From an optimization exercise on the open Yosys and OpenROAD flow, aimed at small area and a short achievable clock period; shortcuts taken in it are not production practice. At most, simulation tests tie the RTL to the original design; equivalence was not proved. Not every run is shown, and edits may drop behaviour that the tests do not exercise. Function not checked in runs 2 to 5, 7 to 10, 13 to 16 and 27 to 30: the RTL went through the layout flow alone.

Fig. 1: run 1, wire density map
(0.5 px per um) 28 x 28 tiles, from white (low) to dark blue (high), scaled to the fullest tile. Values are wire area over tile area, all layers added.
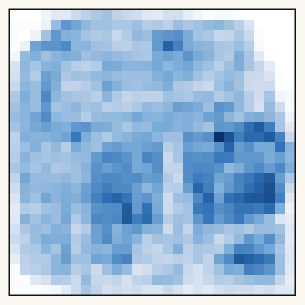
Fig. 2: run 1, met2 routing
(1 px per um)
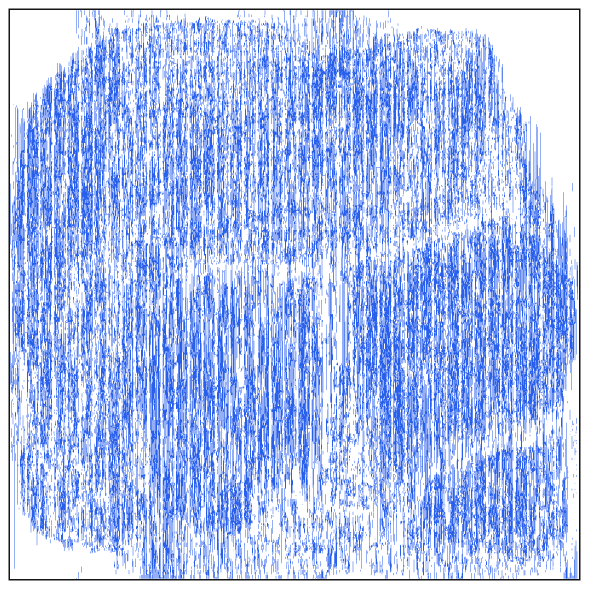
Fig. 3: run 1, full-chip view from the flow's report step
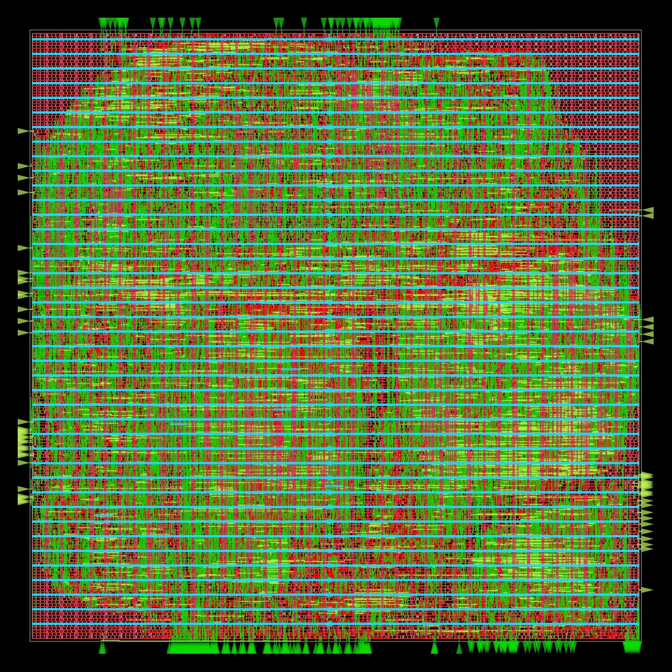
Fig. 4: run 1, cell classes on the final placement
(1 px per um)
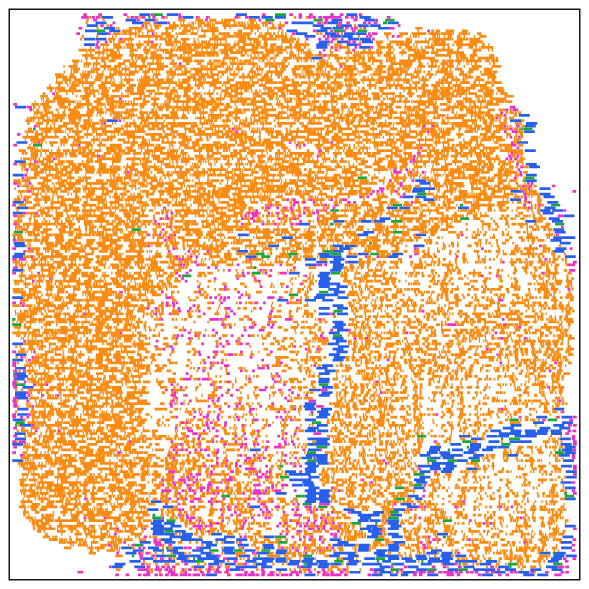
--- flow/design.v ---
module FPUFMAPipe(
  input         clock,
                reset,
                io_in_valid,
                io_in_bits_ren3,
                io_in_bits_swap23,
  input  [2:0]  io_in_bits_rm,
  input  [1:0]  io_in_bits_fmaCmd,
  input  [64:0] io_in_bits_in1,
                io_in_bits_in2,
                io_in_bits_in3,
  output        io_out_valid,
  output [64:0] io_out_bits_data,
  output [4:0]  io_out_bits_exc
);
  wire [64:0] _fma_io_out;	 
  wire [4:0]  _fma_io_exceptionFlags;	 
  wire        _fma_io_validout;	 
  reg         valid;	 
  reg  [2:0]  in_rm;	 
  reg  [1:0]  in_fmaCmd;	 
  reg  [64:0] in_in1;	 
  reg  [64:0] in_in2;	 
  reg  [64:0] in_in3;	 
  reg         io_out_v;	 
  reg  [64:0] io_out_b_data;	 
  reg  [4:0]  io_out_b_exc;	 
  always @(posedge clock) begin
    valid <= io_in_valid;	 
    if (io_in_valid) begin
      in_rm <= io_in_bits_rm;	 
      in_fmaCmd <= io_in_bits_fmaCmd;	 
      in_in1 <= io_in_bits_in1;	 
      if (io_in_bits_swap23)
        in_in2 <= 65'h8000000000000000;	 
      else
        in_in2 <= io_in_bits_in2;	 
      if (io_in_bits_ren3 | io_in_bits_swap23)	 
        in_in3 <= io_in_bits_in3;	 
      else	 
        in_in3 <= (io_in_bits_in1 ^ io_in_bits_in2) & 65'h10000000000000000;	 
    end
    if (_fma_io_validout) begin	 
      io_out_b_data <= ({65{_fma_io_out[63:61] != 3'h7}} | 65'h1EFEFFFFFFFFFFFFF) & _fma_io_out;	 
      io_out_b_exc <= _fma_io_exceptionFlags;	 
    end
    if (reset)
      io_out_v <= 1'h0;	 
    else
      io_out_v <= _fma_io_validout;	 
  end  
  MulAddRecFNPipe fma (	 
    .clock             (clock),
    .reset             (reset),
    .io_validin        (valid),	 
    .io_op             (in_fmaCmd),	 
    .io_a              (in_in1),	 
    .io_b              (in_in2),	 
    .io_c              (in_in3),	 
    .io_roundingMode   (in_rm),	 
    .io_out            (_fma_io_out),
    .io_exceptionFlags (_fma_io_exceptionFlags),
    .io_validout       (_fma_io_validout)
  );
  assign io_out_valid = io_out_v;	 
  assign io_out_bits_data = io_out_b_data;	 
  assign io_out_bits_exc = io_out_b_exc;	 
endmodule
module MulAddRecFNPipe(
  input         clock,
                reset,
                io_validin,
  input  [1:0]  io_op,
  input  [64:0] io_a,
                io_b,
                io_c,
  input  [2:0]  io_roundingMode,
  output [64:0] io_out,
  output [4:0]  io_exceptionFlags,
  output        io_validout
);
  wire         _mulAddRecFNToRaw_postMul_io_invalidExc;	 
  wire         _mulAddRecFNToRaw_postMul_io_rawOut_isNaN;	 
  wire         _mulAddRecFNToRaw_postMul_io_rawOut_isInf;	 
  wire         _mulAddRecFNToRaw_postMul_io_rawOut_isZero;	 
  wire         _mulAddRecFNToRaw_postMul_io_rawOut_sign;	 
  wire [12:0]  _mulAddRecFNToRaw_postMul_io_rawOut_sExp;	 
  wire [55:0]  _mulAddRecFNToRaw_postMul_io_rawOut_sig;	 
  wire [52:0]  _mulAddRecFNToRaw_preMul_io_mulAddA;	 
  wire [52:0]  _mulAddRecFNToRaw_preMul_io_mulAddB;	 
  wire [105:0] _mulAddRecFNToRaw_preMul_io_mulAddC;	 
  wire         _mulAddRecFNToRaw_preMul_io_toPostMul_isSigNaNAny;	 
  wire         _mulAddRecFNToRaw_preMul_io_toPostMul_isNaNAOrB;	 
  wire         _mulAddRecFNToRaw_preMul_io_toPostMul_isInfA;	 
  wire         _mulAddRecFNToRaw_preMul_io_toPostMul_isZeroA;	 
  wire         _mulAddRecFNToRaw_preMul_io_toPostMul_isInfB;	 
  wire         _mulAddRecFNToRaw_preMul_io_toPostMul_isZeroB;	 
  wire         _mulAddRecFNToRaw_preMul_io_toPostMul_signProd;	 
  wire         _mulAddRecFNToRaw_preMul_io_toPostMul_isNaNC;	 
  wire         _mulAddRecFNToRaw_preMul_io_toPostMul_isInfC;	 
  wire         _mulAddRecFNToRaw_preMul_io_toPostMul_isZeroC;	 
  wire [12:0]  _mulAddRecFNToRaw_preMul_io_toPostMul_sExpSum;	 
  wire         _mulAddRecFNToRaw_preMul_io_toPostMul_doSubMags;	 
  wire         _mulAddRecFNToRaw_preMul_io_toPostMul_CIsDominant;	 
  wire [5:0]   _mulAddRecFNToRaw_preMul_io_toPostMul_CDom_CAlignDist;	 
  wire [54:0]  _mulAddRecFNToRaw_preMul_io_toPostMul_highAlignedSigC;	 
  wire         _mulAddRecFNToRaw_preMul_io_toPostMul_bit0AlignedSigC;	 
  reg          mulAddRecFNToRaw_postMul_io_fromPreMul_b_isSigNaNAny;	 
  reg          mulAddRecFNToRaw_postMul_io_fromPreMul_b_isNaNAOrB;	 
  reg          mulAddRecFNToRaw_postMul_io_fromPreMul_b_isInfA;	 
  reg          mulAddRecFNToRaw_postMul_io_fromPreMul_b_isZeroA;	 
  reg          mulAddRecFNToRaw_postMul_io_fromPreMul_b_isInfB;	 
  reg          mulAddRecFNToRaw_postMul_io_fromPreMul_b_isZeroB;	 
  reg          mulAddRecFNToRaw_postMul_io_fromPreMul_b_signProd;	 
  reg          mulAddRecFNToRaw_postMul_io_fromPreMul_b_isNaNC;	 
  reg          mulAddRecFNToRaw_postMul_io_fromPreMul_b_isInfC;	 
  reg          mulAddRecFNToRaw_postMul_io_fromPreMul_b_isZeroC;	 
  reg  [12:0]  mulAddRecFNToRaw_postMul_io_fromPreMul_b_sExpSum;	 
  reg          mulAddRecFNToRaw_postMul_io_fromPreMul_b_doSubMags;	 
  reg          mulAddRecFNToRaw_postMul_io_fromPreMul_b_CIsDominant;	 
  reg  [5:0]   mulAddRecFNToRaw_postMul_io_fromPreMul_b_CDom_CAlignDist;	 
  reg  [54:0]  mulAddRecFNToRaw_postMul_io_fromPreMul_b_highAlignedSigC;	 
  reg          mulAddRecFNToRaw_postMul_io_fromPreMul_b_bit0AlignedSigC;	 
  reg  [106:0] mulAddRecFNToRaw_postMul_io_mulAddResult_b;	 
  reg  [2:0]   mulAddRecFNToRaw_postMul_io_roundingMode_b;	 
  reg  [2:0]   roundingMode_stage0_b;	 
  reg          valid_stage0_v;	 
  reg          roundRawFNToRecFN_io_invalidExc_b;	 
  reg          roundRawFNToRecFN_io_in_b_isNaN;	 
  reg          roundRawFNToRecFN_io_in_b_isInf;	 
  reg          roundRawFNToRecFN_io_in_b_isZero;	 
  reg          roundRawFNToRecFN_io_in_b_sign;	 
  reg  [12:0]  roundRawFNToRecFN_io_in_b_sExp;	 
  reg  [55:0]  roundRawFNToRecFN_io_in_b_sig;	 
  reg  [2:0]   roundRawFNToRecFN_io_roundingMode_b;	 
  reg          roundRawFNToRecFN_io_detectTininess_b;	 
  reg          io_validout_v;	 
  always @(posedge clock) begin
    if (io_validin) begin
      mulAddRecFNToRaw_postMul_io_fromPreMul_b_isSigNaNAny <= _mulAddRecFNToRaw_preMul_io_toPostMul_isSigNaNAny;	 
      mulAddRecFNToRaw_postMul_io_fromPreMul_b_isNaNAOrB <= _mulAddRecFNToRaw_preMul_io_toPostMul_isNaNAOrB;	 
      mulAddRecFNToRaw_postMul_io_fromPreMul_b_isInfA <= _mulAddRecFNToRaw_preMul_io_toPostMul_isInfA;	 
      mulAddRecFNToRaw_postMul_io_fromPreMul_b_isZeroA <= _mulAddRecFNToRaw_preMul_io_toPostMul_isZeroA;	 
      mulAddRecFNToRaw_postMul_io_fromPreMul_b_isInfB <= _mulAddRecFNToRaw_preMul_io_toPostMul_isInfB;	 
      mulAddRecFNToRaw_postMul_io_fromPreMul_b_isZeroB <= _mulAddRecFNToRaw_preMul_io_toPostMul_isZeroB;	 
      mulAddRecFNToRaw_postMul_io_fromPreMul_b_signProd <= _mulAddRecFNToRaw_preMul_io_toPostMul_signProd;	 
      mulAddRecFNToRaw_postMul_io_fromPreMul_b_isNaNC <= _mulAddRecFNToRaw_preMul_io_toPostMul_isNaNC;	 
      mulAddRecFNToRaw_postMul_io_fromPreMul_b_isInfC <= _mulAddRecFNToRaw_preMul_io_toPostMul_isInfC;	 
      mulAddRecFNToRaw_postMul_io_fromPreMul_b_isZeroC <= _mulAddRecFNToRaw_preMul_io_toPostMul_isZeroC;	 
      mulAddRecFNToRaw_postMul_io_fromPreMul_b_sExpSum <= _mulAddRecFNToRaw_preMul_io_toPostMul_sExpSum;	 
      mulAddRecFNToRaw_postMul_io_fromPreMul_b_doSubMags <= _mulAddRecFNToRaw_preMul_io_toPostMul_doSubMags;	 
      mulAddRecFNToRaw_postMul_io_fromPreMul_b_CIsDominant <= _mulAddRecFNToRaw_preMul_io_toPostMul_CIsDominant;	 
      mulAddRecFNToRaw_postMul_io_fromPreMul_b_CDom_CAlignDist <= _mulAddRecFNToRaw_preMul_io_toPostMul_CDom_CAlignDist;	 
      mulAddRecFNToRaw_postMul_io_fromPreMul_b_highAlignedSigC <= _mulAddRecFNToRaw_preMul_io_toPostMul_highAlignedSigC;	 
      mulAddRecFNToRaw_postMul_io_fromPreMul_b_bit0AlignedSigC <= _mulAddRecFNToRaw_preMul_io_toPostMul_bit0AlignedSigC;	 
      mulAddRecFNToRaw_postMul_io_mulAddResult_b <= {1'h0, {53'h0, _mulAddRecFNToRaw_preMul_io_mulAddA} * {53'h0, _mulAddRecFNToRaw_preMul_io_mulAddB}} + {1'h0, _mulAddRecFNToRaw_preMul_io_mulAddC};	 
      mulAddRecFNToRaw_postMul_io_roundingMode_b <= io_roundingMode;	 
      roundingMode_stage0_b <= io_roundingMode;	 
    end
    if (valid_stage0_v) begin	 
      roundRawFNToRecFN_io_invalidExc_b <= _mulAddRecFNToRaw_postMul_io_invalidExc;	 
      roundRawFNToRecFN_io_in_b_isNaN <= _mulAddRecFNToRaw_postMul_io_rawOut_isNaN;	 
      roundRawFNToRecFN_io_in_b_isInf <= _mulAddRecFNToRaw_postMul_io_rawOut_isInf;	 
      roundRawFNToRecFN_io_in_b_isZero <= _mulAddRecFNToRaw_postMul_io_rawOut_isZero;	 
      roundRawFNToRecFN_io_in_b_sign <= _mulAddRecFNToRaw_postMul_io_rawOut_sign;	 
      roundRawFNToRecFN_io_in_b_sExp <= _mulAddRecFNToRaw_postMul_io_rawOut_sExp;	 
      roundRawFNToRecFN_io_in_b_sig <= _mulAddRecFNToRaw_postMul_io_rawOut_sig;	 
      roundRawFNToRecFN_io_roundingMode_b <= roundingMode_stage0_b;	 
    end
    roundRawFNToRecFN_io_detectTininess_b <= valid_stage0_v | roundRawFNToRecFN_io_detectTininess_b;	 
    if (reset) begin
      valid_stage0_v <= 1'h0;	 
      io_validout_v <= 1'h0;	 
    end
    else begin
      valid_stage0_v <= io_validin;	 
      io_validout_v <= valid_stage0_v;	 
    end
  end  
  MulAddRecFNToRaw_preMul_52 mulAddRecFNToRaw_preMul (	 
    .io_op                        (io_op),
    .io_a                         (io_a),
    .io_b                         (io_b),
    .io_c                         (io_c),
    .io_mulAddA                   (_mulAddRecFNToRaw_preMul_io_mulAddA),
    .io_mulAddB                   (_mulAddRecFNToRaw_preMul_io_mulAddB),
    .io_mulAddC                   (_mulAddRecFNToRaw_preMul_io_mulAddC),
    .io_toPostMul_isSigNaNAny     (_mulAddRecFNToRaw_preMul_io_toPostMul_isSigNaNAny),
    .io_toPostMul_isNaNAOrB       (_mulAddRecFNToRaw_preMul_io_toPostMul_isNaNAOrB),
    .io_toPostMul_isInfA          (_mulAddRecFNToRaw_preMul_io_toPostMul_isInfA),
    .io_toPostMul_isZeroA         (_mulAddRecFNToRaw_preMul_io_toPostMul_isZeroA),
    .io_toPostMul_isInfB          (_mulAddRecFNToRaw_preMul_io_toPostMul_isInfB),
    .io_toPostMul_isZeroB         (_mulAddRecFNToRaw_preMul_io_toPostMul_isZeroB),
    .io_toPostMul_signProd        (_mulAddRecFNToRaw_preMul_io_toPostMul_signProd),
    .io_toPostMul_isNaNC          (_mulAddRecFNToRaw_preMul_io_toPostMul_isNaNC),
    .io_toPostMul_isInfC          (_mulAddRecFNToRaw_preMul_io_toPostMul_isInfC),
    .io_toPostMul_isZeroC         (_mulAddRecFNToRaw_preMul_io_toPostMul_isZeroC),
    .io_toPostMul_sExpSum         (_mulAddRecFNToRaw_preMul_io_toPostMul_sExpSum),
    .io_toPostMul_doSubMags       (_mulAddRecFNToRaw_preMul_io_toPostMul_doSubMags),
    .io_toPostMul_CIsDominant     (_mulAddRecFNToRaw_preMul_io_toPostMul_CIsDominant),
    .io_toPostMul_CDom_CAlignDist (_mulAddRecFNToRaw_preMul_io_toPostMul_CDom_CAlignDist),
    .io_toPostMul_highAlignedSigC (_mulAddRecFNToRaw_preMul_io_toPostMul_highAlignedSigC),
    .io_toPostMul_bit0AlignedSigC (_mulAddRecFNToRaw_preMul_io_toPostMul_bit0AlignedSigC)
  );
  MulAddRecFNToRaw_postMul_52 mulAddRecFNToRaw_postMul (	 
    .io_fromPreMul_isSigNaNAny     (mulAddRecFNToRaw_postMul_io_fromPreMul_b_isSigNaNAny),	 
    .io_fromPreMul_isNaNAOrB       (mulAddRecFNToRaw_postMul_io_fromPreMul_b_isNaNAOrB),	 
    .io_fromPreMul_isInfA          (mulAddRecFNToRaw_postMul_io_fromPreMul_b_isInfA),	 
    .io_fromPreMul_isZeroA         (mulAddRecFNToRaw_postMul_io_fromPreMul_b_isZeroA),	 
    .io_fromPreMul_isInfB          (mulAddRecFNToRaw_postMul_io_fromPreMul_b_isInfB),	 
    .io_fromPreMul_isZeroB         (mulAddRecFNToRaw_postMul_io_fromPreMul_b_isZeroB),	 
    .io_fromPreMul_signProd        (mulAddRecFNToRaw_postMul_io_fromPreMul_b_signProd),	 
    .io_fromPreMul_isNaNC          (mulAddRecFNToRaw_postMul_io_fromPreMul_b_isNaNC),	 
    .io_fromPreMul_isInfC          (mulAddRecFNToRaw_postMul_io_fromPreMul_b_isInfC),	 
    .io_fromPreMul_isZeroC         (mulAddRecFNToRaw_postMul_io_fromPreMul_b_isZeroC),	 
    .io_fromPreMul_sExpSum         (mulAddRecFNToRaw_postMul_io_fromPreMul_b_sExpSum),	 
    .io_fromPreMul_doSubMags       (mulAddRecFNToRaw_postMul_io_fromPreMul_b_doSubMags),	 
    .io_fromPreMul_CIsDominant     (mulAddRecFNToRaw_postMul_io_fromPreMul_b_CIsDominant),	 
    .io_fromPreMul_CDom_CAlignDist (mulAddRecFNToRaw_postMul_io_fromPreMul_b_CDom_CAlignDist),	 
    .io_fromPreMul_highAlignedSigC (mulAddRecFNToRaw_postMul_io_fromPreMul_b_highAlignedSigC),	 
    .io_fromPreMul_bit0AlignedSigC (mulAddRecFNToRaw_postMul_io_fromPreMul_b_bit0AlignedSigC),	 
    .io_mulAddResult               (mulAddRecFNToRaw_postMul_io_mulAddResult_b),	 
    .io_roundingMode               (mulAddRecFNToRaw_postMul_io_roundingMode_b),	 
    .io_invalidExc                 (_mulAddRecFNToRaw_postMul_io_invalidExc),
    .io_rawOut_isNaN               (_mulAddRecFNToRaw_postMul_io_rawOut_isNaN),
    .io_rawOut_isInf               (_mulAddRecFNToRaw_postMul_io_rawOut_isInf),
    .io_rawOut_isZero              (_mulAddRecFNToRaw_postMul_io_rawOut_isZero),
    .io_rawOut_sign                (_mulAddRecFNToRaw_postMul_io_rawOut_sign),
    .io_rawOut_sExp                (_mulAddRecFNToRaw_postMul_io_rawOut_sExp),
    .io_rawOut_sig                 (_mulAddRecFNToRaw_postMul_io_rawOut_sig)
  );
  RoundRawFNToRecFN_52 roundRawFNToRecFN (	 
    .io_invalidExc     (roundRawFNToRecFN_io_invalidExc_b),	 
    .io_in_isNaN       (roundRawFNToRecFN_io_in_b_isNaN),	 
    .io_in_isInf       (roundRawFNToRecFN_io_in_b_isInf),	 
    .io_in_isZero      (roundRawFNToRecFN_io_in_b_isZero),	 
    .io_in_sign        (roundRawFNToRecFN_io_in_b_sign),	 
    .io_in_sExp        (roundRawFNToRecFN_io_in_b_sExp),	 
    .io_in_sig         (roundRawFNToRecFN_io_in_b_sig),	 
    .io_roundingMode   (roundRawFNToRecFN_io_roundingMode_b),	 
    .io_detectTininess (roundRawFNToRecFN_io_detectTininess_b),	 
    .io_out            (io_out),
    .io_exceptionFlags (io_exceptionFlags)
  );
  assign io_validout = io_validout_v;	 
endmodule
module MulAddRecFNToRaw_preMul_52(
  input  [1:0]   io_op,
  input  [64:0]  io_a,
                 io_b,
                 io_c,
  output [52:0]  io_mulAddA,
                 io_mulAddB,
  output [105:0] io_mulAddC,
  output         io_toPostMul_isSigNaNAny,
                 io_toPostMul_isNaNAOrB,
                 io_toPostMul_isInfA,
                 io_toPostMul_isZeroA,
                 io_toPostMul_isInfB,
                 io_toPostMul_isZeroB,
                 io_toPostMul_signProd,
                 io_toPostMul_isNaNC,
                 io_toPostMul_isInfC,
                 io_toPostMul_isZeroC,
  output [12:0]  io_toPostMul_sExpSum,
  output         io_toPostMul_doSubMags,
                 io_toPostMul_CIsDominant,
  output [5:0]   io_toPostMul_CDom_CAlignDist,
  output [54:0]  io_toPostMul_highAlignedSigC,
  output         io_toPostMul_bit0AlignedSigC
);
  wire         rawA_isNaN = (&(io_a[63:62])) & io_a[61];	 
  wire         rawB_isNaN = (&(io_b[63:62])) & io_b[61];	 
  wire         rawC_isNaN = (&(io_c[63:62])) & io_c[61];	 
  wire         signProd = io_a[64] ^ io_b[64] ^ io_op[1];	 
  wire [13:0]  _sExpAlignedProd_T_2 = {2'h0, io_a[63:52]} + {2'h0, io_b[63:52]} - 14'h7C8;	 
  wire         doSubMags = signProd ^ io_c[64] ^ io_op[0];	 
  wire [13:0]  _sNatCAlignDist_T_1 = _sExpAlignedProd_T_2 - {2'h0, io_c[63:52]};	 
  wire         isMinCAlign = ~(|(io_a[63:61])) | ~(|(io_b[63:61])) | $signed(_sNatCAlignDist_T_1) < 14'sh0;	 
  wire         CIsDominant = (|(io_c[63:61])) & (isMinCAlign | _sNatCAlignDist_T_1[12:0] < 13'h36);	 
  wire [7:0]   CAlignDist = isMinCAlign ? 8'h0 : _sNatCAlignDist_T_1[12:0] < 13'hA1 ? _sNatCAlignDist_T_1[7:0] : 8'hA1;	 
  wire [164:0] mainAlignedSigC = $signed($signed({doSubMags ? {1'h1, ~(|(io_c[63:61])), ~(io_c[51:0])} : {1'h0, |(io_c[63:61]), io_c[51:0]}, {111{doSubMags}}}) >>> CAlignDist);	 
  wire [64:0]  reduced4CExtra_shift = $signed(65'sh10000000000000000 >>> CAlignDist[7:2]);	 
  wire [12:0]  _GEN = {|(io_c[51:48]), |(io_c[47:44]), |(io_c[43:40]), |(io_c[39:36]), |(io_c[35:32]), |(io_c[31:28]), |(io_c[27:24]), |(io_c[23:20]), |(io_c[19:16]), |(io_c[15:12]), |(io_c[11:8]), |(io_c[7:4]), |(io_c[3:0])} & {reduced4CExtra_shift[24], reduced4CExtra_shift[25], reduced4CExtra_shift[26], reduced4CExtra_shift[27], reduced4CExtra_shift[28], reduced4CExtra_shift[29], reduced4CExtra_shift[30], reduced4CExtra_shift[31], reduced4CExtra_shift[32], reduced4CExtra_shift[33], reduced4CExtra_shift[34], reduced4CExtra_shift[35], reduced4CExtra_shift[36]};	 
  assign io_mulAddA = {|(io_a[63:61]), io_a[51:0]};	 
  assign io_mulAddB = {|(io_b[63:61]), io_b[51:0]};	 
  assign io_mulAddC = mainAlignedSigC[108:3];	 
  assign io_toPostMul_isSigNaNAny = rawA_isNaN & ~(io_a[51]) | rawB_isNaN & ~(io_b[51]) | rawC_isNaN & ~(io_c[51]);	 
  assign io_toPostMul_isNaNAOrB = rawA_isNaN | rawB_isNaN;	 
  assign io_toPostMul_isInfA = (&(io_a[63:62])) & ~(io_a[61]);	 
  assign io_toPostMul_isZeroA = ~(|(io_a[63:61]));	 
  assign io_toPostMul_isInfB = (&(io_b[63:62])) & ~(io_b[61]);	 
  assign io_toPostMul_isZeroB = ~(|(io_b[63:61]));	 
  assign io_toPostMul_signProd = signProd;	 
  assign io_toPostMul_isNaNC = rawC_isNaN;	 
  assign io_toPostMul_isInfC = (&(io_c[63:62])) & ~(io_c[61]);	 
  assign io_toPostMul_isZeroC = ~(|(io_c[63:61]));	 
  assign io_toPostMul_sExpSum = CIsDominant ? {1'h0, io_c[63:52]} : _sExpAlignedProd_T_2[12:0] - 13'h35;	 
  assign io_toPostMul_doSubMags = doSubMags;	 
  assign io_toPostMul_CIsDominant = CIsDominant;	 
  assign io_toPostMul_CDom_CAlignDist = CAlignDist[5:0];	 
  assign io_toPostMul_highAlignedSigC = mainAlignedSigC[163:109];	 
  assign io_toPostMul_bit0AlignedSigC = doSubMags ? (&(mainAlignedSigC[2:0])) & ~(|_GEN) : (|(mainAlignedSigC[2:0])) | (|_GEN);	 
endmodule
module MulAddRecFNToRaw_postMul_52(
  input          io_fromPreMul_isSigNaNAny,
                 io_fromPreMul_isNaNAOrB,
                 io_fromPreMul_isInfA,
                 io_fromPreMul_isZeroA,
                 io_fromPreMul_isInfB,
                 io_fromPreMul_isZeroB,
                 io_fromPreMul_signProd,
                 io_fromPreMul_isNaNC,
                 io_fromPreMul_isInfC,
                 io_fromPreMul_isZeroC,
  input  [12:0]  io_fromPreMul_sExpSum,
  input          io_fromPreMul_doSubMags,
                 io_fromPreMul_CIsDominant,
  input  [5:0]   io_fromPreMul_CDom_CAlignDist,
  input  [54:0]  io_fromPreMul_highAlignedSigC,
  input          io_fromPreMul_bit0AlignedSigC,
  input  [106:0] io_mulAddResult,
  input  [2:0]   io_roundingMode,
  output         io_invalidExc,
                 io_rawOut_isNaN,
                 io_rawOut_isInf,
                 io_rawOut_isZero,
                 io_rawOut_sign,
  output [12:0]  io_rawOut_sExp,
  output [55:0]  io_rawOut_sig
);
  wire         roundingMode_min = io_roundingMode == 3'h2;	 
  wire         CDom_sign = io_fromPreMul_signProd ^ io_fromPreMul_doSubMags;	 
  wire [54:0]  _sigSum_T_3 = io_mulAddResult[106] ? io_fromPreMul_highAlignedSigC + 55'h1 : io_fromPreMul_highAlignedSigC;	 
  wire [107:0] CDom_absSigSum = io_fromPreMul_doSubMags ? ~{_sigSum_T_3, io_mulAddResult[105:53]} : {1'h0, io_fromPreMul_highAlignedSigC[54:53], _sigSum_T_3[52:0], io_mulAddResult[105:54]};	 
  wire [170:0] _CDom_mainSig_T = {63'h0, CDom_absSigSum} << io_fromPreMul_CDom_CAlignDist;	 
  wire [16:0]  CDom_reduced4SigExtra_shift = $signed(17'sh10000 >>> ~(io_fromPreMul_CDom_CAlignDist[5:2]));	 
  wire [108:0] notCDom_absSigSum = _sigSum_T_3[2] ? ~{_sigSum_T_3[1:0], io_mulAddResult[105:0], io_fromPreMul_bit0AlignedSigC} : {_sigSum_T_3[1:0], io_mulAddResult[105:0], io_fromPreMul_bit0AlignedSigC} + {108'h0, io_fromPreMul_doSubMags};	 
  wire [5:0]   notCDom_normDistReduced2 =
    notCDom_absSigSum[108]
      ? 6'h0
      : (|(notCDom_absSigSum[107:106]))
          ? 6'h1
          : (|(notCDom_absSigSum[105:104]))
              ? 6'h2
              : (|(notCDom_absSigSum[103:102])) ? 6'h3 : (|(notCDom_absSigSum[101:100])) ? 6'h4 : (|(notCDom_absSigSum[99:98])) ? 6'h5 : (|(notCDom_absSigSum[97:96])) ? 6'h6 : (|(notCDom_absSigSum[95:94])) ? 6'h7 : (|(notCDom_absSigSum[93:92])) ? 6'h8 : (|(notCDom_absSigSum[91:90])) ? 6'h9 : (|(notCDom_absSigSum[89:88])) ? 6'hA : (|(notCDom_absSigSum[87:86])) ? 6'hB : (|(notCDom_absSigSum[85:84])) ? 6'hC : (|(notCDom_absSigSum[83:82])) ? 6'hD : (|(notCDom_absSigSum[81:80])) ? 6'hE : (|(notCDom_absSigSum[79:78])) ? 6'hF : (|(notCDom_absSigSum[77:76])) ? 6'h10 : (|(notCDom_absSigSum[75:74])) ? 6'h11 : (|(notCDom_absSigSum[73:72])) ? 6'h12 : (|(notCDom_absSigSum[71:70])) ? 6'h13 : (|(notCDom_absSigSum[69:68])) ? 6'h14 : (|(notCDom_absSigSum[67:66])) ? 6'h15 : (|(notCDom_absSigSum[65:64])) ? 6'h16 : (|(notCDom_absSigSum[63:62])) ? 6'h17 : (|(notCDom_absSigSum[61:60])) ? 6'h18 : (|(notCDom_absSigSum[59:58])) ? 6'h19 : (|(notCDom_absSigSum[57:56])) ? 6'h1A : (|(notCDom_absSigSum[55:54])) ? 6'h1B : (|(notCDom_absSigSum[53:52])) ? 6'h1C : (|(notCDom_absSigSum[51:50])) ? 6'h1D : (|(notCDom_absSigSum[49:48])) ? 6'h1E : (|(notCDom_absSigSum[47:46])) ? 6'h1F : (|(notCDom_absSigSum[45:44])) ? 6'h20 : (|(notCDom_absSigSum[43:42])) ? 6'h21 : (|(notCDom_absSigSum[41:40])) ? 6'h22 : (|(notCDom_absSigSum[39:38])) ? 6'h23 : (|(notCDom_absSigSum[37:36])) ? 6'h24 : (|(notCDom_absSigSum[35:34])) ? 6'h25 : (|(notCDom_absSigSum[33:32])) ? 6'h26 : (|(notCDom_absSigSum[31:30])) ? 6'h27 : (|(notCDom_absSigSum[29:28])) ? 6'h28 : (|(notCDom_absSigSum[27:26])) ? 6'h29 : (|(notCDom_absSigSum[25:24])) ? 6'h2A : (|(notCDom_absSigSum[23:22])) ? 6'h2B : (|(notCDom_absSigSum[21:20])) ? 6'h2C : (|(notCDom_absSigSum[19:18])) ? 6'h2D : (|(notCDom_absSigSum[17:16])) ? 6'h2E : (|(notCDom_absSigSum[15:14])) ? 6'h2F : (|(notCDom_absSigSum[13:12])) ? 6'h30 : (|(notCDom_absSigSum[11:10])) ? 6'h31 : (|(notCDom_absSigSum[9:8])) ? 6'h32 : (|(notCDom_absSigSum[7:6])) ? 6'h33 : (|(notCDom_absSigSum[5:4])) ? 6'h34 : (|(notCDom_absSigSum[3:2])) ? 6'h35 : 6'h36;	 
  wire [235:0] _notCDom_mainSig_T = {127'h0, notCDom_absSigSum} << {229'h0, notCDom_normDistReduced2, 1'h0};	 
  wire [32:0]  notCDom_reduced4SigExtra_shift = $signed(33'sh100000000 >>> ~(notCDom_normDistReduced2[5:1]));	 
  wire         notCDom_completeCancellation = _notCDom_mainSig_T[109:108] == 2'h0;	 
  wire         notNaN_isInfProd = io_fromPreMul_isInfA | io_fromPreMul_isInfB;	 
  wire         notNaN_isInfOut = notNaN_isInfProd | io_fromPreMul_isInfC;	 
  wire         notNaN_addZeros = (io_fromPreMul_isZeroA | io_fromPreMul_isZeroB) & io_fromPreMul_isZeroC;	 
  assign io_invalidExc = io_fromPreMul_isSigNaNAny | io_fromPreMul_isInfA & io_fromPreMul_isZeroB | io_fromPreMul_isZeroA & io_fromPreMul_isInfB | ~io_fromPreMul_isNaNAOrB & notNaN_isInfProd & io_fromPreMul_isInfC & io_fromPreMul_doSubMags;	 
  assign io_rawOut_isNaN = io_fromPreMul_isNaNAOrB | io_fromPreMul_isNaNC;	 
  assign io_rawOut_isInf = notNaN_isInfOut;	 
  assign io_rawOut_isZero = notNaN_addZeros | ~io_fromPreMul_CIsDominant & notCDom_completeCancellation;	 
  assign io_rawOut_sign = notNaN_isInfProd & io_fromPreMul_signProd | io_fromPreMul_isInfC & CDom_sign | notNaN_addZeros & ~roundingMode_min & io_fromPreMul_signProd & CDom_sign | notNaN_addZeros & roundingMode_min & (io_fromPreMul_signProd | CDom_sign) | ~notNaN_isInfOut & ~notNaN_addZeros & (io_fromPreMul_CIsDominant ? CDom_sign : notCDom_completeCancellation ? roundingMode_min : io_fromPreMul_signProd ^ _sigSum_T_3[2]);	 
  assign io_rawOut_sExp = io_fromPreMul_CIsDominant ? io_fromPreMul_sExpSum - {12'h0, io_fromPreMul_doSubMags} : io_fromPreMul_sExpSum - {6'h0, notCDom_normDistReduced2, 1'h0};	 
  assign io_rawOut_sig =
    io_fromPreMul_CIsDominant
      ? {_CDom_mainSig_T[107:53], (|(_CDom_mainSig_T[52:50])) | (|({|(CDom_absSigSum[49:46]), |(CDom_absSigSum[45:42]), |(CDom_absSigSum[41:38]), |(CDom_absSigSum[37:34]), |(CDom_absSigSum[33:30]), |(CDom_absSigSum[29:26]), |(CDom_absSigSum[25:22]), |(CDom_absSigSum[21:18]), |(CDom_absSigSum[17:14]), |(CDom_absSigSum[13:10]), |(CDom_absSigSum[9:6]), |(CDom_absSigSum[5:2]), |(CDom_absSigSum[1:0])} & {CDom_reduced4SigExtra_shift[1], CDom_reduced4SigExtra_shift[2], CDom_reduced4SigExtra_shift[3], CDom_reduced4SigExtra_shift[4], CDom_reduced4SigExtra_shift[5], CDom_reduced4SigExtra_shift[6], CDom_reduced4SigExtra_shift[7], CDom_reduced4SigExtra_shift[8], CDom_reduced4SigExtra_shift[9], CDom_reduced4SigExtra_shift[10], CDom_reduced4SigExtra_shift[11], CDom_reduced4SigExtra_shift[12], CDom_reduced4SigExtra_shift[13]})) | (io_fromPreMul_doSubMags ? io_mulAddResult[52:0] != 53'h1FFFFFFFFFFFFF : (|(io_mulAddResult[53:0])))}
      : {_notCDom_mainSig_T[109:55], (|(_notCDom_mainSig_T[54:52])) | (|({|{|(notCDom_absSigSum[51:50]), |(notCDom_absSigSum[49:48])}, |{|(notCDom_absSigSum[47:46]), |(notCDom_absSigSum[45:44])}, |{|(notCDom_absSigSum[43:42]), |(notCDom_absSigSum[41:40])}, |{|(notCDom_absSigSum[39:38]), |(notCDom_absSigSum[37:36])}, |{|(notCDom_absSigSum[35:34]), |(notCDom_absSigSum[33:32])}, |{|(notCDom_absSigSum[31:30]), |(notCDom_absSigSum[29:28])}, |{|(notCDom_absSigSum[27:26]), |(notCDom_absSigSum[25:24])}, |{|(notCDom_absSigSum[23:22]), |(notCDom_absSigSum[21:20])}, |{|(notCDom_absSigSum[19:18]), |(notCDom_absSigSum[17:16])}, |{|(notCDom_absSigSum[15:14]), |(notCDom_absSigSum[13:12])}, |{|(notCDom_absSigSum[11:10]), |(notCDom_absSigSum[9:8])}, |{|(notCDom_absSigSum[7:6]), |(notCDom_absSigSum[5:4])}, |{|(notCDom_absSigSum[3:2]), |(notCDom_absSigSum[1:0])}} & {notCDom_reduced4SigExtra_shift[1], notCDom_reduced4SigExtra_shift[2], notCDom_reduced4SigExtra_shift[3], notCDom_reduced4SigExtra_shift[4], notCDom_reduced4SigExtra_shift[5], notCDom_reduced4SigExtra_shift[6], notCDom_reduced4SigExtra_shift[7], notCDom_reduced4SigExtra_shift[8], notCDom_reduced4SigExtra_shift[9], notCDom_reduced4SigExtra_shift[10], notCDom_reduced4SigExtra_shift[11], notCDom_reduced4SigExtra_shift[12], notCDom_reduced4SigExtra_shift[13]}))};	 
endmodule
module RoundAnyRawFNToRecFN_106(
  input         io_invalidExc,
                io_in_isNaN,
                io_in_isInf,
                io_in_isZero,
                io_in_sign,
  input  [12:0] io_in_sExp,
  input  [55:0] io_in_sig,
  input  [2:0]  io_roundingMode,
  input         io_detectTininess,
  output [64:0] io_out,
  output [4:0]  io_exceptionFlags
);
  wire        roundingMode_near_even = io_roundingMode == 3'h0;	 
  wire        roundingMode_odd = io_roundingMode == 3'h6;	 
  wire        roundMagUp = io_roundingMode == 3'h2 & io_in_sign | io_roundingMode == 3'h3 & ~io_in_sign;	 
  wire [11:0] _roundMask_T_1 = ~(io_in_sExp[11:0]);	 
  wire [64:0] roundMask_shift = $signed(65'sh10000000000000000 >>> _roundMask_T_1[5:0]);	 
  wire [64:0] roundMask_shift_1 = $signed(65'sh10000000000000000 >>> _roundMask_T_1[5:0]);	 
  wire [53:0] _roundMask_T_129 = (_roundMask_T_1[11] ? (_roundMask_T_1[10] ? {~(_roundMask_T_1[9] | _roundMask_T_1[8] | _roundMask_T_1[7] | _roundMask_T_1[6] ? 51'h0 : ~{roundMask_shift[13], roundMask_shift[14], roundMask_shift[15], roundMask_shift[16], roundMask_shift[17], roundMask_shift[18], roundMask_shift[19], roundMask_shift[20], roundMask_shift[21], roundMask_shift[22], roundMask_shift[23], roundMask_shift[24], roundMask_shift[25], roundMask_shift[26], roundMask_shift[27], roundMask_shift[28], roundMask_shift[29], roundMask_shift[30], roundMask_shift[31], roundMask_shift[32], roundMask_shift[33], roundMask_shift[34], roundMask_shift[35], roundMask_shift[36], roundMask_shift[37], roundMask_shift[38], roundMask_shift[39], roundMask_shift[40], roundMask_shift[41], roundMask_shift[42], roundMask_shift[43], roundMask_shift[44], roundMask_shift[45], roundMask_shift[46], roundMask_shift[47], roundMask_shift[48], roundMask_shift[49], roundMask_shift[50], roundMask_shift[51], roundMask_shift[52], roundMask_shift[53], roundMask_shift[54], roundMask_shift[55], roundMask_shift[56], roundMask_shift[57], roundMask_shift[58], roundMask_shift[59], roundMask_shift[60], roundMask_shift[61], roundMask_shift[62], roundMask_shift[63]}), 3'h7} : {51'h0, _roundMask_T_1[9] & _roundMask_T_1[8] & _roundMask_T_1[7] & _roundMask_T_1[6] ? {roundMask_shift_1[0], roundMask_shift_1[1], roundMask_shift_1[2]} : 3'h0}) : 54'h0) | {53'h0, io_in_sig[55]};	 
  wire [54:0] _GEN = {_roundMask_T_129, 1'h1};	 
  wire [54:0] _roundedSig_T_14 = {1'h1, ~_roundMask_T_129} & _GEN;	 
  wire [54:0] _GEN_0 = io_in_sig[55:1] & _roundedSig_T_14;	 
  wire [54:0] _GEN_1 = io_in_sig[54:0] & _GEN;	 
  wire        anyRound = (|_GEN_0) | (|_GEN_1);	 
  wire        _overflow_roundMagUp_T = roundingMode_near_even | io_roundingMode == 3'h4;	 
  wire [54:0] roundedSig = _overflow_roundMagUp_T & (|_GEN_0) | roundMagUp & anyRound ? {1'h0, io_in_sig[55:2] | _roundMask_T_129} + 55'h1 & ~(roundingMode_near_even & (|_GEN_0) & ~(|_GEN_1) ? {_roundMask_T_129, 1'h1} : 55'h0) : {1'h0, io_in_sig[55:2] & ~_roundMask_T_129} | (roundingMode_odd & anyRound ? _roundedSig_T_14 : 55'h0);	 
  wire [13:0] sRoundedExp = {io_in_sExp[12], io_in_sExp} + {12'h0, roundedSig[54:53]};	 
  wire        common_totalUnderflow = $signed(sRoundedExp) < 14'sh3CE;	 
  wire        isNaNOut = io_invalidExc | io_in_isNaN;	 
  wire        commonCase = ~isNaNOut & ~io_in_isInf & ~io_in_isZero;	 
  wire        overflow = commonCase & $signed(sRoundedExp[13:10]) > 4'sh2;	 
  wire        overflow_roundMagUp = _overflow_roundMagUp_T | roundMagUp;	 
  wire        pegMinNonzeroMagOut = commonCase & common_totalUnderflow & (roundMagUp | roundingMode_odd);	 
  wire        pegMaxFiniteMagOut = overflow & ~overflow_roundMagUp;	 
  wire        notNaN_isInfOut = io_in_isInf | overflow & overflow_roundMagUp;	 
  assign io_out = {~isNaNOut & io_in_sign, sRoundedExp[11:0] & ~(io_in_isZero | common_totalUnderflow ? 12'hE00 : 12'h0) & ~(pegMinNonzeroMagOut ? 12'hC31 : 12'h0) & {1'h1, ~pegMaxFiniteMagOut, 10'h3FF} & {2'h3, ~notNaN_isInfOut, 9'h1FF} | (pegMinNonzeroMagOut ? 12'h3CE : 12'h0) | (pegMaxFiniteMagOut ? 12'hBFF : 12'h0) | (notNaN_isInfOut ? 12'hC00 : 12'h0) | (isNaNOut ? 12'hE00 : 12'h0), (isNaNOut | io_in_isZero | common_totalUnderflow ? {isNaNOut, 51'h0} : io_in_sig[55] ? roundedSig[52:1] : roundedSig[51:0]) | {52{pegMaxFiniteMagOut}}};	 
  assign io_exceptionFlags = {io_invalidExc, 1'h0, overflow, commonCase & (common_totalUnderflow | anyRound & io_in_sExp[12:11] != 2'h1 & (io_in_sig[55] ? _roundMask_T_129[1] : _roundMask_T_129[0]) & ~(io_detectTininess & ~(io_in_sig[55] ? _roundMask_T_129[2] : _roundMask_T_129[1]) & (io_in_sig[55] ? roundedSig[54] : roundedSig[53]) & (|_GEN_0) & (_overflow_roundMagUp_T & (io_in_sig[55] ? io_in_sig[2] : io_in_sig[1]) | roundMagUp & (io_in_sig[55] & io_in_sig[2] | (|(io_in_sig[1:0])))))), overflow | commonCase & (common_totalUnderflow | anyRound)};	 
endmodule
module RoundRawFNToRecFN_52(
  input         io_invalidExc,
                io_in_isNaN,
                io_in_isInf,
                io_in_isZero,
                io_in_sign,
  input  [12:0] io_in_sExp,
  input  [55:0] io_in_sig,
  input  [2:0]  io_roundingMode,
  input         io_detectTininess,
  output [64:0] io_out,
  output [4:0]  io_exceptionFlags
);
  RoundAnyRawFNToRecFN_106 roundAnyRawFNToRecFN (	 
    .io_invalidExc     (io_invalidExc),
    .io_in_isNaN       (io_in_isNaN),
    .io_in_isInf       (io_in_isInf),
    .io_in_isZero      (io_in_isZero),
    .io_in_sign        (io_in_sign),
    .io_in_sExp        (io_in_sExp),
    .io_in_sig         (io_in_sig),
    .io_roundingMode   (io_roundingMode),
    .io_detectTininess (io_detectTininess),
    .io_out            (io_out),
    .io_exceptionFlags (io_exceptionFlags)
  );
endmodule
--- flow/run.sh ---
#!/bin/bash
# synth_recipe.tcl (not shown) runs the flow's synth.tcl, then flattens the netlist and writes it again
# the make line also repeats each setting of config.mk as NAME=value (left out here)
make -C /OpenROAD-flow-scripts/flow DESIGN_CONFIG=/design/flow/config.mk WORK_HOME=/design/flow/orfs CLKGATE_MAP_FILE= SYNTH_SCRIPT=/design/flow/synth_recipe.tcl finish
--- flow/config.mk ---
export PLATFORM = sky130hd
export DESIGN_NAME = FPUFMAPipe
export DESIGN_NICKNAME = FPUFMAPipe
export VERILOG_FILES = /design/flow/design.v
export SDC_FILE = /design/flow/constraint.sdc
export NUM_CORES = 8
export LEC_CHECK = 0
export CAP_MARGIN = 20
export CORE_MARGIN = 2
export CORE_UTILIZATION = 45
export SLEW_MARGIN = 20
--- flow/constraint.sdc ---
create_clock -name core_clock -period 16.0 [get_ports {clock}]
set_input_delay 3.2000 -clock core_clock [delete_from_list [all_inputs] [get_ports {clock}]]
set_output_delay 3.2000 -clock core_clock [all_outputs]
set_load 0.01 [all_outputs]
==> flow_summary.toml, run 1 <==
[final_layout]
nets = 20400
area_growth_pct = 9.78
fill_cells = 30900
seq_area_sq_mm = 0.0164
top_register = "fma.mulAddRecFNToRaw_postMul_io_mulAddResult_b"
drive_gt1_frac = 0.0857
n_all_buffers = 1214
seq_share = 0.104
multi_input_area_sq_mm = 0.113
layout_commonest_cell = "nand2_1"
clock_area_frac = 0.0155

[logic_synthesis]
synth_nets = 20300
netlist_top_cells_area = "fa_1 (38%), edfxtp_1 (11%), nand2_1 (7.9%)"
synthTopCellsByCount = "nand2_1 (3009), inv_1 (2762), fa_1 (2713)"
synthArstFlopShare = 0
postSynthAreaPerCell_sq_um = 8.52
synth.area.mux_share = 0.0503
synthAdderAreaFrac = 0.423
synth_top_area_cell = "fa_1"
syn_inst = 16900
synth_top_area_share = 0.378

[detailed_routing]
route.met2.wl_um = 259000
wl_met3_um = 41200
vias_per_cell = 5.82

[setup_path]
crit_start = "in_in1[53]$_DFFE_PP_"
cp_num_cells = 67
crit_path_frequent_cell = "fa_1"
r2r_start = "in_in1[53]$_DFFE_PP_"
worst-path-buf-inv = 13
path_max_fanout = 6
critPathCaptureType = "register"

[place]
portBuffers = 274
dpl.cell_count = 21000
dp_hpwl_um = 454000

[die]
row_count = 207

[sta]
hold_violations = 0
period_minus_slack_ns = 15.53
setup_ws_ns = 0.468
skew_ns = 0.0635
fin_setup_tns_ns = 0

[outcome]
status = "no timing/DRC/antenna violations"

[clock_tree]
cts_hold_buf = 0

[min_path]
min_from = "in_rm[0]$_DFFE_PP_"
About Fig. 1:
The fullest tile reaches 0.70. 4.7% of the tiles are nearly empty. 27% of the tiles are over half the peak.
wire length per cell: 26.2 um
total track usage: 0.342
routed vias: 123k

About Fig. 2:
The longest straight run is 143 um. The layer holds 47% of the routed length. 17282 nets have wire on it. The wires run mostly vertical.

About Fig. 3:
Post-Layout Inst Area: 0.158 sq mm
final design utilization: 0.496

About Fig. 4:
Key: green = clock drivers and dummy loads [cells 127, share of their area 1.6%]; magenta = other buffers and delay cells [cells 1214, share of their area 6.7%]; orange = all other logic [cells 15090, share of their area 81%]; blue = flip-flops [cells 548, share of their area 11%]

## Run 2: large edit since run 1, in outline
flow/design.v: 429 -> 6372 lines; modules unchanged: 0
  FPUFMAPipe: edited, 68 -> 225 lines
  fma_booth_tree: new, 5008 lines
  fma_cpa: new, 903 lines
  fma_lzc_pairs: new, 198 lines
  fma_round: new, 38 lines
  removed: MulAddRecFNPipe, MulAddRecFNToRaw_preMul_52, MulAddRecFNToRaw_postMul_52, RoundAnyRawFNToRecFN_106, RoundRawFNToRecFN_52
==> module fma_lzc_pairs as of run 2 <==
module fma_lzc_pairs(
  input [109:0] x,
  output [5:0] nd,
  output any
);
  wire [63:0] v;
  assign v[0] = x[109] | x[108];
  assign v[1] = x[107] | x[106];
  assign v[2] = x[105] | x[104];
  assign v[3] = x[103] | x[102];
  assign v[4] = x[101] | x[100];
  assign v[5] = x[99] | x[98];
  assign v[6] = x[97] | x[96];
  assign v[7] = x[95] | x[94];
  assign v[8] = x[93] | x[92];
  assign v[9] = x[91] | x[90];
  assign v[10] = x[89] | x[88];
  assign v[11] = x[87] | x[86];
  assign v[12] = x[85] | x[84];
  assign v[13] = x[83] | x[82];
  assign v[14] = x[81] | x[80];
  assign v[15] = x[79] | x[78];
  assign v[16] = x[77] | x[76];
  assign v[17] = x[75] | x[74];
  assign v[18] = x[73] | x[72];
  assign v[19] = x[71] | x[70];
  assign v[20] = x[69] | x[68];
  assign v[21] = x[67] | x[66];
  assign v[22] = x[65] | x[64];
  assign v[23] = x[63] | x[62];
  assign v[24] = x[61] | x[60];
  assign v[25] = x[59] | x[58];
  assign v[26] = x[57] | x[56];
  assign v[27] = x[55] | x[54];
  assign v[28] = x[53] | x[52];
  assign v[29] = x[51] | x[50];
  assign v[30] = x[49] | x[48];
  assign v[31] = x[47] | x[46];
  assign v[32] = x[45] | x[44];
  assign v[33] = x[43] | x[42];
  assign v[34] = x[41] | x[40];
  assign v[35] = x[39] | x[38];
  assign v[36] = x[37] | x[36];
  assign v[37] = x[35] | x[34];
  assign v[38] = x[33] | x[32];
  assign v[39] = x[31] | x[30];
  assign v[40] = x[29] | x[28];
  assign v[41] = x[27] | x[26];
  assign v[42] = x[25] | x[24];
  assign v[43] = x[23] | x[22];
  assign v[44] = x[21] | x[20];
  assign v[45] = x[19] | x[18];
  assign v[46] = x[17] | x[16];
  assign v[47] = x[15] | x[14];
  assign v[48] = x[13] | x[12];
  assign v[49] = x[11] | x[10];
  assign v[50] = x[9] | x[8];
  assign v[51] = x[7] | x[6];
  assign v[52] = x[5] | x[4];
  assign v[53] = x[3] | x[2];
  assign v[54] = 1'b1;
  assign v[55] = 1'b1;
  assign v[56] = 1'b1;
  assign v[57] = 1'b1;
  assign v[58] = 1'b1;
  assign v[59] = 1'b1;
  assign v[60] = 1'b1;
  assign v[61] = 1'b1;
  assign v[62] = 1'b1;
  assign v[63] = 1'b1;
  wire z0_2_v = v[0] | v[1];
  wire z2_2_v = v[2] | v[3];
  wire z0_4_v = z0_2_v | z2_2_v;
  wire z0_4_c0 = z0_2_v ? ~v[0] : ~v[2];
  wire z4_2_v = v[4] | v[5];
  wire z6_2_v = v[6] | v[7];
  wire z4_4_v = z4_2_v | z6_2_v;
  wire z4_4_c0 = z4_2_v ? ~v[4] : ~v[6];
  wire z0_8_v = z0_4_v | z4_4_v;
  wire z0_8_c0 = z0_4_v ? ~z0_2_v : ~z4_2_v;
  wire z0_8_c1 = z0_4_v ? z0_4_c0 : z4_4_c0;
  wire z8_2_v = v[8] | v[9];
  wire z10_2_v = v[10] | v[11];
  wire z8_4_v = z8_2_v | z10_2_v;
  wire z8_4_c0 = z8_2_v ? ~v[8] : ~v[10];
  wire z12_2_v = v[12] | v[13];
  wire z14_2_v = v[14] | v[15];
  wire z12_4_v = z12_2_v | z14_2_v;
  wire z12_4_c0 = z12_2_v ? ~v[12] : ~v[14];
  wire z8_8_v = z8_4_v | z12_4_v;
  wire z8_8_c0 = z8_4_v ? ~z8_2_v : ~z12_2_v;
  wire z8_8_c1 = z8_4_v ? z8_4_c0 : z12_4_c0;
  wire z0_16_v = z0_8_v | z8_8_v;
  wire z0_16_c0 = z0_8_v ? ~z0_4_v : ~z8_4_v;
  wire z0_16_c1 = z0_8_v ? z0_8_c0 : z8_8_c0;
  wire z0_16_c2 = z0_8_v ? z0_8_c1 : z8_8_c1;
  wire z16_2_v = v[16] | v[17];
  wire z18_2_v = v[18] | v[19];
  wire z16_4_v = z16_2_v | z18_2_v;
  wire z16_4_c0 = z16_2_v ? ~v[16] : ~v[18];
  wire z20_2_v = v[20] | v[21];
  wire z22_2_v = v[22] | v[23];
  wire z20_4_v = z20_2_v | z22_2_v;
  wire z20_4_c0 = z20_2_v ? ~v[20] : ~v[22];
  wire z16_8_v = z16_4_v | z20_4_v;
  wire z16_8_c0 = z16_4_v ? ~z16_2_v : ~z20_2_v;
  wire z16_8_c1 = z16_4_v ? z16_4_c0 : z20_4_c0;
  wire z24_2_v = v[24] | v[25];
  wire z26_2_v = v[26] | v[27];
  wire z24_4_v = z24_2_v | z26_2_v;
  wire z24_4_c0 = z24_2_v ? ~v[24] : ~v[26];
  wire z28_2_v = v[28] | v[29];
  wire z30_2_v = v[30] | v[31];
  wire z28_4_v = z28_2_v | z30_2_v;
  wire z28_4_c0 = z28_2_v ? ~v[28] : ~v[30];
  wire z24_8_v = z24_4_v | z28_4_v;
  wire z24_8_c0 = z24_4_v ? ~z24_2_v : ~z28_2_v;
  wire z24_8_c1 = z24_4_v ? z24_4_c0 : z28_4_c0;
  wire z16_16_v = z16_8_v | z24_8_v;
  wire z16_16_c0 = z16_8_v ? ~z16_4_v : ~z24_4_v;
  wire z16_16_c1 = z16_8_v ? z16_8_c0 : z24_8_c0;
  wire z16_16_c2 = z16_8_v ? z16_8_c1 : z24_8_c1;
  wire z0_32_v = z0_16_v | z16_16_v;
  wire z0_32_c0 = z0_16_v ? ~z0_8_v : ~z16_8_v;
  wire z0_32_c1 = z0_16_v ? z0_16_c0 : z16_16_c0;
  wire z0_32_c2 = z0_16_v ? z0_16_c1 : z16_16_c1;
  wire z0_32_c3 = z0_16_v ? z0_16_c2 : z16_16_c2;
  wire z32_2_v = v[32] | v[33];
  wire z34_2_v = v[34] | v[35];
  wire z32_4_v = z32_2_v | z34_2_v;
  wire z32_4_c0 = z32_2_v ? ~v[32] : ~v[34];
  wire z36_2_v = v[36] | v[37];
  wire z38_2_v = v[38] | v[39];
  wire z36_4_v = z36_2_v | z38_2_v;
  wire z36_4_c0 = z36_2_v ? ~v[36] : ~v[38];
  wire z32_8_v = z32_4_v | z36_4_v;
  wire z32_8_c0 = z32_4_v ? ~z32_2_v : ~z36_2_v;
  wire z32_8_c1 = z32_4_v ? z32_4_c0 : z36_4_c0;
  wire z40_2_v = v[40] | v[41];
  wire z42_2_v = v[42] | v[43];
  wire z40_4_v = z40_2_v | z42_2_v;
  wire z40_4_c0 = z40_2_v ? ~v[40] : ~v[42];
  wire z44_2_v = v[44] | v[45];
  wire z46_2_v = v[46] | v[47];
  wire z44_4_v = z44_2_v | z46_2_v;
  wire z44_4_c0 = z44_2_v ? ~v[44] : ~v[46];
  wire z40_8_v = z40_4_v | z44_4_v;
  wire z40_8_c0 = z40_4_v ? ~z40_2_v : ~z44_2_v;
  wire z40_8_c1 = z40_4_v ? z40_4_c0 : z44_4_c0;
  wire z32_16_v = z32_8_v | z40_8_v;
  wire z32_16_c0 = z32_8_v ? ~z32_4_v : ~z40_4_v;
  wire z32_16_c1 = z32_8_v ? z32_8_c0 : z40_8_c0;
  wire z32_16_c2 = z32_8_v ? z32_8_c1 : z40_8_c1;
  wire z48_2_v = v[48] | v[49];
  wire z50_2_v = v[50] | v[51];
  wire z48_4_v = z48_2_v | z50_2_v;
  wire z48_4_c0 = z48_2_v ? ~v[48] : ~v[50];
  wire z52_2_v = v[52] | v[53];
  wire z54_2_v = v[54] | v[55];
  wire z52_4_v = z52_2_v | z54_2_v;
  wire z52_4_c0 = z52_2_v ? ~v[52] : ~v[54];
  wire z48_8_v = z48_4_v | z52_4_v;
  wire z48_8_c0 = z48_4_v ? ~z48_2_v : ~z52_2_v;
  wire z48_8_c1 = z48_4_v ? z48_4_c0 : z52_4_c0;
  wire z56_2_v = v[56] | v[57];
  wire z58_2_v = v[58] | v[59];
  wire z56_4_v = z56_2_v | z58_2_v;
  wire z56_4_c0 = z56_2_v ? ~v[56] : ~v[58];
  wire z60_2_v = v[60] | v[61];
  wire z62_2_v = v[62] | v[63];
  wire z60_4_v = z60_2_v | z62_2_v;
  wire z60_4_c0 = z60_2_v ? ~v[60] : ~v[62];
  wire z56_8_v = z56_4_v | z60_4_v;
  wire z56_8_c0 = z56_4_v ? ~z56_2_v : ~z60_2_v;
  wire z56_8_c1 = z56_4_v ? z56_4_c0 : z60_4_c0;
  wire z48_16_v = z48_8_v | z56_8_v;
  wire z48_16_c0 = z48_8_v ? ~z48_4_v : ~z56_4_v;
  wire z48_16_c1 = z48_8_v ? z48_8_c0 : z56_8_c0;
  wire z48_16_c2 = z48_8_v ? z48_8_c1 : z56_8_c1;
  wire z32_32_v = z32_16_v | z48_16_v;
  wire z32_32_c0 = z32_16_v ? ~z32_8_v : ~z48_8_v;
  wire z32_32_c1 = z32_16_v ? z32_16_c0 : z48_16_c0;
  wire z32_32_c2 = z32_16_v ? z32_16_c1 : z48_16_c1;
  wire z32_32_c3 = z32_16_v ? z32_16_c2 : z48_16_c2;
  wire z0_64_v = z0_32_v | z32_32_v;
  wire z0_64_c0 = z0_32_v ? ~z0_16_v : ~z32_16_v;
  wire z0_64_c1 = z0_32_v ? z0_32_c0 : z32_32_c0;
  wire z0_64_c2 = z0_32_v ? z0_32_c1 : z32_32_c1;
  wire z0_64_c3 = z0_32_v ? z0_32_c2 : z32_32_c2;
  wire z0_64_c4 = z0_32_v ? z0_32_c3 : z32_32_c3;
  assign nd[5] = ~z0_32_v;
  assign nd[4] = z0_64_c0;
  assign nd[3] = z0_64_c1;
  assign nd[2] = z0_64_c2;
  assign nd[1] = z0_64_c3;
  assign nd[0] = z0_64_c4;
  assign any = |v[53:0];
endmodule
==> module fma_round as of run 2 <==
module fma_round(
  input         io_invalidExc,
                io_in_isNaN,
                io_in_isInf,
                io_in_isZero,
                io_in_sign,
  input  [12:0] io_in_sExp,
  input  [55:0] io_in_sig,
  input  [2:0]  io_roundingMode,
  output [64:0] io_out,
  output [4:0]  io_exceptionFlags
);
  wire        roundingMode_near_even = io_roundingMode == 3'h0;
  wire        roundingMode_odd = io_roundingMode == 3'h6;
  wire        roundMagUp = io_roundingMode == 3'h2 & io_in_sign | io_roundingMode == 3'h3 & ~io_in_sign;
  wire [11:0] _roundMask_T_1 = ~(io_in_sExp[11:0]);
  wire [64:0] roundMask_shift = $signed(65'sh10000000000000000 >>> _roundMask_T_1[5:0]);
  wire [64:0] roundMask_shift_1 = $signed(65'sh10000000000000000 >>> _roundMask_T_1[5:0]);
  wire [53:0] _roundMask_T_129 = (_roundMask_T_1[11] ? (_roundMask_T_1[10] ? {~(_roundMask_T_1[9] | _roundMask_T_1[8] | _roundMask_T_1[7] | _roundMask_T_1[6] ? 51'h0 : ~{roundMask_shift[13], roundMask_shift[14], roundMask_shift[15], roundMask_shift[16], roundMask_shift[17], roundMask_shift[18], roundMask_shift[19], roundMask_shift[20], roundMask_shift[21], roundMask_shift[22], roundMask_shift[23], roundMask_shift[24], roundMask_shift[25], roundMask_shift[26], roundMask_shift[27], roundMask_shift[28], roundMask_shift[29], roundMask_shift[30], roundMask_shift[31], roundMask_shift[32], roundMask_shift[33], roundMask_shift[34], roundMask_shift[35], roundMask_shift[36], roundMask_shift[37], roundMask_shift[38], roundMask_shift[39], roundMask_shift[40], roundMask_shift[41], roundMask_shift[42], roundMask_shift[43], roundMask_shift[44], roundMask_shift[45], roundMask_shift[46], roundMask_shift[47], roundMask_shift[48], roundMask_shift[49], roundMask_shift[50], roundMask_shift[51], roundMask_shift[52], roundMask_shift[53], roundMask_shift[54], roundMask_shift[55], roundMask_shift[56], roundMask_shift[57], roundMask_shift[58], roundMask_shift[59], roundMask_shift[60], roundMask_shift[61], roundMask_shift[62], roundMask_shift[63]}), 3'h7} : {51'h0, _roundMask_T_1[9] & _roundMask_T_1[8] & _roundMask_T_1[7] & _roundMask_T_1[6] ? {roundMask_shift_1[0], roundMask_shift_1[1], roundMask_shift_1[2]} : 3'h0}) : 54'h0) | {53'h0, io_in_sig[55]};
  wire [54:0] _GEN = {_roundMask_T_129, 1'h1};
  wire [54:0] _roundedSig_T_14 = {1'h1, ~_roundMask_T_129} & _GEN;
  wire [54:0] _GEN_0 = io_in_sig[55:1] & _roundedSig_T_14;
  wire [54:0] _GEN_1 = io_in_sig[54:0] & _GEN;
  wire        anyRound = (|_GEN_0) | (|_GEN_1);
  wire        _overflow_roundMagUp_T = roundingMode_near_even | io_roundingMode == 3'h4;
  wire [54:0] roundedSig = _overflow_roundMagUp_T & (|_GEN_0) | roundMagUp & anyRound ? {1'h0, io_in_sig[55:2] | _roundMask_T_129} + 55'h1 & ~(roundingMode_near_even & (|_GEN_0) & ~(|_GEN_1) ? {_roundMask_T_129, 1'h1} : 55'h0) : {1'h0, io_in_sig[55:2] & ~_roundMask_T_129} | (roundingMode_odd & anyRound ? _roundedSig_T_14 : 55'h0);
  wire [13:0] sRoundedExp = {io_in_sExp[12], io_in_sExp} + {12'h0, roundedSig[54:53]};
  wire        common_totalUnderflow = $signed(sRoundedExp) < 14'sh3CE;
  wire        isNaNOut = io_invalidExc | io_in_isNaN;
  wire        commonCase = ~isNaNOut & ~io_in_isInf & ~io_in_isZero;
  wire        overflow = commonCase & $signed(sRoundedExp[13:10]) > 4'sh2;
  wire        overflow_roundMagUp = _overflow_roundMagUp_T | roundMagUp;
  wire        pegMinNonzeroMagOut = commonCase & common_totalUnderflow & (roundMagUp | roundingMode_odd);
  wire        pegMaxFiniteMagOut = overflow & ~overflow_roundMagUp;
  wire        notNaN_isInfOut = io_in_isInf | overflow & overflow_roundMagUp;
  assign io_out = {~isNaNOut & io_in_sign, sRoundedExp[11:0] & ~(io_in_isZero | common_totalUnderflow ? 12'hE00 : 12'h0) & ~(pegMinNonzeroMagOut ? 12'hC31 : 12'h0) & {1'h1, ~pegMaxFiniteMagOut, 10'h3FF} & {2'h3, ~notNaN_isInfOut, 9'h1FF} | (pegMinNonzeroMagOut ? 12'h3CE : 12'h0) | (pegMaxFiniteMagOut ? 12'hBFF : 12'h0) | (notNaN_isInfOut ? 12'hC00 : 12'h0) | (isNaNOut ? 12'hE00 : 12'h0), (isNaNOut | io_in_isZero | common_totalUnderflow ? {isNaNOut, 51'h0} : io_in_sig[55] ? roundedSig[52:1] : roundedSig[51:0]) | {52{pegMaxFiniteMagOut}}};
  assign io_exceptionFlags = {io_invalidExc, 1'h0, overflow, commonCase & (common_totalUnderflow | anyRound & io_in_sExp[12:11] != 2'h1 & (io_in_sig[55] ? _roundMask_T_129[1] : _roundMask_T_129[0]) & ~(1'b1 & ~(io_in_sig[55] ? _roundMask_T_129[2] : _roundMask_T_129[1]) & (io_in_sig[55] ? roundedSig[54] : roundedSig[53]) & (|_GEN_0) & (_overflow_roundMagUp_T & (io_in_sig[55] ? io_in_sig[2] : io_in_sig[1]) | roundMagUp & (io_in_sig[55] & io_in_sig[2] | (|(io_in_sig[1:0])))))), overflow | commonCase & (common_totalUnderflow | anyRound)};
endmodule
==> flow_summary.toml, run 2 <==
[outcome]
status = "no timing/DRC/antenna violations"

[final_layout]
multi_input_area_sq_mm = 0.0922
n_all_buffers = 655
seq_share = 0.122
top_register = "e2_X"
area_growth_pct = 7.47
fill_cells = 24500
nets = 14700
drive_gt1_frac = 0.0830
fin_util = 0.485
clock_area_frac = 0.0254
layout_commonest_cell = "a22oi_1"
seq_area_sq_mm = 0.0153

[sta]
fin_setup_tns_ns = 0
setup_ws_ns = 3.72
period_minus_slack_ns = 12.28
hold_violations = 0

[logic_synthesis]
netlist_top_cells_area = "fa_1 (24%), dfxtp_1 (13%), a22oi_1 (9.1%)"
synth.area.mux_share = 0.0668
syn_inst = 13400
synth_top_area_cell = "fa_1"
synth_nets = 15300
synthTopCellsByCount = "a22oi_1 (1419), fa_1 (1412), inv_1 (1282)"
synthAdderAreaFrac = 0.271
synthArstFlopShare = 0
synth_top_area_share = 0.242
postSynthAreaPerCell_sq_um = 8.71

[place]
portBuffers = 274
dp_hpwl_um = 467000
dpl.cell_count = 16200

[setup_path]
critPathCaptureType = "register"
crit_path_frequent_cell = "mux2_2"
cp_num_cells = 32
worst-path-buf-inv = 3
crit_start = "e2_sh[0]$_SDFF_PN0_"
path_max_fanout = 31
r2r_start = "e2_sh[0]$_SDFF_PN0_"

[global_routing]
grt_use_total = 0.484
met3_usage = 0.190

[min_path]
min_from = "e1_sExpSum[11]$_DFF_P_"

[detailed_routing]
route.met2.wl_um = 276000
vias_per_cell = 7.11
met1Wirelength_um = 215000

[die]
row_count = 187
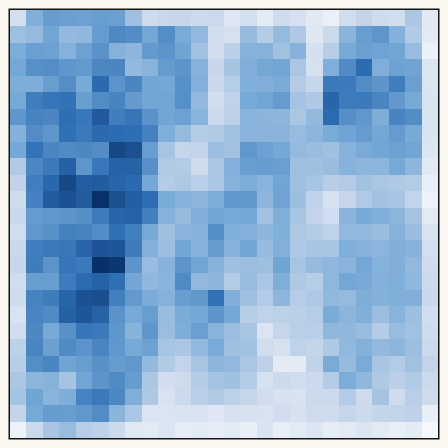
Fig. 5. Wire density map (run 2).
26 x 26 tiles, from white (low) to dark blue (high), scaled to the fullest tile. Values are wire area over tile area, all layers added.
The mean over all tiles is 0.46. 37% of the tiles are over half the peak. The fullest tile reaches 1.0. The densest ninth of the die: left middle.
routed vias: 116k
wire length per cell: 40.0 um
routed wire length: 655000 um

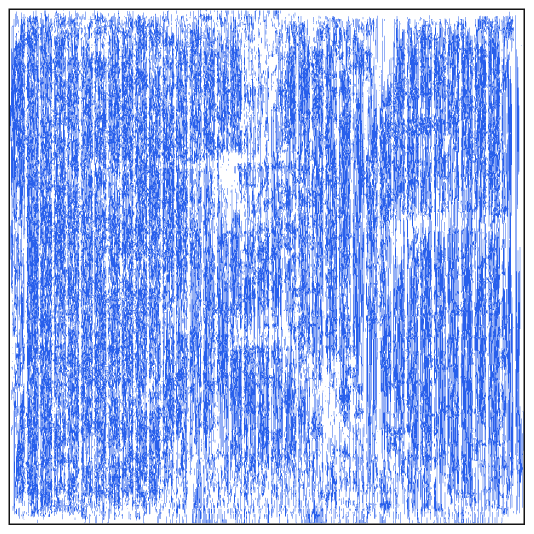
Fig. 6. Met2 routing (run 2).
(1 px per um)
The wires run mostly vertical. 12578 nets have wire on it. The layer carries 276 mm of wire.
M2 GR Usage: 0.723

==> run 3, diff against run 2 <==
--- a/flow/design.v
+++ b/flow/design.v
@@ -28,9 +28,12 @@
   wire infC = (&c[63:62]) & ~c[61];
   wire signProd = a[64] ^ b[64] ^ io_in_bits_fmaCmd[1];
   wire doSub    = signProd ^ c[64] ^ io_in_bits_fmaCmd[0];
-  wire [13:0] sExpAlignedProd = {2'h0, a[63:52]} + {2'h0, b[63:52]} - 14'h7C8;
-  wire [13:0] sNat = sExpAlignedProd - {2'h0, c[63:52]};
-  wire [12:0] sExpProd = sExpAlignedProd[12:0] - 13'h35;
+  wire [13:0] sNat = {2'h0, a[63:52]} + {2'h0, b[63:52]} + {2'h3, ~c[63:52]} + 14'h3839;
+  wire [12:0] sExpProd = {1'h0, a[63:52]} + {1'h0, b[63:52]} + 13'h1803;
+  wire isMinCAlign = zA | zB | sNat[13];
+  wire bigCAlign = ~isMinCAlign & (sNat[12:0] > 13'hA0);
+  wire CIsDom = ~zC & (isMinCAlign | sNat[12:0] < 13'h36);
+  wire [12:0] sExpSum = CIsDom ? {1'h0, c[63:52]} : sExpProd;
   wire isSigNaNAny = nanA & ~a[51] | nanB & ~b[51] | nanC & ~c[51];
   wire isNaNAOrB   = nanA | nanB;
   wire isInfProd   = infA | infB;
@@ -66,10 +69,9 @@
   reg  [26:0] e0_one, e0_two;
   reg  [25:0] e0_neg;
   reg  [52:0] e0_sigCx;
-  reg         e0_doSub, e0_zAB, e0_zC, e0_signProd;
-  reg  [13:0] e0_sNat;
-  reg  [12:0] e0_sExpProd;
-  reg  [11:0] e0_expC;
+  reg         e0_doSub, e0_signProd, e0_isMin, e0_big, e0_CIsDom;
+  reg  [7:0]  e0_u;
+  reg  [12:0] e0_sExpSum;
   reg         e0_invalid, e0_isNaN, e0_isInf, e0_addZeros, e0_signK, e0_signEn;
   reg  [2:0]  e0_rm;
   always @(posedge clock) begin
@@ -80,12 +82,12 @@
     e0_neg <= bNeg;
     e0_sigCx <= sigCx;
     e0_doSub <= doSub;
-    e0_zAB <= zA | zB;
-    e0_zC <= zC;
     e0_signProd <= signProd;
-    e0_sNat <= sNat;
-    e0_sExpProd <= sExpProd;
-    e0_expC <= c[63:52];
+    e0_isMin <= isMinCAlign;
+    e0_big <= bigCAlign;
+    e0_CIsDom <= CIsDom;
+    e0_u <= sNat[7:0];
+    e0_sExpSum <= sExpSum;
     e0_invalid <= invalidExc;
     e0_isNaN <= outIsNaN;
     e0_isInf <= isInfOut;
@@ -94,11 +96,11 @@
     e0_signEn <= signEn;
     e0_rm <= io_in_bits_rm;
   end
-  wire isMinCAlign = e0_zAB | e0_sNat[13];
-  wire CIsDom = ~e0_zC & (isMinCAlign | e0_sNat[12:0] < 13'h36);
-  wire [7:0] CAlignDist = isMinCAlign ? 8'h0 : e0_sNat[12:0] < 13'hA1 ? e0_sNat[7:0] : 8'hA1;
-  wire [12:0] sExpSum = CIsDom ? {1'h0, e0_expC} : e0_sExpProd;
-  wire [164:0] mainAlignedSigC = $signed({e0_doSub, e0_sigCx, {111{e0_doSub}}}) >>> CAlignDist;
+  wire [7:0] CAlignDist = e0_isMin ? 8'h0 : e0_big ? 8'hA1 : e0_u;
+  wire [164:0] shC = $signed({e0_doSub, e0_sigCx, {111{e0_doSub}}}) >>> e0_u;
+  wire [105:0] cadd = (e0_isMin | e0_big) ? {106{e0_doSub}} : shC[108:3];
+  wire [54:0] highC = e0_isMin ? {e0_sigCx, e0_doSub, e0_doSub} : e0_big ? {55{e0_doSub}} : shC[163:109];
+  wire [2:0] lowC = e0_isMin ? {3{e0_doSub}} : e0_big ? e0_sigCx[52:50] : shC[2:0];
   wire [64:0] reduced4CExtra_shift = $signed(65'sh10000000000000000 >>> CAlignDist[7:2]);
   wire [51:0] cFrac = e0_sigCx[51:0] ^ {52{e0_doSub}};
   wire [12:0] cGen = {|(cFrac[51:48]), |(cFrac[47:44]), |(cFrac[43:40]), |(cFrac[39:36]), |(cFrac[35:32]),
@@ -109,12 +111,11 @@
                       reduced4CExtra_shift[30], reduced4CExtra_shift[31], reduced4CExtra_shift[32],
                       reduced4CExtra_shift[33], reduced4CExtra_shift[34], reduced4CExtra_shift[35],
                       reduced4CExtra_shift[36]};
-  wire bit0AlignedSigC = e0_doSub ? (&(mainAlignedSigC[2:0])) & ~(|cGen)
-                                  : (|(mainAlignedSigC[2:0])) | (|cGen);
+  wire bit0AlignedSigC = e0_doSub ? (&lowC) & ~(|cGen) : (|lowC) | (|cGen);
   wire [106:0] tr0, tr1;
   fma_booth_tree tree (
     .a(e0_sigA), .one(e0_one), .two(e0_two), .neg(e0_neg),
-    .cadd(mainAlignedSigC[108:3]), .r0(tr0), .r1(tr1));
+    .cadd(cadd), .r0(tr0), .r1(tr1));
   reg          v1;
   reg  [106:0] e1_r0, e1_r1;
   reg  [54:0]  e1_high;
@@ -127,13 +128,13 @@
     if (reset) v1 <= 1'b0; else v1 <= v0;
     e1_r0 <= tr0;
     e1_r1 <= tr1;
-    e1_high <= mainAlignedSigC[163:109];
+    e1_high <= highC;
     e1_bit0 <= bit0AlignedSigC;
     e1_doSub <= e0_doSub;
-    e1_CIsDom <= CIsDom;
+    e1_CIsDom <= e0_CIsDom;
     e1_signProd <= e0_signProd;
     e1_CAlignDist <= CAlignDist[5:0];
-    e1_sExpSum <= sExpSum;
+    e1_sExpSum <= e0_sExpSum;
     e1_invalid <= e0_invalid;
     e1_isNaN <= e0_isNaN;
     e1_isInf <= e0_isInf;
@@ -159,10 +160,12 @@
   wire [108:0] Yp = e1_doSub ? (e1_bit0 ? {T3_1, sum1, 1'b0} : {T3[1:0], sum0, 1'b1}) : Y;
   wire [108:0] notCDom_abs = nSign ? ~Y : Yp;
   wire [109:0] X = e1_CIsDom ? {CDom_absSigSum, 2'b00} : {1'b0, notCDom_abs};
-  wire [5:0] nd;
-  wire lzAny;
-  fma_lzc_pairs lzc (.x({1'b0, notCDom_abs}), .nd(nd), .any(lzAny));
-  wire complCanc = ~lzAny & ~(|notCDom_abs[1:0]);
+  wire [5:0] ndPos, ndNeg;
+  wire anyPos, anyNeg;
+  fma_lzc_pairs lzcP (.x({1'b0, Yp}), .nd(ndPos), .any(anyPos));
+  fma_lzc_pairs lzcN (.x({1'b0, ~Y}), .nd(ndNeg), .any(anyNeg));
+  wire [5:0] nd = nSign ? ndNeg : ndPos;
+  wire complCanc = nSign ? ~anyNeg & ~(|notCDom_abs[1:0]) : ~anyPos & ~(|Yp[1:0]);
   wire [6:0] sh = e1_CIsDom ? {1'b0, e1_CAlignDist} : {nd, 1'b0};
   wire e1_rmMin = e1_rm == 3'h2;
   wire rawSign = e1_signK | e1_signEn & (e1_CIsDom ? e1_signProd ^ e1_doSub
@@ -6349,24 +6352,40 @@
   wire        roundMagUp = io_roundingMode == 3'h2 & io_in_sign | io_roundingMode == 3'h3 & ~io_in_sign;
   wire [11:0] _roundMask_T_1 = ~(io_in_sExp[11:0]);
   wire [64:0] roundMask_shift = $signed(65'sh10000000000000000 >>> _roundMask_T_1[5:0]);
-  wire [64:0] roundMask_shift_1 = $signed(65'sh10000000000000000 >>> _roundMask_T_1[5:0]);
-  wire [53:0] _roundMask_T_129 = (_roundMask_T_1[11] ? (_roundMask_T_1[10] ? {~(_roundMask_T_1[9] | _roundMask_T_1[8] | _roundMask_T_1[7] | _roundMask_T_1[6] ? 51'h0 : ~{roundMask_shift[13], roundMask_shift[14], roundMask_shift[15], roundMask_shift[16], roundMask_shift[17], roundMask_shift[18], roundMask_shift[19], roundMask_shift[20], roundMask_shift[21], roundMask_shift[22], roundMask_shift[23], roundMask_shift[24], roundMask_shift[25], roundMask_shift[26], roundMask_shift[27], roundMask_shift[28], roundMask_shift[29], roundMask_shift[30], roundMask_shift[31], roundMask_shift[32], roundMask_shift[33], roundMask_shift[34], roundMask_shift[35], roundMask_shift[36], roundMask_shift[37], roundMask_shift[38], roundMask_shift[39], roundMask_shift[40], roundMask_shift[41], roundMask_shift[42], roundMask_shift[43], roundMask_shift[44], roundMask_shift[45], roundMask_shift[46], roundMask_shift[47], roundMask_shift[48], roundMask_shift[49], roundMask_shift[50], roundMask_shift[51], roundMask_shift[52], roundMask_shift[53], roundMask_shift[54], roundMask_shift[55], roundMask_shift[56], roundMask_shift[57], roundMask_shift[58], roundMask_shift[59], roundMask_shift[60], roundMask_shift[61], roundMask_shift[62], roundMask_shift[63]}), 3'h7} : {51'h0, _roundMask_T_1[9] & _roundMask_T_1[8] & _roundMask_T_1[7] & _roundMask_T_1[6] ? {roundMask_shift_1[0], roundMask_shift_1[1], roundMask_shift_1[2]} : 3'h0}) : 54'h0) | {53'h0, io_in_sig[55]};
-  wire [54:0] _GEN = {_roundMask_T_129, 1'h1};
-  wire [54:0] _roundedSig_T_14 = {1'h1, ~_roundMask_T_129} & _GEN;
-  wire [54:0] _GEN_0 = io_in_sig[55:1] & _roundedSig_T_14;
+  wire [53:0] roundMaskE = _roundMask_T_1[11] ? (_roundMask_T_1[10] ? {~(_roundMask_T_1[9] | _roundMask_T_1[8] | _roundMask_T_1[7] | _roundMask_T_1[6] ? 51'h0 : ~{roundMask_shift[13], roundMask_shift[14], roundMask_shift[15], roundMask_shift[16], roundMask_shift[17], roundMask_shift[18], roundMask_shift[19], roundMask_shift[20], roundMask_shift[21], roundMask_shift[22], roundMask_shift[23], roundMask_shift[24], roundMask_shift[25], roundMask_shift[26], roundMask_shift[27], roundMask_shift[28], roundMask_shift[29], roundMask_shift[30], roundMask_shift[31], roundMask_shift[32], roundMask_shift[33], roundMask_shift[34], roundMask_shift[35], roundMask_shift[36], roundMask_shift[37], roundMask_shift[38], roundMask_shift[39], roundMask_shift[40], roundMask_shift[41], roundMask_shift[42], roundMask_shift[43], roundMask_shift[44], roundMask_shift[45], roundMask_shift[46], roundMask_shift[47], roundMask_shift[48], roundMask_shift[49], roundMask_shift[50], roundMask_shift[51], roundMask_shift[52], roundMask_shift[53], roundMask_shift[54], roundMask_shift[55], roundMask_shift[56], roundMask_shift[57], roundMask_shift[58], roundMask_shift[59], roundMask_shift[60], roundMask_shift[61], roundMask_shift[62], roundMask_shift[63]}), 3'h7} : {51'h0, _roundMask_T_1[9] & _roundMask_T_1[8] & _roundMask_T_1[7] & _roundMask_T_1[6] ? {roundMask_shift[0], roundMask_shift[1], roundMask_shift[2]} : 3'h0}) : 54'h0;
+  wire [53:0] roundMask = roundMaskE | {53'h0, io_in_sig[55]};
+  wire [54:0] _GEN = {roundMask, 1'h1};
+  wire [54:0] roundPosMask = {1'h1, ~roundMask} & _GEN;
+  wire [54:0] _GEN_0 = io_in_sig[55:1] & roundPosMask;
   wire [54:0] _GEN_1 = io_in_sig[54:0] & _GEN;
-  wire        anyRound = (|_GEN_0) | (|_GEN_1);
+  wire        roundPosBit = |_GEN_0;
+  wire        anyRoundExtra = |_GEN_1;
+  wire        anyRound = roundPosBit | anyRoundExtra;
   wire        _overflow_roundMagUp_T = roundingMode_near_even | io_roundingMode == 3'h4;
-  wire [54:0] roundedSig = _overflow_roundMagUp_T & (|_GEN_0) | roundMagUp & anyRound ? {1'h0, io_in_sig[55:2] | _roundMask_T_129} + 55'h1 & ~(roundingMode_near_even & (|_GEN_0) & ~(|_GEN_1) ? {_roundMask_T_129, 1'h1} : 55'h0) : {1'h0, io_in_sig[55:2] & ~_roundMask_T_129} | (roundingMode_odd & anyRound ? _roundedSig_T_14 : 55'h0);
-  wire [13:0] sRoundedExp = {io_in_sExp[12], io_in_sExp} + {12'h0, roundedSig[54:53]};
-  wire        common_totalUnderflow = $signed(sRoundedExp) < 14'sh3CE;
+  wire        roundIncr = _overflow_roundMagUp_T & roundPosBit | roundMagUp & anyRound;
+  wire [54:0] incSig = {1'h0, io_in_sig[55:2] | roundMask} + 55'h1;
+  wire [54:0] roundedSig = roundIncr
+    ? incSig & ~(roundingMode_near_even & roundPosBit & ~anyRoundExtra ? _GEN : 55'h0)
+    : {1'h0, io_in_sig[55:2] & ~roundMask} | (roundingMode_odd & anyRound ? roundPosMask : 55'h0);
+  wire [13:0] sExpX = {io_in_sExp[12], io_in_sExp};
+  wire [13:0] sExpP1 = sExpX + 14'h1;
+  wire [13:0] sExpP2 = sExpX + 14'h2;
+  wire uf0 = $signed(sExpX) < 14'sh3CE;
+  wire uf1 = $signed(sExpP1) < 14'sh3CE;
+  wire uf2 = $signed(sExpP2) < 14'sh3CE;
+  wire of0 = $signed(sExpX[13:10]) > 4'sh2;
+  wire of1 = $signed(sExpP1[13:10]) > 4'sh2;
+  wire of2 = $signed(sExpP2[13:10]) > 4'sh2;
+  wire [13:0] sRoundedExp = roundedSig[54] ? sExpP2 : roundedSig[53] ? sExpP1 : sExpX;
+  wire        common_totalUnderflow = roundedSig[54] ? uf2 : roundedSig[53] ? uf1 : uf0;
+  wire        expOverflow = roundedSig[54] ? of2 : roundedSig[53] ? of1 : of0;
   wire        isNaNOut = io_invalidExc | io_in_isNaN;
   wire        commonCase = ~isNaNOut & ~io_in_isInf & ~io_in_isZero;
-  wire        overflow = commonCase & $signed(sRoundedExp[13:10]) > 4'sh2;
+  wire        overflow = commonCase & expOverflow;
   wire        overflow_roundMagUp = _overflow_roundMagUp_T | roundMagUp;
   wire        pegMinNonzeroMagOut = commonCase & common_totalUnderflow & (roundMagUp | roundingMode_odd);
   wire        pegMaxFiniteMagOut = overflow & ~overflow_roundMagUp;
   wire        notNaN_isInfOut = io_in_isInf | overflow & overflow_roundMagUp;
   assign io_out = {~isNaNOut & io_in_sign, sRoundedExp[11:0] & ~(io_in_isZero | common_totalUnderflow ? 12'hE00 : 12'h0) & ~(pegMinNonzeroMagOut ? 12'hC31 : 12'h0) & {1'h1, ~pegMaxFiniteMagOut, 10'h3FF} & {2'h3, ~notNaN_isInfOut, 9'h1FF} | (pegMinNonzeroMagOut ? 12'h3CE : 12'h0) | (pegMaxFiniteMagOut ? 12'hBFF : 12'h0) | (notNaN_isInfOut ? 12'hC00 : 12'h0) | (isNaNOut ? 12'hE00 : 12'h0), (isNaNOut | io_in_isZero | common_totalUnderflow ? {isNaNOut, 51'h0} : io_in_sig[55] ? roundedSig[52:1] : roundedSig[51:0]) | {52{pegMaxFiniteMagOut}}};
-  assign io_exceptionFlags = {io_invalidExc, 1'h0, overflow, commonCase & (common_totalUnderflow | anyRound & io_in_sExp[12:11] != 2'h1 & (io_in_sig[55] ? _roundMask_T_129[1] : _roundMask_T_129[0]) & ~(1'b1 & ~(io_in_sig[55] ? _roundMask_T_129[2] : _roundMask_T_129[1]) & (io_in_sig[55] ? roundedSig[54] : roundedSig[53]) & (|_GEN_0) & (_overflow_roundMagUp_T & (io_in_sig[55] ? io_in_sig[2] : io_in_sig[1]) | roundMagUp & (io_in_sig[55] & io_in_sig[2] | (|(io_in_sig[1:0])))))), overflow | commonCase & (common_totalUnderflow | anyRound)};
+  assign io_exceptionFlags = {io_invalidExc, 1'h0, overflow, commonCase & (common_totalUnderflow | anyRound & io_in_sExp[12:11] != 2'h1 & (io_in_sig[55] ? roundMask[1] : roundMask[0]) & ~(~(io_in_sig[55] ? roundMask[2] : roundMask[1]) & (io_in_sig[55] ? roundedSig[54] : roundedSig[53]) & roundPosBit & (_overflow_roundMagUp_T & (io_in_sig[55] ? io_in_sig[2] : io_in_sig[1]) | roundMagUp & (io_in_sig[55] & io_in_sig[2] | (|(io_in_sig[1:0])))))), overflow | commonCase & (common_totalUnderflow | anyRound)};
 endmodule
==> flow/flow/run.sh (new file) <==
#!/bin/bash
# The standard layout (standard synthesis, floorplan, placement, CTS, routing),
# with ORFS's setup repair asked to leave extra setup slack so that it upsizes and
# buffers the slowest paths. The make output goes to flow.log, and ORFS keeps each
# step's full log under orfs/logs/.
set -uo pipefail
bash standard.sh SETUP_SLACK_MARGIN=9 finish > flow.log 2>&1
==> flow/standard.sh (new file) <==
#!/bin/bash
# synth_recipe.tcl (not shown) runs the flow's synth.tcl, then flattens the netlist and writes it again
# the make line also repeats each setting of config.mk as NAME=value (left out here)
make -C /OpenROAD-flow-scripts/flow DESIGN_CONFIG=/design/flow/config.mk WORK_HOME=/design/flow/orfs CLKGATE_MAP_FILE= SYNTH_SCRIPT=/design/flow/synth_recipe.tcl "${@:-finish}"
removed: flow/run.sh
==> flow_summary.toml, run 3 <==
[final_layout]
nets = 15400
n_all_buffers = 727
top_register = "e2_X"
area_growth_pct = 8.64
drive_gt1_frac = 0.101
seq_share = 0.115

[sta]
period_minus_slack_ns = 7.07

[logic_synthesis]
netlist_top_cells_area = "fa_1 (24%), dfxtp_1 (12%), a22oi_1 (8.9%)"
synthAdderAreaFrac = 0.268
synth.area.mux_share = 0.0670
postSynthAreaPerCell_sq_um = 8.56
syn_inst = 14000
synth_nets = 15900
synthArstFlopShare = 0

[die]
row_count = 189

[setup_path]
crit_start = "e2_sh[1]$_DFF_P_"
crit_path_frequent_cell = "a32oi_1"
cp_num_cells = 17

[global_routing]
grt_use_total = 0.478
met3_usage = 0.185

[min_path]
min_from = "e0_rm[1]$_DFF_P_"

[place]
dpl.cell_count = 16800
dp_hpwl_um = 469000

[outcome]
status = "no timing/DRC/antenna violations"

[detailed_routing]
route.met2.wl_um = 280000
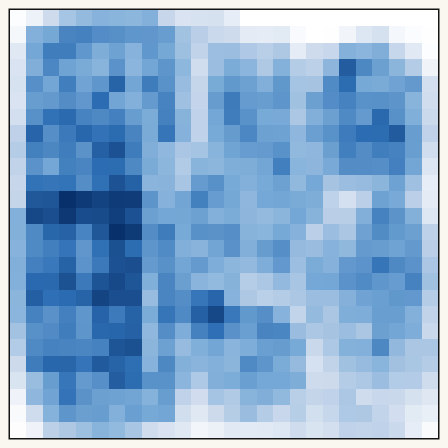
Fig. 7. Wire density map (run 3).
26 x 26 tiles, from white (low) to dark blue (high), scaled to the fullest tile. Values are wire area over tile area, all layers added.
The densest ninth of the die: left middle. 49% of the tiles are over half the peak. The fullest tile reaches 0.96.

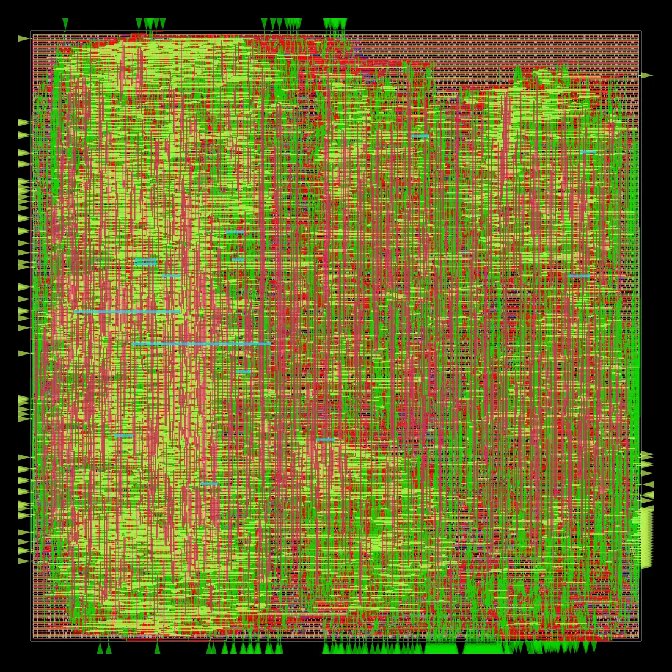
Fig. 8. Wires after detailed routing (run 3).
met3 WL: 92300 um
uppermost layer routed: met5

==> run 4: too many edits to list; what changed since run 3 <==
flow/design.v: 6391 -> 4958 lines; modules unchanged: 3
  FPUFMAPipe: edited, 228 -> 257 lines
  fma_booth_tree: edited, 5008 -> 3518 lines
  fma_add: new, 28 lines
==> module fma_add as of run 4 <==
module fma_add #(parameter W = 14) (
  input  [W-1:0] a,
  input  [W-1:0] b,
  input          cin,
  output [W-1:0] s
);
  localparam L = $clog2(W);
  wire [W-1:0] g [0:L];
  wire [W-1:0] p [0:L];
  assign g[0] = (a & b) | ({{(W-1){1'b0}}, cin} & (a ^ b));
  assign p[0] = a ^ b;
  genvar l, i;
  generate
    for (l = 0; l < L; l = l + 1) begin : lev
      for (i = 0; i < W; i = i + 1) begin : bit_
        if ((i >> l) & 1) begin : comb
          localparam integer J = ((i >> l) << l) - 1;
          assign g[l+1][i] = g[l][i] | (p[l][i] & g[l][J]);
          assign p[l+1][i] = p[l][i] & p[l][J];
        end else begin : pass
          assign g[l+1][i] = g[l][i];
          assign p[l+1][i] = p[l][i];
        end
      end
    end
  endgenerate
  assign s = (a ^ b) ^ {g[L][W-2:0], cin};
endmodule
==> module FPUFMAPipe as of run 4 <==
module FPUFMAPipe(
  input         clock,
                reset,
                io_in_valid,
                io_in_bits_ren3,
                io_in_bits_swap23,
  input  [2:0]  io_in_bits_rm,
  input  [1:0]  io_in_bits_fmaCmd,
  input  [64:0] io_in_bits_in1,
                io_in_bits_in2,
                io_in_bits_in3,
  output        io_out_valid,
  output [64:0] io_out_bits_data,
  output [4:0]  io_out_bits_exc
);
  wire [64:0] a = io_in_bits_in1;
  wire [64:0] b = io_in_bits_swap23 ? 65'h08000000000000000 : io_in_bits_in2;
  wire [64:0] c = (io_in_bits_ren3 | io_in_bits_swap23) ? io_in_bits_in3
                  : {io_in_bits_in1[64] ^ io_in_bits_in2[64], 64'h0};
  wire zA = ~(|a[63:61]);
  wire zB = ~(|b[63:61]);
  wire zC = ~(|c[63:61]);
  wire nanA = (&a[63:62]) & a[61];
  wire nanB = (&b[63:62]) & b[61];
  wire nanC = (&c[63:62]) & c[61];
  wire infA = (&a[63:62]) & ~a[61];
  wire infB = (&b[63:62]) & ~b[61];
  wire infC = (&c[63:62]) & ~c[61];
  wire signProd = a[64] ^ b[64] ^ io_in_bits_fmaCmd[1];
  wire doSub    = signProd ^ c[64] ^ io_in_bits_fmaCmd[0];
  wire [13:0] ex = {2'h0, a[63:52]};
  wire [13:0] ey = {2'h0, b[63:52]};
  wire [13:0] ez = {2'h3, ~c[63:52]};
  wire [13:0] k1 = 14'h3839;
  wire [13:0] s1 = ex ^ ey ^ ez;
  wire [13:0] c1 = {(ex[12:0] & ey[12:0]) | (ex[12:0] & ez[12:0]) | (ey[12:0] & ez[12:0]), 1'b0};
  wire [13:0] s2 = s1 ^ c1 ^ k1;
  wire [13:0] c2 = {(s1[12:0] & c1[12:0]) | (s1[12:0] & k1[12:0]) | (c1[12:0] & k1[12:0]), 1'b0};
  wire [13:0] sNat;
  fma_add #(14) addNat (.a(s2), .b(c2), .cin(1'b0), .s(sNat));
  wire [12:0] k2 = 13'h1803;
  wire [12:0] s3 = ex[12:0] ^ ey[12:0] ^ k2;
  wire [12:0] c3 = {(ex[11:0] & ey[11:0]) | (ex[11:0] & k2[11:0]) | (ey[11:0] & k2[11:0]), 1'b0};
  wire [12:0] sExpProd;
  fma_add #(13) addProd (.a(s3), .b(c3), .cin(1'b0), .s(sExpProd));
  wire isSigNaNAny = nanA & ~a[51] | nanB & ~b[51] | nanC & ~c[51];
  wire isNaNAOrB   = nanA | nanB;
  wire isInfProd   = infA | infB;
  wire invalidExc  = isSigNaNAny | infA & zB | zA & infB | ~isNaNAOrB & isInfProd & infC & doSub;
  wire outIsNaN    = isNaNAOrB | nanC;
  wire isInfOut    = isInfProd | infC;
  wire addZeros    = (zA | zB) & zC;
  wire rmMin       = io_in_bits_rm == 3'h2;
  wire CDomSign    = signProd ^ doSub;
  wire signK       = isInfProd & signProd | infC & CDomSign
                     | addZeros & ~rmMin & signProd & CDomSign
                     | addZeros & rmMin & (signProd | CDomSign);
  wire signEn      = ~isInfOut & ~addZeros;
  wire [54:0] yB = {1'b0, ~zB, b[51:0], 1'b0};    
  wire [26:0] bOne, bTwo;
  wire [25:0] bNeg;
  genvar gi;
  generate
    for (gi = 0; gi < 27; gi = gi + 1) begin : booth
      wire y0 = yB[2*gi];        
      wire y1 = yB[2*gi+1];      
      wire y2 = yB[2*gi+2];      
      assign bOne[gi] = y1 ^ y0;
      assign bTwo[gi] = y2 & ~y1 & ~y0 | ~y2 & y1 & y0;
      if (gi < 26) begin : n
        assign bNeg[gi] = y2;
      end
    end
  endgenerate
  wire [52:0] sigCx = {~zC, c[51:0]} ^ {53{doSub}};
  reg         v0;
  reg  [52:0] e0_sigA;
  reg  [26:0] e0_one, e0_two;
  reg  [25:0] e0_neg;
  reg  [52:0] e0_sigCx;
  reg         e0_doSub, e0_signProd, e0_zAB, e0_zC;
  reg  [13:0] e0_sNat;
  reg  [12:0] e0_sExpProd;
  reg  [11:0] e0_expC;
  reg         e0_invalid, e0_isNaN, e0_isInf, e0_addZeros, e0_signK, e0_signEn;
  reg  [2:0]  e0_rm;
  always @(posedge clock) begin
    v0 <= io_in_valid;
    e0_sigA <= {~zA, a[51:0]};
    e0_one <= bOne;
    e0_two <= bTwo;
    e0_neg <= bNeg;
    e0_sigCx <= sigCx;
    e0_doSub <= doSub;
    e0_signProd <= signProd;
    e0_zAB <= zA | zB;
    e0_zC <= zC;
    e0_sNat <= sNat;
    e0_sExpProd <= sExpProd;
    e0_expC <= c[63:52];
    e0_invalid <= invalidExc;
    e0_isNaN <= outIsNaN;
    e0_isInf <= isInfOut;
    e0_addZeros <= addZeros;
    e0_signK <= signK;
    e0_signEn <= signEn;
    e0_rm <= io_in_bits_rm;
  end
  wire e0_isMin = e0_zAB | e0_sNat[13];
  wire e0_big = ~e0_isMin & (e0_sNat[12:0] > 13'hA0);
  wire e0_CIsDom = ~e0_zC & (e0_isMin | e0_sNat[12:0] < 13'h36);
  wire [12:0] e0_sExpSum = e0_CIsDom ? {1'h0, e0_expC} : e0_sExpProd;
  wire [7:0] e0_u = e0_sNat[7:0];
  wire [7:0] CAlignDist = e0_isMin ? 8'h0 : e0_big ? 8'hA1 : e0_u;
  wire [164:0] shC = $signed({e0_doSub, e0_sigCx, {111{e0_doSub}}}) >>> e0_u;
  wire [105:0] cadd = (e0_isMin | e0_big) ? {106{e0_doSub}} : shC[108:3];
  wire [54:0] highC = e0_isMin ? {e0_sigCx, e0_doSub, e0_doSub} : e0_big ? {55{e0_doSub}} : shC[163:109];
  wire [2:0] lowC = e0_isMin ? {3{e0_doSub}} : e0_big ? e0_sigCx[52:50] : shC[2:0];
  wire [64:0] reduced4CExtra_shift = $signed(65'sh10000000000000000 >>> CAlignDist[7:2]);
  wire [51:0] cFrac = e0_sigCx[51:0] ^ {52{e0_doSub}};
  wire [12:0] cGen = {|(cFrac[51:48]), |(cFrac[47:44]), |(cFrac[43:40]), |(cFrac[39:36]), |(cFrac[35:32]),
                      |(cFrac[31:28]), |(cFrac[27:24]), |(cFrac[23:20]), |(cFrac[19:16]), |(cFrac[15:12]),
                      |(cFrac[11:8]), |(cFrac[7:4]), |(cFrac[3:0])}
                   & {reduced4CExtra_shift[24], reduced4CExtra_shift[25], reduced4CExtra_shift[26],
                      reduced4CExtra_shift[27], reduced4CExtra_shift[28], reduced4CExtra_shift[29],
                      reduced4CExtra_shift[30], reduced4CExtra_shift[31], reduced4CExtra_shift[32],
                      reduced4CExtra_shift[33], reduced4CExtra_shift[34], reduced4CExtra_shift[35],
                      reduced4CExtra_shift[36]};
  wire bit0AlignedSigC = e0_doSub ? (&lowC) & ~(|cGen) : (|lowC) | (|cGen);
  wire [106:0] tr0, tr1;
  fma_booth_tree tree (
    .a(e0_sigA), .one(e0_one), .two(e0_two), .neg(e0_neg),
    .cadd(cadd), .r0(tr0), .r1(tr1));
  reg          v1;
  reg  [106:0] e1_r0, e1_r1;
  reg  [54:0]  e1_high;
  reg          e1_bit0, e1_doSub, e1_CIsDom, e1_signProd;
  reg  [5:0]   e1_CAlignDist;
  reg  [12:0]  e1_sExpSum;
  reg          e1_invalid, e1_isNaN, e1_isInf, e1_addZeros, e1_signK, e1_signEn;
  reg  [2:0]   e1_rm;
  always @(posedge clock) begin
    if (reset) v1 <= 1'b0; else v1 <= v0;
    e1_r0 <= tr0;
    e1_r1 <= tr1;
    e1_high <= highC;
    e1_bit0 <= bit0AlignedSigC;
    e1_doSub <= e0_doSub;
    e1_CIsDom <= e0_CIsDom;
    e1_signProd <= e0_signProd;
    e1_CAlignDist <= CAlignDist[5:0];
    e1_sExpSum <= e0_sExpSum;
    e1_invalid <= e0_invalid;
    e1_isNaN <= e0_isNaN;
    e1_isInf <= e0_isInf;
    e1_addZeros <= e0_addZeros;
    e1_signK <= e0_signK;
    e1_signEn <= e0_signEn;
    e1_rm <= e0_rm;
  end
  wire [105:0] sum0, sum1;
  wire c105_0, c105_1;
  fma_cpa cpa (.x(e1_r0[105:0]), .y(e1_r1[105:0]), .sum0(sum0), .sum1(sum1),
               .cout0(c105_0), .cout1(c105_1));
  wire m106 = e1_r0[106] ^ e1_r1[106];
  wire mAR106_0 = m106 ^ c105_0;
  wire mAR106_1 = m106 ^ c105_1;
  wire [54:0] hiOnes;
  assign hiOnes[0] = 1'b1;
  genvar hi;
  generate
    for (hi = 1; hi < 55; hi = hi + 1) begin : hio
      assign hiOnes[hi] = &e1_high[hi-1:0];
    end
  endgenerate
  wire [54:0] T3 = e1_high ^ (hiOnes & {55{mAR106_0}});
  wire [1:0]  T3_1 = e1_high[1:0] ^ (hiOnes[1:0] & {2{mAR106_1}});
  wire [161:0] sigSum = {T3, sum0, e1_bit0};
  wire [107:0] CDom_absSigSum = e1_doSub ? ~sigSum[161:54] : {1'h0, e1_high[54:53], sigSum[159:55]};
  wire CDom_extraSticky = e1_doSub ? sum0[52:0] != 53'h1FFFFFFFFFFFFF : (|(sum0[53:0]));
  wire nSign = T3[2];
  wire [108:0] Y = sigSum[108:0];
  wire [108:0] Yp = e1_doSub ? (e1_bit0 ? {T3_1, sum1, 1'b0} : {T3[1:0], sum0, 1'b1}) : Y;
  wire [108:0] notCDom_abs = nSign ? ~Y : Yp;
  wire [109:0] X = e1_CIsDom ? {CDom_absSigSum, 2'b00} : {1'b0, notCDom_abs};
  wire [5:0] ndPos, ndNeg;
  wire anyPos, anyNeg;
  fma_lzc_pairs lzcP (.x({1'b0, Yp}), .nd(ndPos), .any(anyPos));
  fma_lzc_pairs lzcN (.x({1'b0, ~Y}), .nd(ndNeg), .any(anyNeg));
  wire [5:0] nd = nSign ? ndNeg : ndPos;
  wire complCanc = nSign ? ~anyNeg & ~(|notCDom_abs[1:0]) : ~anyPos & ~(|Yp[1:0]);
  wire [6:0] sh = e1_CIsDom ? {1'b0, e1_CAlignDist} : {nd, 1'b0};
  wire e1_rmMin = e1_rm == 3'h2;
  wire rawSign = e1_signK | e1_signEn & (e1_CIsDom ? e1_signProd ^ e1_doSub
                                          : complCanc ? e1_rmMin : e1_signProd ^ nSign);
  wire rawIsZero = e1_addZeros | ~e1_CIsDom & complCanc;
  reg          v2;
  reg  [109:0] e2_X;
  reg  [6:0]   e2_sh;
  reg  [12:0]  e2_sExpSum;
  reg          e2_CIsDom, e2_doSub, e2_extraSticky;
  reg          e2_invalid, e2_isNaN, e2_isInf, e2_isZero, e2_sign;
  reg  [2:0]   e2_rm;
  always @(posedge clock) begin
    if (reset) v2 <= 1'b0; else v2 <= v1;
    e2_X <= X;
    e2_sh <= sh;
    e2_sExpSum <= e1_sExpSum - {12'h0, e1_CIsDom & e1_doSub};
    e2_CIsDom <= e1_CIsDom;
    e2_doSub <= e1_doSub;
    e2_extraSticky <= e1_CIsDom & CDom_extraSticky;
    e2_invalid <= e1_invalid;
    e2_isNaN <= e1_isNaN;
    e2_isInf <= e1_isInf;
    e2_isZero <= rawIsZero;
    e2_sign <= rawSign;
    e2_rm <= e1_rm;
  end
  wire [109:0] xs6 = e2_sh[6] ? {e2_X[45:0], 64'h0} : e2_X;
  wire [109:0] xs5 = e2_sh[5] ? {xs6[77:0], 32'h0} : xs6;
  wire [109:0] xs4 = e2_sh[4] ? {xs5[93:0], 16'h0} : xs5;
  wire [109:0] xs3 = e2_sh[3] ? {xs4[101:0], 8'h0} : xs4;
  wire [109:0] xs2 = e2_sh[2] ? {xs3[105:0], 4'h0} : xs3;
  wire [109:0] xs1 = e2_sh[1] ? {xs2[107:0], 2'h0} : xs2;
  wire [109:0] Xs  = e2_sh[0] ? {xs1[108:0], 1'h0} : xs1;
  wire [12:0] grp = {|(e2_X[51:48]), |(e2_X[47:44]), |(e2_X[43:40]), |(e2_X[39:36]), |(e2_X[35:32]),
                     |(e2_X[31:28]), |(e2_X[27:24]), |(e2_X[23:20]), |(e2_X[19:16]), |(e2_X[15:12]),
                     |(e2_X[11:8]), |(e2_X[7:4]), |(e2_X[3:0])};
  wire [4:0] shq = e2_sh[6:2];
  reg grpSticky;
  integer k;
  always @(*) begin
    grpSticky = 1'b0;
    for (k = 0; k < 13; k = k + 1)
      if ({27'h0, shq} + k <= 12) grpSticky = grpSticky | grp[k];
  end
  wire sticky = (|(Xs[54:52])) | grpSticky | e2_extraSticky;
  wire [55:0] rawSig = {Xs[109:55], sticky};
  wire [12:0] rawExp = e2_sExpSum - {6'h0, e2_sh & {7{~e2_CIsDom}}};
  wire [64:0] rOut;
  wire [4:0]  rExc;
  fma_round rnd (
    .io_invalidExc(e2_invalid), .io_in_isNaN(e2_isNaN), .io_in_isInf(e2_isInf),
    .io_in_isZero(e2_isZero), .io_in_sign(e2_sign), .io_in_sExp(rawExp), .io_in_sig(rawSig),
    .io_roundingMode(e2_rm), .io_out(rOut), .io_exceptionFlags(rExc));
  reg         v3;
  reg  [64:0] e3_data;
  reg  [4:0]  e3_exc;
  always @(posedge clock) begin
    if (reset) v3 <= 1'b0; else v3 <= v2;
    e3_data <= ({65{rOut[63:61] != 3'h7}} | 65'h1EFEFFFFFFFFFFFFF) & rOut;
    e3_exc <= rExc;
  end
  assign io_out_valid = v3;
  assign io_out_bits_data = e3_data;
  assign io_out_bits_exc = e3_exc;
endmodule
--- a/flow/flow/run.sh
+++ b/flow/flow/run.sh
@@ -5,3 +5,3 @@
 # step's full log under orfs/logs/.
 set -uo pipefail
-bash standard.sh SETUP_SLACK_MARGIN=9 finish > flow.log 2>&1
+bash standard.sh SETUP_SLACK_MARGIN=10.5 finish > flow.log 2>&1
--- a/flow/config.mk
+++ b/flow/config.mk
@@ -6,5 +6,7 @@
 export NUM_CORES = 8
 export LEC_CHECK = 0
+export ABC_AREA = 1
 export CAP_MARGIN = 20
+export CELL_PAD_IN_SITES_DETAIL_PLACEMENT = 1
 export CORE_MARGIN = 2
 export CORE_UTILIZATION = 45
==> flow_summary.toml, run 4 <==
[outcome]
status = "no timing/DRC/antenna violations"

[setup_path]
critPathTopFamily = "adder cells"
rr_worst_depth = 18
cp_num_cells = 18
path_max_fanout = 27
crit_path_frequent_cell = "nand2_1"
crit_start = "e0_sNat[0]$_DFF_P_"

[final_layout]
area_growth_pct = 13.1
seq_cells = 752
drive_gt1_frac = 0.0900
multi_input_area_sq_mm = 0.0877
seq_share = 0.120
top_register = "e2_X"
layout_commonest_cell = "nand2_1"
multi_input_cells = 11100
fill_cells = 29700
nets = 16300
n_all_buffers = 750

[logic_synthesis]
synth_nets = 16600
synth.area.mux_share = 0.0106
netlist_top_cells_area = "fa_1 (26%), dfxtp_1 (14%), xor2_1 (13%)"
synthAdderAreaFrac = 0.288
synth_cell_types = 73
postSynthAreaPerCell_sq_um = 7.60
synth_top_area_cell = "fa_1"
syn_inst = 14600
synthArstFlopShare = 0
synth-edff-count = 0

[sta]
rsz0062_at_grt = "true"
timing.hold.ws_ns = 0.327
period_minus_slack_ns = 5.68

[flow_run]
max_cap_violations = 0

[detailed_routing]
top_layer_used = "met5"
route.met2.wl_um = 251000
wl_met3_um = 90300
drc = 0

[place]
dpl.cell_count = 17300
dp_hpwl_um = 426000

[global_routing]
grt_pass1_vias = 122000
met3_usage = 0.206
grt_max_degree = 110
grt_use_total = 0.469

[min_path]
hold_depth = 0
min_from = "e0_addZeros$_DFF_P_"

[die]
ios = 276
die_w_um = 501
die_area_sq_mm = 0.251

[clock_tree]
cts-root-buf = "clkbuf_16"
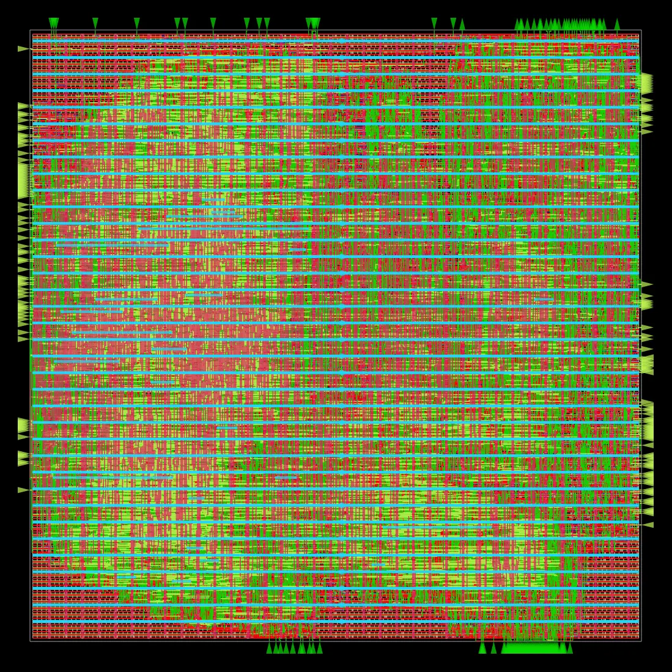
Fig. 9. Full-chip view from the flow's report step (run 4).
Post-Layout Inst Area: 0.126 sq mm
# rows: 182
final design utilization: 0.512

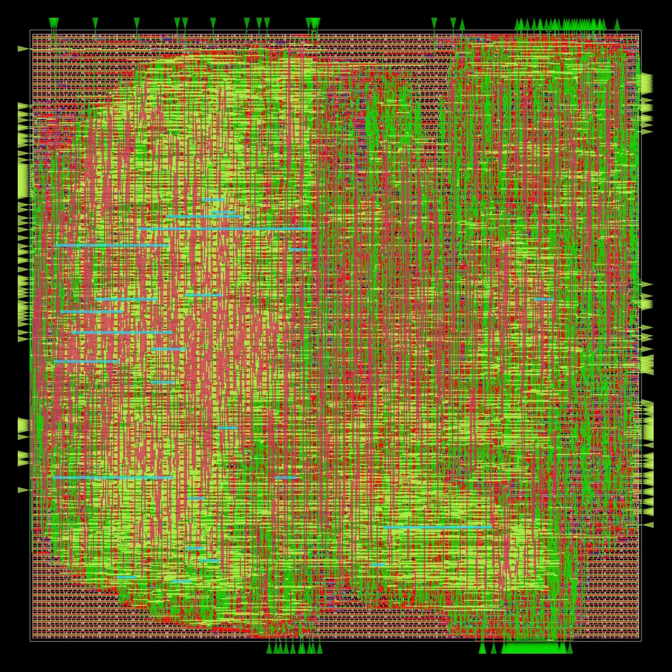
Fig. 10. Wires after detailed routing (run 4).
routed vias: 121k
wire length per cell: 34.7 um

==> run 5, diff against run 4 <==
--- a/flow/config.mk
+++ b/flow/config.mk
@@ -7,7 +7,6 @@
 export LEC_CHECK = 0
 export ABC_AREA = 1
 export CAP_MARGIN = 20
-export CELL_PAD_IN_SITES_DETAIL_PLACEMENT = 1
 export CORE_MARGIN = 2
-export CORE_UTILIZATION = 45
+export CORE_UTILIZATION = 38
 export SLEW_MARGIN = 20
==> flow_summary.toml, run 5 <==
[final_layout]
area_growth_pct = 13.4
seq_share = 0.120
nets = 16300
multi_input_area_sq_mm = 0.0878
seq_cells = 752
n_all_buffers = 744
drive_gt1_frac = 0.0899
layout_commonest_cell = "nand2_1"
top_register = "e2_X"

[sta]
rsz0062_at_grt = "true"
timing.hold.ws_ns = 0.321
period_minus_slack_ns = 5.61

[setup_path]
rr_worst_depth = 14
path_max_fanout = 27
crit_path_frequent_cell = "fa_1"
critPathTopFamily = "adder cells"

[global_routing]
grt_max_degree = 110
grt_use_total = 0.382
grt_pass1_vias = 112000

[min_path]
hold_depth = 0
min_from = "e1_invalid$_DFF_P_"

[die]
ios = 276
die_area_sq_mm = 0.297
die_w_um = 545

[place]
dpl.cell_count = 18000
dp_hpwl_um = 417000

[logic_synthesis]
synthAdderAreaFrac = 0.288
synth_nets = 16600
synth.area.mux_share = 0.0106
postSynthAreaPerCell_sq_um = 7.60
synth_top_area_cell = "fa_1"
synth_cell_types = 73
syn_inst = 14600

[detailed_routing]
route.met2.wl_um = 241000
vias = 115000
wl_per_cell_um = 32.2
wl_met3_um = 80500
top_layer_used = "met5"

[outcome]
status = "no timing/DRC/antenna violations"

[flow_run]
max_cap_violations = 0
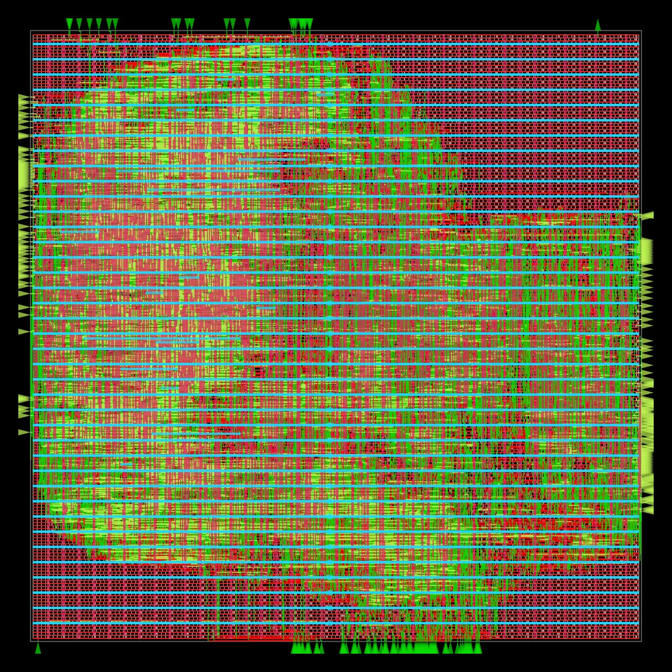
Fig. 11. Full-chip view from the flow's report step (run 5).
final design utilization: 0.433
# rows: 198

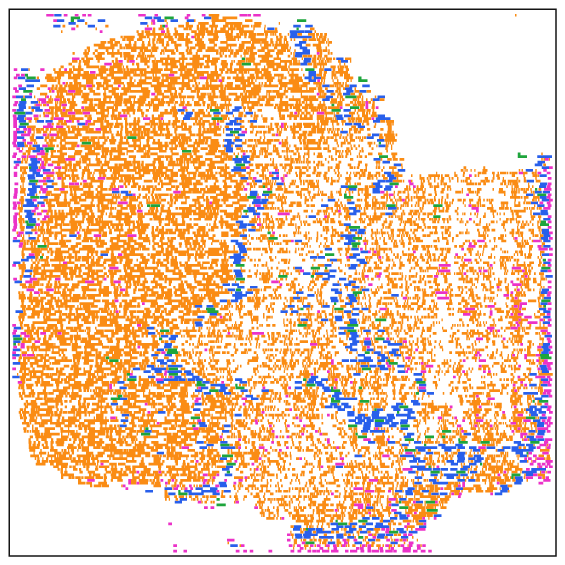
Fig. 12. Cell classes on the final placement (run 5).
(1 px per um)
Key: green = clock drivers and dummy loads [cells 175, share of their area 2.7%]; magenta = other buffers and delay cells [cells 744, share of their area 6.7%]; orange = all other logic [cells 12818, share of their area 78%]; blue = flip-flops [cells 752, share of their area 12%]

==> run 6, diff against run 5 <==
--- a/flow/design.v
+++ b/flow/design.v
@@ -37,12 +37,12 @@
   wire [13:0] s2 = s1 ^ c1 ^ k1;
   wire [13:0] c2 = {(s1[12:0] & c1[12:0]) | (s1[12:0] & k1[12:0]) | (c1[12:0] & k1[12:0]), 1'b0};
   wire [13:0] sNat;
-  fma_add #(14) addNat (.a(s2), .b(c2), .cin(1'b0), .s(sNat));
+  fma_add #(14, 4) addNat (.a(s2), .b(c2), .cin(1'b0), .s(sNat));
   wire [12:0] k2 = 13'h1803;
   wire [12:0] s3 = ex[12:0] ^ ey[12:0] ^ k2;
   wire [12:0] c3 = {(ex[11:0] & ey[11:0]) | (ex[11:0] & k2[11:0]) | (ey[11:0] & k2[11:0]), 1'b0};
   wire [12:0] sExpProd;
-  fma_add #(13) addProd (.a(s3), .b(c3), .cin(1'b0), .s(sExpProd));
+  fma_add #(13, 4) addProd (.a(s3), .b(c3), .cin(1'b0), .s(sExpProd));
   wire isSigNaNAny = nanA & ~a[51] | nanB & ~b[51] | nanC & ~c[51];
   wire isNaNAOrB   = nanA | nanB;
   wire isInfProd   = infA | infB;
@@ -4928,13 +4928,12 @@
   assign io_out = {~isNaNOut & io_in_sign, sRoundedExp[11:0] & ~(io_in_isZero | common_totalUnderflow ? 12'hE00 : 12'h0) & ~(pegMinNonzeroMagOut ? 12'hC31 : 12'h0) & {1'h1, ~pegMaxFiniteMagOut, 10'h3FF} & {2'h3, ~notNaN_isInfOut, 9'h1FF} | (pegMinNonzeroMagOut ? 12'h3CE : 12'h0) | (pegMaxFiniteMagOut ? 12'hBFF : 12'h0) | (notNaN_isInfOut ? 12'hC00 : 12'h0) | (isNaNOut ? 12'hE00 : 12'h0), (isNaNOut | io_in_isZero | common_totalUnderflow ? {isNaNOut, 51'h0} : io_in_sig[55] ? roundedSig[52:1] : roundedSig[51:0]) | {52{pegMaxFiniteMagOut}}};
   assign io_exceptionFlags = {io_invalidExc, 1'h0, overflow, commonCase & (common_totalUnderflow | anyRound & io_in_sExp[12:11] != 2'h1 & (io_in_sig[55] ? roundMask[1] : roundMask[0]) & ~(~(io_in_sig[55] ? roundMask[2] : roundMask[1]) & (io_in_sig[55] ? roundedSig[54] : roundedSig[53]) & roundPosBit & (_overflow_roundMagUp_T & (io_in_sig[55] ? io_in_sig[2] : io_in_sig[1]) | roundMagUp & (io_in_sig[55] & io_in_sig[2] | (|(io_in_sig[1:0])))))), overflow | commonCase & (common_totalUnderflow | anyRound)};
 endmodule
-module fma_add #(parameter W = 14) (
+module fma_add #(parameter W = 14, parameter L = 4) (
   input  [W-1:0] a,
   input  [W-1:0] b,
   input          cin,
   output [W-1:0] s
 );
-  localparam L = $clog2(W);
   wire [W-1:0] g [0:L];
   wire [W-1:0] p [0:L];
   assign g[0] = (a & b) | ({{(W-1){1'b0}}, cin} & (a ^ b));
==> flow_summary.toml, run 6 <==
[min_path]
min_from = "e1_invalid$_DFF_P_"
hold_depth = 0

[logic_synthesis]
postSynthAreaPerCell_sq_um = 7.60
syn_inst = 14600
synthAdderAreaFrac = 0.288
synth_cell_types = 73

[detailed_routing]
top_layer_used = "met5"

[setup_path]
crit_path_frequent_cell = "fa_1"
rr_worst_depth = 14
critPathTopFamily = "adder cells"
path_max_fanout = 27

[final_layout]
nets = 16300
seq_share = 0.120
n_all_buffers = 744
drive_gt1_frac = 0.0899
fin_util = 0.433
area_growth_pct = 13.4
layout_commonest_cell = "nand2_1"

[global_routing]
grt_max_degree = 110

[flow_run]
max_cap_violations = 0

[die]
row_count = 198
die_w_um = 545

[sta]
period_minus_slack_ns = 5.61
timing.hold.ws_ns = 0.321
rsz0062_at_grt = "true"

[place]
dpl.cell_count = 18000

[outcome]
status = "no timing/DRC/antenna violations"

[pwr]
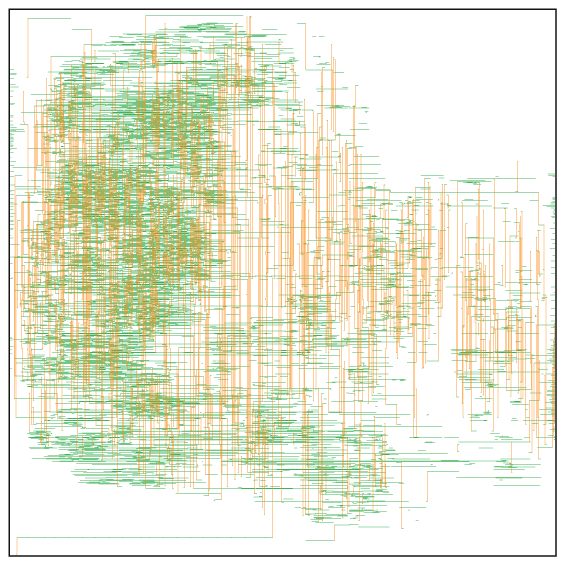
Fig. 13. Signal wires by layer (run 6).
(1 px per um) Only two layers are drawn.
Key: green = met3 [wire length 80.5 mm]; orange = met4 [wire length 63.9 mm]
routed vias: 115k
wire length per cell: 32.2 um
routed wire length: 593000 um

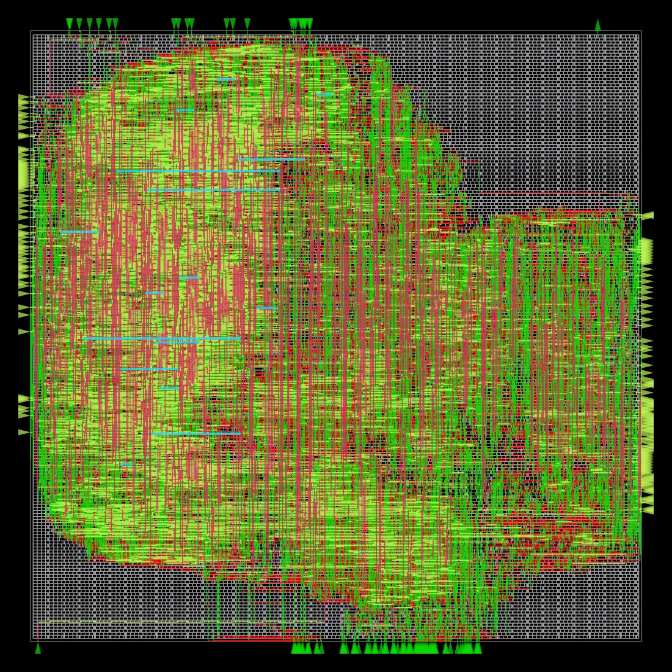
Fig. 14. Wires after detailed routing (run 6).
total track usage: 0.382
M1 WL: 207000 um
met3 WL: 80500 um
met2 routed WL: 241000 um

==> run 7, diff against run 6 <==
--- a/flow/design.v
+++ b/flow/design.v
@@ -117,10 +117,14 @@
   wire [54:0] highC = e0_isMin ? {e0_sigCx, e0_doSub, e0_doSub} : e0_big ? {55{e0_doSub}} : shC[163:109];
   wire [2:0] lowC = e0_isMin ? {3{e0_doSub}} : e0_big ? e0_sigCx[52:50] : shC[2:0];
   wire [64:0] reduced4CExtra_shift = $signed(65'sh10000000000000000 >>> CAlignDist[7:2]);
-  wire [51:0] cFrac = e0_sigCx[51:0] ^ {52{e0_doSub}};
-  wire [12:0] cGen = {|(cFrac[51:48]), |(cFrac[47:44]), |(cFrac[43:40]), |(cFrac[39:36]), |(cFrac[35:32]),
-                      |(cFrac[31:28]), |(cFrac[27:24]), |(cFrac[23:20]), |(cFrac[19:16]), |(cFrac[15:12]),
-                      |(cFrac[11:8]), |(cFrac[7:4]), |(cFrac[3:0])}
+  wire [12:0] cGrp;
+  genvar cg;
+  generate
+    for (cg = 0; cg < 13; cg = cg + 1) begin : cgrp
+      assign cGrp[cg] = e0_doSub ? ~(&e0_sigCx[4*cg+3:4*cg]) : (|e0_sigCx[4*cg+3:4*cg]);
+    end
+  endgenerate
+  wire [12:0] cGen = cGrp
                    & {reduced4CExtra_shift[24], reduced4CExtra_shift[25], reduced4CExtra_shift[26],
                       reduced4CExtra_shift[27], reduced4CExtra_shift[28], reduced4CExtra_shift[29],
                       reduced4CExtra_shift[30], reduced4CExtra_shift[31], reduced4CExtra_shift[32],
--- a/flow/flow/run.sh
+++ b/flow/flow/run.sh
@@ -4,4 +4,4 @@
 # buffers the slowest paths. The make output goes to flow.log, and ORFS keeps each
 # step's full log under orfs/logs/.
 set -uo pipefail
-bash standard.sh SETUP_SLACK_MARGIN=10.5 finish > flow.log 2>&1
+bash standard.sh SETUP_SLACK_MARGIN=10.8 finish > flow.log 2>&1
==> flow_summary.toml, run 7 <==
[global_routing]
grt_use_total = 0.403
grt_max_degree = 95

[detailed_routing]
top_layer_used = "met5"
wl_met3_um = 94000
route.met2.wl_um = 253000
drt-total-wl_um = 642000
vias = 119000
met1Wirelength_um = 213000

[flow_run]
max_cap_violations = 0

[logic_synthesis]
yosysMostFrequentCell = "nand2_1"
syn_inst = 14400
synth_cell_types = 72
postSynthAreaPerCell_sq_um = 7.65
synthAdderAreaFrac = 0.290

[die]
row_count = 198

[outcome]
status = "no timing/DRC/antenna violations"

[sta]
rsz0062_at_grt = "true"
period_minus_slack_ns = 5.35
timing.hold.ws_ns = 0.326

[setup_path]
crit_path_frequent_cell = "a21oi_2"
critPathTopFamily = "adder cells"

[min_path]
hold_depth = 0
min_from = "e0_rm[0]$_DFF_P_"

[final_layout]
area_growth_pct = 19.2
multi_input_cells = 11000
n_all_buffers = 953
nets = 16400
drive_gt1_frac = 0.123

[place]
dpl.cell_count = 17800
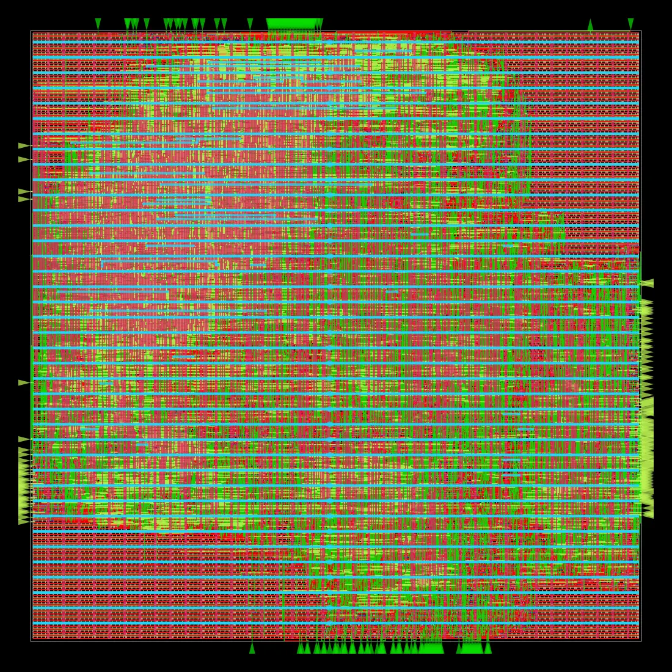
Fig. 15. Full-chip view from the flow's report step (run 7).
Die Width: 543 um
Die Y: 543 um
Die ar.: 0.295 sq mm
Post-Layout Inst Area: 0.132 sq mm
final design utilization: 0.454

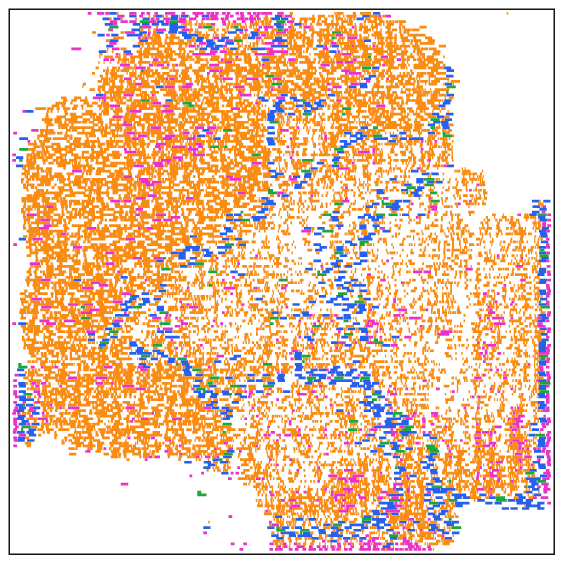
Fig. 16. Cell classes on the final placement (run 7).
(1 px per um)
Key: green = clock drivers and dummy loads [cells 175, share of their area 2.6%]; magenta = other buffers and delay cells [cells 953, share of their area 9.7%]; orange = all other logic [cells 12646, share of their area 76%]; blue = flip-flops [cells 752, share of their area 12%]

==> run 8, diff against run 7 <==
--- a/flow/design.v
+++ b/flow/design.v
@@ -207,7 +207,7 @@
   reg  [2:0]   e2_rm;
   always @(posedge clock) begin
     if (reset) v2 <= 1'b0; else v2 <= v1;
-    e2_X <= X;
+    e2_X <= sh[6] ? {X[45:0], 64'h0} : X;    
     e2_sh <= sh;
     e2_sExpSum <= e1_sExpSum - {12'h0, e1_CIsDom & e1_doSub};
     e2_CIsDom <= e1_CIsDom;
@@ -220,8 +220,7 @@
     e2_sign <= rawSign;
     e2_rm <= e1_rm;
   end
-  wire [109:0] xs6 = e2_sh[6] ? {e2_X[45:0], 64'h0} : e2_X;
-  wire [109:0] xs5 = e2_sh[5] ? {xs6[77:0], 32'h0} : xs6;
+  wire [109:0] xs5 = e2_sh[5] ? {e2_X[77:0], 32'h0} : e2_X;
   wire [109:0] xs4 = e2_sh[4] ? {xs5[93:0], 16'h0} : xs5;
   wire [109:0] xs3 = e2_sh[3] ? {xs4[101:0], 8'h0} : xs4;
   wire [109:0] xs2 = e2_sh[2] ? {xs3[105:0], 4'h0} : xs3;
@@ -230,7 +229,7 @@
   wire [12:0] grp = {|(e2_X[51:48]), |(e2_X[47:44]), |(e2_X[43:40]), |(e2_X[39:36]), |(e2_X[35:32]),
                      |(e2_X[31:28]), |(e2_X[27:24]), |(e2_X[23:20]), |(e2_X[19:16]), |(e2_X[15:12]),
                      |(e2_X[11:8]), |(e2_X[7:4]), |(e2_X[3:0])};
-  wire [4:0] shq = e2_sh[6:2];
+  wire [4:0] shq = {1'b0, e2_sh[5:2]};
   reg grpSticky;
   integer k;
   always @(*) begin
==> flow_summary.toml, run 8 <==
[final_layout]
area_growth_pct = 20.1
drive_gt1_frac = 0.139
multi_input_cells = 11200
nets = 16700

[detailed_routing]
wl_met3_um = 93900
top_layer_used = "met5"
route.met2.wl_um = 242000
met1Wirelength_um = 209000

[global_routing]
grt_pass1_vias = 111000
antenna_found_initial = 41
grt_max_degree = 79

[min_path]
hold_depth = 0
min_from = "e0_rm[0]$_DFF_P_"

[logic_synthesis]
postSynthAreaPerCell_sq_um = 7.58
syn_inst = 14800
synth_cell_types = 76
yosysMostFrequentCell = "nand2_1"

[die]
die_w_um = 547
die_y_um = 547
die_area_sq_mm = 0.299

[setup_path]
critPathTopFamily = "adder cells"
crit_path_frequent_cell = "fa_2"

[outcome]
status = "no timing/DRC/antenna violations"

[sta]
period_minus_slack_ns = 5.38
timing.hold.ws_ns = 0.325
setup_ws_ns = 10.62
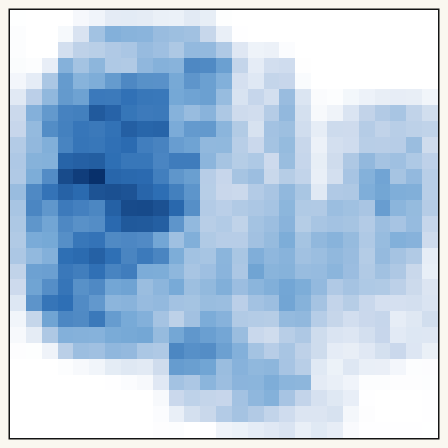
Fig. 17. Wire density map (run 8).
27 x 27 tiles, from white (low) to dark blue (high), scaled to the fullest tile. Values are wire area over tile area, all layers added.
The mean over all tiles is 0.40. 18% of the tiles are nearly empty. The densest ninth of the die: left middle. The fullest tile reaches 1.2.
routed wire length: 617000 um
total track usage: 0.378
wire length per cell: 32.8 um
routed vias: 119k

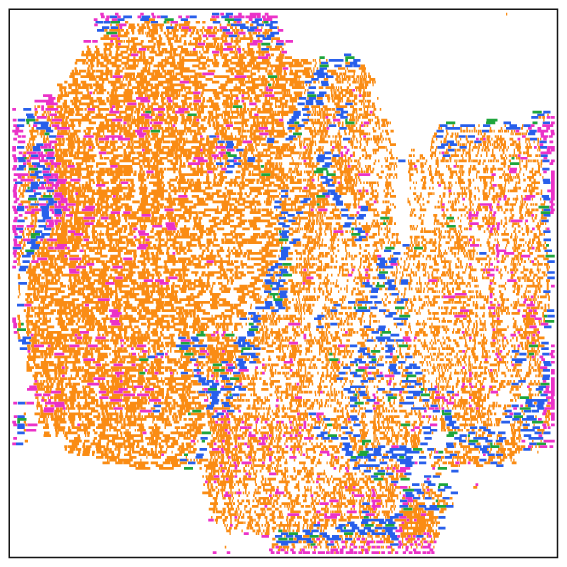
Fig. 18. Cell classes on the final placement (run 8).
(1 px per um)
Key: blue = flip-flops [cells 752, share of their area 12%]; magenta = other buffers and delay cells [cells 1010, share of their area 10%]; green = clock drivers and dummy loads [cells 176, share of their area 2.6%]; orange = all other logic [cells 12934, share of their area 75%]
Post-Layout Inst Area: 0.134 sq mm
core area: 0.294 sq mm
# rows: 199
Seq area share: 0.113
final design utilization: 0.458

==> run 9, diff against run 8 <==
--- a/flow/design.v
+++ b/flow/design.v
@@ -164,8 +164,9 @@
   end
   wire [105:0] sum0, sum1;
   wire c105_0, c105_1;
+  wire sumIsM1;    
   fma_cpa cpa (.x(e1_r0[105:0]), .y(e1_r1[105:0]), .sum0(sum0), .sum1(sum1),
-               .cout0(c105_0), .cout1(c105_1));
+               .cout0(c105_0), .cout1(c105_1), .pall(sumIsM1));
   wire m106 = e1_r0[106] ^ e1_r1[106];
   wire mAR106_0 = m106 ^ c105_0;
   wire mAR106_1 = m106 ^ c105_1;
@@ -192,7 +193,9 @@
   fma_lzc_pairs lzcP (.x({1'b0, Yp}), .nd(ndPos), .any(anyPos));
   fma_lzc_pairs lzcN (.x({1'b0, ~Y}), .nd(ndNeg), .any(anyNeg));
   wire [5:0] nd = nSign ? ndNeg : ndPos;
-  wire complCanc = nSign ? ~anyNeg & ~(|notCDom_abs[1:0]) : ~anyPos & ~(|Yp[1:0]);
+  wire t3IsM1 = (e1_high[1:0] == 2'h3) & ~m106 | (e1_high[1:0] == 2'h2) & m106;
+  wire signM1 = e1_high[2] ^ (e1_high[1] & e1_high[0] & m106);
+  wire complCanc = e1_bit0 & sumIsM1 & t3IsM1 & (signM1 | e1_doSub);
   wire [6:0] sh = e1_CIsDom ? {1'b0, e1_CAlignDist} : {nd, 1'b0};
   wire e1_rmMin = e1_rm == 3'h2;
   wire rawSign = e1_signK | e1_signEn & (e1_CIsDom ? e1_signProd ^ e1_doSub
@@ -3782,7 +3785,8 @@
   output [105:0] sum0,
   output [105:0] sum1,
   output cout0,
-  output cout1
+  output cout1,
+  output pall
 );
   wire [105:0] g0 = x & y;
   wire [105:0] p0 = x ^ y;
@@ -4678,6 +4682,7 @@
   assign sum1[105] = p0[105] ^ (G6_104 | P6_104);
   assign cout0 = G6_105;
   assign cout1 = G6_105 | P6_105;
+  assign pall = P6_105;
 endmodule
 module fma_lzc_pairs(
   input [109:0] x,
==> flow_summary.toml, run 9 <==
[die]
die_w_um = 547
die_y_um = 547
die_area_sq_mm = 0.299
row_count = 199
core_region_area_sq_mm = 0.294

[logic_synthesis]
yosysMostFrequentCell = "nand2_1"
synth_cell_types = 78
postSynthAreaPerCell_sq_um = 7.53
syn_inst = 14900

[clock_tree]
htreeDepth = 3
cts_setup_buffers = 114
clkLatencyLatePin_ns = 0.92

[min_path]
hold_depth = 0
min_from = "e0_rm[2]$_DFF_P_"

[setup_path]
reg2reg_to = "e1_r0[47]$_DFF_P_"
crit_path_frequent_cell = "nand2_1"
path_max_fanout = 27
critPathTopFamily = "adder cells"

[detailed_routing]
wl_met3_um = 92400
route.met2.wl_um = 248000
top_layer_used = "met5"
met1Wirelength_um = 210000

[sta]
timing.hold.ws_ns = 0.325
period_minus_slack_ns = 5.38
setup_ws_ns = 10.62
setup_viol = 0

[final_layout]
seq_share = 0.113
diodes = 83
nets = 16800
multi_input_cells = 11300
fin_util = 0.458
top_regs = "e2_X x110, e1_r0 x107, e1_r1 x107"
area_growth_pct = 19.9
drive_gt1_frac = 0.132

[global_routing]
grt_max_degree = 73
grt_pass1_vias = 113000
grt.overflow.total = 0
antenna_found_initial = 27

[outcome]
status = "no timing/DRC/antenna violations"

[place]
place_ws_ns = 7.96
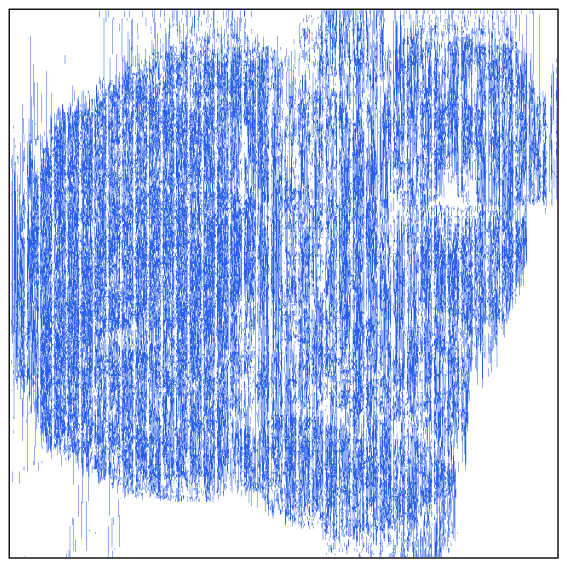
Fig. 19. Met2 routing (run 9).
(1 px per um)
13804 nets have wire on it. The layer holds 40% of the routed length. The layer carries 248 mm of wire. The wires run mostly vertical.
M2 GR Usage: 0.560
routed wire length: 622000 um
routed vias: 119k

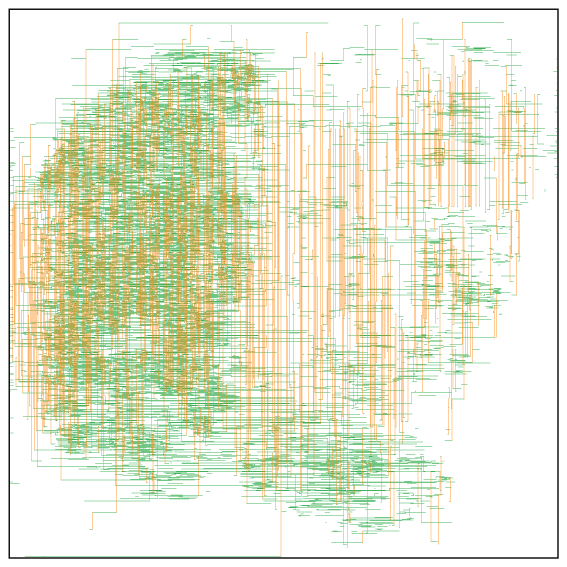
Fig. 20. Signal wires by layer (run 9).
(1 px per um) Only two layers are drawn.
Key: green = met3 [wire length 92.4 mm]; orange = met4 [wire length 71.3 mm]
total track usage: 0.388
wire length per cell: 32.8 um

==> run 10, diff against run 9 <==
--- a/flow/design.v
+++ b/flow/design.v
@@ -136,7 +136,9 @@
     .a(e0_sigA), .one(e0_one), .two(e0_two), .neg(e0_neg),
     .cadd(cadd), .r0(tr0), .r1(tr1));
   reg          v1;
-  reg  [106:0] e1_r0, e1_r1;
+  reg  [106:0] e1_r0n, e1_r1n;    
+  wire [106:0] e1_r0 = ~e1_r0n;
+  wire [106:0] e1_r1 = ~e1_r1n;
   reg  [54:0]  e1_high;
   reg          e1_bit0, e1_doSub, e1_CIsDom, e1_signProd;
   reg  [5:0]   e1_CAlignDist;
@@ -145,8 +147,8 @@
   reg  [2:0]   e1_rm;
   always @(posedge clock) begin
     if (reset) v1 <= 1'b0; else v1 <= v0;
-    e1_r0 <= tr0;
-    e1_r1 <= tr1;
+    e1_r0n <= ~tr0;
+    e1_r1n <= ~tr1;
     e1_high <= highC;
     e1_bit0 <= bit0AlignedSigC;
     e1_doSub <= e0_doSub;
==> flow_summary.toml, run 10 <==
[min_path]
hold_depth = 0
min_from = "e0_rm[1]$_DFF_P_"

[sta]
timing.hold.ws_ns = 0.322
setup_ws_ns = 10.51
period_minus_slack_ns = 5.49

[setup_path]
rrSetupSlack_ns = 10.51
slowest_stage = "o31ai_4"
required_ns = 16.67
crit_path_frequent_cell = "fa_2"
path_max_fanout = 7
critPathTopFamily = "adder cells"
reg2reg_to = "e1_r0n[31]$_DFF_P_"

[logic_synthesis]
synth_ff_type = "dfxtp_1"
yosysMostFrequentCell = "nand2_1"
postSynthAreaPerCell_sq_um = 7.59
synth_cell_types = 78
yosys_warnings = 3
syn_inst = 14700
synthesis.area_sq_mm = 0.112

[die]
core_region_area_sq_mm = 0.294
row_count = 199
taps = 3919
die_area_sq_mm = 0.299
ios = 276
die_w_um = 547
die_y_um = 547

[final_layout]
drive_gt1_frac = 0.133
area_growth_pct = 18.5
nets = 16600
multi_input_cells = 11200
diodes = 52
top_regs = "e2_X x110, e1_r0n x107, e1_r1n x107"
fin_util = 0.452
inv_count = 1733
seq_cells = 752
finalNonFillerCells = 18800

[clock_tree]
cts_tree = "done"
cts_setup_buffers = 132
htreeDepth = 3
clkLatencyLatePin_ns = 0.90

[global_routing]
gr-usage-met2 = 0.551
grt_pass1_vias = 112000
grt.overflow.total = 0
grt_max_degree = 88
antenna_found_initial = 34

[outcome]
status = "no timing/DRC/antenna violations"

[place]
place_ws_ns = 8.78

[detailed_routing]
wl_met3_um = 87600
route.met2.wl_um = 244000
top_layer_used = "met5"
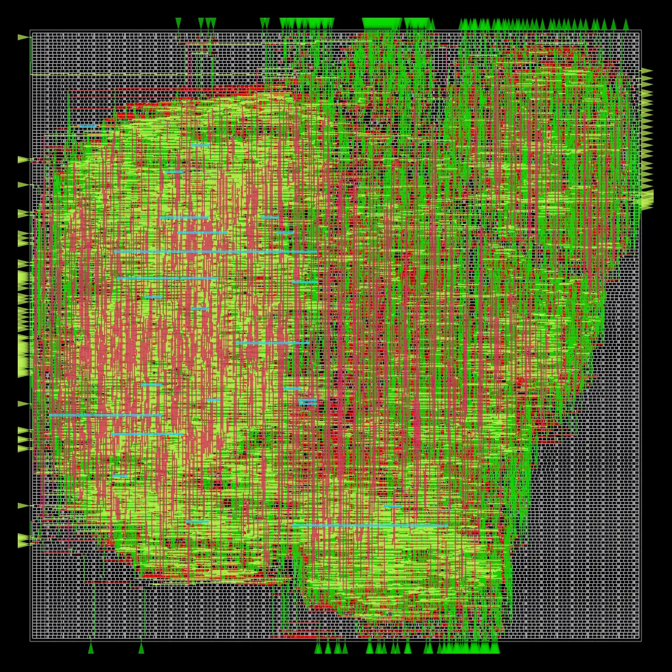
Fig. 21. Wires after detailed routing (run 10).
M1 WL: 207000 um
wire length per cell: 32.1 um

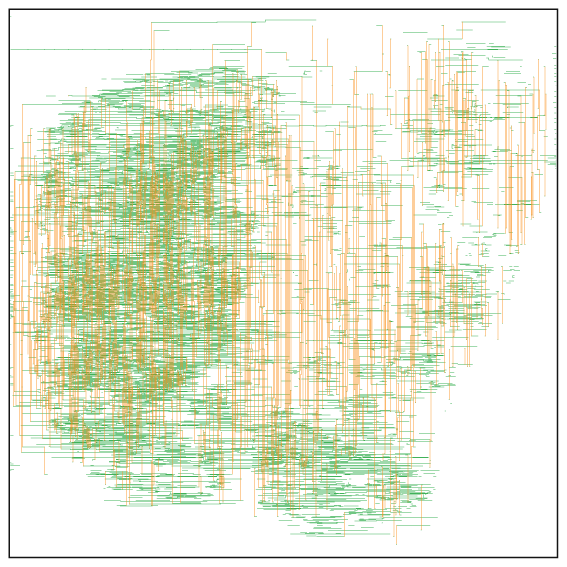
Fig. 22. Signal wires by layer (run 10).
(1 px per um) Only two layers are drawn.
Key: green = met3 [wire length 87.6 mm]; orange = met4 [wire length 64.0 mm]
routed wire length: 604000 um
routed vias: 117k
total track usage: 0.380

==> run 11, diff against run 10 <==
--- a/flow/design.v
+++ b/flow/design.v
@@ -136,9 +136,7 @@
     .a(e0_sigA), .one(e0_one), .two(e0_two), .neg(e0_neg),
     .cadd(cadd), .r0(tr0), .r1(tr1));
   reg          v1;
-  reg  [106:0] e1_r0n, e1_r1n;    
-  wire [106:0] e1_r0 = ~e1_r0n;
-  wire [106:0] e1_r1 = ~e1_r1n;
+  reg  [106:0] e1_r0, e1_r1;
   reg  [54:0]  e1_high;
   reg          e1_bit0, e1_doSub, e1_CIsDom, e1_signProd;
   reg  [5:0]   e1_CAlignDist;
@@ -147,8 +145,8 @@
   reg  [2:0]   e1_rm;
   always @(posedge clock) begin
     if (reset) v1 <= 1'b0; else v1 <= v0;
-    e1_r0n <= ~tr0;
-    e1_r1n <= ~tr1;
+    e1_r0 <= tr0;
+    e1_r1 <= tr1;
     e1_high <= highC;
     e1_bit0 <= bit0AlignedSigC;
     e1_doSub <= e0_doSub;
@@ -212,7 +210,7 @@
   reg  [2:0]   e2_rm;
   always @(posedge clock) begin
     if (reset) v2 <= 1'b0; else v2 <= v1;
-    e2_X <= sh[6] ? {X[45:0], 64'h0} : X;    
+    e2_X <= X;
     e2_sh <= sh;
     e2_sExpSum <= e1_sExpSum - {12'h0, e1_CIsDom & e1_doSub};
     e2_CIsDom <= e1_CIsDom;
@@ -225,7 +223,8 @@
     e2_sign <= rawSign;
     e2_rm <= e1_rm;
   end
-  wire [109:0] xs5 = e2_sh[5] ? {e2_X[77:0], 32'h0} : e2_X;
+  wire [109:0] xs6 = e2_sh[6] ? {e2_X[45:0], 64'h0} : e2_X;
+  wire [109:0] xs5 = e2_sh[5] ? {xs6[77:0], 32'h0} : xs6;
   wire [109:0] xs4 = e2_sh[4] ? {xs5[93:0], 16'h0} : xs5;
   wire [109:0] xs3 = e2_sh[3] ? {xs4[101:0], 8'h0} : xs4;
   wire [109:0] xs2 = e2_sh[2] ? {xs3[105:0], 4'h0} : xs3;
@@ -234,7 +233,7 @@
   wire [12:0] grp = {|(e2_X[51:48]), |(e2_X[47:44]), |(e2_X[43:40]), |(e2_X[39:36]), |(e2_X[35:32]),
                      |(e2_X[31:28]), |(e2_X[27:24]), |(e2_X[23:20]), |(e2_X[19:16]), |(e2_X[15:12]),
                      |(e2_X[11:8]), |(e2_X[7:4]), |(e2_X[3:0])};
-  wire [4:0] shq = {1'b0, e2_sh[5:2]};
+  wire [4:0] shq = e2_sh[6:2];
   reg grpSticky;
   integer k;
   always @(*) begin
==> flow_summary.toml, run 11 <==
[outcome]
status = "stopped before the end"
stop_stage = "global routing"
error_line = "[ERROR GRT-0232] Routing congestion too high. Check the congestion heatmap in the GUI."

[clock_tree]
cts_hold_buf = 0
cts-root-buf = "clkbuf_16"
clk_path_buf_depth = 4
numCtsBuffers = 96
cts_setup_buffers = 154
cts_resized = 1214
htreeDepth = 3
cts_sinks = 752

[place]
gp_congestion = 1.04
dpl.cell_count = 18000
place_ws_ns = 8.27
dp_hpwl_um = 437000
portBuffers = 274
placed_area_sq_mm = 0.117

[logic_synthesis]
synth_top_family_by_area = "adder cells"
synthesis.area_sq_mm = 0.111
synth_nets = 16500
syn_inst = 14600
synth_compound_area_frac = 0.160
synth-simple-area-share = 0.178
synth-edff-count = 0
synthAdderAreaFrac = 0.289
synthArstFlopShare = 0
synth_top_area_cell = "fa_1"
yosysMostFrequentCell = "nand2_1"
synth.area.mux_share = 0.00911
netlist_top_cells_area = "fa_1 (26%), dfxtp_1 (14%), xor2_1 (13%)"
seq_area_frac_synth = 0.136
synth_top_area_share = 0.259
synth_cell_types = 72
synthTopCellsByCount = "nand2_1 (2324), xor2_1 (1635), inv_1 (1472)"
postSynthAreaPerCell_sq_um = 7.61
ys_ff_latch = 752
yosys_warnings = 3
synth_ff_type = "dfxtp_1"
synth-xor-area-share = 0.133

[die]
row_count = 198
die_w_um = 544
die_y_um = 544
ios = 276
initial_utilization = 0.382

[global_routing]
grt_max_degree = 90
==> run 12, diff against run 11 <==
--- a/flow/flow/run.sh
+++ b/flow/flow/run.sh
@@ -4,4 +4,4 @@
 # buffers the slowest paths. The make output goes to flow.log, and ORFS keeps each
 # step's full log under orfs/logs/.
 set -uo pipefail
-bash standard.sh SETUP_SLACK_MARGIN=10.8 finish > flow.log 2>&1
+bash standard.sh SETUP_SLACK_MARGIN=10.65 finish > flow.log 2>&1
==> flow_summary.toml, run 12 <==
[outcome]
status = "no timing/DRC/antenna violations"

[logic_synthesis]
yosys_warnings = 3
synth_top_area_share = 0.259
postSynthAreaPerCell_sq_um = 7.61
synth_ff_type = "dfxtp_1"
synth-edff-count = 0
synth.area.mux_share = 0.00911
synth_compound_area_frac = 0.160
synthArstFlopShare = 0
ys_ff_latch = 752
synth_nets = 16500
seq_area_frac_synth = 0.136
synthTopCellsByCount = "nand2_1 (2324), xor2_1 (1635), inv_1 (1472)"
netlist_top_cells_area = "fa_1 (26%), dfxtp_1 (14%), xor2_1 (13%)"
synth_cell_types = 72
synthAdderAreaFrac = 0.289
synth_top_area_cell = "fa_1"
synth-simple-area-share = 0.178
syn_inst = 14600
synthesis.area_sq_mm = 0.111
yosysMostFrequentCell = "nand2_1"

[global_routing]
gr-usage-met2 = 0.568
grt_max_degree = 90
met3_usage = 0.153

[die]
die_w_um = 544
initial_utilization = 0.382
ios = 276
die_y_um = 544
row_count = 198

[place]
place_ws_ns = 8.34
dp_hpwl_um = 425000
dpl.cell_count = 18000
gp_congestion = 1.08
portBuffers = 274

[clock_tree]
cts_resized = 777
cts_setup_buffers = 82
clk_path_buf_depth = 4
cts_hold_buf = 0
numCtsBuffers = 95
htreeDepth = 3
cts_sinks = 752

[setup_path]
critPathTopFamily = "adder cells"

[sta]
slew_headroom = 0.0995
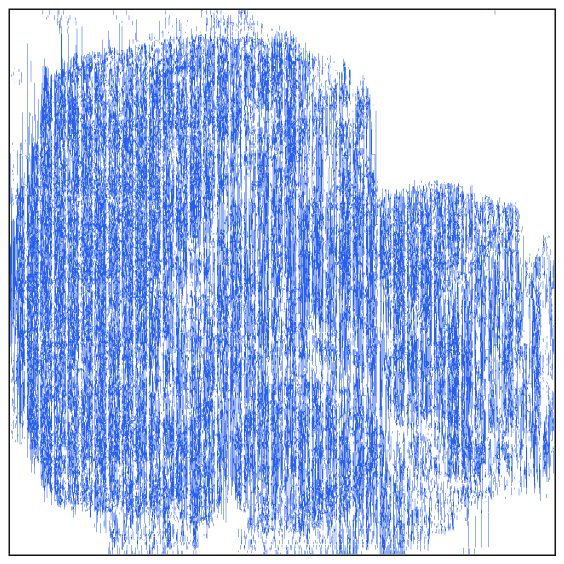
Fig. 23. Met2 routing (run 12).
(1 px per um)
13390 nets have wire on it. The layer holds 40% of the routed length. The wires run mostly vertical. The longest straight run is 241 um.

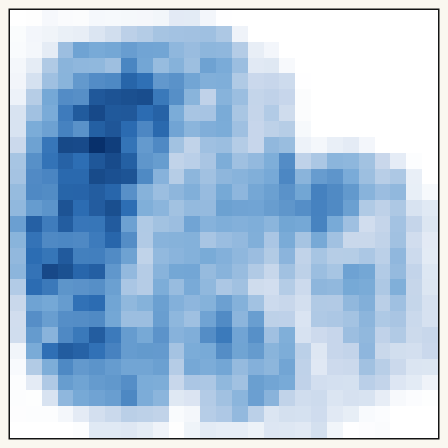
Fig. 24. Wire density map (run 12).
27 x 27 tiles, from white (low) to dark blue (high), scaled to the fullest tile. Values are wire area over tile area, all layers added.
The emptiest ninth of the die: top right. The mean over all tiles is 0.39. 29% of the tiles are over half the peak. 16% of the tiles are nearly empty. The densest ninth of the die: left middle. The fullest tile reaches 1.1.
total track usage: 0.391
routed wire length: 610000 um
routed vias: 117k
wire length per cell: 33.0 um

==> run 13, diff against run 12 <==
--- a/flow/design.v
+++ b/flow/design.v
@@ -164,9 +164,8 @@
   end
   wire [105:0] sum0, sum1;
   wire c105_0, c105_1;
-  wire sumIsM1;    
   fma_cpa cpa (.x(e1_r0[105:0]), .y(e1_r1[105:0]), .sum0(sum0), .sum1(sum1),
-               .cout0(c105_0), .cout1(c105_1), .pall(sumIsM1));
+               .cout0(c105_0), .cout1(c105_1));
   wire m106 = e1_r0[106] ^ e1_r1[106];
   wire mAR106_0 = m106 ^ c105_0;
   wire mAR106_1 = m106 ^ c105_1;
@@ -193,9 +192,7 @@
   fma_lzc_pairs lzcP (.x({1'b0, Yp}), .nd(ndPos), .any(anyPos));
   fma_lzc_pairs lzcN (.x({1'b0, ~Y}), .nd(ndNeg), .any(anyNeg));
   wire [5:0] nd = nSign ? ndNeg : ndPos;
-  wire t3IsM1 = (e1_high[1:0] == 2'h3) & ~m106 | (e1_high[1:0] == 2'h2) & m106;
-  wire signM1 = e1_high[2] ^ (e1_high[1] & e1_high[0] & m106);
-  wire complCanc = e1_bit0 & sumIsM1 & t3IsM1 & (signM1 | e1_doSub);
+  wire complCanc = nSign ? ~anyNeg & ~(|notCDom_abs[1:0]) : ~anyPos & ~(|Yp[1:0]);
   wire [6:0] sh = e1_CIsDom ? {1'b0, e1_CAlignDist} : {nd, 1'b0};
   wire e1_rmMin = e1_rm == 3'h2;
   wire rawSign = e1_signK | e1_signEn & (e1_CIsDom ? e1_signProd ^ e1_doSub
@@ -3786,8 +3783,7 @@
   output [105:0] sum0,
   output [105:0] sum1,
   output cout0,
-  output cout1,
-  output pall
+  output cout1
 );
   wire [105:0] g0 = x & y;
   wire [105:0] p0 = x ^ y;
@@ -4683,7 +4679,6 @@
   assign sum1[105] = p0[105] ^ (G6_104 | P6_104);
   assign cout0 = G6_105;
   assign cout1 = G6_105 | P6_105;
-  assign pall = P6_105;
 endmodule
 module fma_lzc_pairs(
   input [109:0] x,
==> flow_summary.toml, run 13 <==
[global_routing]
grt_max_degree = 98
gr-usage-met2 = 0.573
grt_pass1_vias = 111000
grt_use_total = 0.398

[logic_synthesis]
synth_nets = 16400
postSynthAreaPerCell_sq_um = 7.65
synth_compound_area_frac = 0.157
synth_cell_types = 72
synth-edff-count = 0
syn_inst = 14400
synth_top_area_share = 0.260
synth-simple-area-share = 0.175
seq_area_frac_synth = 0.136
synthesis.area_sq_mm = 0.111
synth_ff_type = "dfxtp_1"
yosysMostFrequentCell = "nand2_1"
synth_top_area_cell = "fa_1"
synth.area.mux_share = 0.0110
netlist_top_cells_area = "fa_1 (26%), dfxtp_1 (14%), xor2_1 (13%)"
synthTopCellsByCount = "nand2_1 (2300), xor2_1 (1638), inv_1 (1491)"
yosys_warnings = 3

[setup_path]
crit_path_frequent_cell = "fa_1"
critPathTopFamily = "adder cells"
cpPeakStageDelay_ns = 0.66

[die]
die_y_um = 543
ios = 276
row_count = 198
die_w_um = 543
initial_utilization = 0.381

[place]
dpl.cell_count = 17800
place_ws_ns = 8.17
dp_hpwl_um = 434000
portBuffers = 274
gp_congestion = 1.08

[detailed_routing]
wl_per_cell_um = 33.7
vias = 115000
drt-total-wl_um = 616000
route.met2.wl_um = 249000

[clock_tree]
cts_sinks = 752
htreeDepth = 3
cts_resized = 676
cts_hold_buf = 0
cts_setup_buffers = 70
clk_path_buf_depth = 4
numCtsBuffers = 102

[sta]
slew_headroom = 0.164

[outcome]
status = "no timing/DRC/antenna violations"

[final_layout]
nonClkBufAreaFrac = 0.0746
diodes = 35
multi_input_area_share = 0.686
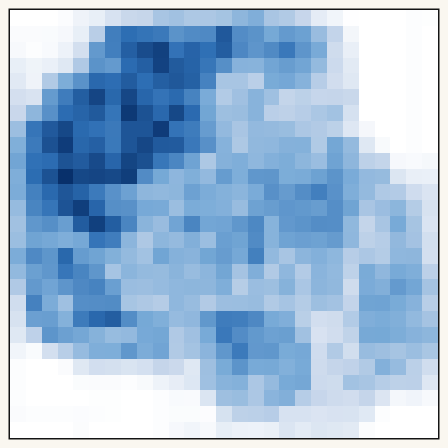
Fig. 25. Wire density map (run 13).
27 x 27 tiles, from white (low) to dark blue (high), scaled to the fullest tile. Values are wire area over tile area, all layers added.
34% of the tiles are over half the peak. The fullest tile reaches 0.99. 13% of the tiles are nearly empty. The emptiest ninth of the die: top right. The mean over all tiles is 0.39. The densest ninth of the die: left middle.

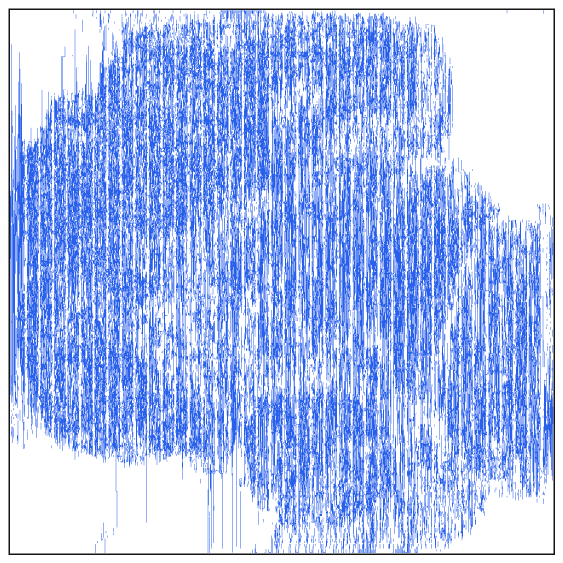
Fig. 26. Met2 routing (run 13).
(1 px per um)
The wires run mostly vertical. The longest straight run is 276 um. 13157 nets have wire on it. The layer holds 40% of the routed length.

==> run 14, diff against run 13 <==
--- a/flow/design.v
+++ b/flow/design.v
@@ -192,6 +192,10 @@
   fma_lzc_pairs lzcP (.x({1'b0, Yp}), .nd(ndPos), .any(anyPos));
   fma_lzc_pairs lzcN (.x({1'b0, ~Y}), .nd(ndNeg), .any(anyNeg));
   wire [5:0] nd = nSign ? ndNeg : ndPos;
+  wire [12:0] expBase = e1_sExpSum - {12'h0, e1_CIsDom & e1_doSub};
+  wire [12:0] expPos = expBase - {6'h0, ndPos, 1'b0};
+  wire [12:0] expNeg = expBase - {6'h0, ndNeg, 1'b0};
+  wire [12:0] rawExpS2 = e1_CIsDom ? expBase : nSign ? expNeg : expPos;
   wire complCanc = nSign ? ~anyNeg & ~(|notCDom_abs[1:0]) : ~anyPos & ~(|Yp[1:0]);
   wire [6:0] sh = e1_CIsDom ? {1'b0, e1_CAlignDist} : {nd, 1'b0};
   wire e1_rmMin = e1_rm == 3'h2;
@@ -201,7 +205,7 @@
   reg          v2;
   reg  [109:0] e2_X;
   reg  [6:0]   e2_sh;
-  reg  [12:0]  e2_sExpSum;
+  reg  [12:0]  e2_rawExp;
   reg          e2_CIsDom, e2_doSub, e2_extraSticky;
   reg          e2_invalid, e2_isNaN, e2_isInf, e2_isZero, e2_sign;
   reg  [2:0]   e2_rm;
@@ -209,7 +213,7 @@
     if (reset) v2 <= 1'b0; else v2 <= v1;
     e2_X <= X;
     e2_sh <= sh;
-    e2_sExpSum <= e1_sExpSum - {12'h0, e1_CIsDom & e1_doSub};
+    e2_rawExp <= rawExpS2;
     e2_CIsDom <= e1_CIsDom;
     e2_doSub <= e1_doSub;
     e2_extraSticky <= e1_CIsDom & CDom_extraSticky;
@@ -240,7 +244,7 @@
   end
   wire sticky = (|(Xs[54:52])) | grpSticky | e2_extraSticky;
   wire [55:0] rawSig = {Xs[109:55], sticky};
-  wire [12:0] rawExp = e2_sExpSum - {6'h0, e2_sh & {7{~e2_CIsDom}}};
+  wire [12:0] rawExp = e2_rawExp;
   wire [64:0] rOut;
   wire [4:0]  rExc;
   fma_round rnd (
==> flow_summary.toml, run 14 <==
[outcome]
status = "no timing/DRC/antenna violations"

[setup_path]
slowest_stage = "dfxtp_1"
critPathTopFamily = "simple AND/OR/NAND/NOR gates"
rr_worst_depth = 40
cpPeakStageDelay_ns = 0.32
required_ns = 16.80
r2r_start = "e1_r0[18]$_DFF_P_"
start_kind = "register"

[sta]
setup_viol = 0
skew_ns = 0.108
slew_headroom = 0.147
fmax_ghz = 0.173

[global_routing]
gr-usage-met2 = 0.548
grt_max_degree = 82

[detailed_routing]
route.met2.wl_um = 240000
vias_per_cell = 6.29
drc = 0

[final_layout]
n_all_buffers = 835
seq_cells = 751
inv_count = 1663
nonClkBufAreaFrac = 0.0793
n_clock_buffer = 125
multi_input_area_share = 0.685

[logic_synthesis]
synthesis.area_sq_mm = 0.111
synth-simple-area-share = 0.179
postSynthAreaPerCell_sq_um = 7.63
synth.area.mux_share = 0.00804
yosys_warnings = 3
synth_nets = 16400
synth_compound_area_frac = 0.159
synth_top_area_cell = "fa_1"
synthTopCellsByCount = "nand2_1 (2291), xor2_1 (1617), inv_1 (1478)"
synth-edff-count = 0
netlist_top_cells_area = "fa_1 (26%), dfxtp_1 (14%), xor2_1 (13%)"
synth_top_area_share = 0.259
synth_ff_type = "dfxtp_1"
seq_area_frac_synth = 0.136
syn_inst = 14500

[die]
ios = 276
initial_utilization = 0.381
taps = 3900

[place]
gp_congestion = 1.07
place_ws_ns = 8.28
dp_hpwl_um = 417000
dpl.cell_count = 17900
portBuffers = 274

[clock_tree]
cts_resized = 1006
clk_path_buf_depth = 4
cts_hold_buf = 0
cts_sinks = 751
htreeDepth = 3
clk_pin_slew_ns = 0.06
cts_setup_buffers = 102

[pwr]
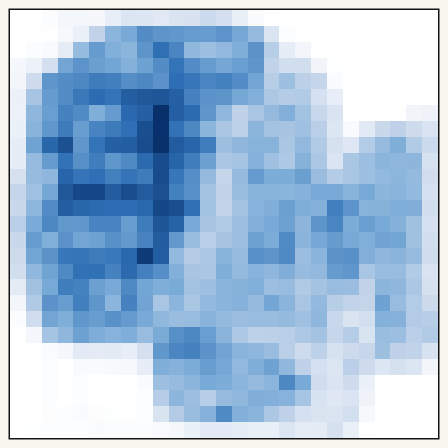
Fig. 27. Wire density map (run 14).
27 x 27 tiles, from white (low) to dark blue (high), scaled to the fullest tile. Values are wire area over tile area, all layers added.
16% of the tiles are nearly empty. The mean over all tiles is 0.38. The emptiest ninth of the die: top right.
total track usage: 0.387
wire length per cell: 32.8 um
routed vias: 116k
routed wire length: 602000 um

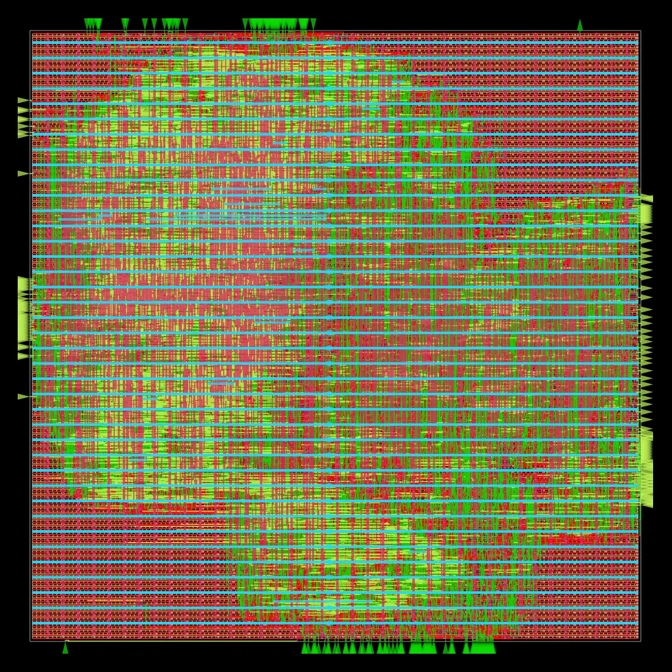
Fig. 28. Full-chip view from the flow's report step (run 14).
Die Width: 544 um
Die Y: 544 um
# rows: 198
Finished Layout Cells: 18.4k

==> run 15, diff against run 14 <==
--- a/flow/design.v
+++ b/flow/design.v
@@ -36,13 +36,7 @@
   wire [13:0] c1 = {(ex[12:0] & ey[12:0]) | (ex[12:0] & ez[12:0]) | (ey[12:0] & ez[12:0]), 1'b0};
   wire [13:0] s2 = s1 ^ c1 ^ k1;
   wire [13:0] c2 = {(s1[12:0] & c1[12:0]) | (s1[12:0] & k1[12:0]) | (c1[12:0] & k1[12:0]), 1'b0};
-  wire [13:0] sNat;
-  fma_add #(14, 4) addNat (.a(s2), .b(c2), .cin(1'b0), .s(sNat));
-  wire [12:0] k2 = 13'h1803;
-  wire [12:0] s3 = ex[12:0] ^ ey[12:0] ^ k2;
-  wire [12:0] c3 = {(ex[11:0] & ey[11:0]) | (ex[11:0] & k2[11:0]) | (ey[11:0] & k2[11:0]), 1'b0};
-  wire [12:0] sExpProd;
-  fma_add #(13, 4) addProd (.a(s3), .b(c3), .cin(1'b0), .s(sExpProd));
+  wire [8:0] sNatLo = {1'b0, s2[7:0]} + {1'b0, c2[7:0]};
   wire isSigNaNAny = nanA & ~a[51] | nanB & ~b[51] | nanC & ~c[51];
   wire isNaNAOrB   = nanA | nanB;
   wire isInfProd   = infA | infB;
@@ -79,8 +73,8 @@
   reg  [25:0] e0_neg;
   reg  [52:0] e0_sigCx;
   reg         e0_doSub, e0_signProd, e0_zAB, e0_zC;
-  reg  [13:0] e0_sNat;
-  reg  [12:0] e0_sExpProd;
+  reg  [8:0]  e0_sNatLo;
+  reg  [5:0]  e0_sNatS, e0_sNatC;
   reg  [11:0] e0_expC;
   reg         e0_invalid, e0_isNaN, e0_isInf, e0_addZeros, e0_signK, e0_signEn;
   reg  [2:0]  e0_rm;
@@ -95,8 +89,9 @@
     e0_signProd <= signProd;
     e0_zAB <= zA | zB;
     e0_zC <= zC;
-    e0_sNat <= sNat;
-    e0_sExpProd <= sExpProd;
+    e0_sNatLo <= sNatLo;
+    e0_sNatS <= s2[13:8];
+    e0_sNatC <= c2[13:8];
     e0_expC <= c[63:52];
     e0_invalid <= invalidExc;
     e0_isNaN <= outIsNaN;
@@ -106,6 +101,11 @@
     e0_signEn <= signEn;
     e0_rm <= io_in_bits_rm;
   end
+  wire [5:0] sNatHi;
+  fma_add #(6, 3) addNatHi (.a(e0_sNatS), .b(e0_sNatC), .cin(e0_sNatLo[8]), .s(sNatHi));
+  wire [13:0] e0_sNat = {sNatHi, e0_sNatLo[7:0]};
+  wire [12:0] e0_sExpProd;
+  fma_add #(13, 4) addProd (.a(e0_sNat[12:0]), .b({1'b0, e0_expC} + 13'h1FCB), .cin(1'b0), .s(e0_sExpProd));
   wire e0_isMin = e0_zAB | e0_sNat[13];
   wire e0_big = ~e0_isMin & (e0_sNat[12:0] > 13'hA0);
   wire e0_CIsDom = ~e0_zC & (e0_isMin | e0_sNat[12:0] < 13'h36);
@@ -192,10 +192,6 @@
   fma_lzc_pairs lzcP (.x({1'b0, Yp}), .nd(ndPos), .any(anyPos));
   fma_lzc_pairs lzcN (.x({1'b0, ~Y}), .nd(ndNeg), .any(anyNeg));
   wire [5:0] nd = nSign ? ndNeg : ndPos;
-  wire [12:0] expBase = e1_sExpSum - {12'h0, e1_CIsDom & e1_doSub};
-  wire [12:0] expPos = expBase - {6'h0, ndPos, 1'b0};
-  wire [12:0] expNeg = expBase - {6'h0, ndNeg, 1'b0};
-  wire [12:0] rawExpS2 = e1_CIsDom ? expBase : nSign ? expNeg : expPos;
   wire complCanc = nSign ? ~anyNeg & ~(|notCDom_abs[1:0]) : ~anyPos & ~(|Yp[1:0]);
   wire [6:0] sh = e1_CIsDom ? {1'b0, e1_CAlignDist} : {nd, 1'b0};
   wire e1_rmMin = e1_rm == 3'h2;
@@ -205,15 +201,15 @@
   reg          v2;
   reg  [109:0] e2_X;
   reg  [6:0]   e2_sh;
-  reg  [12:0]  e2_rawExp;
+  reg  [12:0]  e2_sExpSum;
   reg          e2_CIsDom, e2_doSub, e2_extraSticky;
   reg          e2_invalid, e2_isNaN, e2_isInf, e2_isZero, e2_sign;
   reg  [2:0]   e2_rm;
   always @(posedge clock) begin
     if (reset) v2 <= 1'b0; else v2 <= v1;
-    e2_X <= X;
+    e2_X <= sh[6] ? {X[45:0], 64'h0} : X;    
     e2_sh <= sh;
-    e2_rawExp <= rawExpS2;
+    e2_sExpSum <= e1_sExpSum - {12'h0, e1_CIsDom & e1_doSub};
     e2_CIsDom <= e1_CIsDom;
     e2_doSub <= e1_doSub;
     e2_extraSticky <= e1_CIsDom & CDom_extraSticky;
@@ -224,8 +220,7 @@
     e2_sign <= rawSign;
     e2_rm <= e1_rm;
   end
-  wire [109:0] xs6 = e2_sh[6] ? {e2_X[45:0], 64'h0} : e2_X;
-  wire [109:0] xs5 = e2_sh[5] ? {xs6[77:0], 32'h0} : xs6;
+  wire [109:0] xs5 = e2_sh[5] ? {e2_X[77:0], 32'h0} : e2_X;
   wire [109:0] xs4 = e2_sh[4] ? {xs5[93:0], 16'h0} : xs5;
   wire [109:0] xs3 = e2_sh[3] ? {xs4[101:0], 8'h0} : xs4;
   wire [109:0] xs2 = e2_sh[2] ? {xs3[105:0], 4'h0} : xs3;
@@ -234,7 +229,7 @@
   wire [12:0] grp = {|(e2_X[51:48]), |(e2_X[47:44]), |(e2_X[43:40]), |(e2_X[39:36]), |(e2_X[35:32]),
                      |(e2_X[31:28]), |(e2_X[27:24]), |(e2_X[23:20]), |(e2_X[19:16]), |(e2_X[15:12]),
                      |(e2_X[11:8]), |(e2_X[7:4]), |(e2_X[3:0])};
-  wire [4:0] shq = e2_sh[6:2];
+  wire [4:0] shq = {1'b0, e2_sh[5:2]};
   reg grpSticky;
   integer k;
   always @(*) begin
@@ -244,7 +239,7 @@
   end
   wire sticky = (|(Xs[54:52])) | grpSticky | e2_extraSticky;
   wire [55:0] rawSig = {Xs[109:55], sticky};
-  wire [12:0] rawExp = e2_rawExp;
+  wire [12:0] rawExp = e2_sExpSum - {6'h0, e2_sh & {7{~e2_CIsDom}}};
   wire [64:0] rOut;
   wire [4:0]  rExc;
   fma_round rnd (
--- a/flow/flow/run.sh
+++ b/flow/flow/run.sh
@@ -4,4 +4,4 @@
 # buffers the slowest paths. The make output goes to flow.log, and ORFS keeps each
 # step's full log under orfs/logs/.
 set -uo pipefail
-bash standard.sh SETUP_SLACK_MARGIN=10.65 finish > flow.log 2>&1
+bash standard.sh SETUP_SLACK_MARGIN=10.8 finish > flow.log 2>&1
==> flow_summary.toml, run 15 <==
[outcome]
status = "no timing/DRC/antenna violations"

[final_layout]
inv_count = 1633
n_all_buffers = 942
multi_input_area_share = 0.693

[die]
row_count = 199
initial_utilization = 0.381
die_w_um = 546
taps = 3919

[logic_synthesis]
synth_top_area_cell = "fa_1"
netlist_top_cells_area = "fa_1 (26%), dfxtp_1 (13%), xor2_1 (13%)"
synth_nets = 16500
synth.area.mux_share = 0.00780
synth_ff_type = "dfxtp_1"

[clock_tree]
htreeDepth = 3
cts_resized = 1184
cts_setup_buffers = 221
clk_path_buf_depth = 4

[setup_path]
rr_worst_depth = 14
r2r_start = "e0_sNatLo[2]$_DFF_P_"
cpPeakStageDelay_ns = 0.63
slowest_stage = "o21ai_0"

[place]
gp_congestion = 1.06
portBuffers = 274

[sta]
fmax_ghz = 0.168

[detailed_routing]
vias = 117000
wl_per_cell_um = 31.7
route.met2.wl_um = 241000
drc = 0

[global_routing]
gr-usage-met2 = 0.553
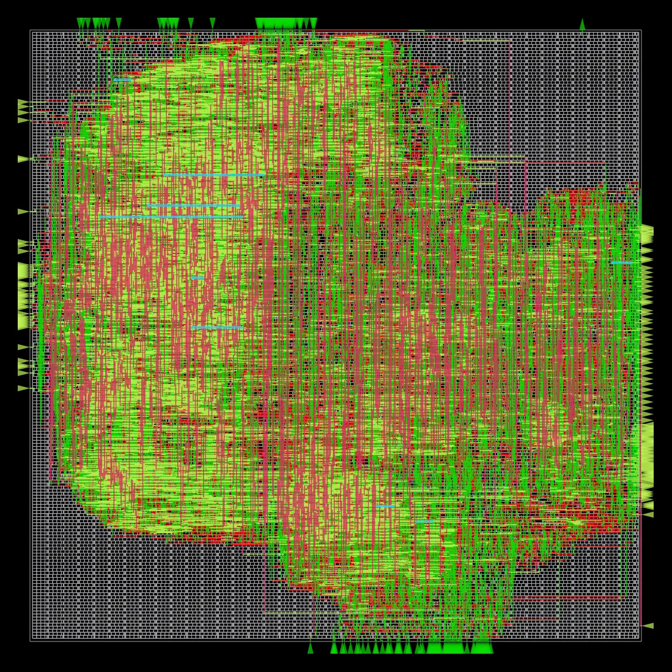
Fig. 29. Wires after detailed routing (run 15).
total track usage: 0.380
routed wire length: 592000 um
met3 WL: 83600 um

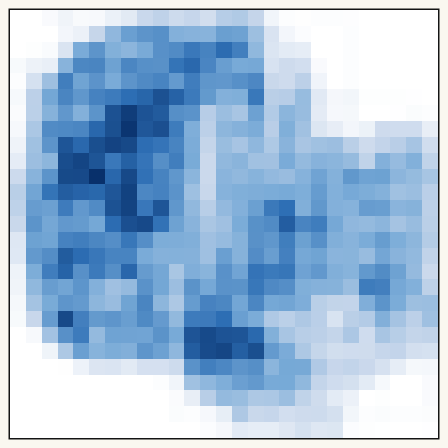
Fig. 30. Wire density map (run 15).
27 x 27 tiles, from white (low) to dark blue (high), scaled to the fullest tile. Values are wire area over tile area, all layers added.
The emptiest ninth of the die: top right. The fullest tile reaches 0.99. The densest ninth of the die: left middle. 17% of the tiles are nearly empty. The mean over all tiles is 0.37. 35% of the tiles are over half the peak.

==> run 16, diff against run 15 <==
--- a/flow/design.v
+++ b/flow/design.v
@@ -136,7 +136,9 @@
     .a(e0_sigA), .one(e0_one), .two(e0_two), .neg(e0_neg),
     .cadd(cadd), .r0(tr0), .r1(tr1));
   reg          v1;
-  reg  [106:0] e1_r0, e1_r1;
+  reg  [106:0] e1_r0n, e1_r1n;    
+  wire [106:0] e1_r0 = ~e1_r0n;
+  wire [106:0] e1_r1 = ~e1_r1n;
   reg  [54:0]  e1_high;
   reg          e1_bit0, e1_doSub, e1_CIsDom, e1_signProd;
   reg  [5:0]   e1_CAlignDist;
@@ -145,8 +147,8 @@
   reg  [2:0]   e1_rm;
   always @(posedge clock) begin
     if (reset) v1 <= 1'b0; else v1 <= v0;
-    e1_r0 <= tr0;
-    e1_r1 <= tr1;
+    e1_r0n <= ~tr0;
+    e1_r1n <= ~tr1;
     e1_high <= highC;
     e1_bit0 <= bit0AlignedSigC;
     e1_doSub <= e0_doSub;
--- a/flow/config.mk
+++ b/flow/config.mk
@@ -9,4 +9,5 @@
 export CAP_MARGIN = 20
 export CORE_MARGIN = 2
 export CORE_UTILIZATION = 38
+export CTS_BUF_LIST = sky130_fd_sc_hd__clkbuf_4 sky130_fd_sc_hd__clkbuf_8
 export SLEW_MARGIN = 20
==> flow_summary.toml, run 16 <==
[die]
die_w_um = 545
row_count = 198
taps = 3900
initial_utilization = 0.382

[final_layout]
multi_input_area_share = 0.692
final_cell_mix = "nand2_1 (2622), xor2_1 (1612), o22ai_1 (1447), inv_1 (1414), fa_1 (1126)"
inv_count = 1648

[detailed_routing]
drc = 0
wl_met3_um = 90500
route.met2.wl_um = 253000
vias = 118000
drt-total-wl_um = 627000

[logic_synthesis]
synth_nets = 16700
synth.area.mux_share = 0.00737
netlist_top_cells_area = "fa_1 (26%), dfxtp_1 (13%), xor2_1 (13%)"

[clock_tree]
cts_resized = 972
htreeDepth = 4
cts_setup_buffers = 250
clk_path_buf_depth = 4

[place]
portBuffers = 274
gp_congestion = 1.06

[sta]
skew_ns = 0.137
fmax_ghz = 0.161

[global_routing]
gr-usage-met2 = 0.580
grt_use_total = 0.403

[setup_path]
r2r_start = "e0_sNatS[0]$_DFF_P_"
slowest_stage = "o21ai_4"
rr_worst_depth = 23
cpPeakStageDelay_ns = 0.58

[outcome]
status = "no timing/DRC/antenna violations"
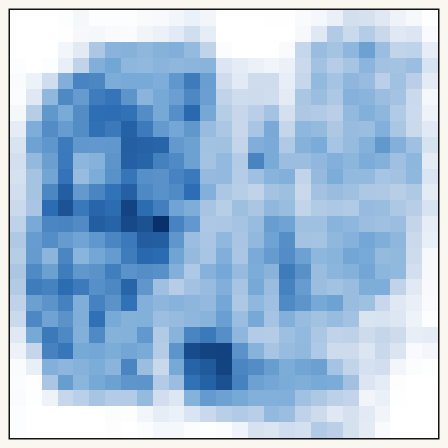
Fig. 31. Wire density map (run 16).
27 x 27 tiles, from white (low) to dark blue (high), scaled to the fullest tile. Values are wire area over tile area, all layers added.
9.5% of the tiles are nearly empty. The fullest tile reaches 1.0. The emptiest ninth of the die: bottom right. The mean over all tiles is 0.39. The densest ninth of the die: left middle. 28% of the tiles are over half the peak.

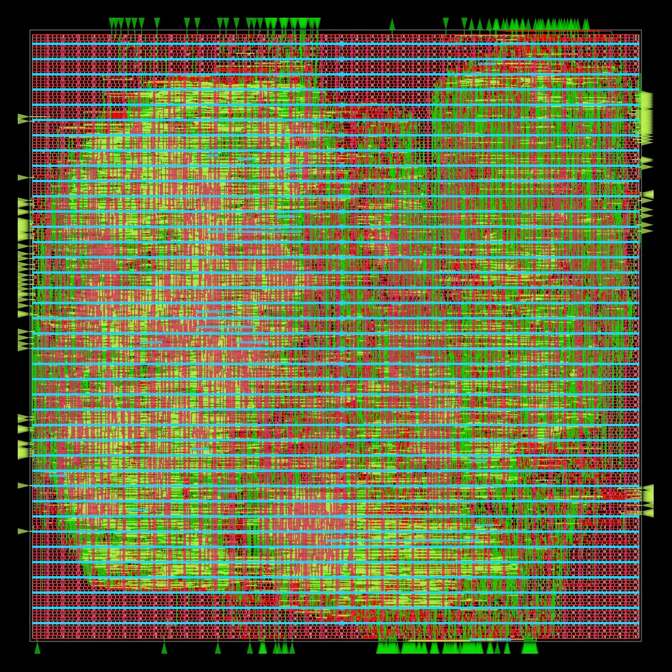
Fig. 32. Full-chip view from the flow's report step (run 16).
IO Pins: 276
Die ar.: 0.298 sq mm
Post-Layout Inst Area: 0.131 sq mm

==> run 17, diff against run 16 <==
--- a/flow/design.v
+++ b/flow/design.v
@@ -36,7 +36,13 @@
   wire [13:0] c1 = {(ex[12:0] & ey[12:0]) | (ex[12:0] & ez[12:0]) | (ey[12:0] & ez[12:0]), 1'b0};
   wire [13:0] s2 = s1 ^ c1 ^ k1;
   wire [13:0] c2 = {(s1[12:0] & c1[12:0]) | (s1[12:0] & k1[12:0]) | (c1[12:0] & k1[12:0]), 1'b0};
-  wire [8:0] sNatLo = {1'b0, s2[7:0]} + {1'b0, c2[7:0]};
+  wire [13:0] sNat;
+  fma_add #(14, 4) addNat (.a(s2), .b(c2), .cin(1'b0), .s(sNat));
+  wire [12:0] k2 = 13'h1803;
+  wire [12:0] s3 = ex[12:0] ^ ey[12:0] ^ k2;
+  wire [12:0] c3 = {(ex[11:0] & ey[11:0]) | (ex[11:0] & k2[11:0]) | (ey[11:0] & k2[11:0]), 1'b0};
+  wire [12:0] sExpProd;
+  fma_add #(13, 4) addProd (.a(s3), .b(c3), .cin(1'b0), .s(sExpProd));
   wire isSigNaNAny = nanA & ~a[51] | nanB & ~b[51] | nanC & ~c[51];
   wire isNaNAOrB   = nanA | nanB;
   wire isInfProd   = infA | infB;
@@ -73,8 +79,8 @@
   reg  [25:0] e0_neg;
   reg  [52:0] e0_sigCx;
   reg         e0_doSub, e0_signProd, e0_zAB, e0_zC;
-  reg  [8:0]  e0_sNatLo;
-  reg  [5:0]  e0_sNatS, e0_sNatC;
+  reg  [13:0] e0_sNat;
+  reg  [12:0] e0_sExpProd;
   reg  [11:0] e0_expC;
   reg         e0_invalid, e0_isNaN, e0_isInf, e0_addZeros, e0_signK, e0_signEn;
   reg  [2:0]  e0_rm;
@@ -89,9 +95,8 @@
     e0_signProd <= signProd;
     e0_zAB <= zA | zB;
     e0_zC <= zC;
-    e0_sNatLo <= sNatLo;
-    e0_sNatS <= s2[13:8];
-    e0_sNatC <= c2[13:8];
+    e0_sNat <= sNat;
+    e0_sExpProd <= sExpProd;
     e0_expC <= c[63:52];
     e0_invalid <= invalidExc;
     e0_isNaN <= outIsNaN;
@@ -101,11 +106,6 @@
     e0_signEn <= signEn;
     e0_rm <= io_in_bits_rm;
   end
-  wire [5:0] sNatHi;
-  fma_add #(6, 3) addNatHi (.a(e0_sNatS), .b(e0_sNatC), .cin(e0_sNatLo[8]), .s(sNatHi));
-  wire [13:0] e0_sNat = {sNatHi, e0_sNatLo[7:0]};
-  wire [12:0] e0_sExpProd;
-  fma_add #(13, 4) addProd (.a(e0_sNat[12:0]), .b({1'b0, e0_expC} + 13'h1FCB), .cin(1'b0), .s(e0_sExpProd));
   wire e0_isMin = e0_zAB | e0_sNat[13];
   wire e0_big = ~e0_isMin & (e0_sNat[12:0] > 13'hA0);
   wire e0_CIsDom = ~e0_zC & (e0_isMin | e0_sNat[12:0] < 13'h36);
@@ -136,9 +136,7 @@
     .a(e0_sigA), .one(e0_one), .two(e0_two), .neg(e0_neg),
     .cadd(cadd), .r0(tr0), .r1(tr1));
   reg          v1;
-  reg  [106:0] e1_r0n, e1_r1n;    
-  wire [106:0] e1_r0 = ~e1_r0n;
-  wire [106:0] e1_r1 = ~e1_r1n;
+  reg  [106:0] e1_r0, e1_r1;
   reg  [54:0]  e1_high;
   reg          e1_bit0, e1_doSub, e1_CIsDom, e1_signProd;
   reg  [5:0]   e1_CAlignDist;
@@ -147,8 +145,8 @@
   reg  [2:0]   e1_rm;
   always @(posedge clock) begin
     if (reset) v1 <= 1'b0; else v1 <= v0;
-    e1_r0n <= ~tr0;
-    e1_r1n <= ~tr1;
+    e1_r0 <= tr0;
+    e1_r1 <= tr1;
     e1_high <= highC;
     e1_bit0 <= bit0AlignedSigC;
     e1_doSub <= e0_doSub;
@@ -166,8 +164,9 @@
   end
   wire [105:0] sum0, sum1;
   wire c105_0, c105_1;
+  wire sumIsM1;    
   fma_cpa cpa (.x(e1_r0[105:0]), .y(e1_r1[105:0]), .sum0(sum0), .sum1(sum1),
-               .cout0(c105_0), .cout1(c105_1));
+               .cout0(c105_0), .cout1(c105_1), .pall(sumIsM1));
   wire m106 = e1_r0[106] ^ e1_r1[106];
   wire mAR106_0 = m106 ^ c105_0;
   wire mAR106_1 = m106 ^ c105_1;
@@ -194,7 +193,9 @@
   fma_lzc_pairs lzcP (.x({1'b0, Yp}), .nd(ndPos), .any(anyPos));
   fma_lzc_pairs lzcN (.x({1'b0, ~Y}), .nd(ndNeg), .any(anyNeg));
   wire [5:0] nd = nSign ? ndNeg : ndPos;
-  wire complCanc = nSign ? ~anyNeg & ~(|notCDom_abs[1:0]) : ~anyPos & ~(|Yp[1:0]);
+  wire t3IsM1 = (e1_high[1:0] == 2'h3) & ~m106 | (e1_high[1:0] == 2'h2) & m106;
+  wire signM1 = e1_high[2] ^ (e1_high[1] & e1_high[0] & m106);
+  wire complCanc = e1_bit0 & sumIsM1 & t3IsM1 & (signM1 | e1_doSub);
   wire [6:0] sh = e1_CIsDom ? {1'b0, e1_CAlignDist} : {nd, 1'b0};
   wire e1_rmMin = e1_rm == 3'h2;
   wire rawSign = e1_signK | e1_signEn & (e1_CIsDom ? e1_signProd ^ e1_doSub
@@ -209,7 +210,7 @@
   reg  [2:0]   e2_rm;
   always @(posedge clock) begin
     if (reset) v2 <= 1'b0; else v2 <= v1;
-    e2_X <= sh[6] ? {X[45:0], 64'h0} : X;    
+    e2_X <= X;
     e2_sh <= sh;
     e2_sExpSum <= e1_sExpSum - {12'h0, e1_CIsDom & e1_doSub};
     e2_CIsDom <= e1_CIsDom;
@@ -222,7 +223,8 @@
     e2_sign <= rawSign;
     e2_rm <= e1_rm;
   end
-  wire [109:0] xs5 = e2_sh[5] ? {e2_X[77:0], 32'h0} : e2_X;
+  wire [109:0] xs6 = e2_sh[6] ? {e2_X[45:0], 64'h0} : e2_X;
+  wire [109:0] xs5 = e2_sh[5] ? {xs6[77:0], 32'h0} : xs6;
   wire [109:0] xs4 = e2_sh[4] ? {xs5[93:0], 16'h0} : xs5;
   wire [109:0] xs3 = e2_sh[3] ? {xs4[101:0], 8'h0} : xs4;
   wire [109:0] xs2 = e2_sh[2] ? {xs3[105:0], 4'h0} : xs3;
@@ -231,7 +233,7 @@
   wire [12:0] grp = {|(e2_X[51:48]), |(e2_X[47:44]), |(e2_X[43:40]), |(e2_X[39:36]), |(e2_X[35:32]),
                      |(e2_X[31:28]), |(e2_X[27:24]), |(e2_X[23:20]), |(e2_X[19:16]), |(e2_X[15:12]),
                      |(e2_X[11:8]), |(e2_X[7:4]), |(e2_X[3:0])};
-  wire [4:0] shq = {1'b0, e2_sh[5:2]};
+  wire [4:0] shq = e2_sh[6:2];
   reg grpSticky;
   integer k;
   always @(*) begin
@@ -3784,7 +3786,8 @@
   output [105:0] sum0,
   output [105:0] sum1,
   output cout0,
-  output cout1
+  output cout1,
+  output pall
 );
   wire [105:0] g0 = x & y;
   wire [105:0] p0 = x ^ y;
@@ -4680,6 +4683,7 @@
   assign sum1[105] = p0[105] ^ (G6_104 | P6_104);
   assign cout0 = G6_105;
   assign cout1 = G6_105 | P6_105;
+  assign pall = P6_105;
 endmodule
 module fma_lzc_pairs(
   input [109:0] x,
==> flow/flow/run.sh (replaced) <==
#!/bin/bash
# The standard layout (standard synthesis, floorplan, placement, CTS, routing), with
# two changes to how ORFS repairs timing: the setup repair is asked to leave extra setup
# slack, and gate resizing may pick any drive strength (MATCH_CELL_FOOTPRINT=0) instead of
# only cells of the same width. The make output goes to flow.log, and ORFS keeps each
# step's full log under orfs/logs/.
set -uo pipefail
bash standard.sh SETUP_SLACK_MARGIN=10.65 MATCH_CELL_FOOTPRINT=0 finish > flow.log 2>&1
--- a/flow/config.mk
+++ b/flow/config.mk
@@ -9,5 +9,4 @@
 export CAP_MARGIN = 20
 export CORE_MARGIN = 2
 export CORE_UTILIZATION = 38
-export CTS_BUF_LIST = sky130_fd_sc_hd__clkbuf_4 sky130_fd_sc_hd__clkbuf_8
 export SLEW_MARGIN = 20
==> flow_summary.toml, run 17 <==
[place]
gp_congestion = 1.05

[global_routing]
gr-usage-met2 = 0.569

[clock_tree]
cts_setup_buffers = 98
clk_path_buf_depth = 4
htreeDepth = 3

[logic_synthesis]
synth.area.mux_share = 0.00911
synth_nets = 16500
netlist_top_cells_area = "fa_1 (26%), dfxtp_1 (14%), xor2_1 (13%)"

[outcome]
status = "no timing/DRC/antenna violations"

[detailed_routing]
wl_met3_um = 85600
route.met2.wl_um = 248000
drc = 0

[final_layout]
multi_input_area_share = 0.682
inv_count = 1668
final_cell_mix = "nand2_1 (2265), xor2_1 (1626), inv_1 (1443), o22ai_1 (1436), fa_1 (1404)"

[setup_path]
rr_worst_depth = 12
r2r_start = "e0_neg[22]$_DFF_P_"

[die]
initial_utilization = 0.382
row_count = 198
die_area_sq_mm = 0.296
taps = 3900
die_w_um = 544
ios = 276

[sta]
skew_ns = 0.0935
fmax_ghz = 0.181
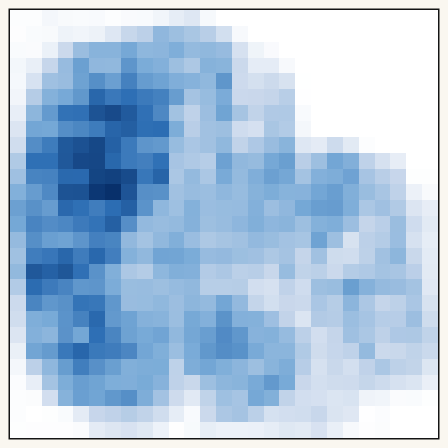
Fig. 33. Wire density map (run 17).
27 x 27 tiles, from white (low) to dark blue (high), scaled to the fullest tile. Values are wire area over tile area, all layers added.
16% of the tiles are nearly empty. The emptiest ninth of the die: top right. The fullest tile reaches 1.1. 24% of the tiles are over half the peak.
routed wire length: 612000 um
wire length per cell: 33.1 um
routed vias: 117k
total track usage: 0.393

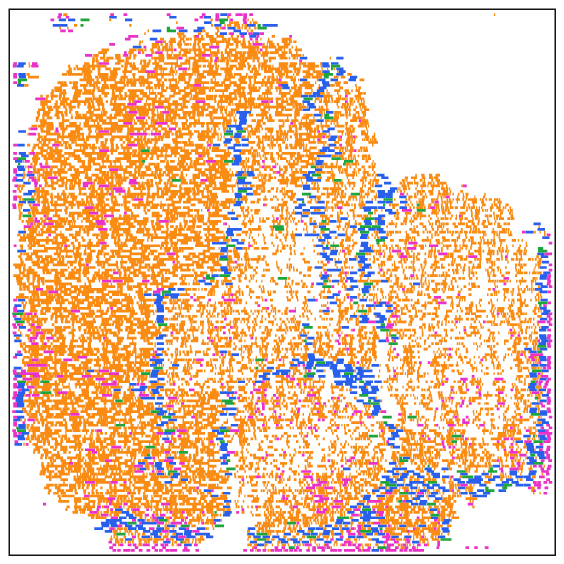
Fig. 34. Cell classes on the final placement (run 17).
(1 px per um)
Key: magenta = other buffers and delay cells [cells 870, share of their area 8.5%]; blue = flip-flops [cells 752, share of their area 12%]; orange = all other logic [cells 12755, share of their area 76%]; green = clock drivers and dummy loads [cells 176, share of their area 2.8%]
Post-Layout Inst Area: 0.129 sq mm
Seq area share: 0.118
core area: 0.291 sq mm

==> run 18, diff against run 17 <==
==> flow/flow/run.sh (replaced) <==
#!/bin/bash
# The standard layout (standard synthesis, floorplan, placement, CTS, routing), with
# two changes: the setup repair is asked to leave extra setup slack, and the buffers
# that every input and output port gets are sky130_fd_sc_hd__buf_4 cells. The make output
# goes to flow.log, and ORFS keeps each step's full log under orfs/logs/.
set -uo pipefail
bash standard.sh SETUP_SLACK_MARGIN=10.65 "BUFFER_PORTS_ARGS=-buffer_cell sky130_fd_sc_hd__buf_4" finish > flow.log 2>&1
==> flow_summary.toml, run 18 <==
[outcome]
status = "no timing/DRC/antenna violations"

[place]
dpl.cell_count = 18000
gp_congestion = 1.06
dp_hpwl_um = 424000

[final_layout]
top_regs = "e2_X x110, e1_r0 x107, e1_r1 x107"
nets = 16400
multi_input_area_share = 0.685
seq_cells = 752
inv_count = 1674
final_cell_mix = "nand2_1 (2267), xor2_1 (1624), inv_1 (1445), o22ai_1 (1433), fa_1 (1407)"
largest_reg_flops = 110

[global_routing]
grt_use_total = 0.390
met3_usage = 0.144
gr-usage-met2 = 0.566

[clock_tree]
cts_resized = 769
cts_setup_buffers = 75
clk_path_buf_depth = 4
htreeDepth = 3
clkLatencyLatePin_ns = 0.90

[die]
core_region_area_sq_mm = 0.291
die_area_sq_mm = 0.296
initial_utilization = 0.382
row_count = 198
ios = 276
taps = 3900
die_w_um = 544

[setup_path]
rr_worst_depth = 13
cpPeakStageDelay_ns = 0.96
crit_path_frequent_cell = "fa_1"
r2r_start = "e0_sigA[52]$_DFF_P_"
reg2reg_to = "e1_r0[65]$_DFF_P_"

[sta]
fmax_ghz = 0.178
skew_ns = 0.0904
worst_slew_pin_slew_ns = 1.39
period_share = 0.352
period_minus_slack_ns = 5.63
fin_setup_tns_ns = 0

[logic_synthesis]
netlist_top_cells_area = "fa_1 (26%), dfxtp_1 (14%), xor2_1 (13%)"
seq_area_frac_synth = 0.136
synth_top_area_share = 0.259
synth_nets = 16500
synth.area.mux_share = 0.00911
ys_ff_latch = 752

[detailed_routing]
dr.pass1.iters = 15
route.met2.wl_um = 249000
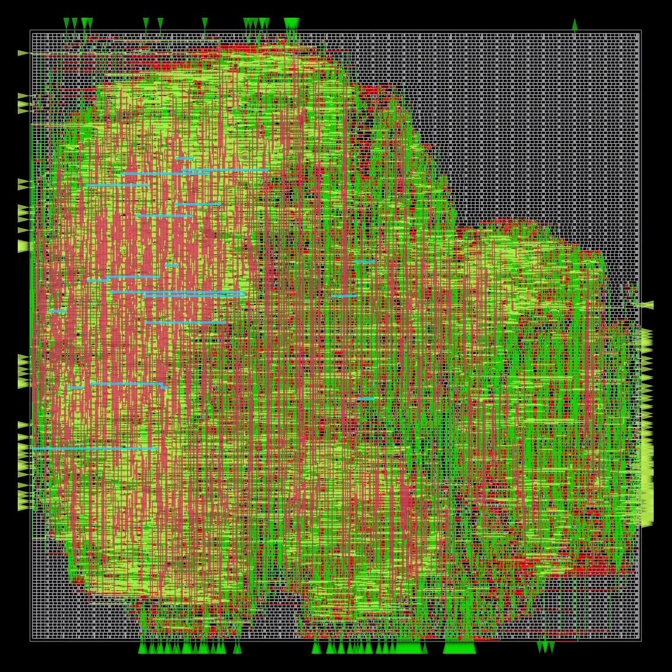
Fig. 35. Wires after detailed routing (run 18).
routed vias: 117k
M1 WL: 211000 um
routed wire length: 614000 um
wire length per cell: 33.3 um
met3 WL: 85500 um

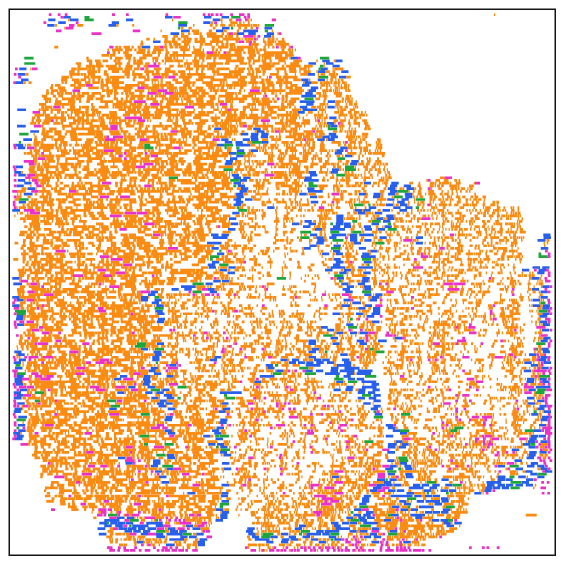
Fig. 36. Cell classes on the final placement (run 18).
(1 px per um)
Key: orange = all other logic [cells 12760, share of their area 77%]; green = clock drivers and dummy loads [cells 173, share of their area 2.8%]; blue = flip-flops [cells 752, share of their area 12%]; magenta = other buffers and delay cells [cells 846, share of their area 7.9%]
Post-Layout Inst Area: 0.128 sq mm
Seq area share: 0.119

==> run 19, diff against run 18 <==
==> flow/flow/run.sh (replaced) <==
#!/bin/bash
# The standard layout (standard synthesis, floorplan, placement, CTS, routing), with
# two changes: the setup repair is asked to leave extra setup slack, and the buffers
# that every input and output port gets are sky130_fd_sc_hd__buf_2 cells (smaller and
# faster than the delay cells buffer_ports picks by default). The make output goes to
# flow.log, and ORFS keeps each step's full log under orfs/logs/.
set -uo pipefail
bash standard.sh SETUP_SLACK_MARGIN=10.65 "BUFFER_PORTS_ARGS=-buffer_cell sky130_fd_sc_hd__buf_2" finish > flow.log 2>&1
==> flow_summary.toml, run 19 <==
[sta]
fmax_ghz = 0.183
fin_setup_tns_ns = 0
skew_ns = 0.122
period_minus_slack_ns = 5.48
worst_slew_pin_slew_ns = 1.26

[detailed_routing]
drt-total-wl_um = 612000
dr.pass1.iters = 11
met1Wirelength_um = 209000

[die]
taps = 3900
ios = 276
core_region_area_sq_mm = 0.291
row_count = 198
initial_utilization = 0.382

[place]
gp_congestion = 1.06
dp_hpwl_um = 424000

[global_routing]
grt_use_total = 0.392
met3_usage = 0.158

[setup_path]
reg2reg_to = "e1_r0[70]$_DFF_P_"
r2r_start = "e0_sNat[1]$_DFF_P_"
cpPeakStageDelay_ns = 0.69
crit_path_frequent_cell = "nand2_1"
rr_worst_depth = 17

[final_layout]
inv_count = 1671
top_regs = "e2_X x110, e1_r0 x107, e1_r1 x107"
final_cell_mix = "nand2_1 (2248), xor2_1 (1614), inv_1 (1441), o22ai_1 (1422), fa_1 (1401)"
seq_share = 0.119
largest_reg_flops = 110
nets = 16400
seq_cells = 752
multi_input_area_share = 0.690

[logic_synthesis]
synth_nets = 16500
synth.area.mux_share = 0.00911
synth_cell_types = 72
ys_ff_latch = 752
synth_top_area_share = 0.259
seq_area_frac_synth = 0.136
netlist_top_cells_area = "fa_1 (26%), dfxtp_1 (14%), xor2_1 (13%)"

[outcome]
status = "no timing/DRC/antenna violations"

[clock_tree]
cts_resized = 810
htreeDepth = 3
clkLatencyLatePin_ns = 0.93
clk_path_buf_depth = 4
cts_setup_buffers = 75
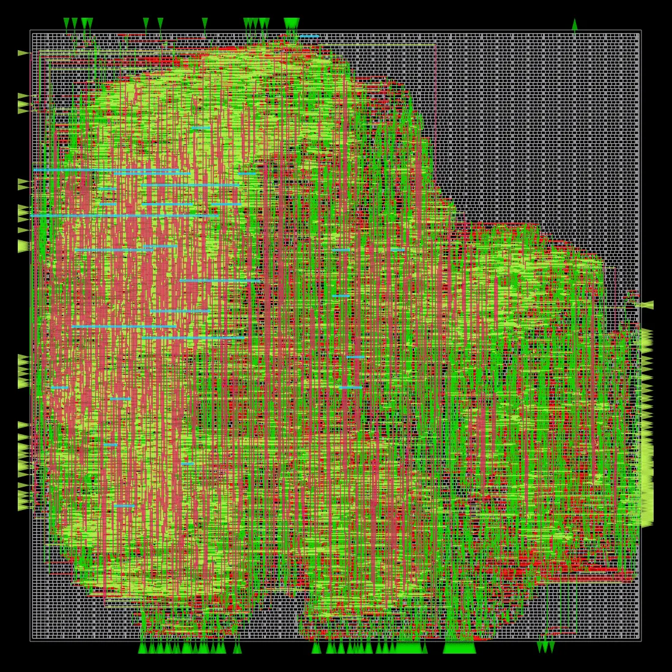
Fig. 37. Wires after detailed routing (run 19).
met2 routed WL: 246000 um
met3 WL: 87400 um
routed vias: 118k
wire length per cell: 33.2 um

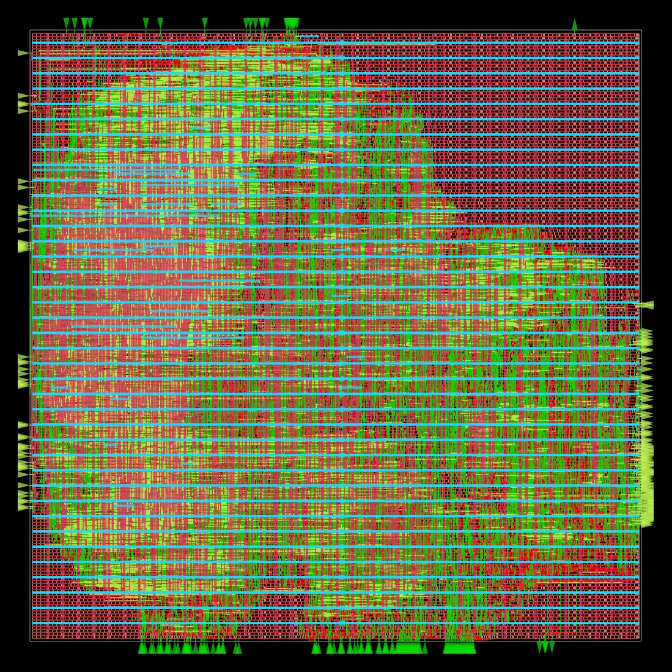
Fig. 38. Full-chip view from the flow's report step (run 19).
Post-Layout Inst Area: 0.128 sq mm
Die ar.: 0.296 sq mm

==> run 20, diff against run 19 <==
--- a/flow/flow/run.sh
+++ b/flow/flow/run.sh
@@ -5,4 +5,4 @@
 # faster than the delay cells buffer_ports picks by default). The make output goes to
 # flow.log, and ORFS keeps each step's full log under orfs/logs/.
 set -uo pipefail
-bash standard.sh SETUP_SLACK_MARGIN=10.65 "BUFFER_PORTS_ARGS=-buffer_cell sky130_fd_sc_hd__buf_2" finish > flow.log 2>&1
+bash standard.sh SETUP_SLACK_MARGIN=10.65 MATCH_CELL_FOOTPRINT=0 "BUFFER_PORTS_ARGS=-buffer_cell sky130_fd_sc_hd__buf_2" finish > flow.log 2>&1
==> flow_summary.toml, run 20 <==
[outcome]
status = "no timing/DRC/antenna violations"

[die]
die_area_sq_mm = 0.296
ios = 276
row_count = 198
taps = 3900
initial_utilization = 0.382
core_region_area_sq_mm = 0.291

[logic_synthesis]
syn_inst = 14600
synth_top_area_share = 0.259
synth.area.mux_share = 0.00911
yosys_warnings = 3
synth_cell_types = 72
postSynthAreaPerCell_sq_um = 7.61
synth_nets = 16500
netlist_top_cells_area = "fa_1 (26%), dfxtp_1 (14%), xor2_1 (13%)"
synthesis.area_sq_mm = 0.111

[final_layout]
multi_input_area_share = 0.685
seq_share = 0.118
inv_count = 1667
nets = 16500
largest_reg_flops = 110
top_regs = "e2_X x110, e1_r0 x107, e1_r1 x107"
final_cell_area_sq_mm = 0.129
final_cell_mix = "nand2_1 (2235), xor2_1 (1618), inv_1 (1439), o22ai_1 (1424), fa_1 (1404)"
seq_cells = 752

[setup_path]
rr_worst_depth = 17
cpPeakStageDelay_ns = 0.71
path_max_fanout = 25
crit_path_frequent_cell = "o21ai_0"
r2r_start = "e0_doSub$_DFF_P_"
start_kind = "register"

[sta]
fin_setup_tns_ns = 0
fmax_ghz = 0.182
skew_ns = 0.0818
period_minus_slack_ns = 5.48
worst_slew_pin_slew_ns = 1.35

[place]
gp_congestion = 1.07
dp_hpwl_um = 433000

[global_routing]
busiest_layer = "met2"
grt.overflow.total = 0
grt_max_degree = 94

[clock_tree]
clk_path_buf_depth = 4
cts_setup_buffers = 118
htreeDepth = 3
cts_resized = 1051
clkLatencyLatePin_ns = 0.89

[detailed_routing]
drt-total-wl_um = 625000
wl_per_cell_um = 33.7
dr.pass1.iters = 17
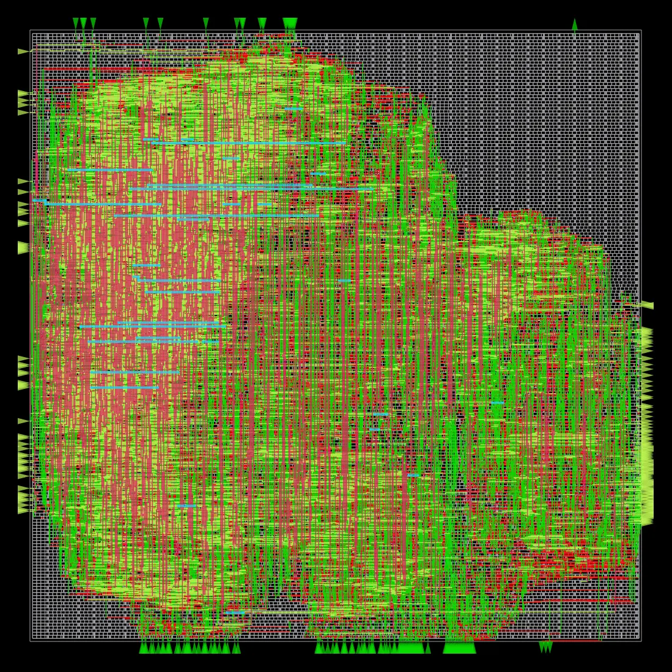
Fig. 39. Wires after detailed routing (run 20).
routed vias: 118k
met3 WL: 87100 um
met2 routed WL: 252000 um
M1 WL: 212000 um
total track usage: 0.400

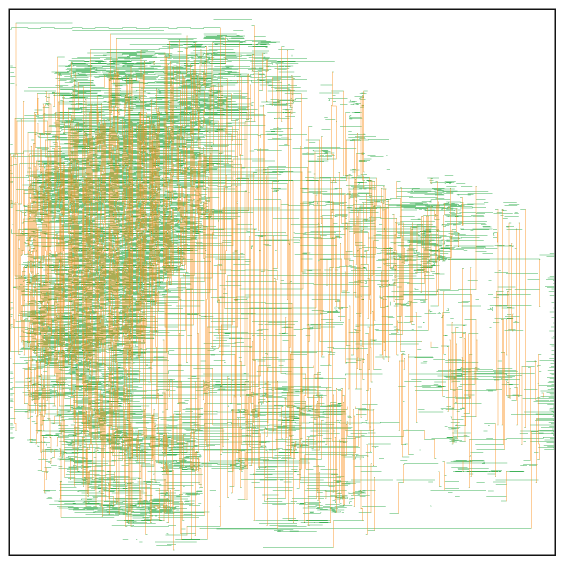
Fig. 40. Signal wires by layer (run 20).
(1 px per um) Only two layers are drawn.
Key: orange = met4 [wire length 72.3 mm]; green = met3 [wire length 87.1 mm]

==> run 21, diff against run 20 <==
--- a/flow/design.v
+++ b/flow/design.v
@@ -136,7 +136,9 @@
     .a(e0_sigA), .one(e0_one), .two(e0_two), .neg(e0_neg),
     .cadd(cadd), .r0(tr0), .r1(tr1));
   reg          v1;
-  reg  [106:0] e1_r0, e1_r1;
+  reg  [106:0] e1_r0n, e1_r1n;    
+  wire [106:0] e1_r0 = ~e1_r0n;
+  wire [106:0] e1_r1 = ~e1_r1n;
   reg  [54:0]  e1_high;
   reg          e1_bit0, e1_doSub, e1_CIsDom, e1_signProd;
   reg  [5:0]   e1_CAlignDist;
@@ -145,8 +147,8 @@
   reg  [2:0]   e1_rm;
   always @(posedge clock) begin
     if (reset) v1 <= 1'b0; else v1 <= v0;
-    e1_r0 <= tr0;
-    e1_r1 <= tr1;
+    e1_r0n <= ~tr0;
+    e1_r1n <= ~tr1;
     e1_high <= highC;
     e1_bit0 <= bit0AlignedSigC;
     e1_doSub <= e0_doSub;
--- a/flow/flow/run.sh
+++ b/flow/flow/run.sh
@@ -5,4 +5,4 @@
 # faster than the delay cells buffer_ports picks by default). The make output goes to
 # flow.log, and ORFS keeps each step's full log under orfs/logs/.
 set -uo pipefail
-bash standard.sh SETUP_SLACK_MARGIN=10.65 MATCH_CELL_FOOTPRINT=0 "BUFFER_PORTS_ARGS=-buffer_cell sky130_fd_sc_hd__buf_2" finish > flow.log 2>&1
+bash standard.sh SETUP_SLACK_MARGIN=10.8 "BUFFER_PORTS_ARGS=-buffer_cell sky130_fd_sc_hd__buf_2" finish > flow.log 2>&1
==> flow_summary.toml, run 21 <==
[outcome]
status = "no timing/DRC/antenna violations"

[setup_path]
crit_path_frequent_cell = "a21oi_2"
start_kind = "input port"
rr_worst_depth = 16
cpPeakStageDelay_ns = 0.53
r2r_start = "e0_sNat[0]$_DFF_P_"

[final_layout]
largest_reg_flops = 110
final_cell_mix = "nand2_1 (2293), xor2_1 (1621), inv_1 (1478), o22ai_1 (1430), fa_1 (1378)"
final_cell_area_sq_mm = 0.131
nets = 16600
seq_share = 0.116
top_regs = "e2_X x110, e1_r0n x107, e1_r1n x107"
multi_input_area_share = 0.683

[sta]
fmax_ghz = 0.188
period_minus_slack_ns = 5.33
fin_setup_tns_ns = 0

[global_routing]
grt_use_total = 0.378
grt_max_degree = 75

[logic_synthesis]
yosys_warnings = 3
synth_nets = 16700
postSynthAreaPerCell_sq_um = 7.58
synth_top_area_share = 0.257
synthesis.area_sq_mm = 0.112

[clock_tree]
cts_setup_buffers = 112
clk_path_buf_depth = 4

[die]
die_area_sq_mm = 0.299
core_region_area_sq_mm = 0.293
row_count = 199

[detailed_routing]
dr.pass1.iters = 11
wl_per_cell_um = 32.0
vias = 117000
route.met2.wl_um = 242000
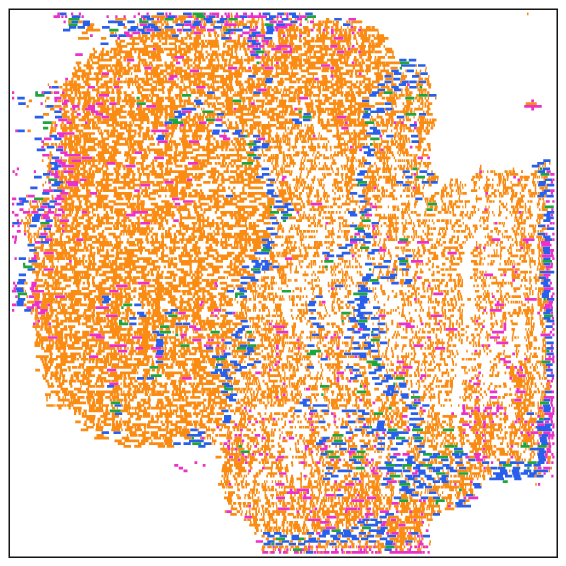
Fig. 41. Cell classes on the final placement (run 21).
(1 px per um)
Key: orange = all other logic [cells 12927, share of their area 77%]; blue = flip-flops [cells 752, share of their area 12%]; green = clock drivers and dummy loads [cells 179, share of their area 2.8%]; magenta = other buffers and delay cells [cells 925, share of their area 8.4%]

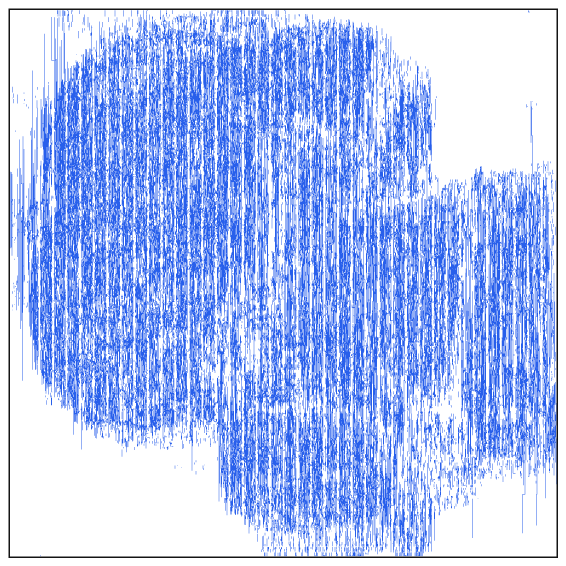
Fig. 42. Met2 routing (run 21).
(1 px per um)
The layer carries 242 mm of wire. The wires run mostly vertical. The layer holds 40% of the routed length. 13467 nets have wire on it.

==> run 22, diff against run 21 <==
--- a/flow/flow/run.sh
+++ b/flow/flow/run.sh
@@ -5,4 +5,4 @@
 # faster than the delay cells buffer_ports picks by default). The make output goes to
 # flow.log, and ORFS keeps each step's full log under orfs/logs/.
 set -uo pipefail
-bash standard.sh SETUP_SLACK_MARGIN=10.8 "BUFFER_PORTS_ARGS=-buffer_cell sky130_fd_sc_hd__buf_2" finish > flow.log 2>&1
+bash standard.sh SETUP_SLACK_MARGIN=10.65 "BUFFER_PORTS_ARGS=-buffer_cell sky130_fd_sc_hd__buf_2" finish > flow.log 2>&1
==> flow_summary.toml, run 22 <==
[logic_synthesis]
synthesis.area_sq_mm = 0.112
netlist_top_cells_area = "fa_1 (26%), dfxtp_1 (13%), xor2_1 (13%)"
synth_nets = 16700
yosys_warnings = 3
postSynthAreaPerCell_sq_um = 7.58
synth_top_area_share = 0.257

[sta]
maxSlewViolCount = 0
period_minus_slack_ns = 5.44
fmax_ghz = 0.184
slew_headroom = 0.107
fin_setup_tns_ns = 0
rsz0062_at_grt = "true"

[clock_tree]
cts-root-buf = "clkbuf_16"
cts_resized = 686
clk_path_buf_depth = 4
cts_setup_buffers = 67
numCtsBuffers = 102

[final_layout]
nets = 16500
final_cell_mix = "nand2_1 (2306), xor2_1 (1630), inv_1 (1483), o22ai_1 (1445), fa_1 (1411)"
top_regs = "e2_X x110, e1_r0n x107, e1_r1n x107"
final_cell_area_sq_mm = 0.127
largest_reg_flops = 110

[die]
die_area_sq_mm = 0.299
row_count = 199

[setup_path]
crit_path_frequent_cell = "fa_1"
r2r_start = "e0_neg[18]$_DFF_P_"
start_kind = "register"
cpPeakStageDelay_ns = 0.68

[detailed_routing]
vias = 116000
route.met2.wl_um = 238000
drt_iter0_markers = 16200

[min_path]
hold_depth = 0
min_from = "e1_isNaN$_DFF_P_"

[outcome]
status = "no timing/DRC/antenna violations"

[global_routing]
grt_max_degree = 99
grt_use_total = 0.377
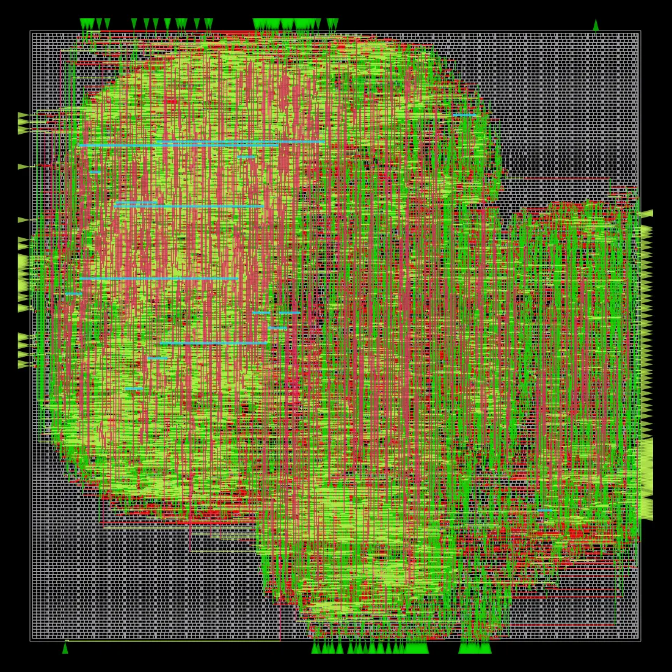
Fig. 43. Wires after detailed routing (run 22).
M1 WL: 204000 um
wire length per cell: 31.7 um

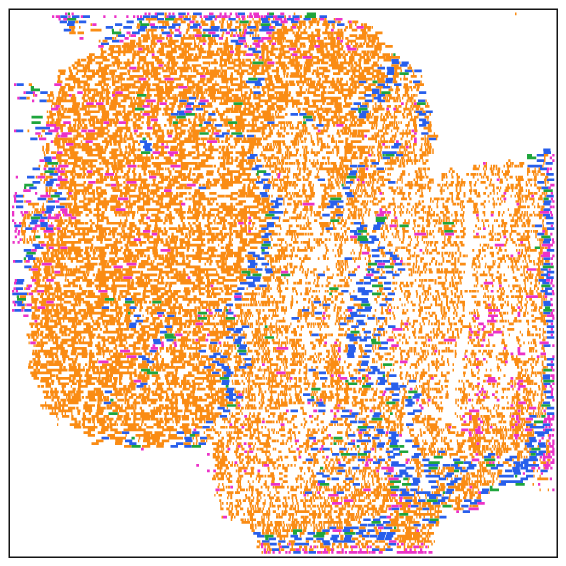
Fig. 44. Cell classes on the final placement (run 22).
(1 px per um)
Key: green = clock drivers and dummy loads [cells 182, share of their area 3.0%]; orange = all other logic [cells 12925, share of their area 78%]; blue = flip-flops [cells 752, share of their area 12%]; magenta = other buffers and delay cells [cells 775, share of their area 6.5%]
final design utilization: 0.434
Seq area share: 0.119
core area: 0.293 sq mm

==> run 23, diff against run 22 <==
--- a/flow/design.v
+++ b/flow/design.v
@@ -74,10 +74,11 @@
   endgenerate
   wire [52:0] sigCx = {~zC, c[51:0]} ^ {53{doSub}};
   reg         v0;
-  reg  [52:0] e0_sigA;
-  reg  [26:0] e0_one, e0_two;
+  reg  [52:0] e0_sigAn;            
+  reg  [26:0] e0_onen, e0_twon;
   reg  [25:0] e0_neg;
-  reg  [52:0] e0_sigCx;
+  reg  [52:0] e0_sigCxn;           
+  wire [52:0] e0_sigCx = ~e0_sigCxn;
   reg         e0_doSub, e0_signProd, e0_zAB, e0_zC;
   reg  [13:0] e0_sNat;
   reg  [12:0] e0_sExpProd;
@@ -86,11 +87,11 @@
   reg  [2:0]  e0_rm;
   always @(posedge clock) begin
     v0 <= io_in_valid;
-    e0_sigA <= {~zA, a[51:0]};
-    e0_one <= bOne;
-    e0_two <= bTwo;
+    e0_sigAn <= ~{~zA, a[51:0]};
+    e0_onen <= ~bOne;
+    e0_twon <= ~bTwo;
     e0_neg <= bNeg;
-    e0_sigCx <= sigCx;
+    e0_sigCxn <= ~sigCx;
     e0_doSub <= doSub;
     e0_signProd <= signProd;
     e0_zAB <= zA | zB;
@@ -133,7 +134,7 @@
   wire bit0AlignedSigC = e0_doSub ? (&lowC) & ~(|cGen) : (|lowC) | (|cGen);
   wire [106:0] tr0, tr1;
   fma_booth_tree tree (
-    .a(e0_sigA), .one(e0_one), .two(e0_two), .neg(e0_neg),
+    .a(~e0_sigAn), .one(~e0_onen), .two(~e0_twon), .neg(e0_neg),
     .cadd(cadd), .r0(tr0), .r1(tr1));
   reg          v1;
   reg  [106:0] e1_r0n, e1_r1n;    
@@ -164,11 +165,15 @@
     e1_signEn <= e0_signEn;
     e1_rm <= e0_rm;
   end
-  wire [105:0] sum0, sum1;
-  wire c105_0, c105_1;
+  wire [105:0] sum0n, sum1n;
+  wire c105_0n, c105_1n;
   wire sumIsM1;    
-  fma_cpa cpa (.x(e1_r0[105:0]), .y(e1_r1[105:0]), .sum0(sum0), .sum1(sum1),
-               .cout0(c105_0), .cout1(c105_1), .pall(sumIsM1));
+  fma_cpa cpa (.x(e1_r0n[105:0]), .y(e1_r1n[105:0]), .sum0(sum0n), .sum1(sum1n),
+               .cout0(c105_0n), .cout1(c105_1n), .pall(sumIsM1));
+  wire [105:0] sum0 = ~sum1n;
+  wire [105:0] sum1 = ~sum0n;
+  wire c105_0 = ~c105_1n;
+  wire c105_1 = ~c105_0n;
   wire m106 = e1_r0[106] ^ e1_r1[106];
   wire mAR106_0 = m106 ^ c105_0;
   wire mAR106_1 = m106 ^ c105_1;
==> flow_summary.toml, run 23 <==
[final_layout]
final_cell_area_sq_mm = 0.127
diodes = 22
fin_util = 0.434
n_clock_buffer = 117
largest_reg_flops = 110
multi_input_area_sq_mm = 0.0896
final_cell_mix = "nand2_1 (2551), xor2_1 (1631), o22ai_1 (1435), fa_1 (1414), inv_1 (1189)"
nets = 16400
top_regs = "e2_X x110, e1_r0n x107, e1_r1n x107"
seq_share = 0.121
n_all_buffers = 824

[logic_synthesis]
synth_top_area_share = 0.257
syn_inst = 14800
netlist_top_cells_area = "fa_1 (26%), dfxtp_1 (13%), xor2_1 (13%)"
yosys_warnings = 3
synth-xor-area-share = 0.133
synth_nets = 16700
postSynthAreaPerCell_sq_um = 7.56
synthesis.area_sq_mm = 0.112

[die]
core_region_area_sq_mm = 0.292
die_area_sq_mm = 0.298
ios = 276
row_count = 198

[min_path]
hold_depth = 0
min_from = "e1_isNaN$_DFF_P_"

[sta]
fin_setup_tns_ns = 0
slew_headroom = 0.242
period_minus_slack_ns = 5.44
maxSlewViolCount = 0
rsz0062_at_grt = "true"
fmax_ghz = 0.184

[clock_tree]
numCtsBuffers = 93
cts_setup_buffers = 114
cts-root-buf = "clkbuf_16"
cts_resized = 652
clk_path_buf_depth = 4

[detailed_routing]
drt_iter0_markers = 18600
vias_per_cell = 6.34

[place]
placed_area_sq_mm = 0.115
dpl.cell_count = 18000

[global_routing]
grt_max_degree = 86
met3_usage = 0.147

[outcome]
status = "no timing/DRC/antenna violations"

[setup_path]
cpPeakStageDelay_ns = 0.61
r2r_start = "e0_neg[10]$_DFF_P_"
critPathCapture = "e1_r0n[47]$_DFF_P_"
crit_path_frequent_cell = "fa_1"
crit_chain = "buf_4 > inv_8 > buf_12 > xor2_1 > fa_1 > fa_1 > fa_1 > fa_1 > fa_1 > fa_1 > fa_1"
start_kind = "register"
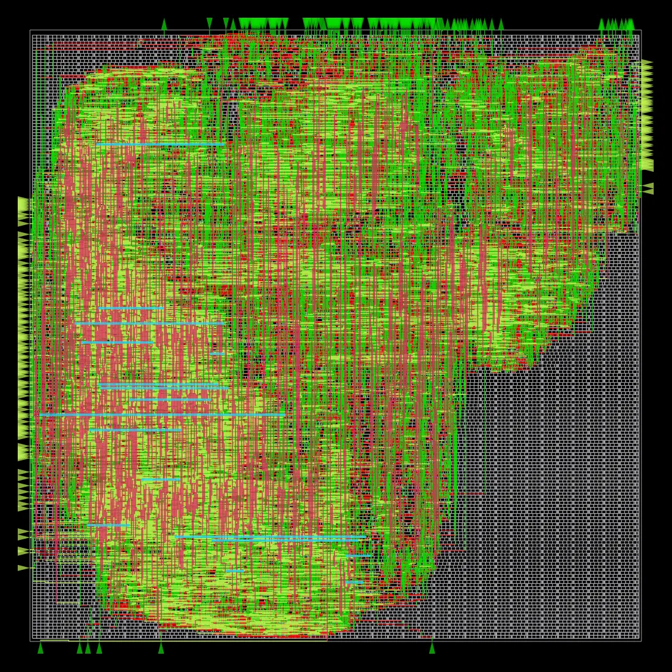
Fig. 45. Wires after detailed routing (run 23).
M1 WL: 207000 um
total track usage: 0.376
routed wire length: 592000 um
wire length per cell: 32.1 um
met2 routed WL: 237000 um

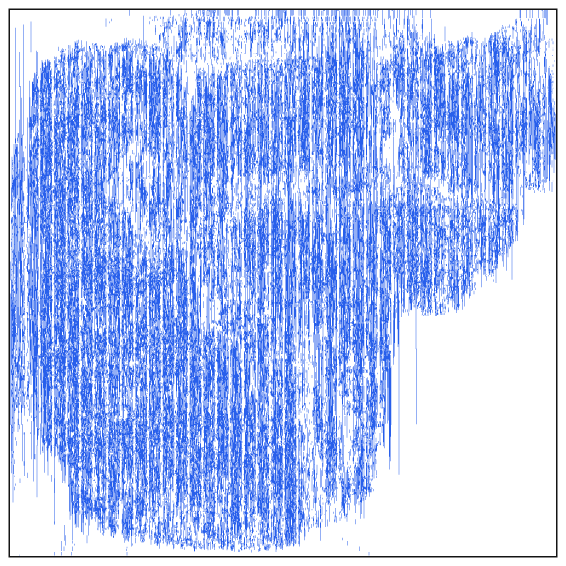
Fig. 46. Met2 routing (run 23).
(1 px per um)
13148 nets have wire on it. The layer carries 237 mm of wire. The layer holds 40% of the routed length.
routed vias: 117k
M2 GR Usage: 0.535

==> run 24, diff against run 23 <==
--- a/flow/config.mk
+++ b/flow/config.mk
@@ -8,5 +8,5 @@
 export ABC_AREA = 1
 export CAP_MARGIN = 20
 export CORE_MARGIN = 2
-export CORE_UTILIZATION = 38
+export CORE_UTILIZATION = 35
 export SLEW_MARGIN = 20
==> flow_summary.toml, run 24 <==
[final_layout]
multi_input_area_sq_mm = 0.0895
nets = 16300
clock_area_frac = 0.0266
n_clock_buffer = 128
seq_share = 0.122
largest_reg_flops = 110
top_regs = "e2_X x110, e1_r0n x107, e1_r1n x107"
diodes = 13
multi_input_area_share = 0.709
final_cell_mix = "nand2_1 (2562), xor2_1 (1632), o22ai_1 (1436), fa_1 (1427), inv_1 (1193)"
n_all_buffers = 759

[outcome]
status = "no timing/DRC/antenna violations"

[setup_path]
crit_chain = "buf_4 > o22ai_1 > xor2_1 > fa_1 > fa_1 > fa_1 > fa_1 > fa_1 > fa_1 > fa_2"
rrSetupSlack_ns = 10.56
r2r_start = "e0_onen[0]$_DFF_P_"
crit_start = "e0_onen[0]$_DFF_P_"
cpPeakStageDelay_ns = 0.70
crit_path_frequent_cell = "fa_1"
critPathCapture = "e1_r0n[54]$_DFF_P_"
start_kind = "register"

[clock_tree]
cts_setup_buffers = 73
cts_resized = 584
clk_path_buf_depth = 4
cts-root-buf = "clkbuf_16"

[logic_synthesis]
netlist_top_cells_area = "fa_1 (26%), dfxtp_1 (13%), xor2_1 (13%)"
synth_nets = 16700
synth-xor-area-share = 0.133
postSynthAreaPerCell_sq_um = 7.56
yosys_warnings = 3
synthesis.area_sq_mm = 0.112
synth_top_area_share = 0.257

[sta]
rsz0062_at_grt = "true"
fmax_ghz = 0.184
worst_slew_pin_slew_ns = 1.15
fin_setup_tns_ns = 0

[place]
placed_area_sq_mm = 0.116
dpl.cell_count = 18200

[detailed_routing]
drt_iter0_markers = 18600
met1Wirelength_um = 206000
route.met2.wl_um = 232000
vias_per_cell = 6.26
vias = 117000

[die]
die_area_sq_mm = 0.323
ios = 276
core_region_area_sq_mm = 0.318

[min_path]
hold_depth = 0
min_from = "e0_signProd$_DFF_P_"

[global_routing]
met3_usage = 0.139
grt_max_degree = 86
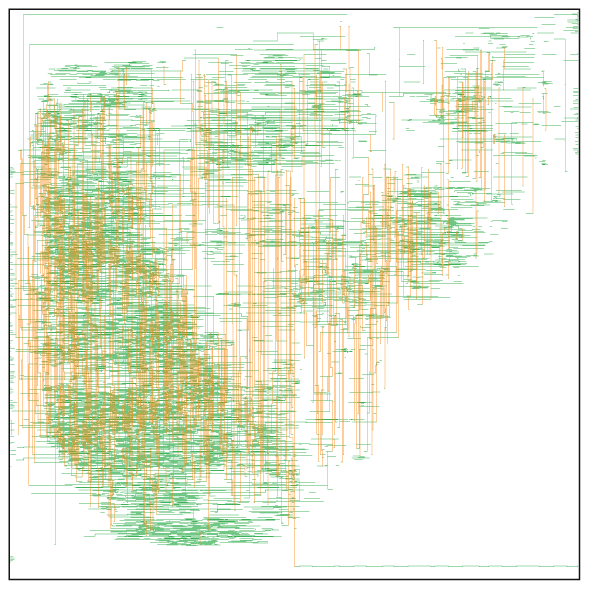
Fig. 47. Signal wires by layer (run 24).
(1 px per um) Only two layers are drawn.
Key: orange = met4 [wire length 58.3 mm]; green = met3 [wire length 89.3 mm]
total track usage: 0.343
wire length per cell: 31.4 um

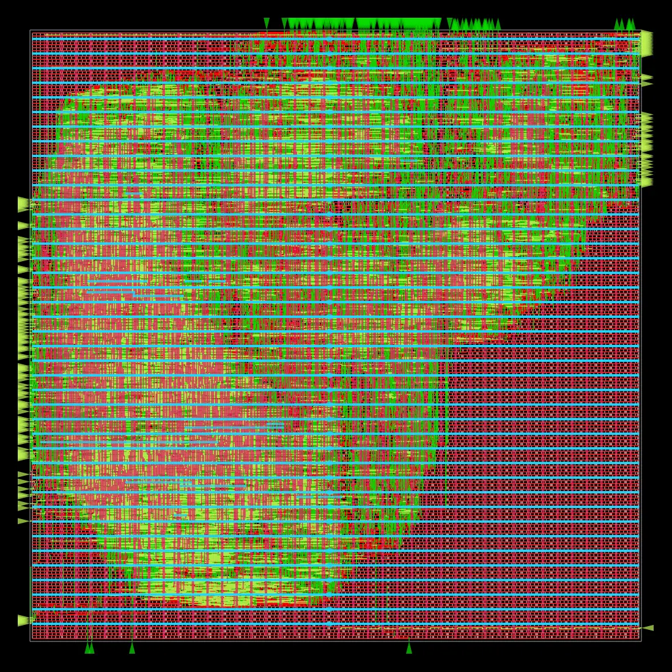
Fig. 48. Full-chip view from the flow's report step (run 24).
Post-Layout Inst Area: 0.126 sq mm
routed wire length: 586000 um
final design utilization: 0.397
# rows: 207
Die Y: 569 um

==> run 25, diff against run 24 <==
--- a/flow/flow/run.sh
+++ b/flow/flow/run.sh
@@ -5,4 +5,4 @@
 # faster than the delay cells buffer_ports picks by default). The make output goes to
 # flow.log, and ORFS keeps each step's full log under orfs/logs/.
 set -uo pipefail
-bash standard.sh SETUP_SLACK_MARGIN=10.65 "BUFFER_PORTS_ARGS=-buffer_cell sky130_fd_sc_hd__buf_2" finish > flow.log 2>&1
+bash standard.sh SETUP_SLACK_MARGIN=10.6 "BUFFER_PORTS_ARGS=-buffer_cell sky130_fd_sc_hd__buf_2" finish > flow.log 2>&1
--- a/flow/config.mk
+++ b/flow/config.mk
@@ -8,5 +8,5 @@
 export ABC_AREA = 1
 export CAP_MARGIN = 20
 export CORE_MARGIN = 2
-export CORE_UTILIZATION = 35
+export CORE_UTILIZATION = 38
 export SLEW_MARGIN = 20
==> flow_summary.toml, run 25 <==
[final_layout]
n_clock_buffer = 117
multi_input_area_share = 0.715
top_regs = "e2_X x110, e1_r0n x107, e1_r1n x107"
final_cell_mix = "nand2_1 (2594), xor2_1 (1633), o22ai_1 (1435), fa_1 (1422), inv_1 (1195)"
diodes = 29
clock_area_frac = 0.0250
multi_input_area_sq_mm = 0.0890
fin_util = 0.427
final_cell_area_sq_mm = 0.124
nets = 16300
largest_reg_flops = 110
seq_share = 0.123

[detailed_routing]
drt_iter0_markers = 19900
met1Wirelength_um = 201000
vias_per_cell = 6.40
wl_per_cell_um = 31.7
vias = 117000
route.met2.wl_um = 230000

[logic_synthesis]
synth_top_area_share = 0.257
yosys_warnings = 3
synthesis.area_sq_mm = 0.112
postSynthAreaPerCell_sq_um = 7.56
netlist_top_cells_area = "fa_1 (26%), dfxtp_1 (13%), xor2_1 (13%)"
synth-xor-area-share = 0.133

[setup_path]
r2r_start = "e0_sigAn[22]$_DFF_P_"
start_kind = "register"
crit_path_frequent_cell = "fa_1"
critPathCapture = "e1_r0n[52]$_DFF_P_"
crit_chain = "buf_6 > o22ai_1 > xor2_1 > fa_1 > fa_1 > fa_2 > fa_1 > fa_1 > fa_1 > fa_1"
rrSetupSlack_ns = 10.41

[die]
die_area_sq_mm = 0.298
core_region_area_sq_mm = 0.292
die_y_um = 546
row_count = 198
ios = 276

[sta]
rsz0062_at_grt = "true"
worst_slew_pin_slew_ns = 1.24
fmax_ghz = 0.179
fin_setup_tns_ns = 0

[place]
placed_area_sq_mm = 0.115

[clock_tree]
cts_setup_buffers = 57
cts-root-buf = "clkbuf_16"
clk_path_buf_depth = 4
cts_resized = 471

[global_routing]
grt_max_degree = 88
met3_usage = 0.153
grt_use_total = 0.369

[min_path]
hold_depth = 0
min_from = "e0_addZeros$_DFF_P_"

[outcome]
status = "no timing/DRC/antenna violations"
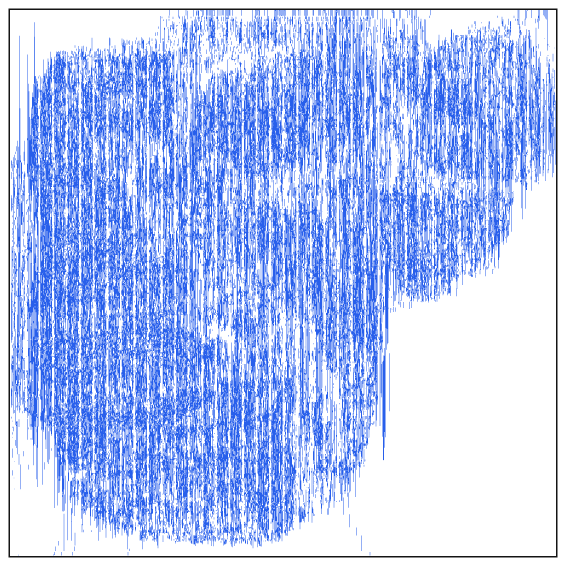
Fig. 49. Met2 routing (run 25).
(1 px per um)
The layer carries 230 mm of wire. 13116 nets have wire on it.
M2 GR Usage: 0.517
routed wire length: 582000 um

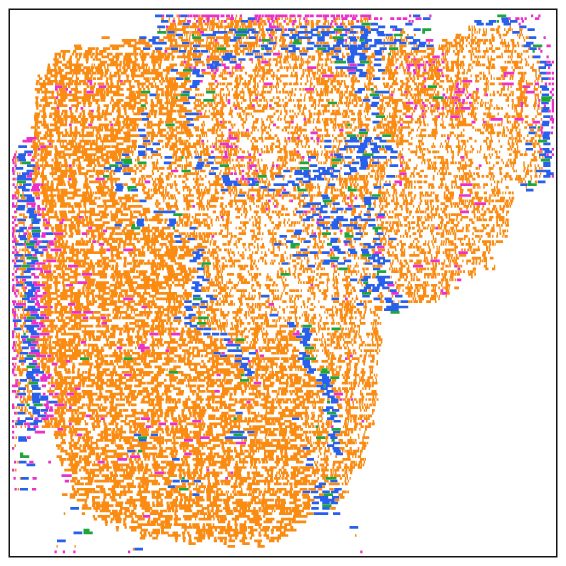
Fig. 50. Cell classes on the final placement (run 25).
(1 px per um)
Key: green = clock drivers and dummy loads [cells 161, share of their area 2.6%]; blue = flip-flops [cells 752, share of their area 13%]; magenta = other buffers and delay cells [cells 710, share of their area 5.8%]; orange = all other logic [cells 12798, share of their area 79%]

==> run 26, diff against run 25 <==
--- a/flow/flow/run.sh
+++ b/flow/flow/run.sh
@@ -5,4 +5,4 @@
 # faster than the delay cells buffer_ports picks by default). The make output goes to
 # flow.log, and ORFS keeps each step's full log under orfs/logs/.
 set -uo pipefail
-bash standard.sh SETUP_SLACK_MARGIN=10.6 "BUFFER_PORTS_ARGS=-buffer_cell sky130_fd_sc_hd__buf_2" finish > flow.log 2>&1
+bash standard.sh SETUP_SLACK_MARGIN=10.7 "BUFFER_PORTS_ARGS=-buffer_cell sky130_fd_sc_hd__buf_2" finish > flow.log 2>&1
==> flow_summary.toml, run 26 <==
[outcome]
status = "no timing/DRC/antenna violations"

[logic_synthesis]
synth-xor-area-share = 0.133
yosys_warnings = 3
synth_top_area_share = 0.257
postSynthAreaPerCell_sq_um = 7.56

[setup_path]
rrSetupSlack_ns = 10.60
critPathCapture = "e1_r0n[52]$_DFF_P_"
crit_path_frequent_cell = "fa_1"
r2r_start = "e0_onen[17]$_DFF_P_"

[sta]
worst_slew_pin_slew_ns = 1.08
fin_setup_tns_ns = 0
rsz0062_at_grt = "true"
fmax_ghz = 0.185

[place]
placed_area_sq_mm = 0.115

[detailed_routing]
met1Wirelength_um = 203000
vias_per_cell = 6.40
drt_iter0_markers = 19900

[final_layout]
n_clock_buffer = 120
diodes = 21
largest_reg_flops = 110
nets = 16400
multi_input_area_share = 0.705

[min_path]
hold_depth = 0
min_from = "e0_rm[1]$_DFF_P_"

[die]
die_area_sq_mm = 0.298

[global_routing]
grt_use_total = 0.373
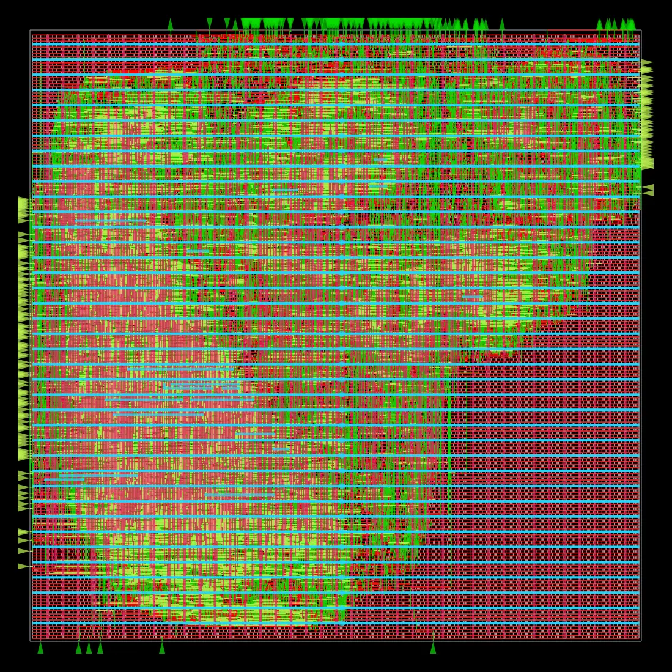
Fig. 51. Full-chip view from the flow's report step (run 26).
# rows: 198
final design utilization: 0.434
routed wire length: 590000 um
Die Y: 546 um

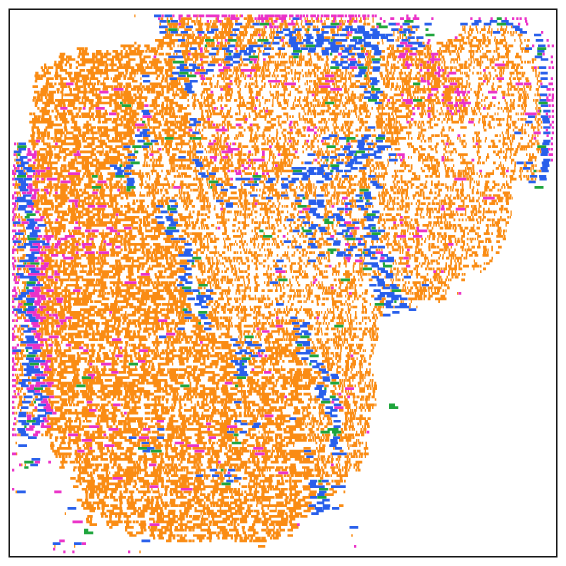
Fig. 52. Cell classes on the final placement (run 26).
(1 px per um)
Key: magenta = other buffers and delay cells [cells 801, share of their area 7.1%]; blue = flip-flops [cells 752, share of their area 13%]; green = clock drivers and dummy loads [cells 172, share of their area 2.6%]; orange = all other logic [cells 12797, share of their area 78%]
Seq area share: 0.122
Post-Layout Inst Area: 0.126 sq mm
core area: 0.292 sq mm

==> run 27, diff against run 26 <==
--- a/flow/design.v
+++ b/flow/design.v
@@ -114,7 +114,8 @@
   wire [7:0] e0_u = e0_sNat[7:0];
   wire [7:0] CAlignDist = e0_isMin ? 8'h0 : e0_big ? 8'hA1 : e0_u;
   wire [164:0] shC = $signed({e0_doSub, e0_sigCx, {111{e0_doSub}}}) >>> e0_u;
-  wire [105:0] cadd = (e0_isMin | e0_big) ? {106{e0_doSub}} : shC[108:3];
+  wire caddFill = e0_zAB | (|e0_sNat[13:8]);
+  wire [105:0] cadd = caddFill ? {106{e0_doSub}} : shC[108:3];
   wire [54:0] highC = e0_isMin ? {e0_sigCx, e0_doSub, e0_doSub} : e0_big ? {55{e0_doSub}} : shC[163:109];
   wire [2:0] lowC = e0_isMin ? {3{e0_doSub}} : e0_big ? e0_sigCx[52:50] : shC[2:0];
   wire [64:0] reduced4CExtra_shift = $signed(65'sh10000000000000000 >>> CAlignDist[7:2]);
==> flow_summary.toml, run 27 <==
[detailed_routing]
drt_iter0_markers = 19100
met1Wirelength_um = 213000
vias_per_cell = 6.40
drt-total-wl_um = 624000

[sta]
rsz0062_at_grt = "true"
worst_slew_pin_slew_ns = 1.27
skew_ns = 0.116
fmax_ghz = 0.185
hold_violations = 0
fin_setup_tns_ns = 0

[logic_synthesis]
postSynthAreaPerCell_sq_um = 7.51
synth_top_area_cell = "fa_1"
synth-xor-area-share = 0.132
yosys_warnings = 3
synth_top_area_share = 0.255
synth_ff_type = "dfxtp_1"
synthesis.area_sq_mm = 0.113

[final_layout]
final_cell_area_sq_mm = 0.128
multi_input_area_share = 0.703
largest_reg_flops = 110
seq_share = 0.120
finalNonFillerCells = 18700
nets = 16600
fin_util = 0.433
n_clock_buffer = 116

[die]
die_area_sq_mm = 0.301
core_region_area_sq_mm = 0.296
ios = 276
row_count = 200
die_y_um = 549

[outcome]
status = "no timing/DRC/antenna violations"

[setup_path]
critPathCapture = "e1_r0n[51]$_DFF_P_"
rrSetupSlack_ns = 10.59
crit_path_frequent_cell = "fa_1"

[min_path]
hold_depth = 0
min_from = "e1_invalid$_DFF_P_"

[global_routing]
grt_use_total = 0.391

[place]
placed_area_sq_mm = 0.117
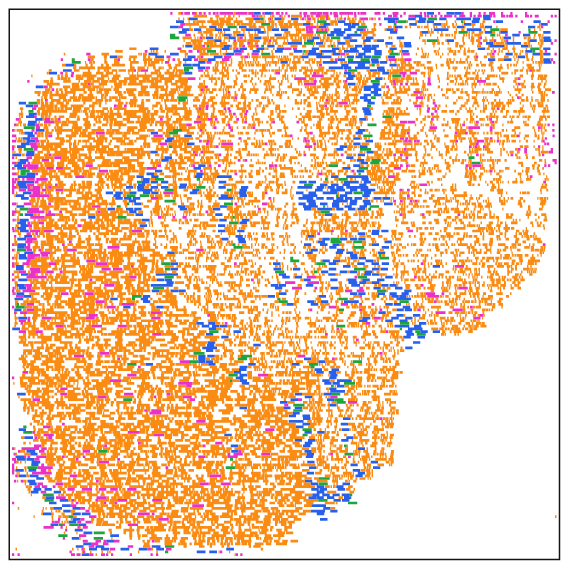
Fig. 53. Cell classes on the final placement (run 27).
(1 px per um)
Key: blue = flip-flops [cells 752, share of their area 12%]; green = clock drivers and dummy loads [cells 172, share of their area 2.8%]; orange = all other logic [cells 13025, share of their area 77%]; magenta = other buffers and delay cells [cells 831, share of their area 7.4%]

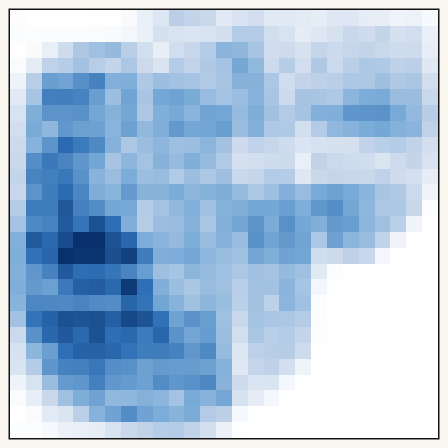
Fig. 54. Wire density map (run 27).
27 x 27 tiles, from white (low) to dark blue (high), scaled to the fullest tile. Values are wire area over tile area, all layers added.
The densest ninth of the die: left middle. 26% of the tiles are over half the peak. The emptiest ninth of the die: bottom right. 17% of the tiles are nearly empty. The fullest tile reaches 1.1.

==> run 28, diff against run 27 <==
--- a/flow/design.v
+++ b/flow/design.v
@@ -36,13 +36,7 @@
   wire [13:0] c1 = {(ex[12:0] & ey[12:0]) | (ex[12:0] & ez[12:0]) | (ey[12:0] & ez[12:0]), 1'b0};
   wire [13:0] s2 = s1 ^ c1 ^ k1;
   wire [13:0] c2 = {(s1[12:0] & c1[12:0]) | (s1[12:0] & k1[12:0]) | (c1[12:0] & k1[12:0]), 1'b0};
-  wire [13:0] sNat;
-  fma_add #(14, 4) addNat (.a(s2), .b(c2), .cin(1'b0), .s(sNat));
-  wire [12:0] k2 = 13'h1803;
-  wire [12:0] s3 = ex[12:0] ^ ey[12:0] ^ k2;
-  wire [12:0] c3 = {(ex[11:0] & ey[11:0]) | (ex[11:0] & k2[11:0]) | (ey[11:0] & k2[11:0]), 1'b0};
-  wire [12:0] sExpProd;
-  fma_add #(13, 4) addProd (.a(s3), .b(c3), .cin(1'b0), .s(sExpProd));
+  wire [8:0] sNatLo = {1'b0, s2[7:0]} + {1'b0, c2[7:0]};
   wire isSigNaNAny = nanA & ~a[51] | nanB & ~b[51] | nanC & ~c[51];
   wire isNaNAOrB   = nanA | nanB;
   wire isInfProd   = infA | infB;
@@ -80,8 +74,8 @@
   reg  [52:0] e0_sigCxn;           
   wire [52:0] e0_sigCx = ~e0_sigCxn;
   reg         e0_doSub, e0_signProd, e0_zAB, e0_zC;
-  reg  [13:0] e0_sNat;
-  reg  [12:0] e0_sExpProd;
+  reg  [8:0]  e0_sNatLo;
+  reg  [5:0]  e0_sNatS, e0_sNatC;
   reg  [11:0] e0_expC;
   reg         e0_invalid, e0_isNaN, e0_isInf, e0_addZeros, e0_signK, e0_signEn;
   reg  [2:0]  e0_rm;
@@ -96,8 +90,9 @@
     e0_signProd <= signProd;
     e0_zAB <= zA | zB;
     e0_zC <= zC;
-    e0_sNat <= sNat;
-    e0_sExpProd <= sExpProd;
+    e0_sNatLo <= sNatLo;
+    e0_sNatS <= s2[13:8];
+    e0_sNatC <= c2[13:8];
     e0_expC <= c[63:52];
     e0_invalid <= invalidExc;
     e0_isNaN <= outIsNaN;
@@ -107,6 +102,11 @@
     e0_signEn <= signEn;
     e0_rm <= io_in_bits_rm;
   end
+  wire [5:0] sNatHi;
+  fma_add #(6, 3) addNatHi (.a(e0_sNatS), .b(e0_sNatC), .cin(e0_sNatLo[8]), .s(sNatHi));
+  wire [13:0] e0_sNat = {sNatHi, e0_sNatLo[7:0]};
+  wire [12:0] e0_sExpProd;
+  fma_add #(13, 4) addProd (.a(e0_sNat[12:0]), .b({1'b0, e0_expC} + 13'h1FCB), .cin(1'b0), .s(e0_sExpProd));
   wire e0_isMin = e0_zAB | e0_sNat[13];
   wire e0_big = ~e0_isMin & (e0_sNat[12:0] > 13'hA0);
   wire e0_CIsDom = ~e0_zC & (e0_isMin | e0_sNat[12:0] < 13'h36);
==> flow_summary.toml, run 28 <==
[final_layout]
largest_reg_flops = 110
finalNonFillerCells = 18400
fin_util = 0.435
n_clock_buffer = 120
nets = 16300
multi_input_area_share = 0.715

[sta]
rsz0062_at_grt = "true"
fmax_ghz = 0.165
fin_setup_tns_ns = 0
hold_violations = 0

[die]
row_count = 198
die_y_um = 545
core_region_area_sq_mm = 0.291
die_area_sq_mm = 0.297

[detailed_routing]
drt_iter0_markers = 18500
vias_per_cell = 6.40
drt-total-wl_um = 609000

[logic_synthesis]
postSynthAreaPerCell_sq_um = 7.59
synth_top_area_share = 0.259
synth_top_area_cell = "fa_1"
synth_ff_type = "dfxtp_1"
synth-xor-area-share = 0.135
yosys_warnings = 3

[setup_path]
critPathCapture = "e1_r0n[25]$_DFF_P_"

[global_routing]
grt_use_total = 0.390

[min_path]
min_from = "e1_isNaN$_DFF_P_"
hold_depth = 0

[outcome]
status = "no timing/DRC/antenna violations"
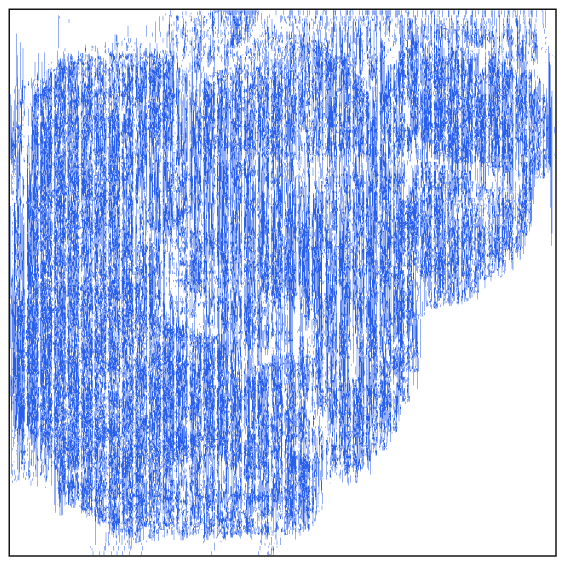
Fig. 55. Met2 routing (run 28).
(1 px per um)
The wires run mostly vertical. 13118 nets have wire on it. The layer carries 241 mm of wire. The longest straight run is 180 um. The layer holds 40% of the routed length.

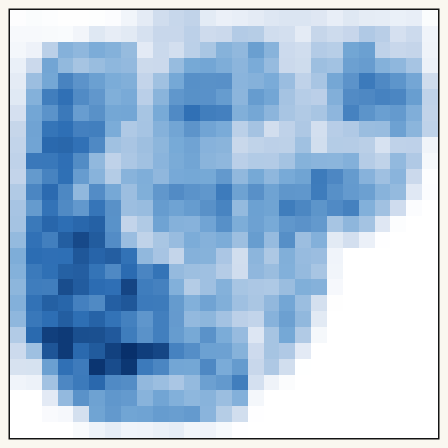
Fig. 56. Wire density map (run 28).
27 x 27 tiles, from white (low) to dark blue (high), scaled to the fullest tile. Values are wire area over tile area, all layers added.
The fullest tile reaches 1.0. 17% of the tiles are nearly empty. The emptiest ninth of the die: bottom right.

==> run 29, diff against run 28 <==
--- a/flow/flow/run.sh
+++ b/flow/flow/run.sh
@@ -5,4 +5,4 @@
 # faster than the delay cells buffer_ports picks by default). The make output goes to
 # flow.log, and ORFS keeps each step's full log under orfs/logs/.
 set -uo pipefail
-bash standard.sh SETUP_SLACK_MARGIN=10.7 "BUFFER_PORTS_ARGS=-buffer_cell sky130_fd_sc_hd__buf_2" finish > flow.log 2>&1
+bash standard.sh SETUP_SLACK_MARGIN=10.75 "BUFFER_PORTS_ARGS=-buffer_cell sky130_fd_sc_hd__buf_2" finish > flow.log 2>&1
==> flow_summary.toml, run 29 <==
[clock_tree]
cts_setup_buffers = 113
cts_resized = 822
cts_tree = "done"
htreeDepth = 3
clk_pin_slew_ns = 0.06

[detailed_routing]
drt_iter0_markers = 19100
top_layer_used = "met5"
vias_per_cell = 6.40
met1Wirelength_um = 211000

[sta]
rsz0062_at_grt = "true"
fmax_ghz = 0.167
fin_setup_tns_ns = 0
hold_violations = 0

[place]
placed_area_sq_mm = 0.115

[logic_synthesis]
synth_top_family_by_area = "adder cells"
yosys_warnings = 3
postSynthAreaPerCell_sq_um = 7.59
synth_ff_type = "dfxtp_1"
synth_compound_area_frac = 0.160
synth-xor-area-share = 0.135
synth-simple-area-share = 0.191
synth_top_area_cell = "fa_1"

[setup_path]
reg2reg_to = "e1_r0n[25]$_DFF_P_"
critPathCapture = "e1_r0n[25]$_DFF_P_"
required_ns = 16.69

[final_layout]
n_clock_buffer = 124
multi_input_area_share = 0.712
nets = 16300
largest_reg_flops = 110

[min_path]
min_from = "e0_rm[0]$_DFF_P_"
hold_depth = 0

[global_routing]
grt_use_total = 0.385
grt_max_degree = 83
grt.overflow.total = 0
grt_pass1_wl_um = 831000

[die]
row_count = 198
core_region_area_sq_mm = 0.291

[outcome]
status = "no timing/DRC/antenna violations"
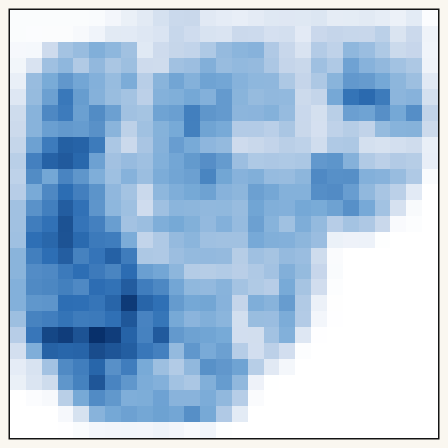
Fig. 57. Wire density map (run 29).
27 x 27 tiles, from white (low) to dark blue (high), scaled to the fullest tile. Values are wire area over tile area, all layers added.
The emptiest ninth of the die: bottom right. 28% of the tiles are over half the peak. The fullest tile reaches 1.1. The mean over all tiles is 0.38. 18% of the tiles are nearly empty. The densest ninth of the die: left middle.
routed wire length: 601000 um
wire length per cell: 32.6 um

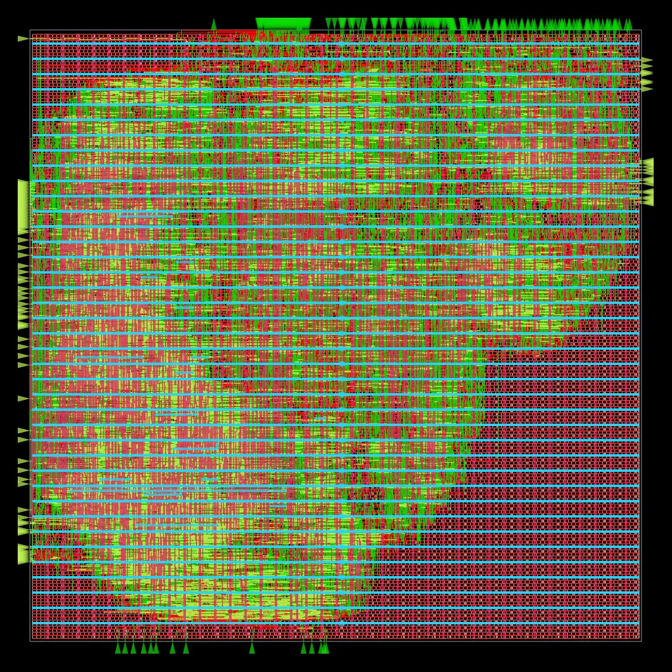
Fig. 58. Full-chip view from the flow's report step (run 29).
Die ar.: 0.297 sq mm
Finished Layout Cells: 18.4k
Die Y: 545 um
final design utilization: 0.436
Post-Layout Inst Area: 0.127 sq mm

==> run 30, diff against run 29 <==
--- a/flow/flow/run.sh
+++ b/flow/flow/run.sh
@@ -5,4 +5,4 @@
 # faster than the delay cells buffer_ports picks by default). The make output goes to
 # flow.log, and ORFS keeps each step's full log under orfs/logs/.
 set -uo pipefail
-bash standard.sh SETUP_SLACK_MARGIN=10.75 "BUFFER_PORTS_ARGS=-buffer_cell sky130_fd_sc_hd__buf_2" finish > flow.log 2>&1
+bash standard.sh SETUP_SLACK_MARGIN=10.65 "BUFFER_PORTS_ARGS=-buffer_cell sky130_fd_sc_hd__buf_2" finish > flow.log 2>&1
==> flow_summary.toml, run 30 <==
[clock_tree]
clkLatencyLatePin_ns = 0.89
clk_pin_slew_ns = 0.06
htreeDepth = 3
cts_setup_buffers = 132
cts_resized = 740
cts_tree = "done"
numCtsBuffers = 93

[setup_path]
worst-path-buf-inv = 6
reg2reg_to = "e1_r0n[79]$_DFF_P_"
cp_num_cells = 20
required_ns = 16.69
crit_path_frequent_cell = "fa_2"
critPathCapture = "e1_r0n[79]$_DFF_P_"
cp_data_arrival_time_ns = 6.78

[final_layout]
multi_input_cells = 11400
largest_reg_flops = 110
layout_commonest_cell = "nand2_1"
finalNonFillerCells = 18400
final_cell_area_sq_mm = 0.126
multi_input_area_share = 0.717
fin_util = 0.432

[place]
placed_area_sq_mm = 0.115
dpl.cell_count = 17900

[logic_synthesis]
synth-edff-count = 0
ys_ff_latch = 744
synth-simple-area-share = 0.191
synth_compound_area_frac = 0.160
synth_ff_type = "dfxtp_1"
yosys_warnings = 3
synth-xor-area-share = 0.135
synth_top_area_cell = "fa_1"
postSynthAreaPerCell_sq_um = 7.59

[detailed_routing]
drt_iter0_markers = 18200
vias_per_cell = 6.39
met1Wirelength_um = 212000

[sta]
fmax_ghz = 0.164
rsz0062_at_grt = "true"
hold_violations = 0
fin_setup_tns_ns = 0

[die]
die_area_sq_mm = 0.297
taps = 3900
core_region_area_sq_mm = 0.291
die_y_um = 545
row_count = 198

[outcome]
status = "no timing/DRC/antenna violations"

[global_routing]
grt.overflow.total = 0
grt_max_degree = 85

[min_path]
hold_depth = 0
hp-class = "reg2reg"
min_from = "e0_isInf$_DFF_P_"
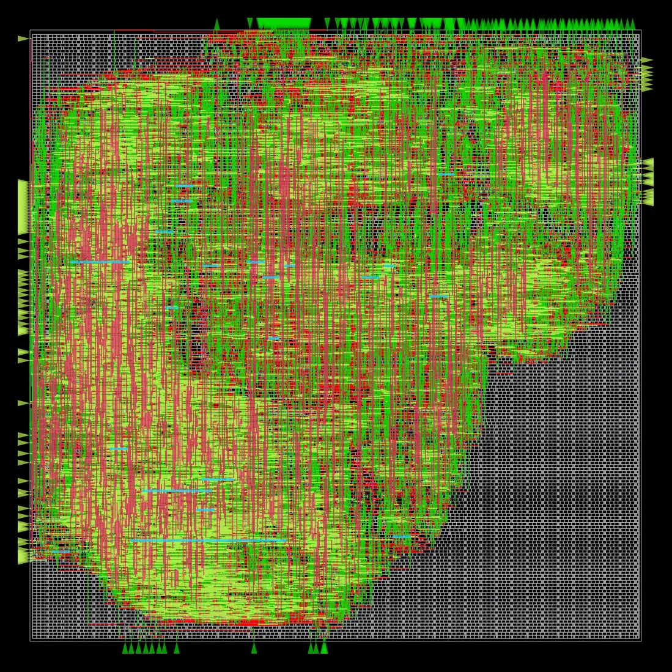
Fig. 59. Wires after detailed routing (run 30).
routed vias: 117k
met3 WL: 87000 um
total track usage: 0.388

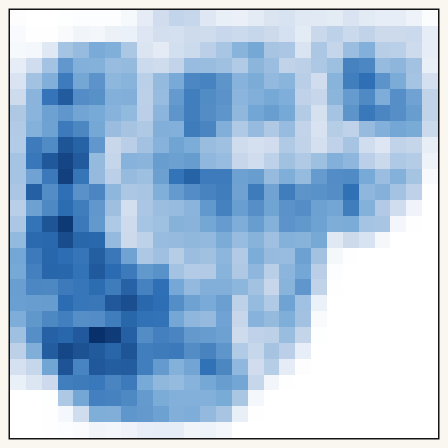
Fig. 60. Wire density map (run 30).
27 x 27 tiles, from white (low) to dark blue (high), scaled to the fullest tile. Values are wire area over tile area, all layers added.
The mean over all tiles is 0.38. 18% of the tiles are nearly empty. The fullest tile reaches 1.0. 32% of the tiles are over half the peak. The densest ninth of the die: left middle.
wire length per cell: 32.8 um
routed wire length: 602000 um

-- static timing again, ports no longer ideal --
The results above use ideal ports. As a check the final layouts listed here were re-extracted and re-timed, cells and wires unchanged. Step 1 assumes that a clkbuf_16 drives the clock port and a buf_2 every other input. Step 2 moves the port delays by t, midway between the first and last clock arrival at a register: inputs arrive t later, outputs are due t later. That takes back most of the time a late clock gives input paths. a / b / c = ideal ports / drivers / drivers and shift; a / b = the first two.
run	t (ns)	setup slack, ns	hold WS [ns]	latest minus earliest clock arrival (ns)	slew at the worst register clock pin (ns)
run 1	0.893	0.468 / 0.468 / 0.468	0.414 / 0.414 / 0.414	0.069 / 0.068	0.07 / 0.07
run 2	0.878	3.725 / 3.725 / 3.725	0.285 / 0.285 / 0.285	0.064 / 0.064	0.07 / 0.07
run 3	0.948	8.928 / 8.928 / 7.994	0.314 / 0.314 / 0.314	0.118 / 0.118	0.08 / 0.08
run 4	0.891	10.317 / 10.317 / 9.683	0.327 / 0.327 / 0.327	0.096 / 0.096	0.08 / 0.08
run 5	0.974	10.394 / 10.394 / 9.692	0.321 / 0.321 / 0.321	0.097 / 0.097	0.09 / 0.09
run 6	0.974	10.394 / 10.394 / 9.692	0.321 / 0.321 / 0.321	0.097 / 0.097	0.09 / 0.09
run 7	0.972	10.647 / 10.691 / 9.719	0.326 / 0.326 / 0.326	0.099 / 0.099	0.07 / 0.07
run 8	0.966	10.618 / 10.618 / 9.787	0.325 / 0.325 / 0.325	0.117 / 0.117	0.08 / 0.08
run 9	0.960	10.624 / 10.624 / 9.719	0.325 / 0.325 / 0.325	0.096 / 0.096	0.08 / 0.08
run 10	0.962	10.509 / 10.509 / 9.742	0.322 / 0.322 / 0.322	0.093 / 0.093	0.08 / 0.08
run 12	0.963	10.595 / 10.595 / 9.689	0.325 / 0.325 / 0.325	0.076 / 0.076	0.09 / 0.09
run 13	0.957	10.465 / 10.465 / 9.649	0.321 / 0.321 / 0.321	0.097 / 0.098	0.09 / 0.09
run 14	0.949	10.218 / 10.218 / 9.768	0.326 / 0.326 / 0.326	0.108 / 0.108	0.09 / 0.09
run 15	0.986	10.061 / 10.061 / 9.967	0.313 / 0.313 / 0.313	0.091 / 0.091	0.09 / 0.09
run 16	1.134	9.775 / 9.775 / 9.775	0.327 / 0.327 / 0.327	0.138 / 0.138	0.08 / 0.08
run 17	0.947	10.468 / 10.355 / 9.408	0.325 / 0.325 / 0.325	0.093 / 0.094	0.08 / 0.08
run 18	0.957	10.371 / 10.371 / 9.465	0.321 / 0.321 / 0.321	0.094 / 0.094	0.09 / 0.09
run 19	0.991	10.523 / 10.523 / 9.712	0.323 / 0.323 / 0.323	0.122 / 0.122	0.09 / 0.09
run 20	0.956	10.520 / 10.449 / 9.493	0.322 / 0.322 / 0.322	0.082 / 0.082	0.08 / 0.08
run 21	0.984	10.670 / 10.693 / 9.709	0.327 / 0.327 / 0.327	0.147 / 0.146	0.09 / 0.09
run 22	0.959	10.562 / 10.562 / 9.724	0.321 / 0.321 / 0.321	0.112 / 0.111	0.07 / 0.07
run 23	0.956	10.558 / 10.558 / 9.716	0.327 / 0.327 / 0.327	0.106 / 0.105	0.08 / 0.08
run 24	0.996	10.562 / 10.562 / 9.693	0.327 / 0.327 / 0.327	0.097 / 0.097	0.08 / 0.08
run 25	0.990	10.414 / 10.414 / 9.766	0.327 / 0.327 / 0.327	0.135 / 0.135	0.07 / 0.07
run 26	0.978	10.602 / 10.602 / 9.779	0.310 / 0.310 / 0.310	0.105 / 0.105	0.08 / 0.08
run 27	0.956	10.592 / 10.592 / 9.719	0.320 / 0.320 / 0.320	0.116 / 0.115	0.09 / 0.09
run 28	0.943	9.950 / 9.950 / 9.950	0.313 / 0.313 / 0.313	0.072 / 0.071	0.08 / 0.08
run 29	0.965	10.000 / 10.000 / 9.988	0.325 / 0.325 / 0.325	0.063 / 0.063	0.08 / 0.08
run 30	0.964	9.905 / 9.905 / 9.905	0.326 / 0.326 / 0.326	0.081 / 0.081	0.08 / 0.08
After both steps every run listed still meets setup and hold. For run 17, which loses most, drivers alone change the setup slack by -0.113 ns; drivers and shift together by -1.060 ns.
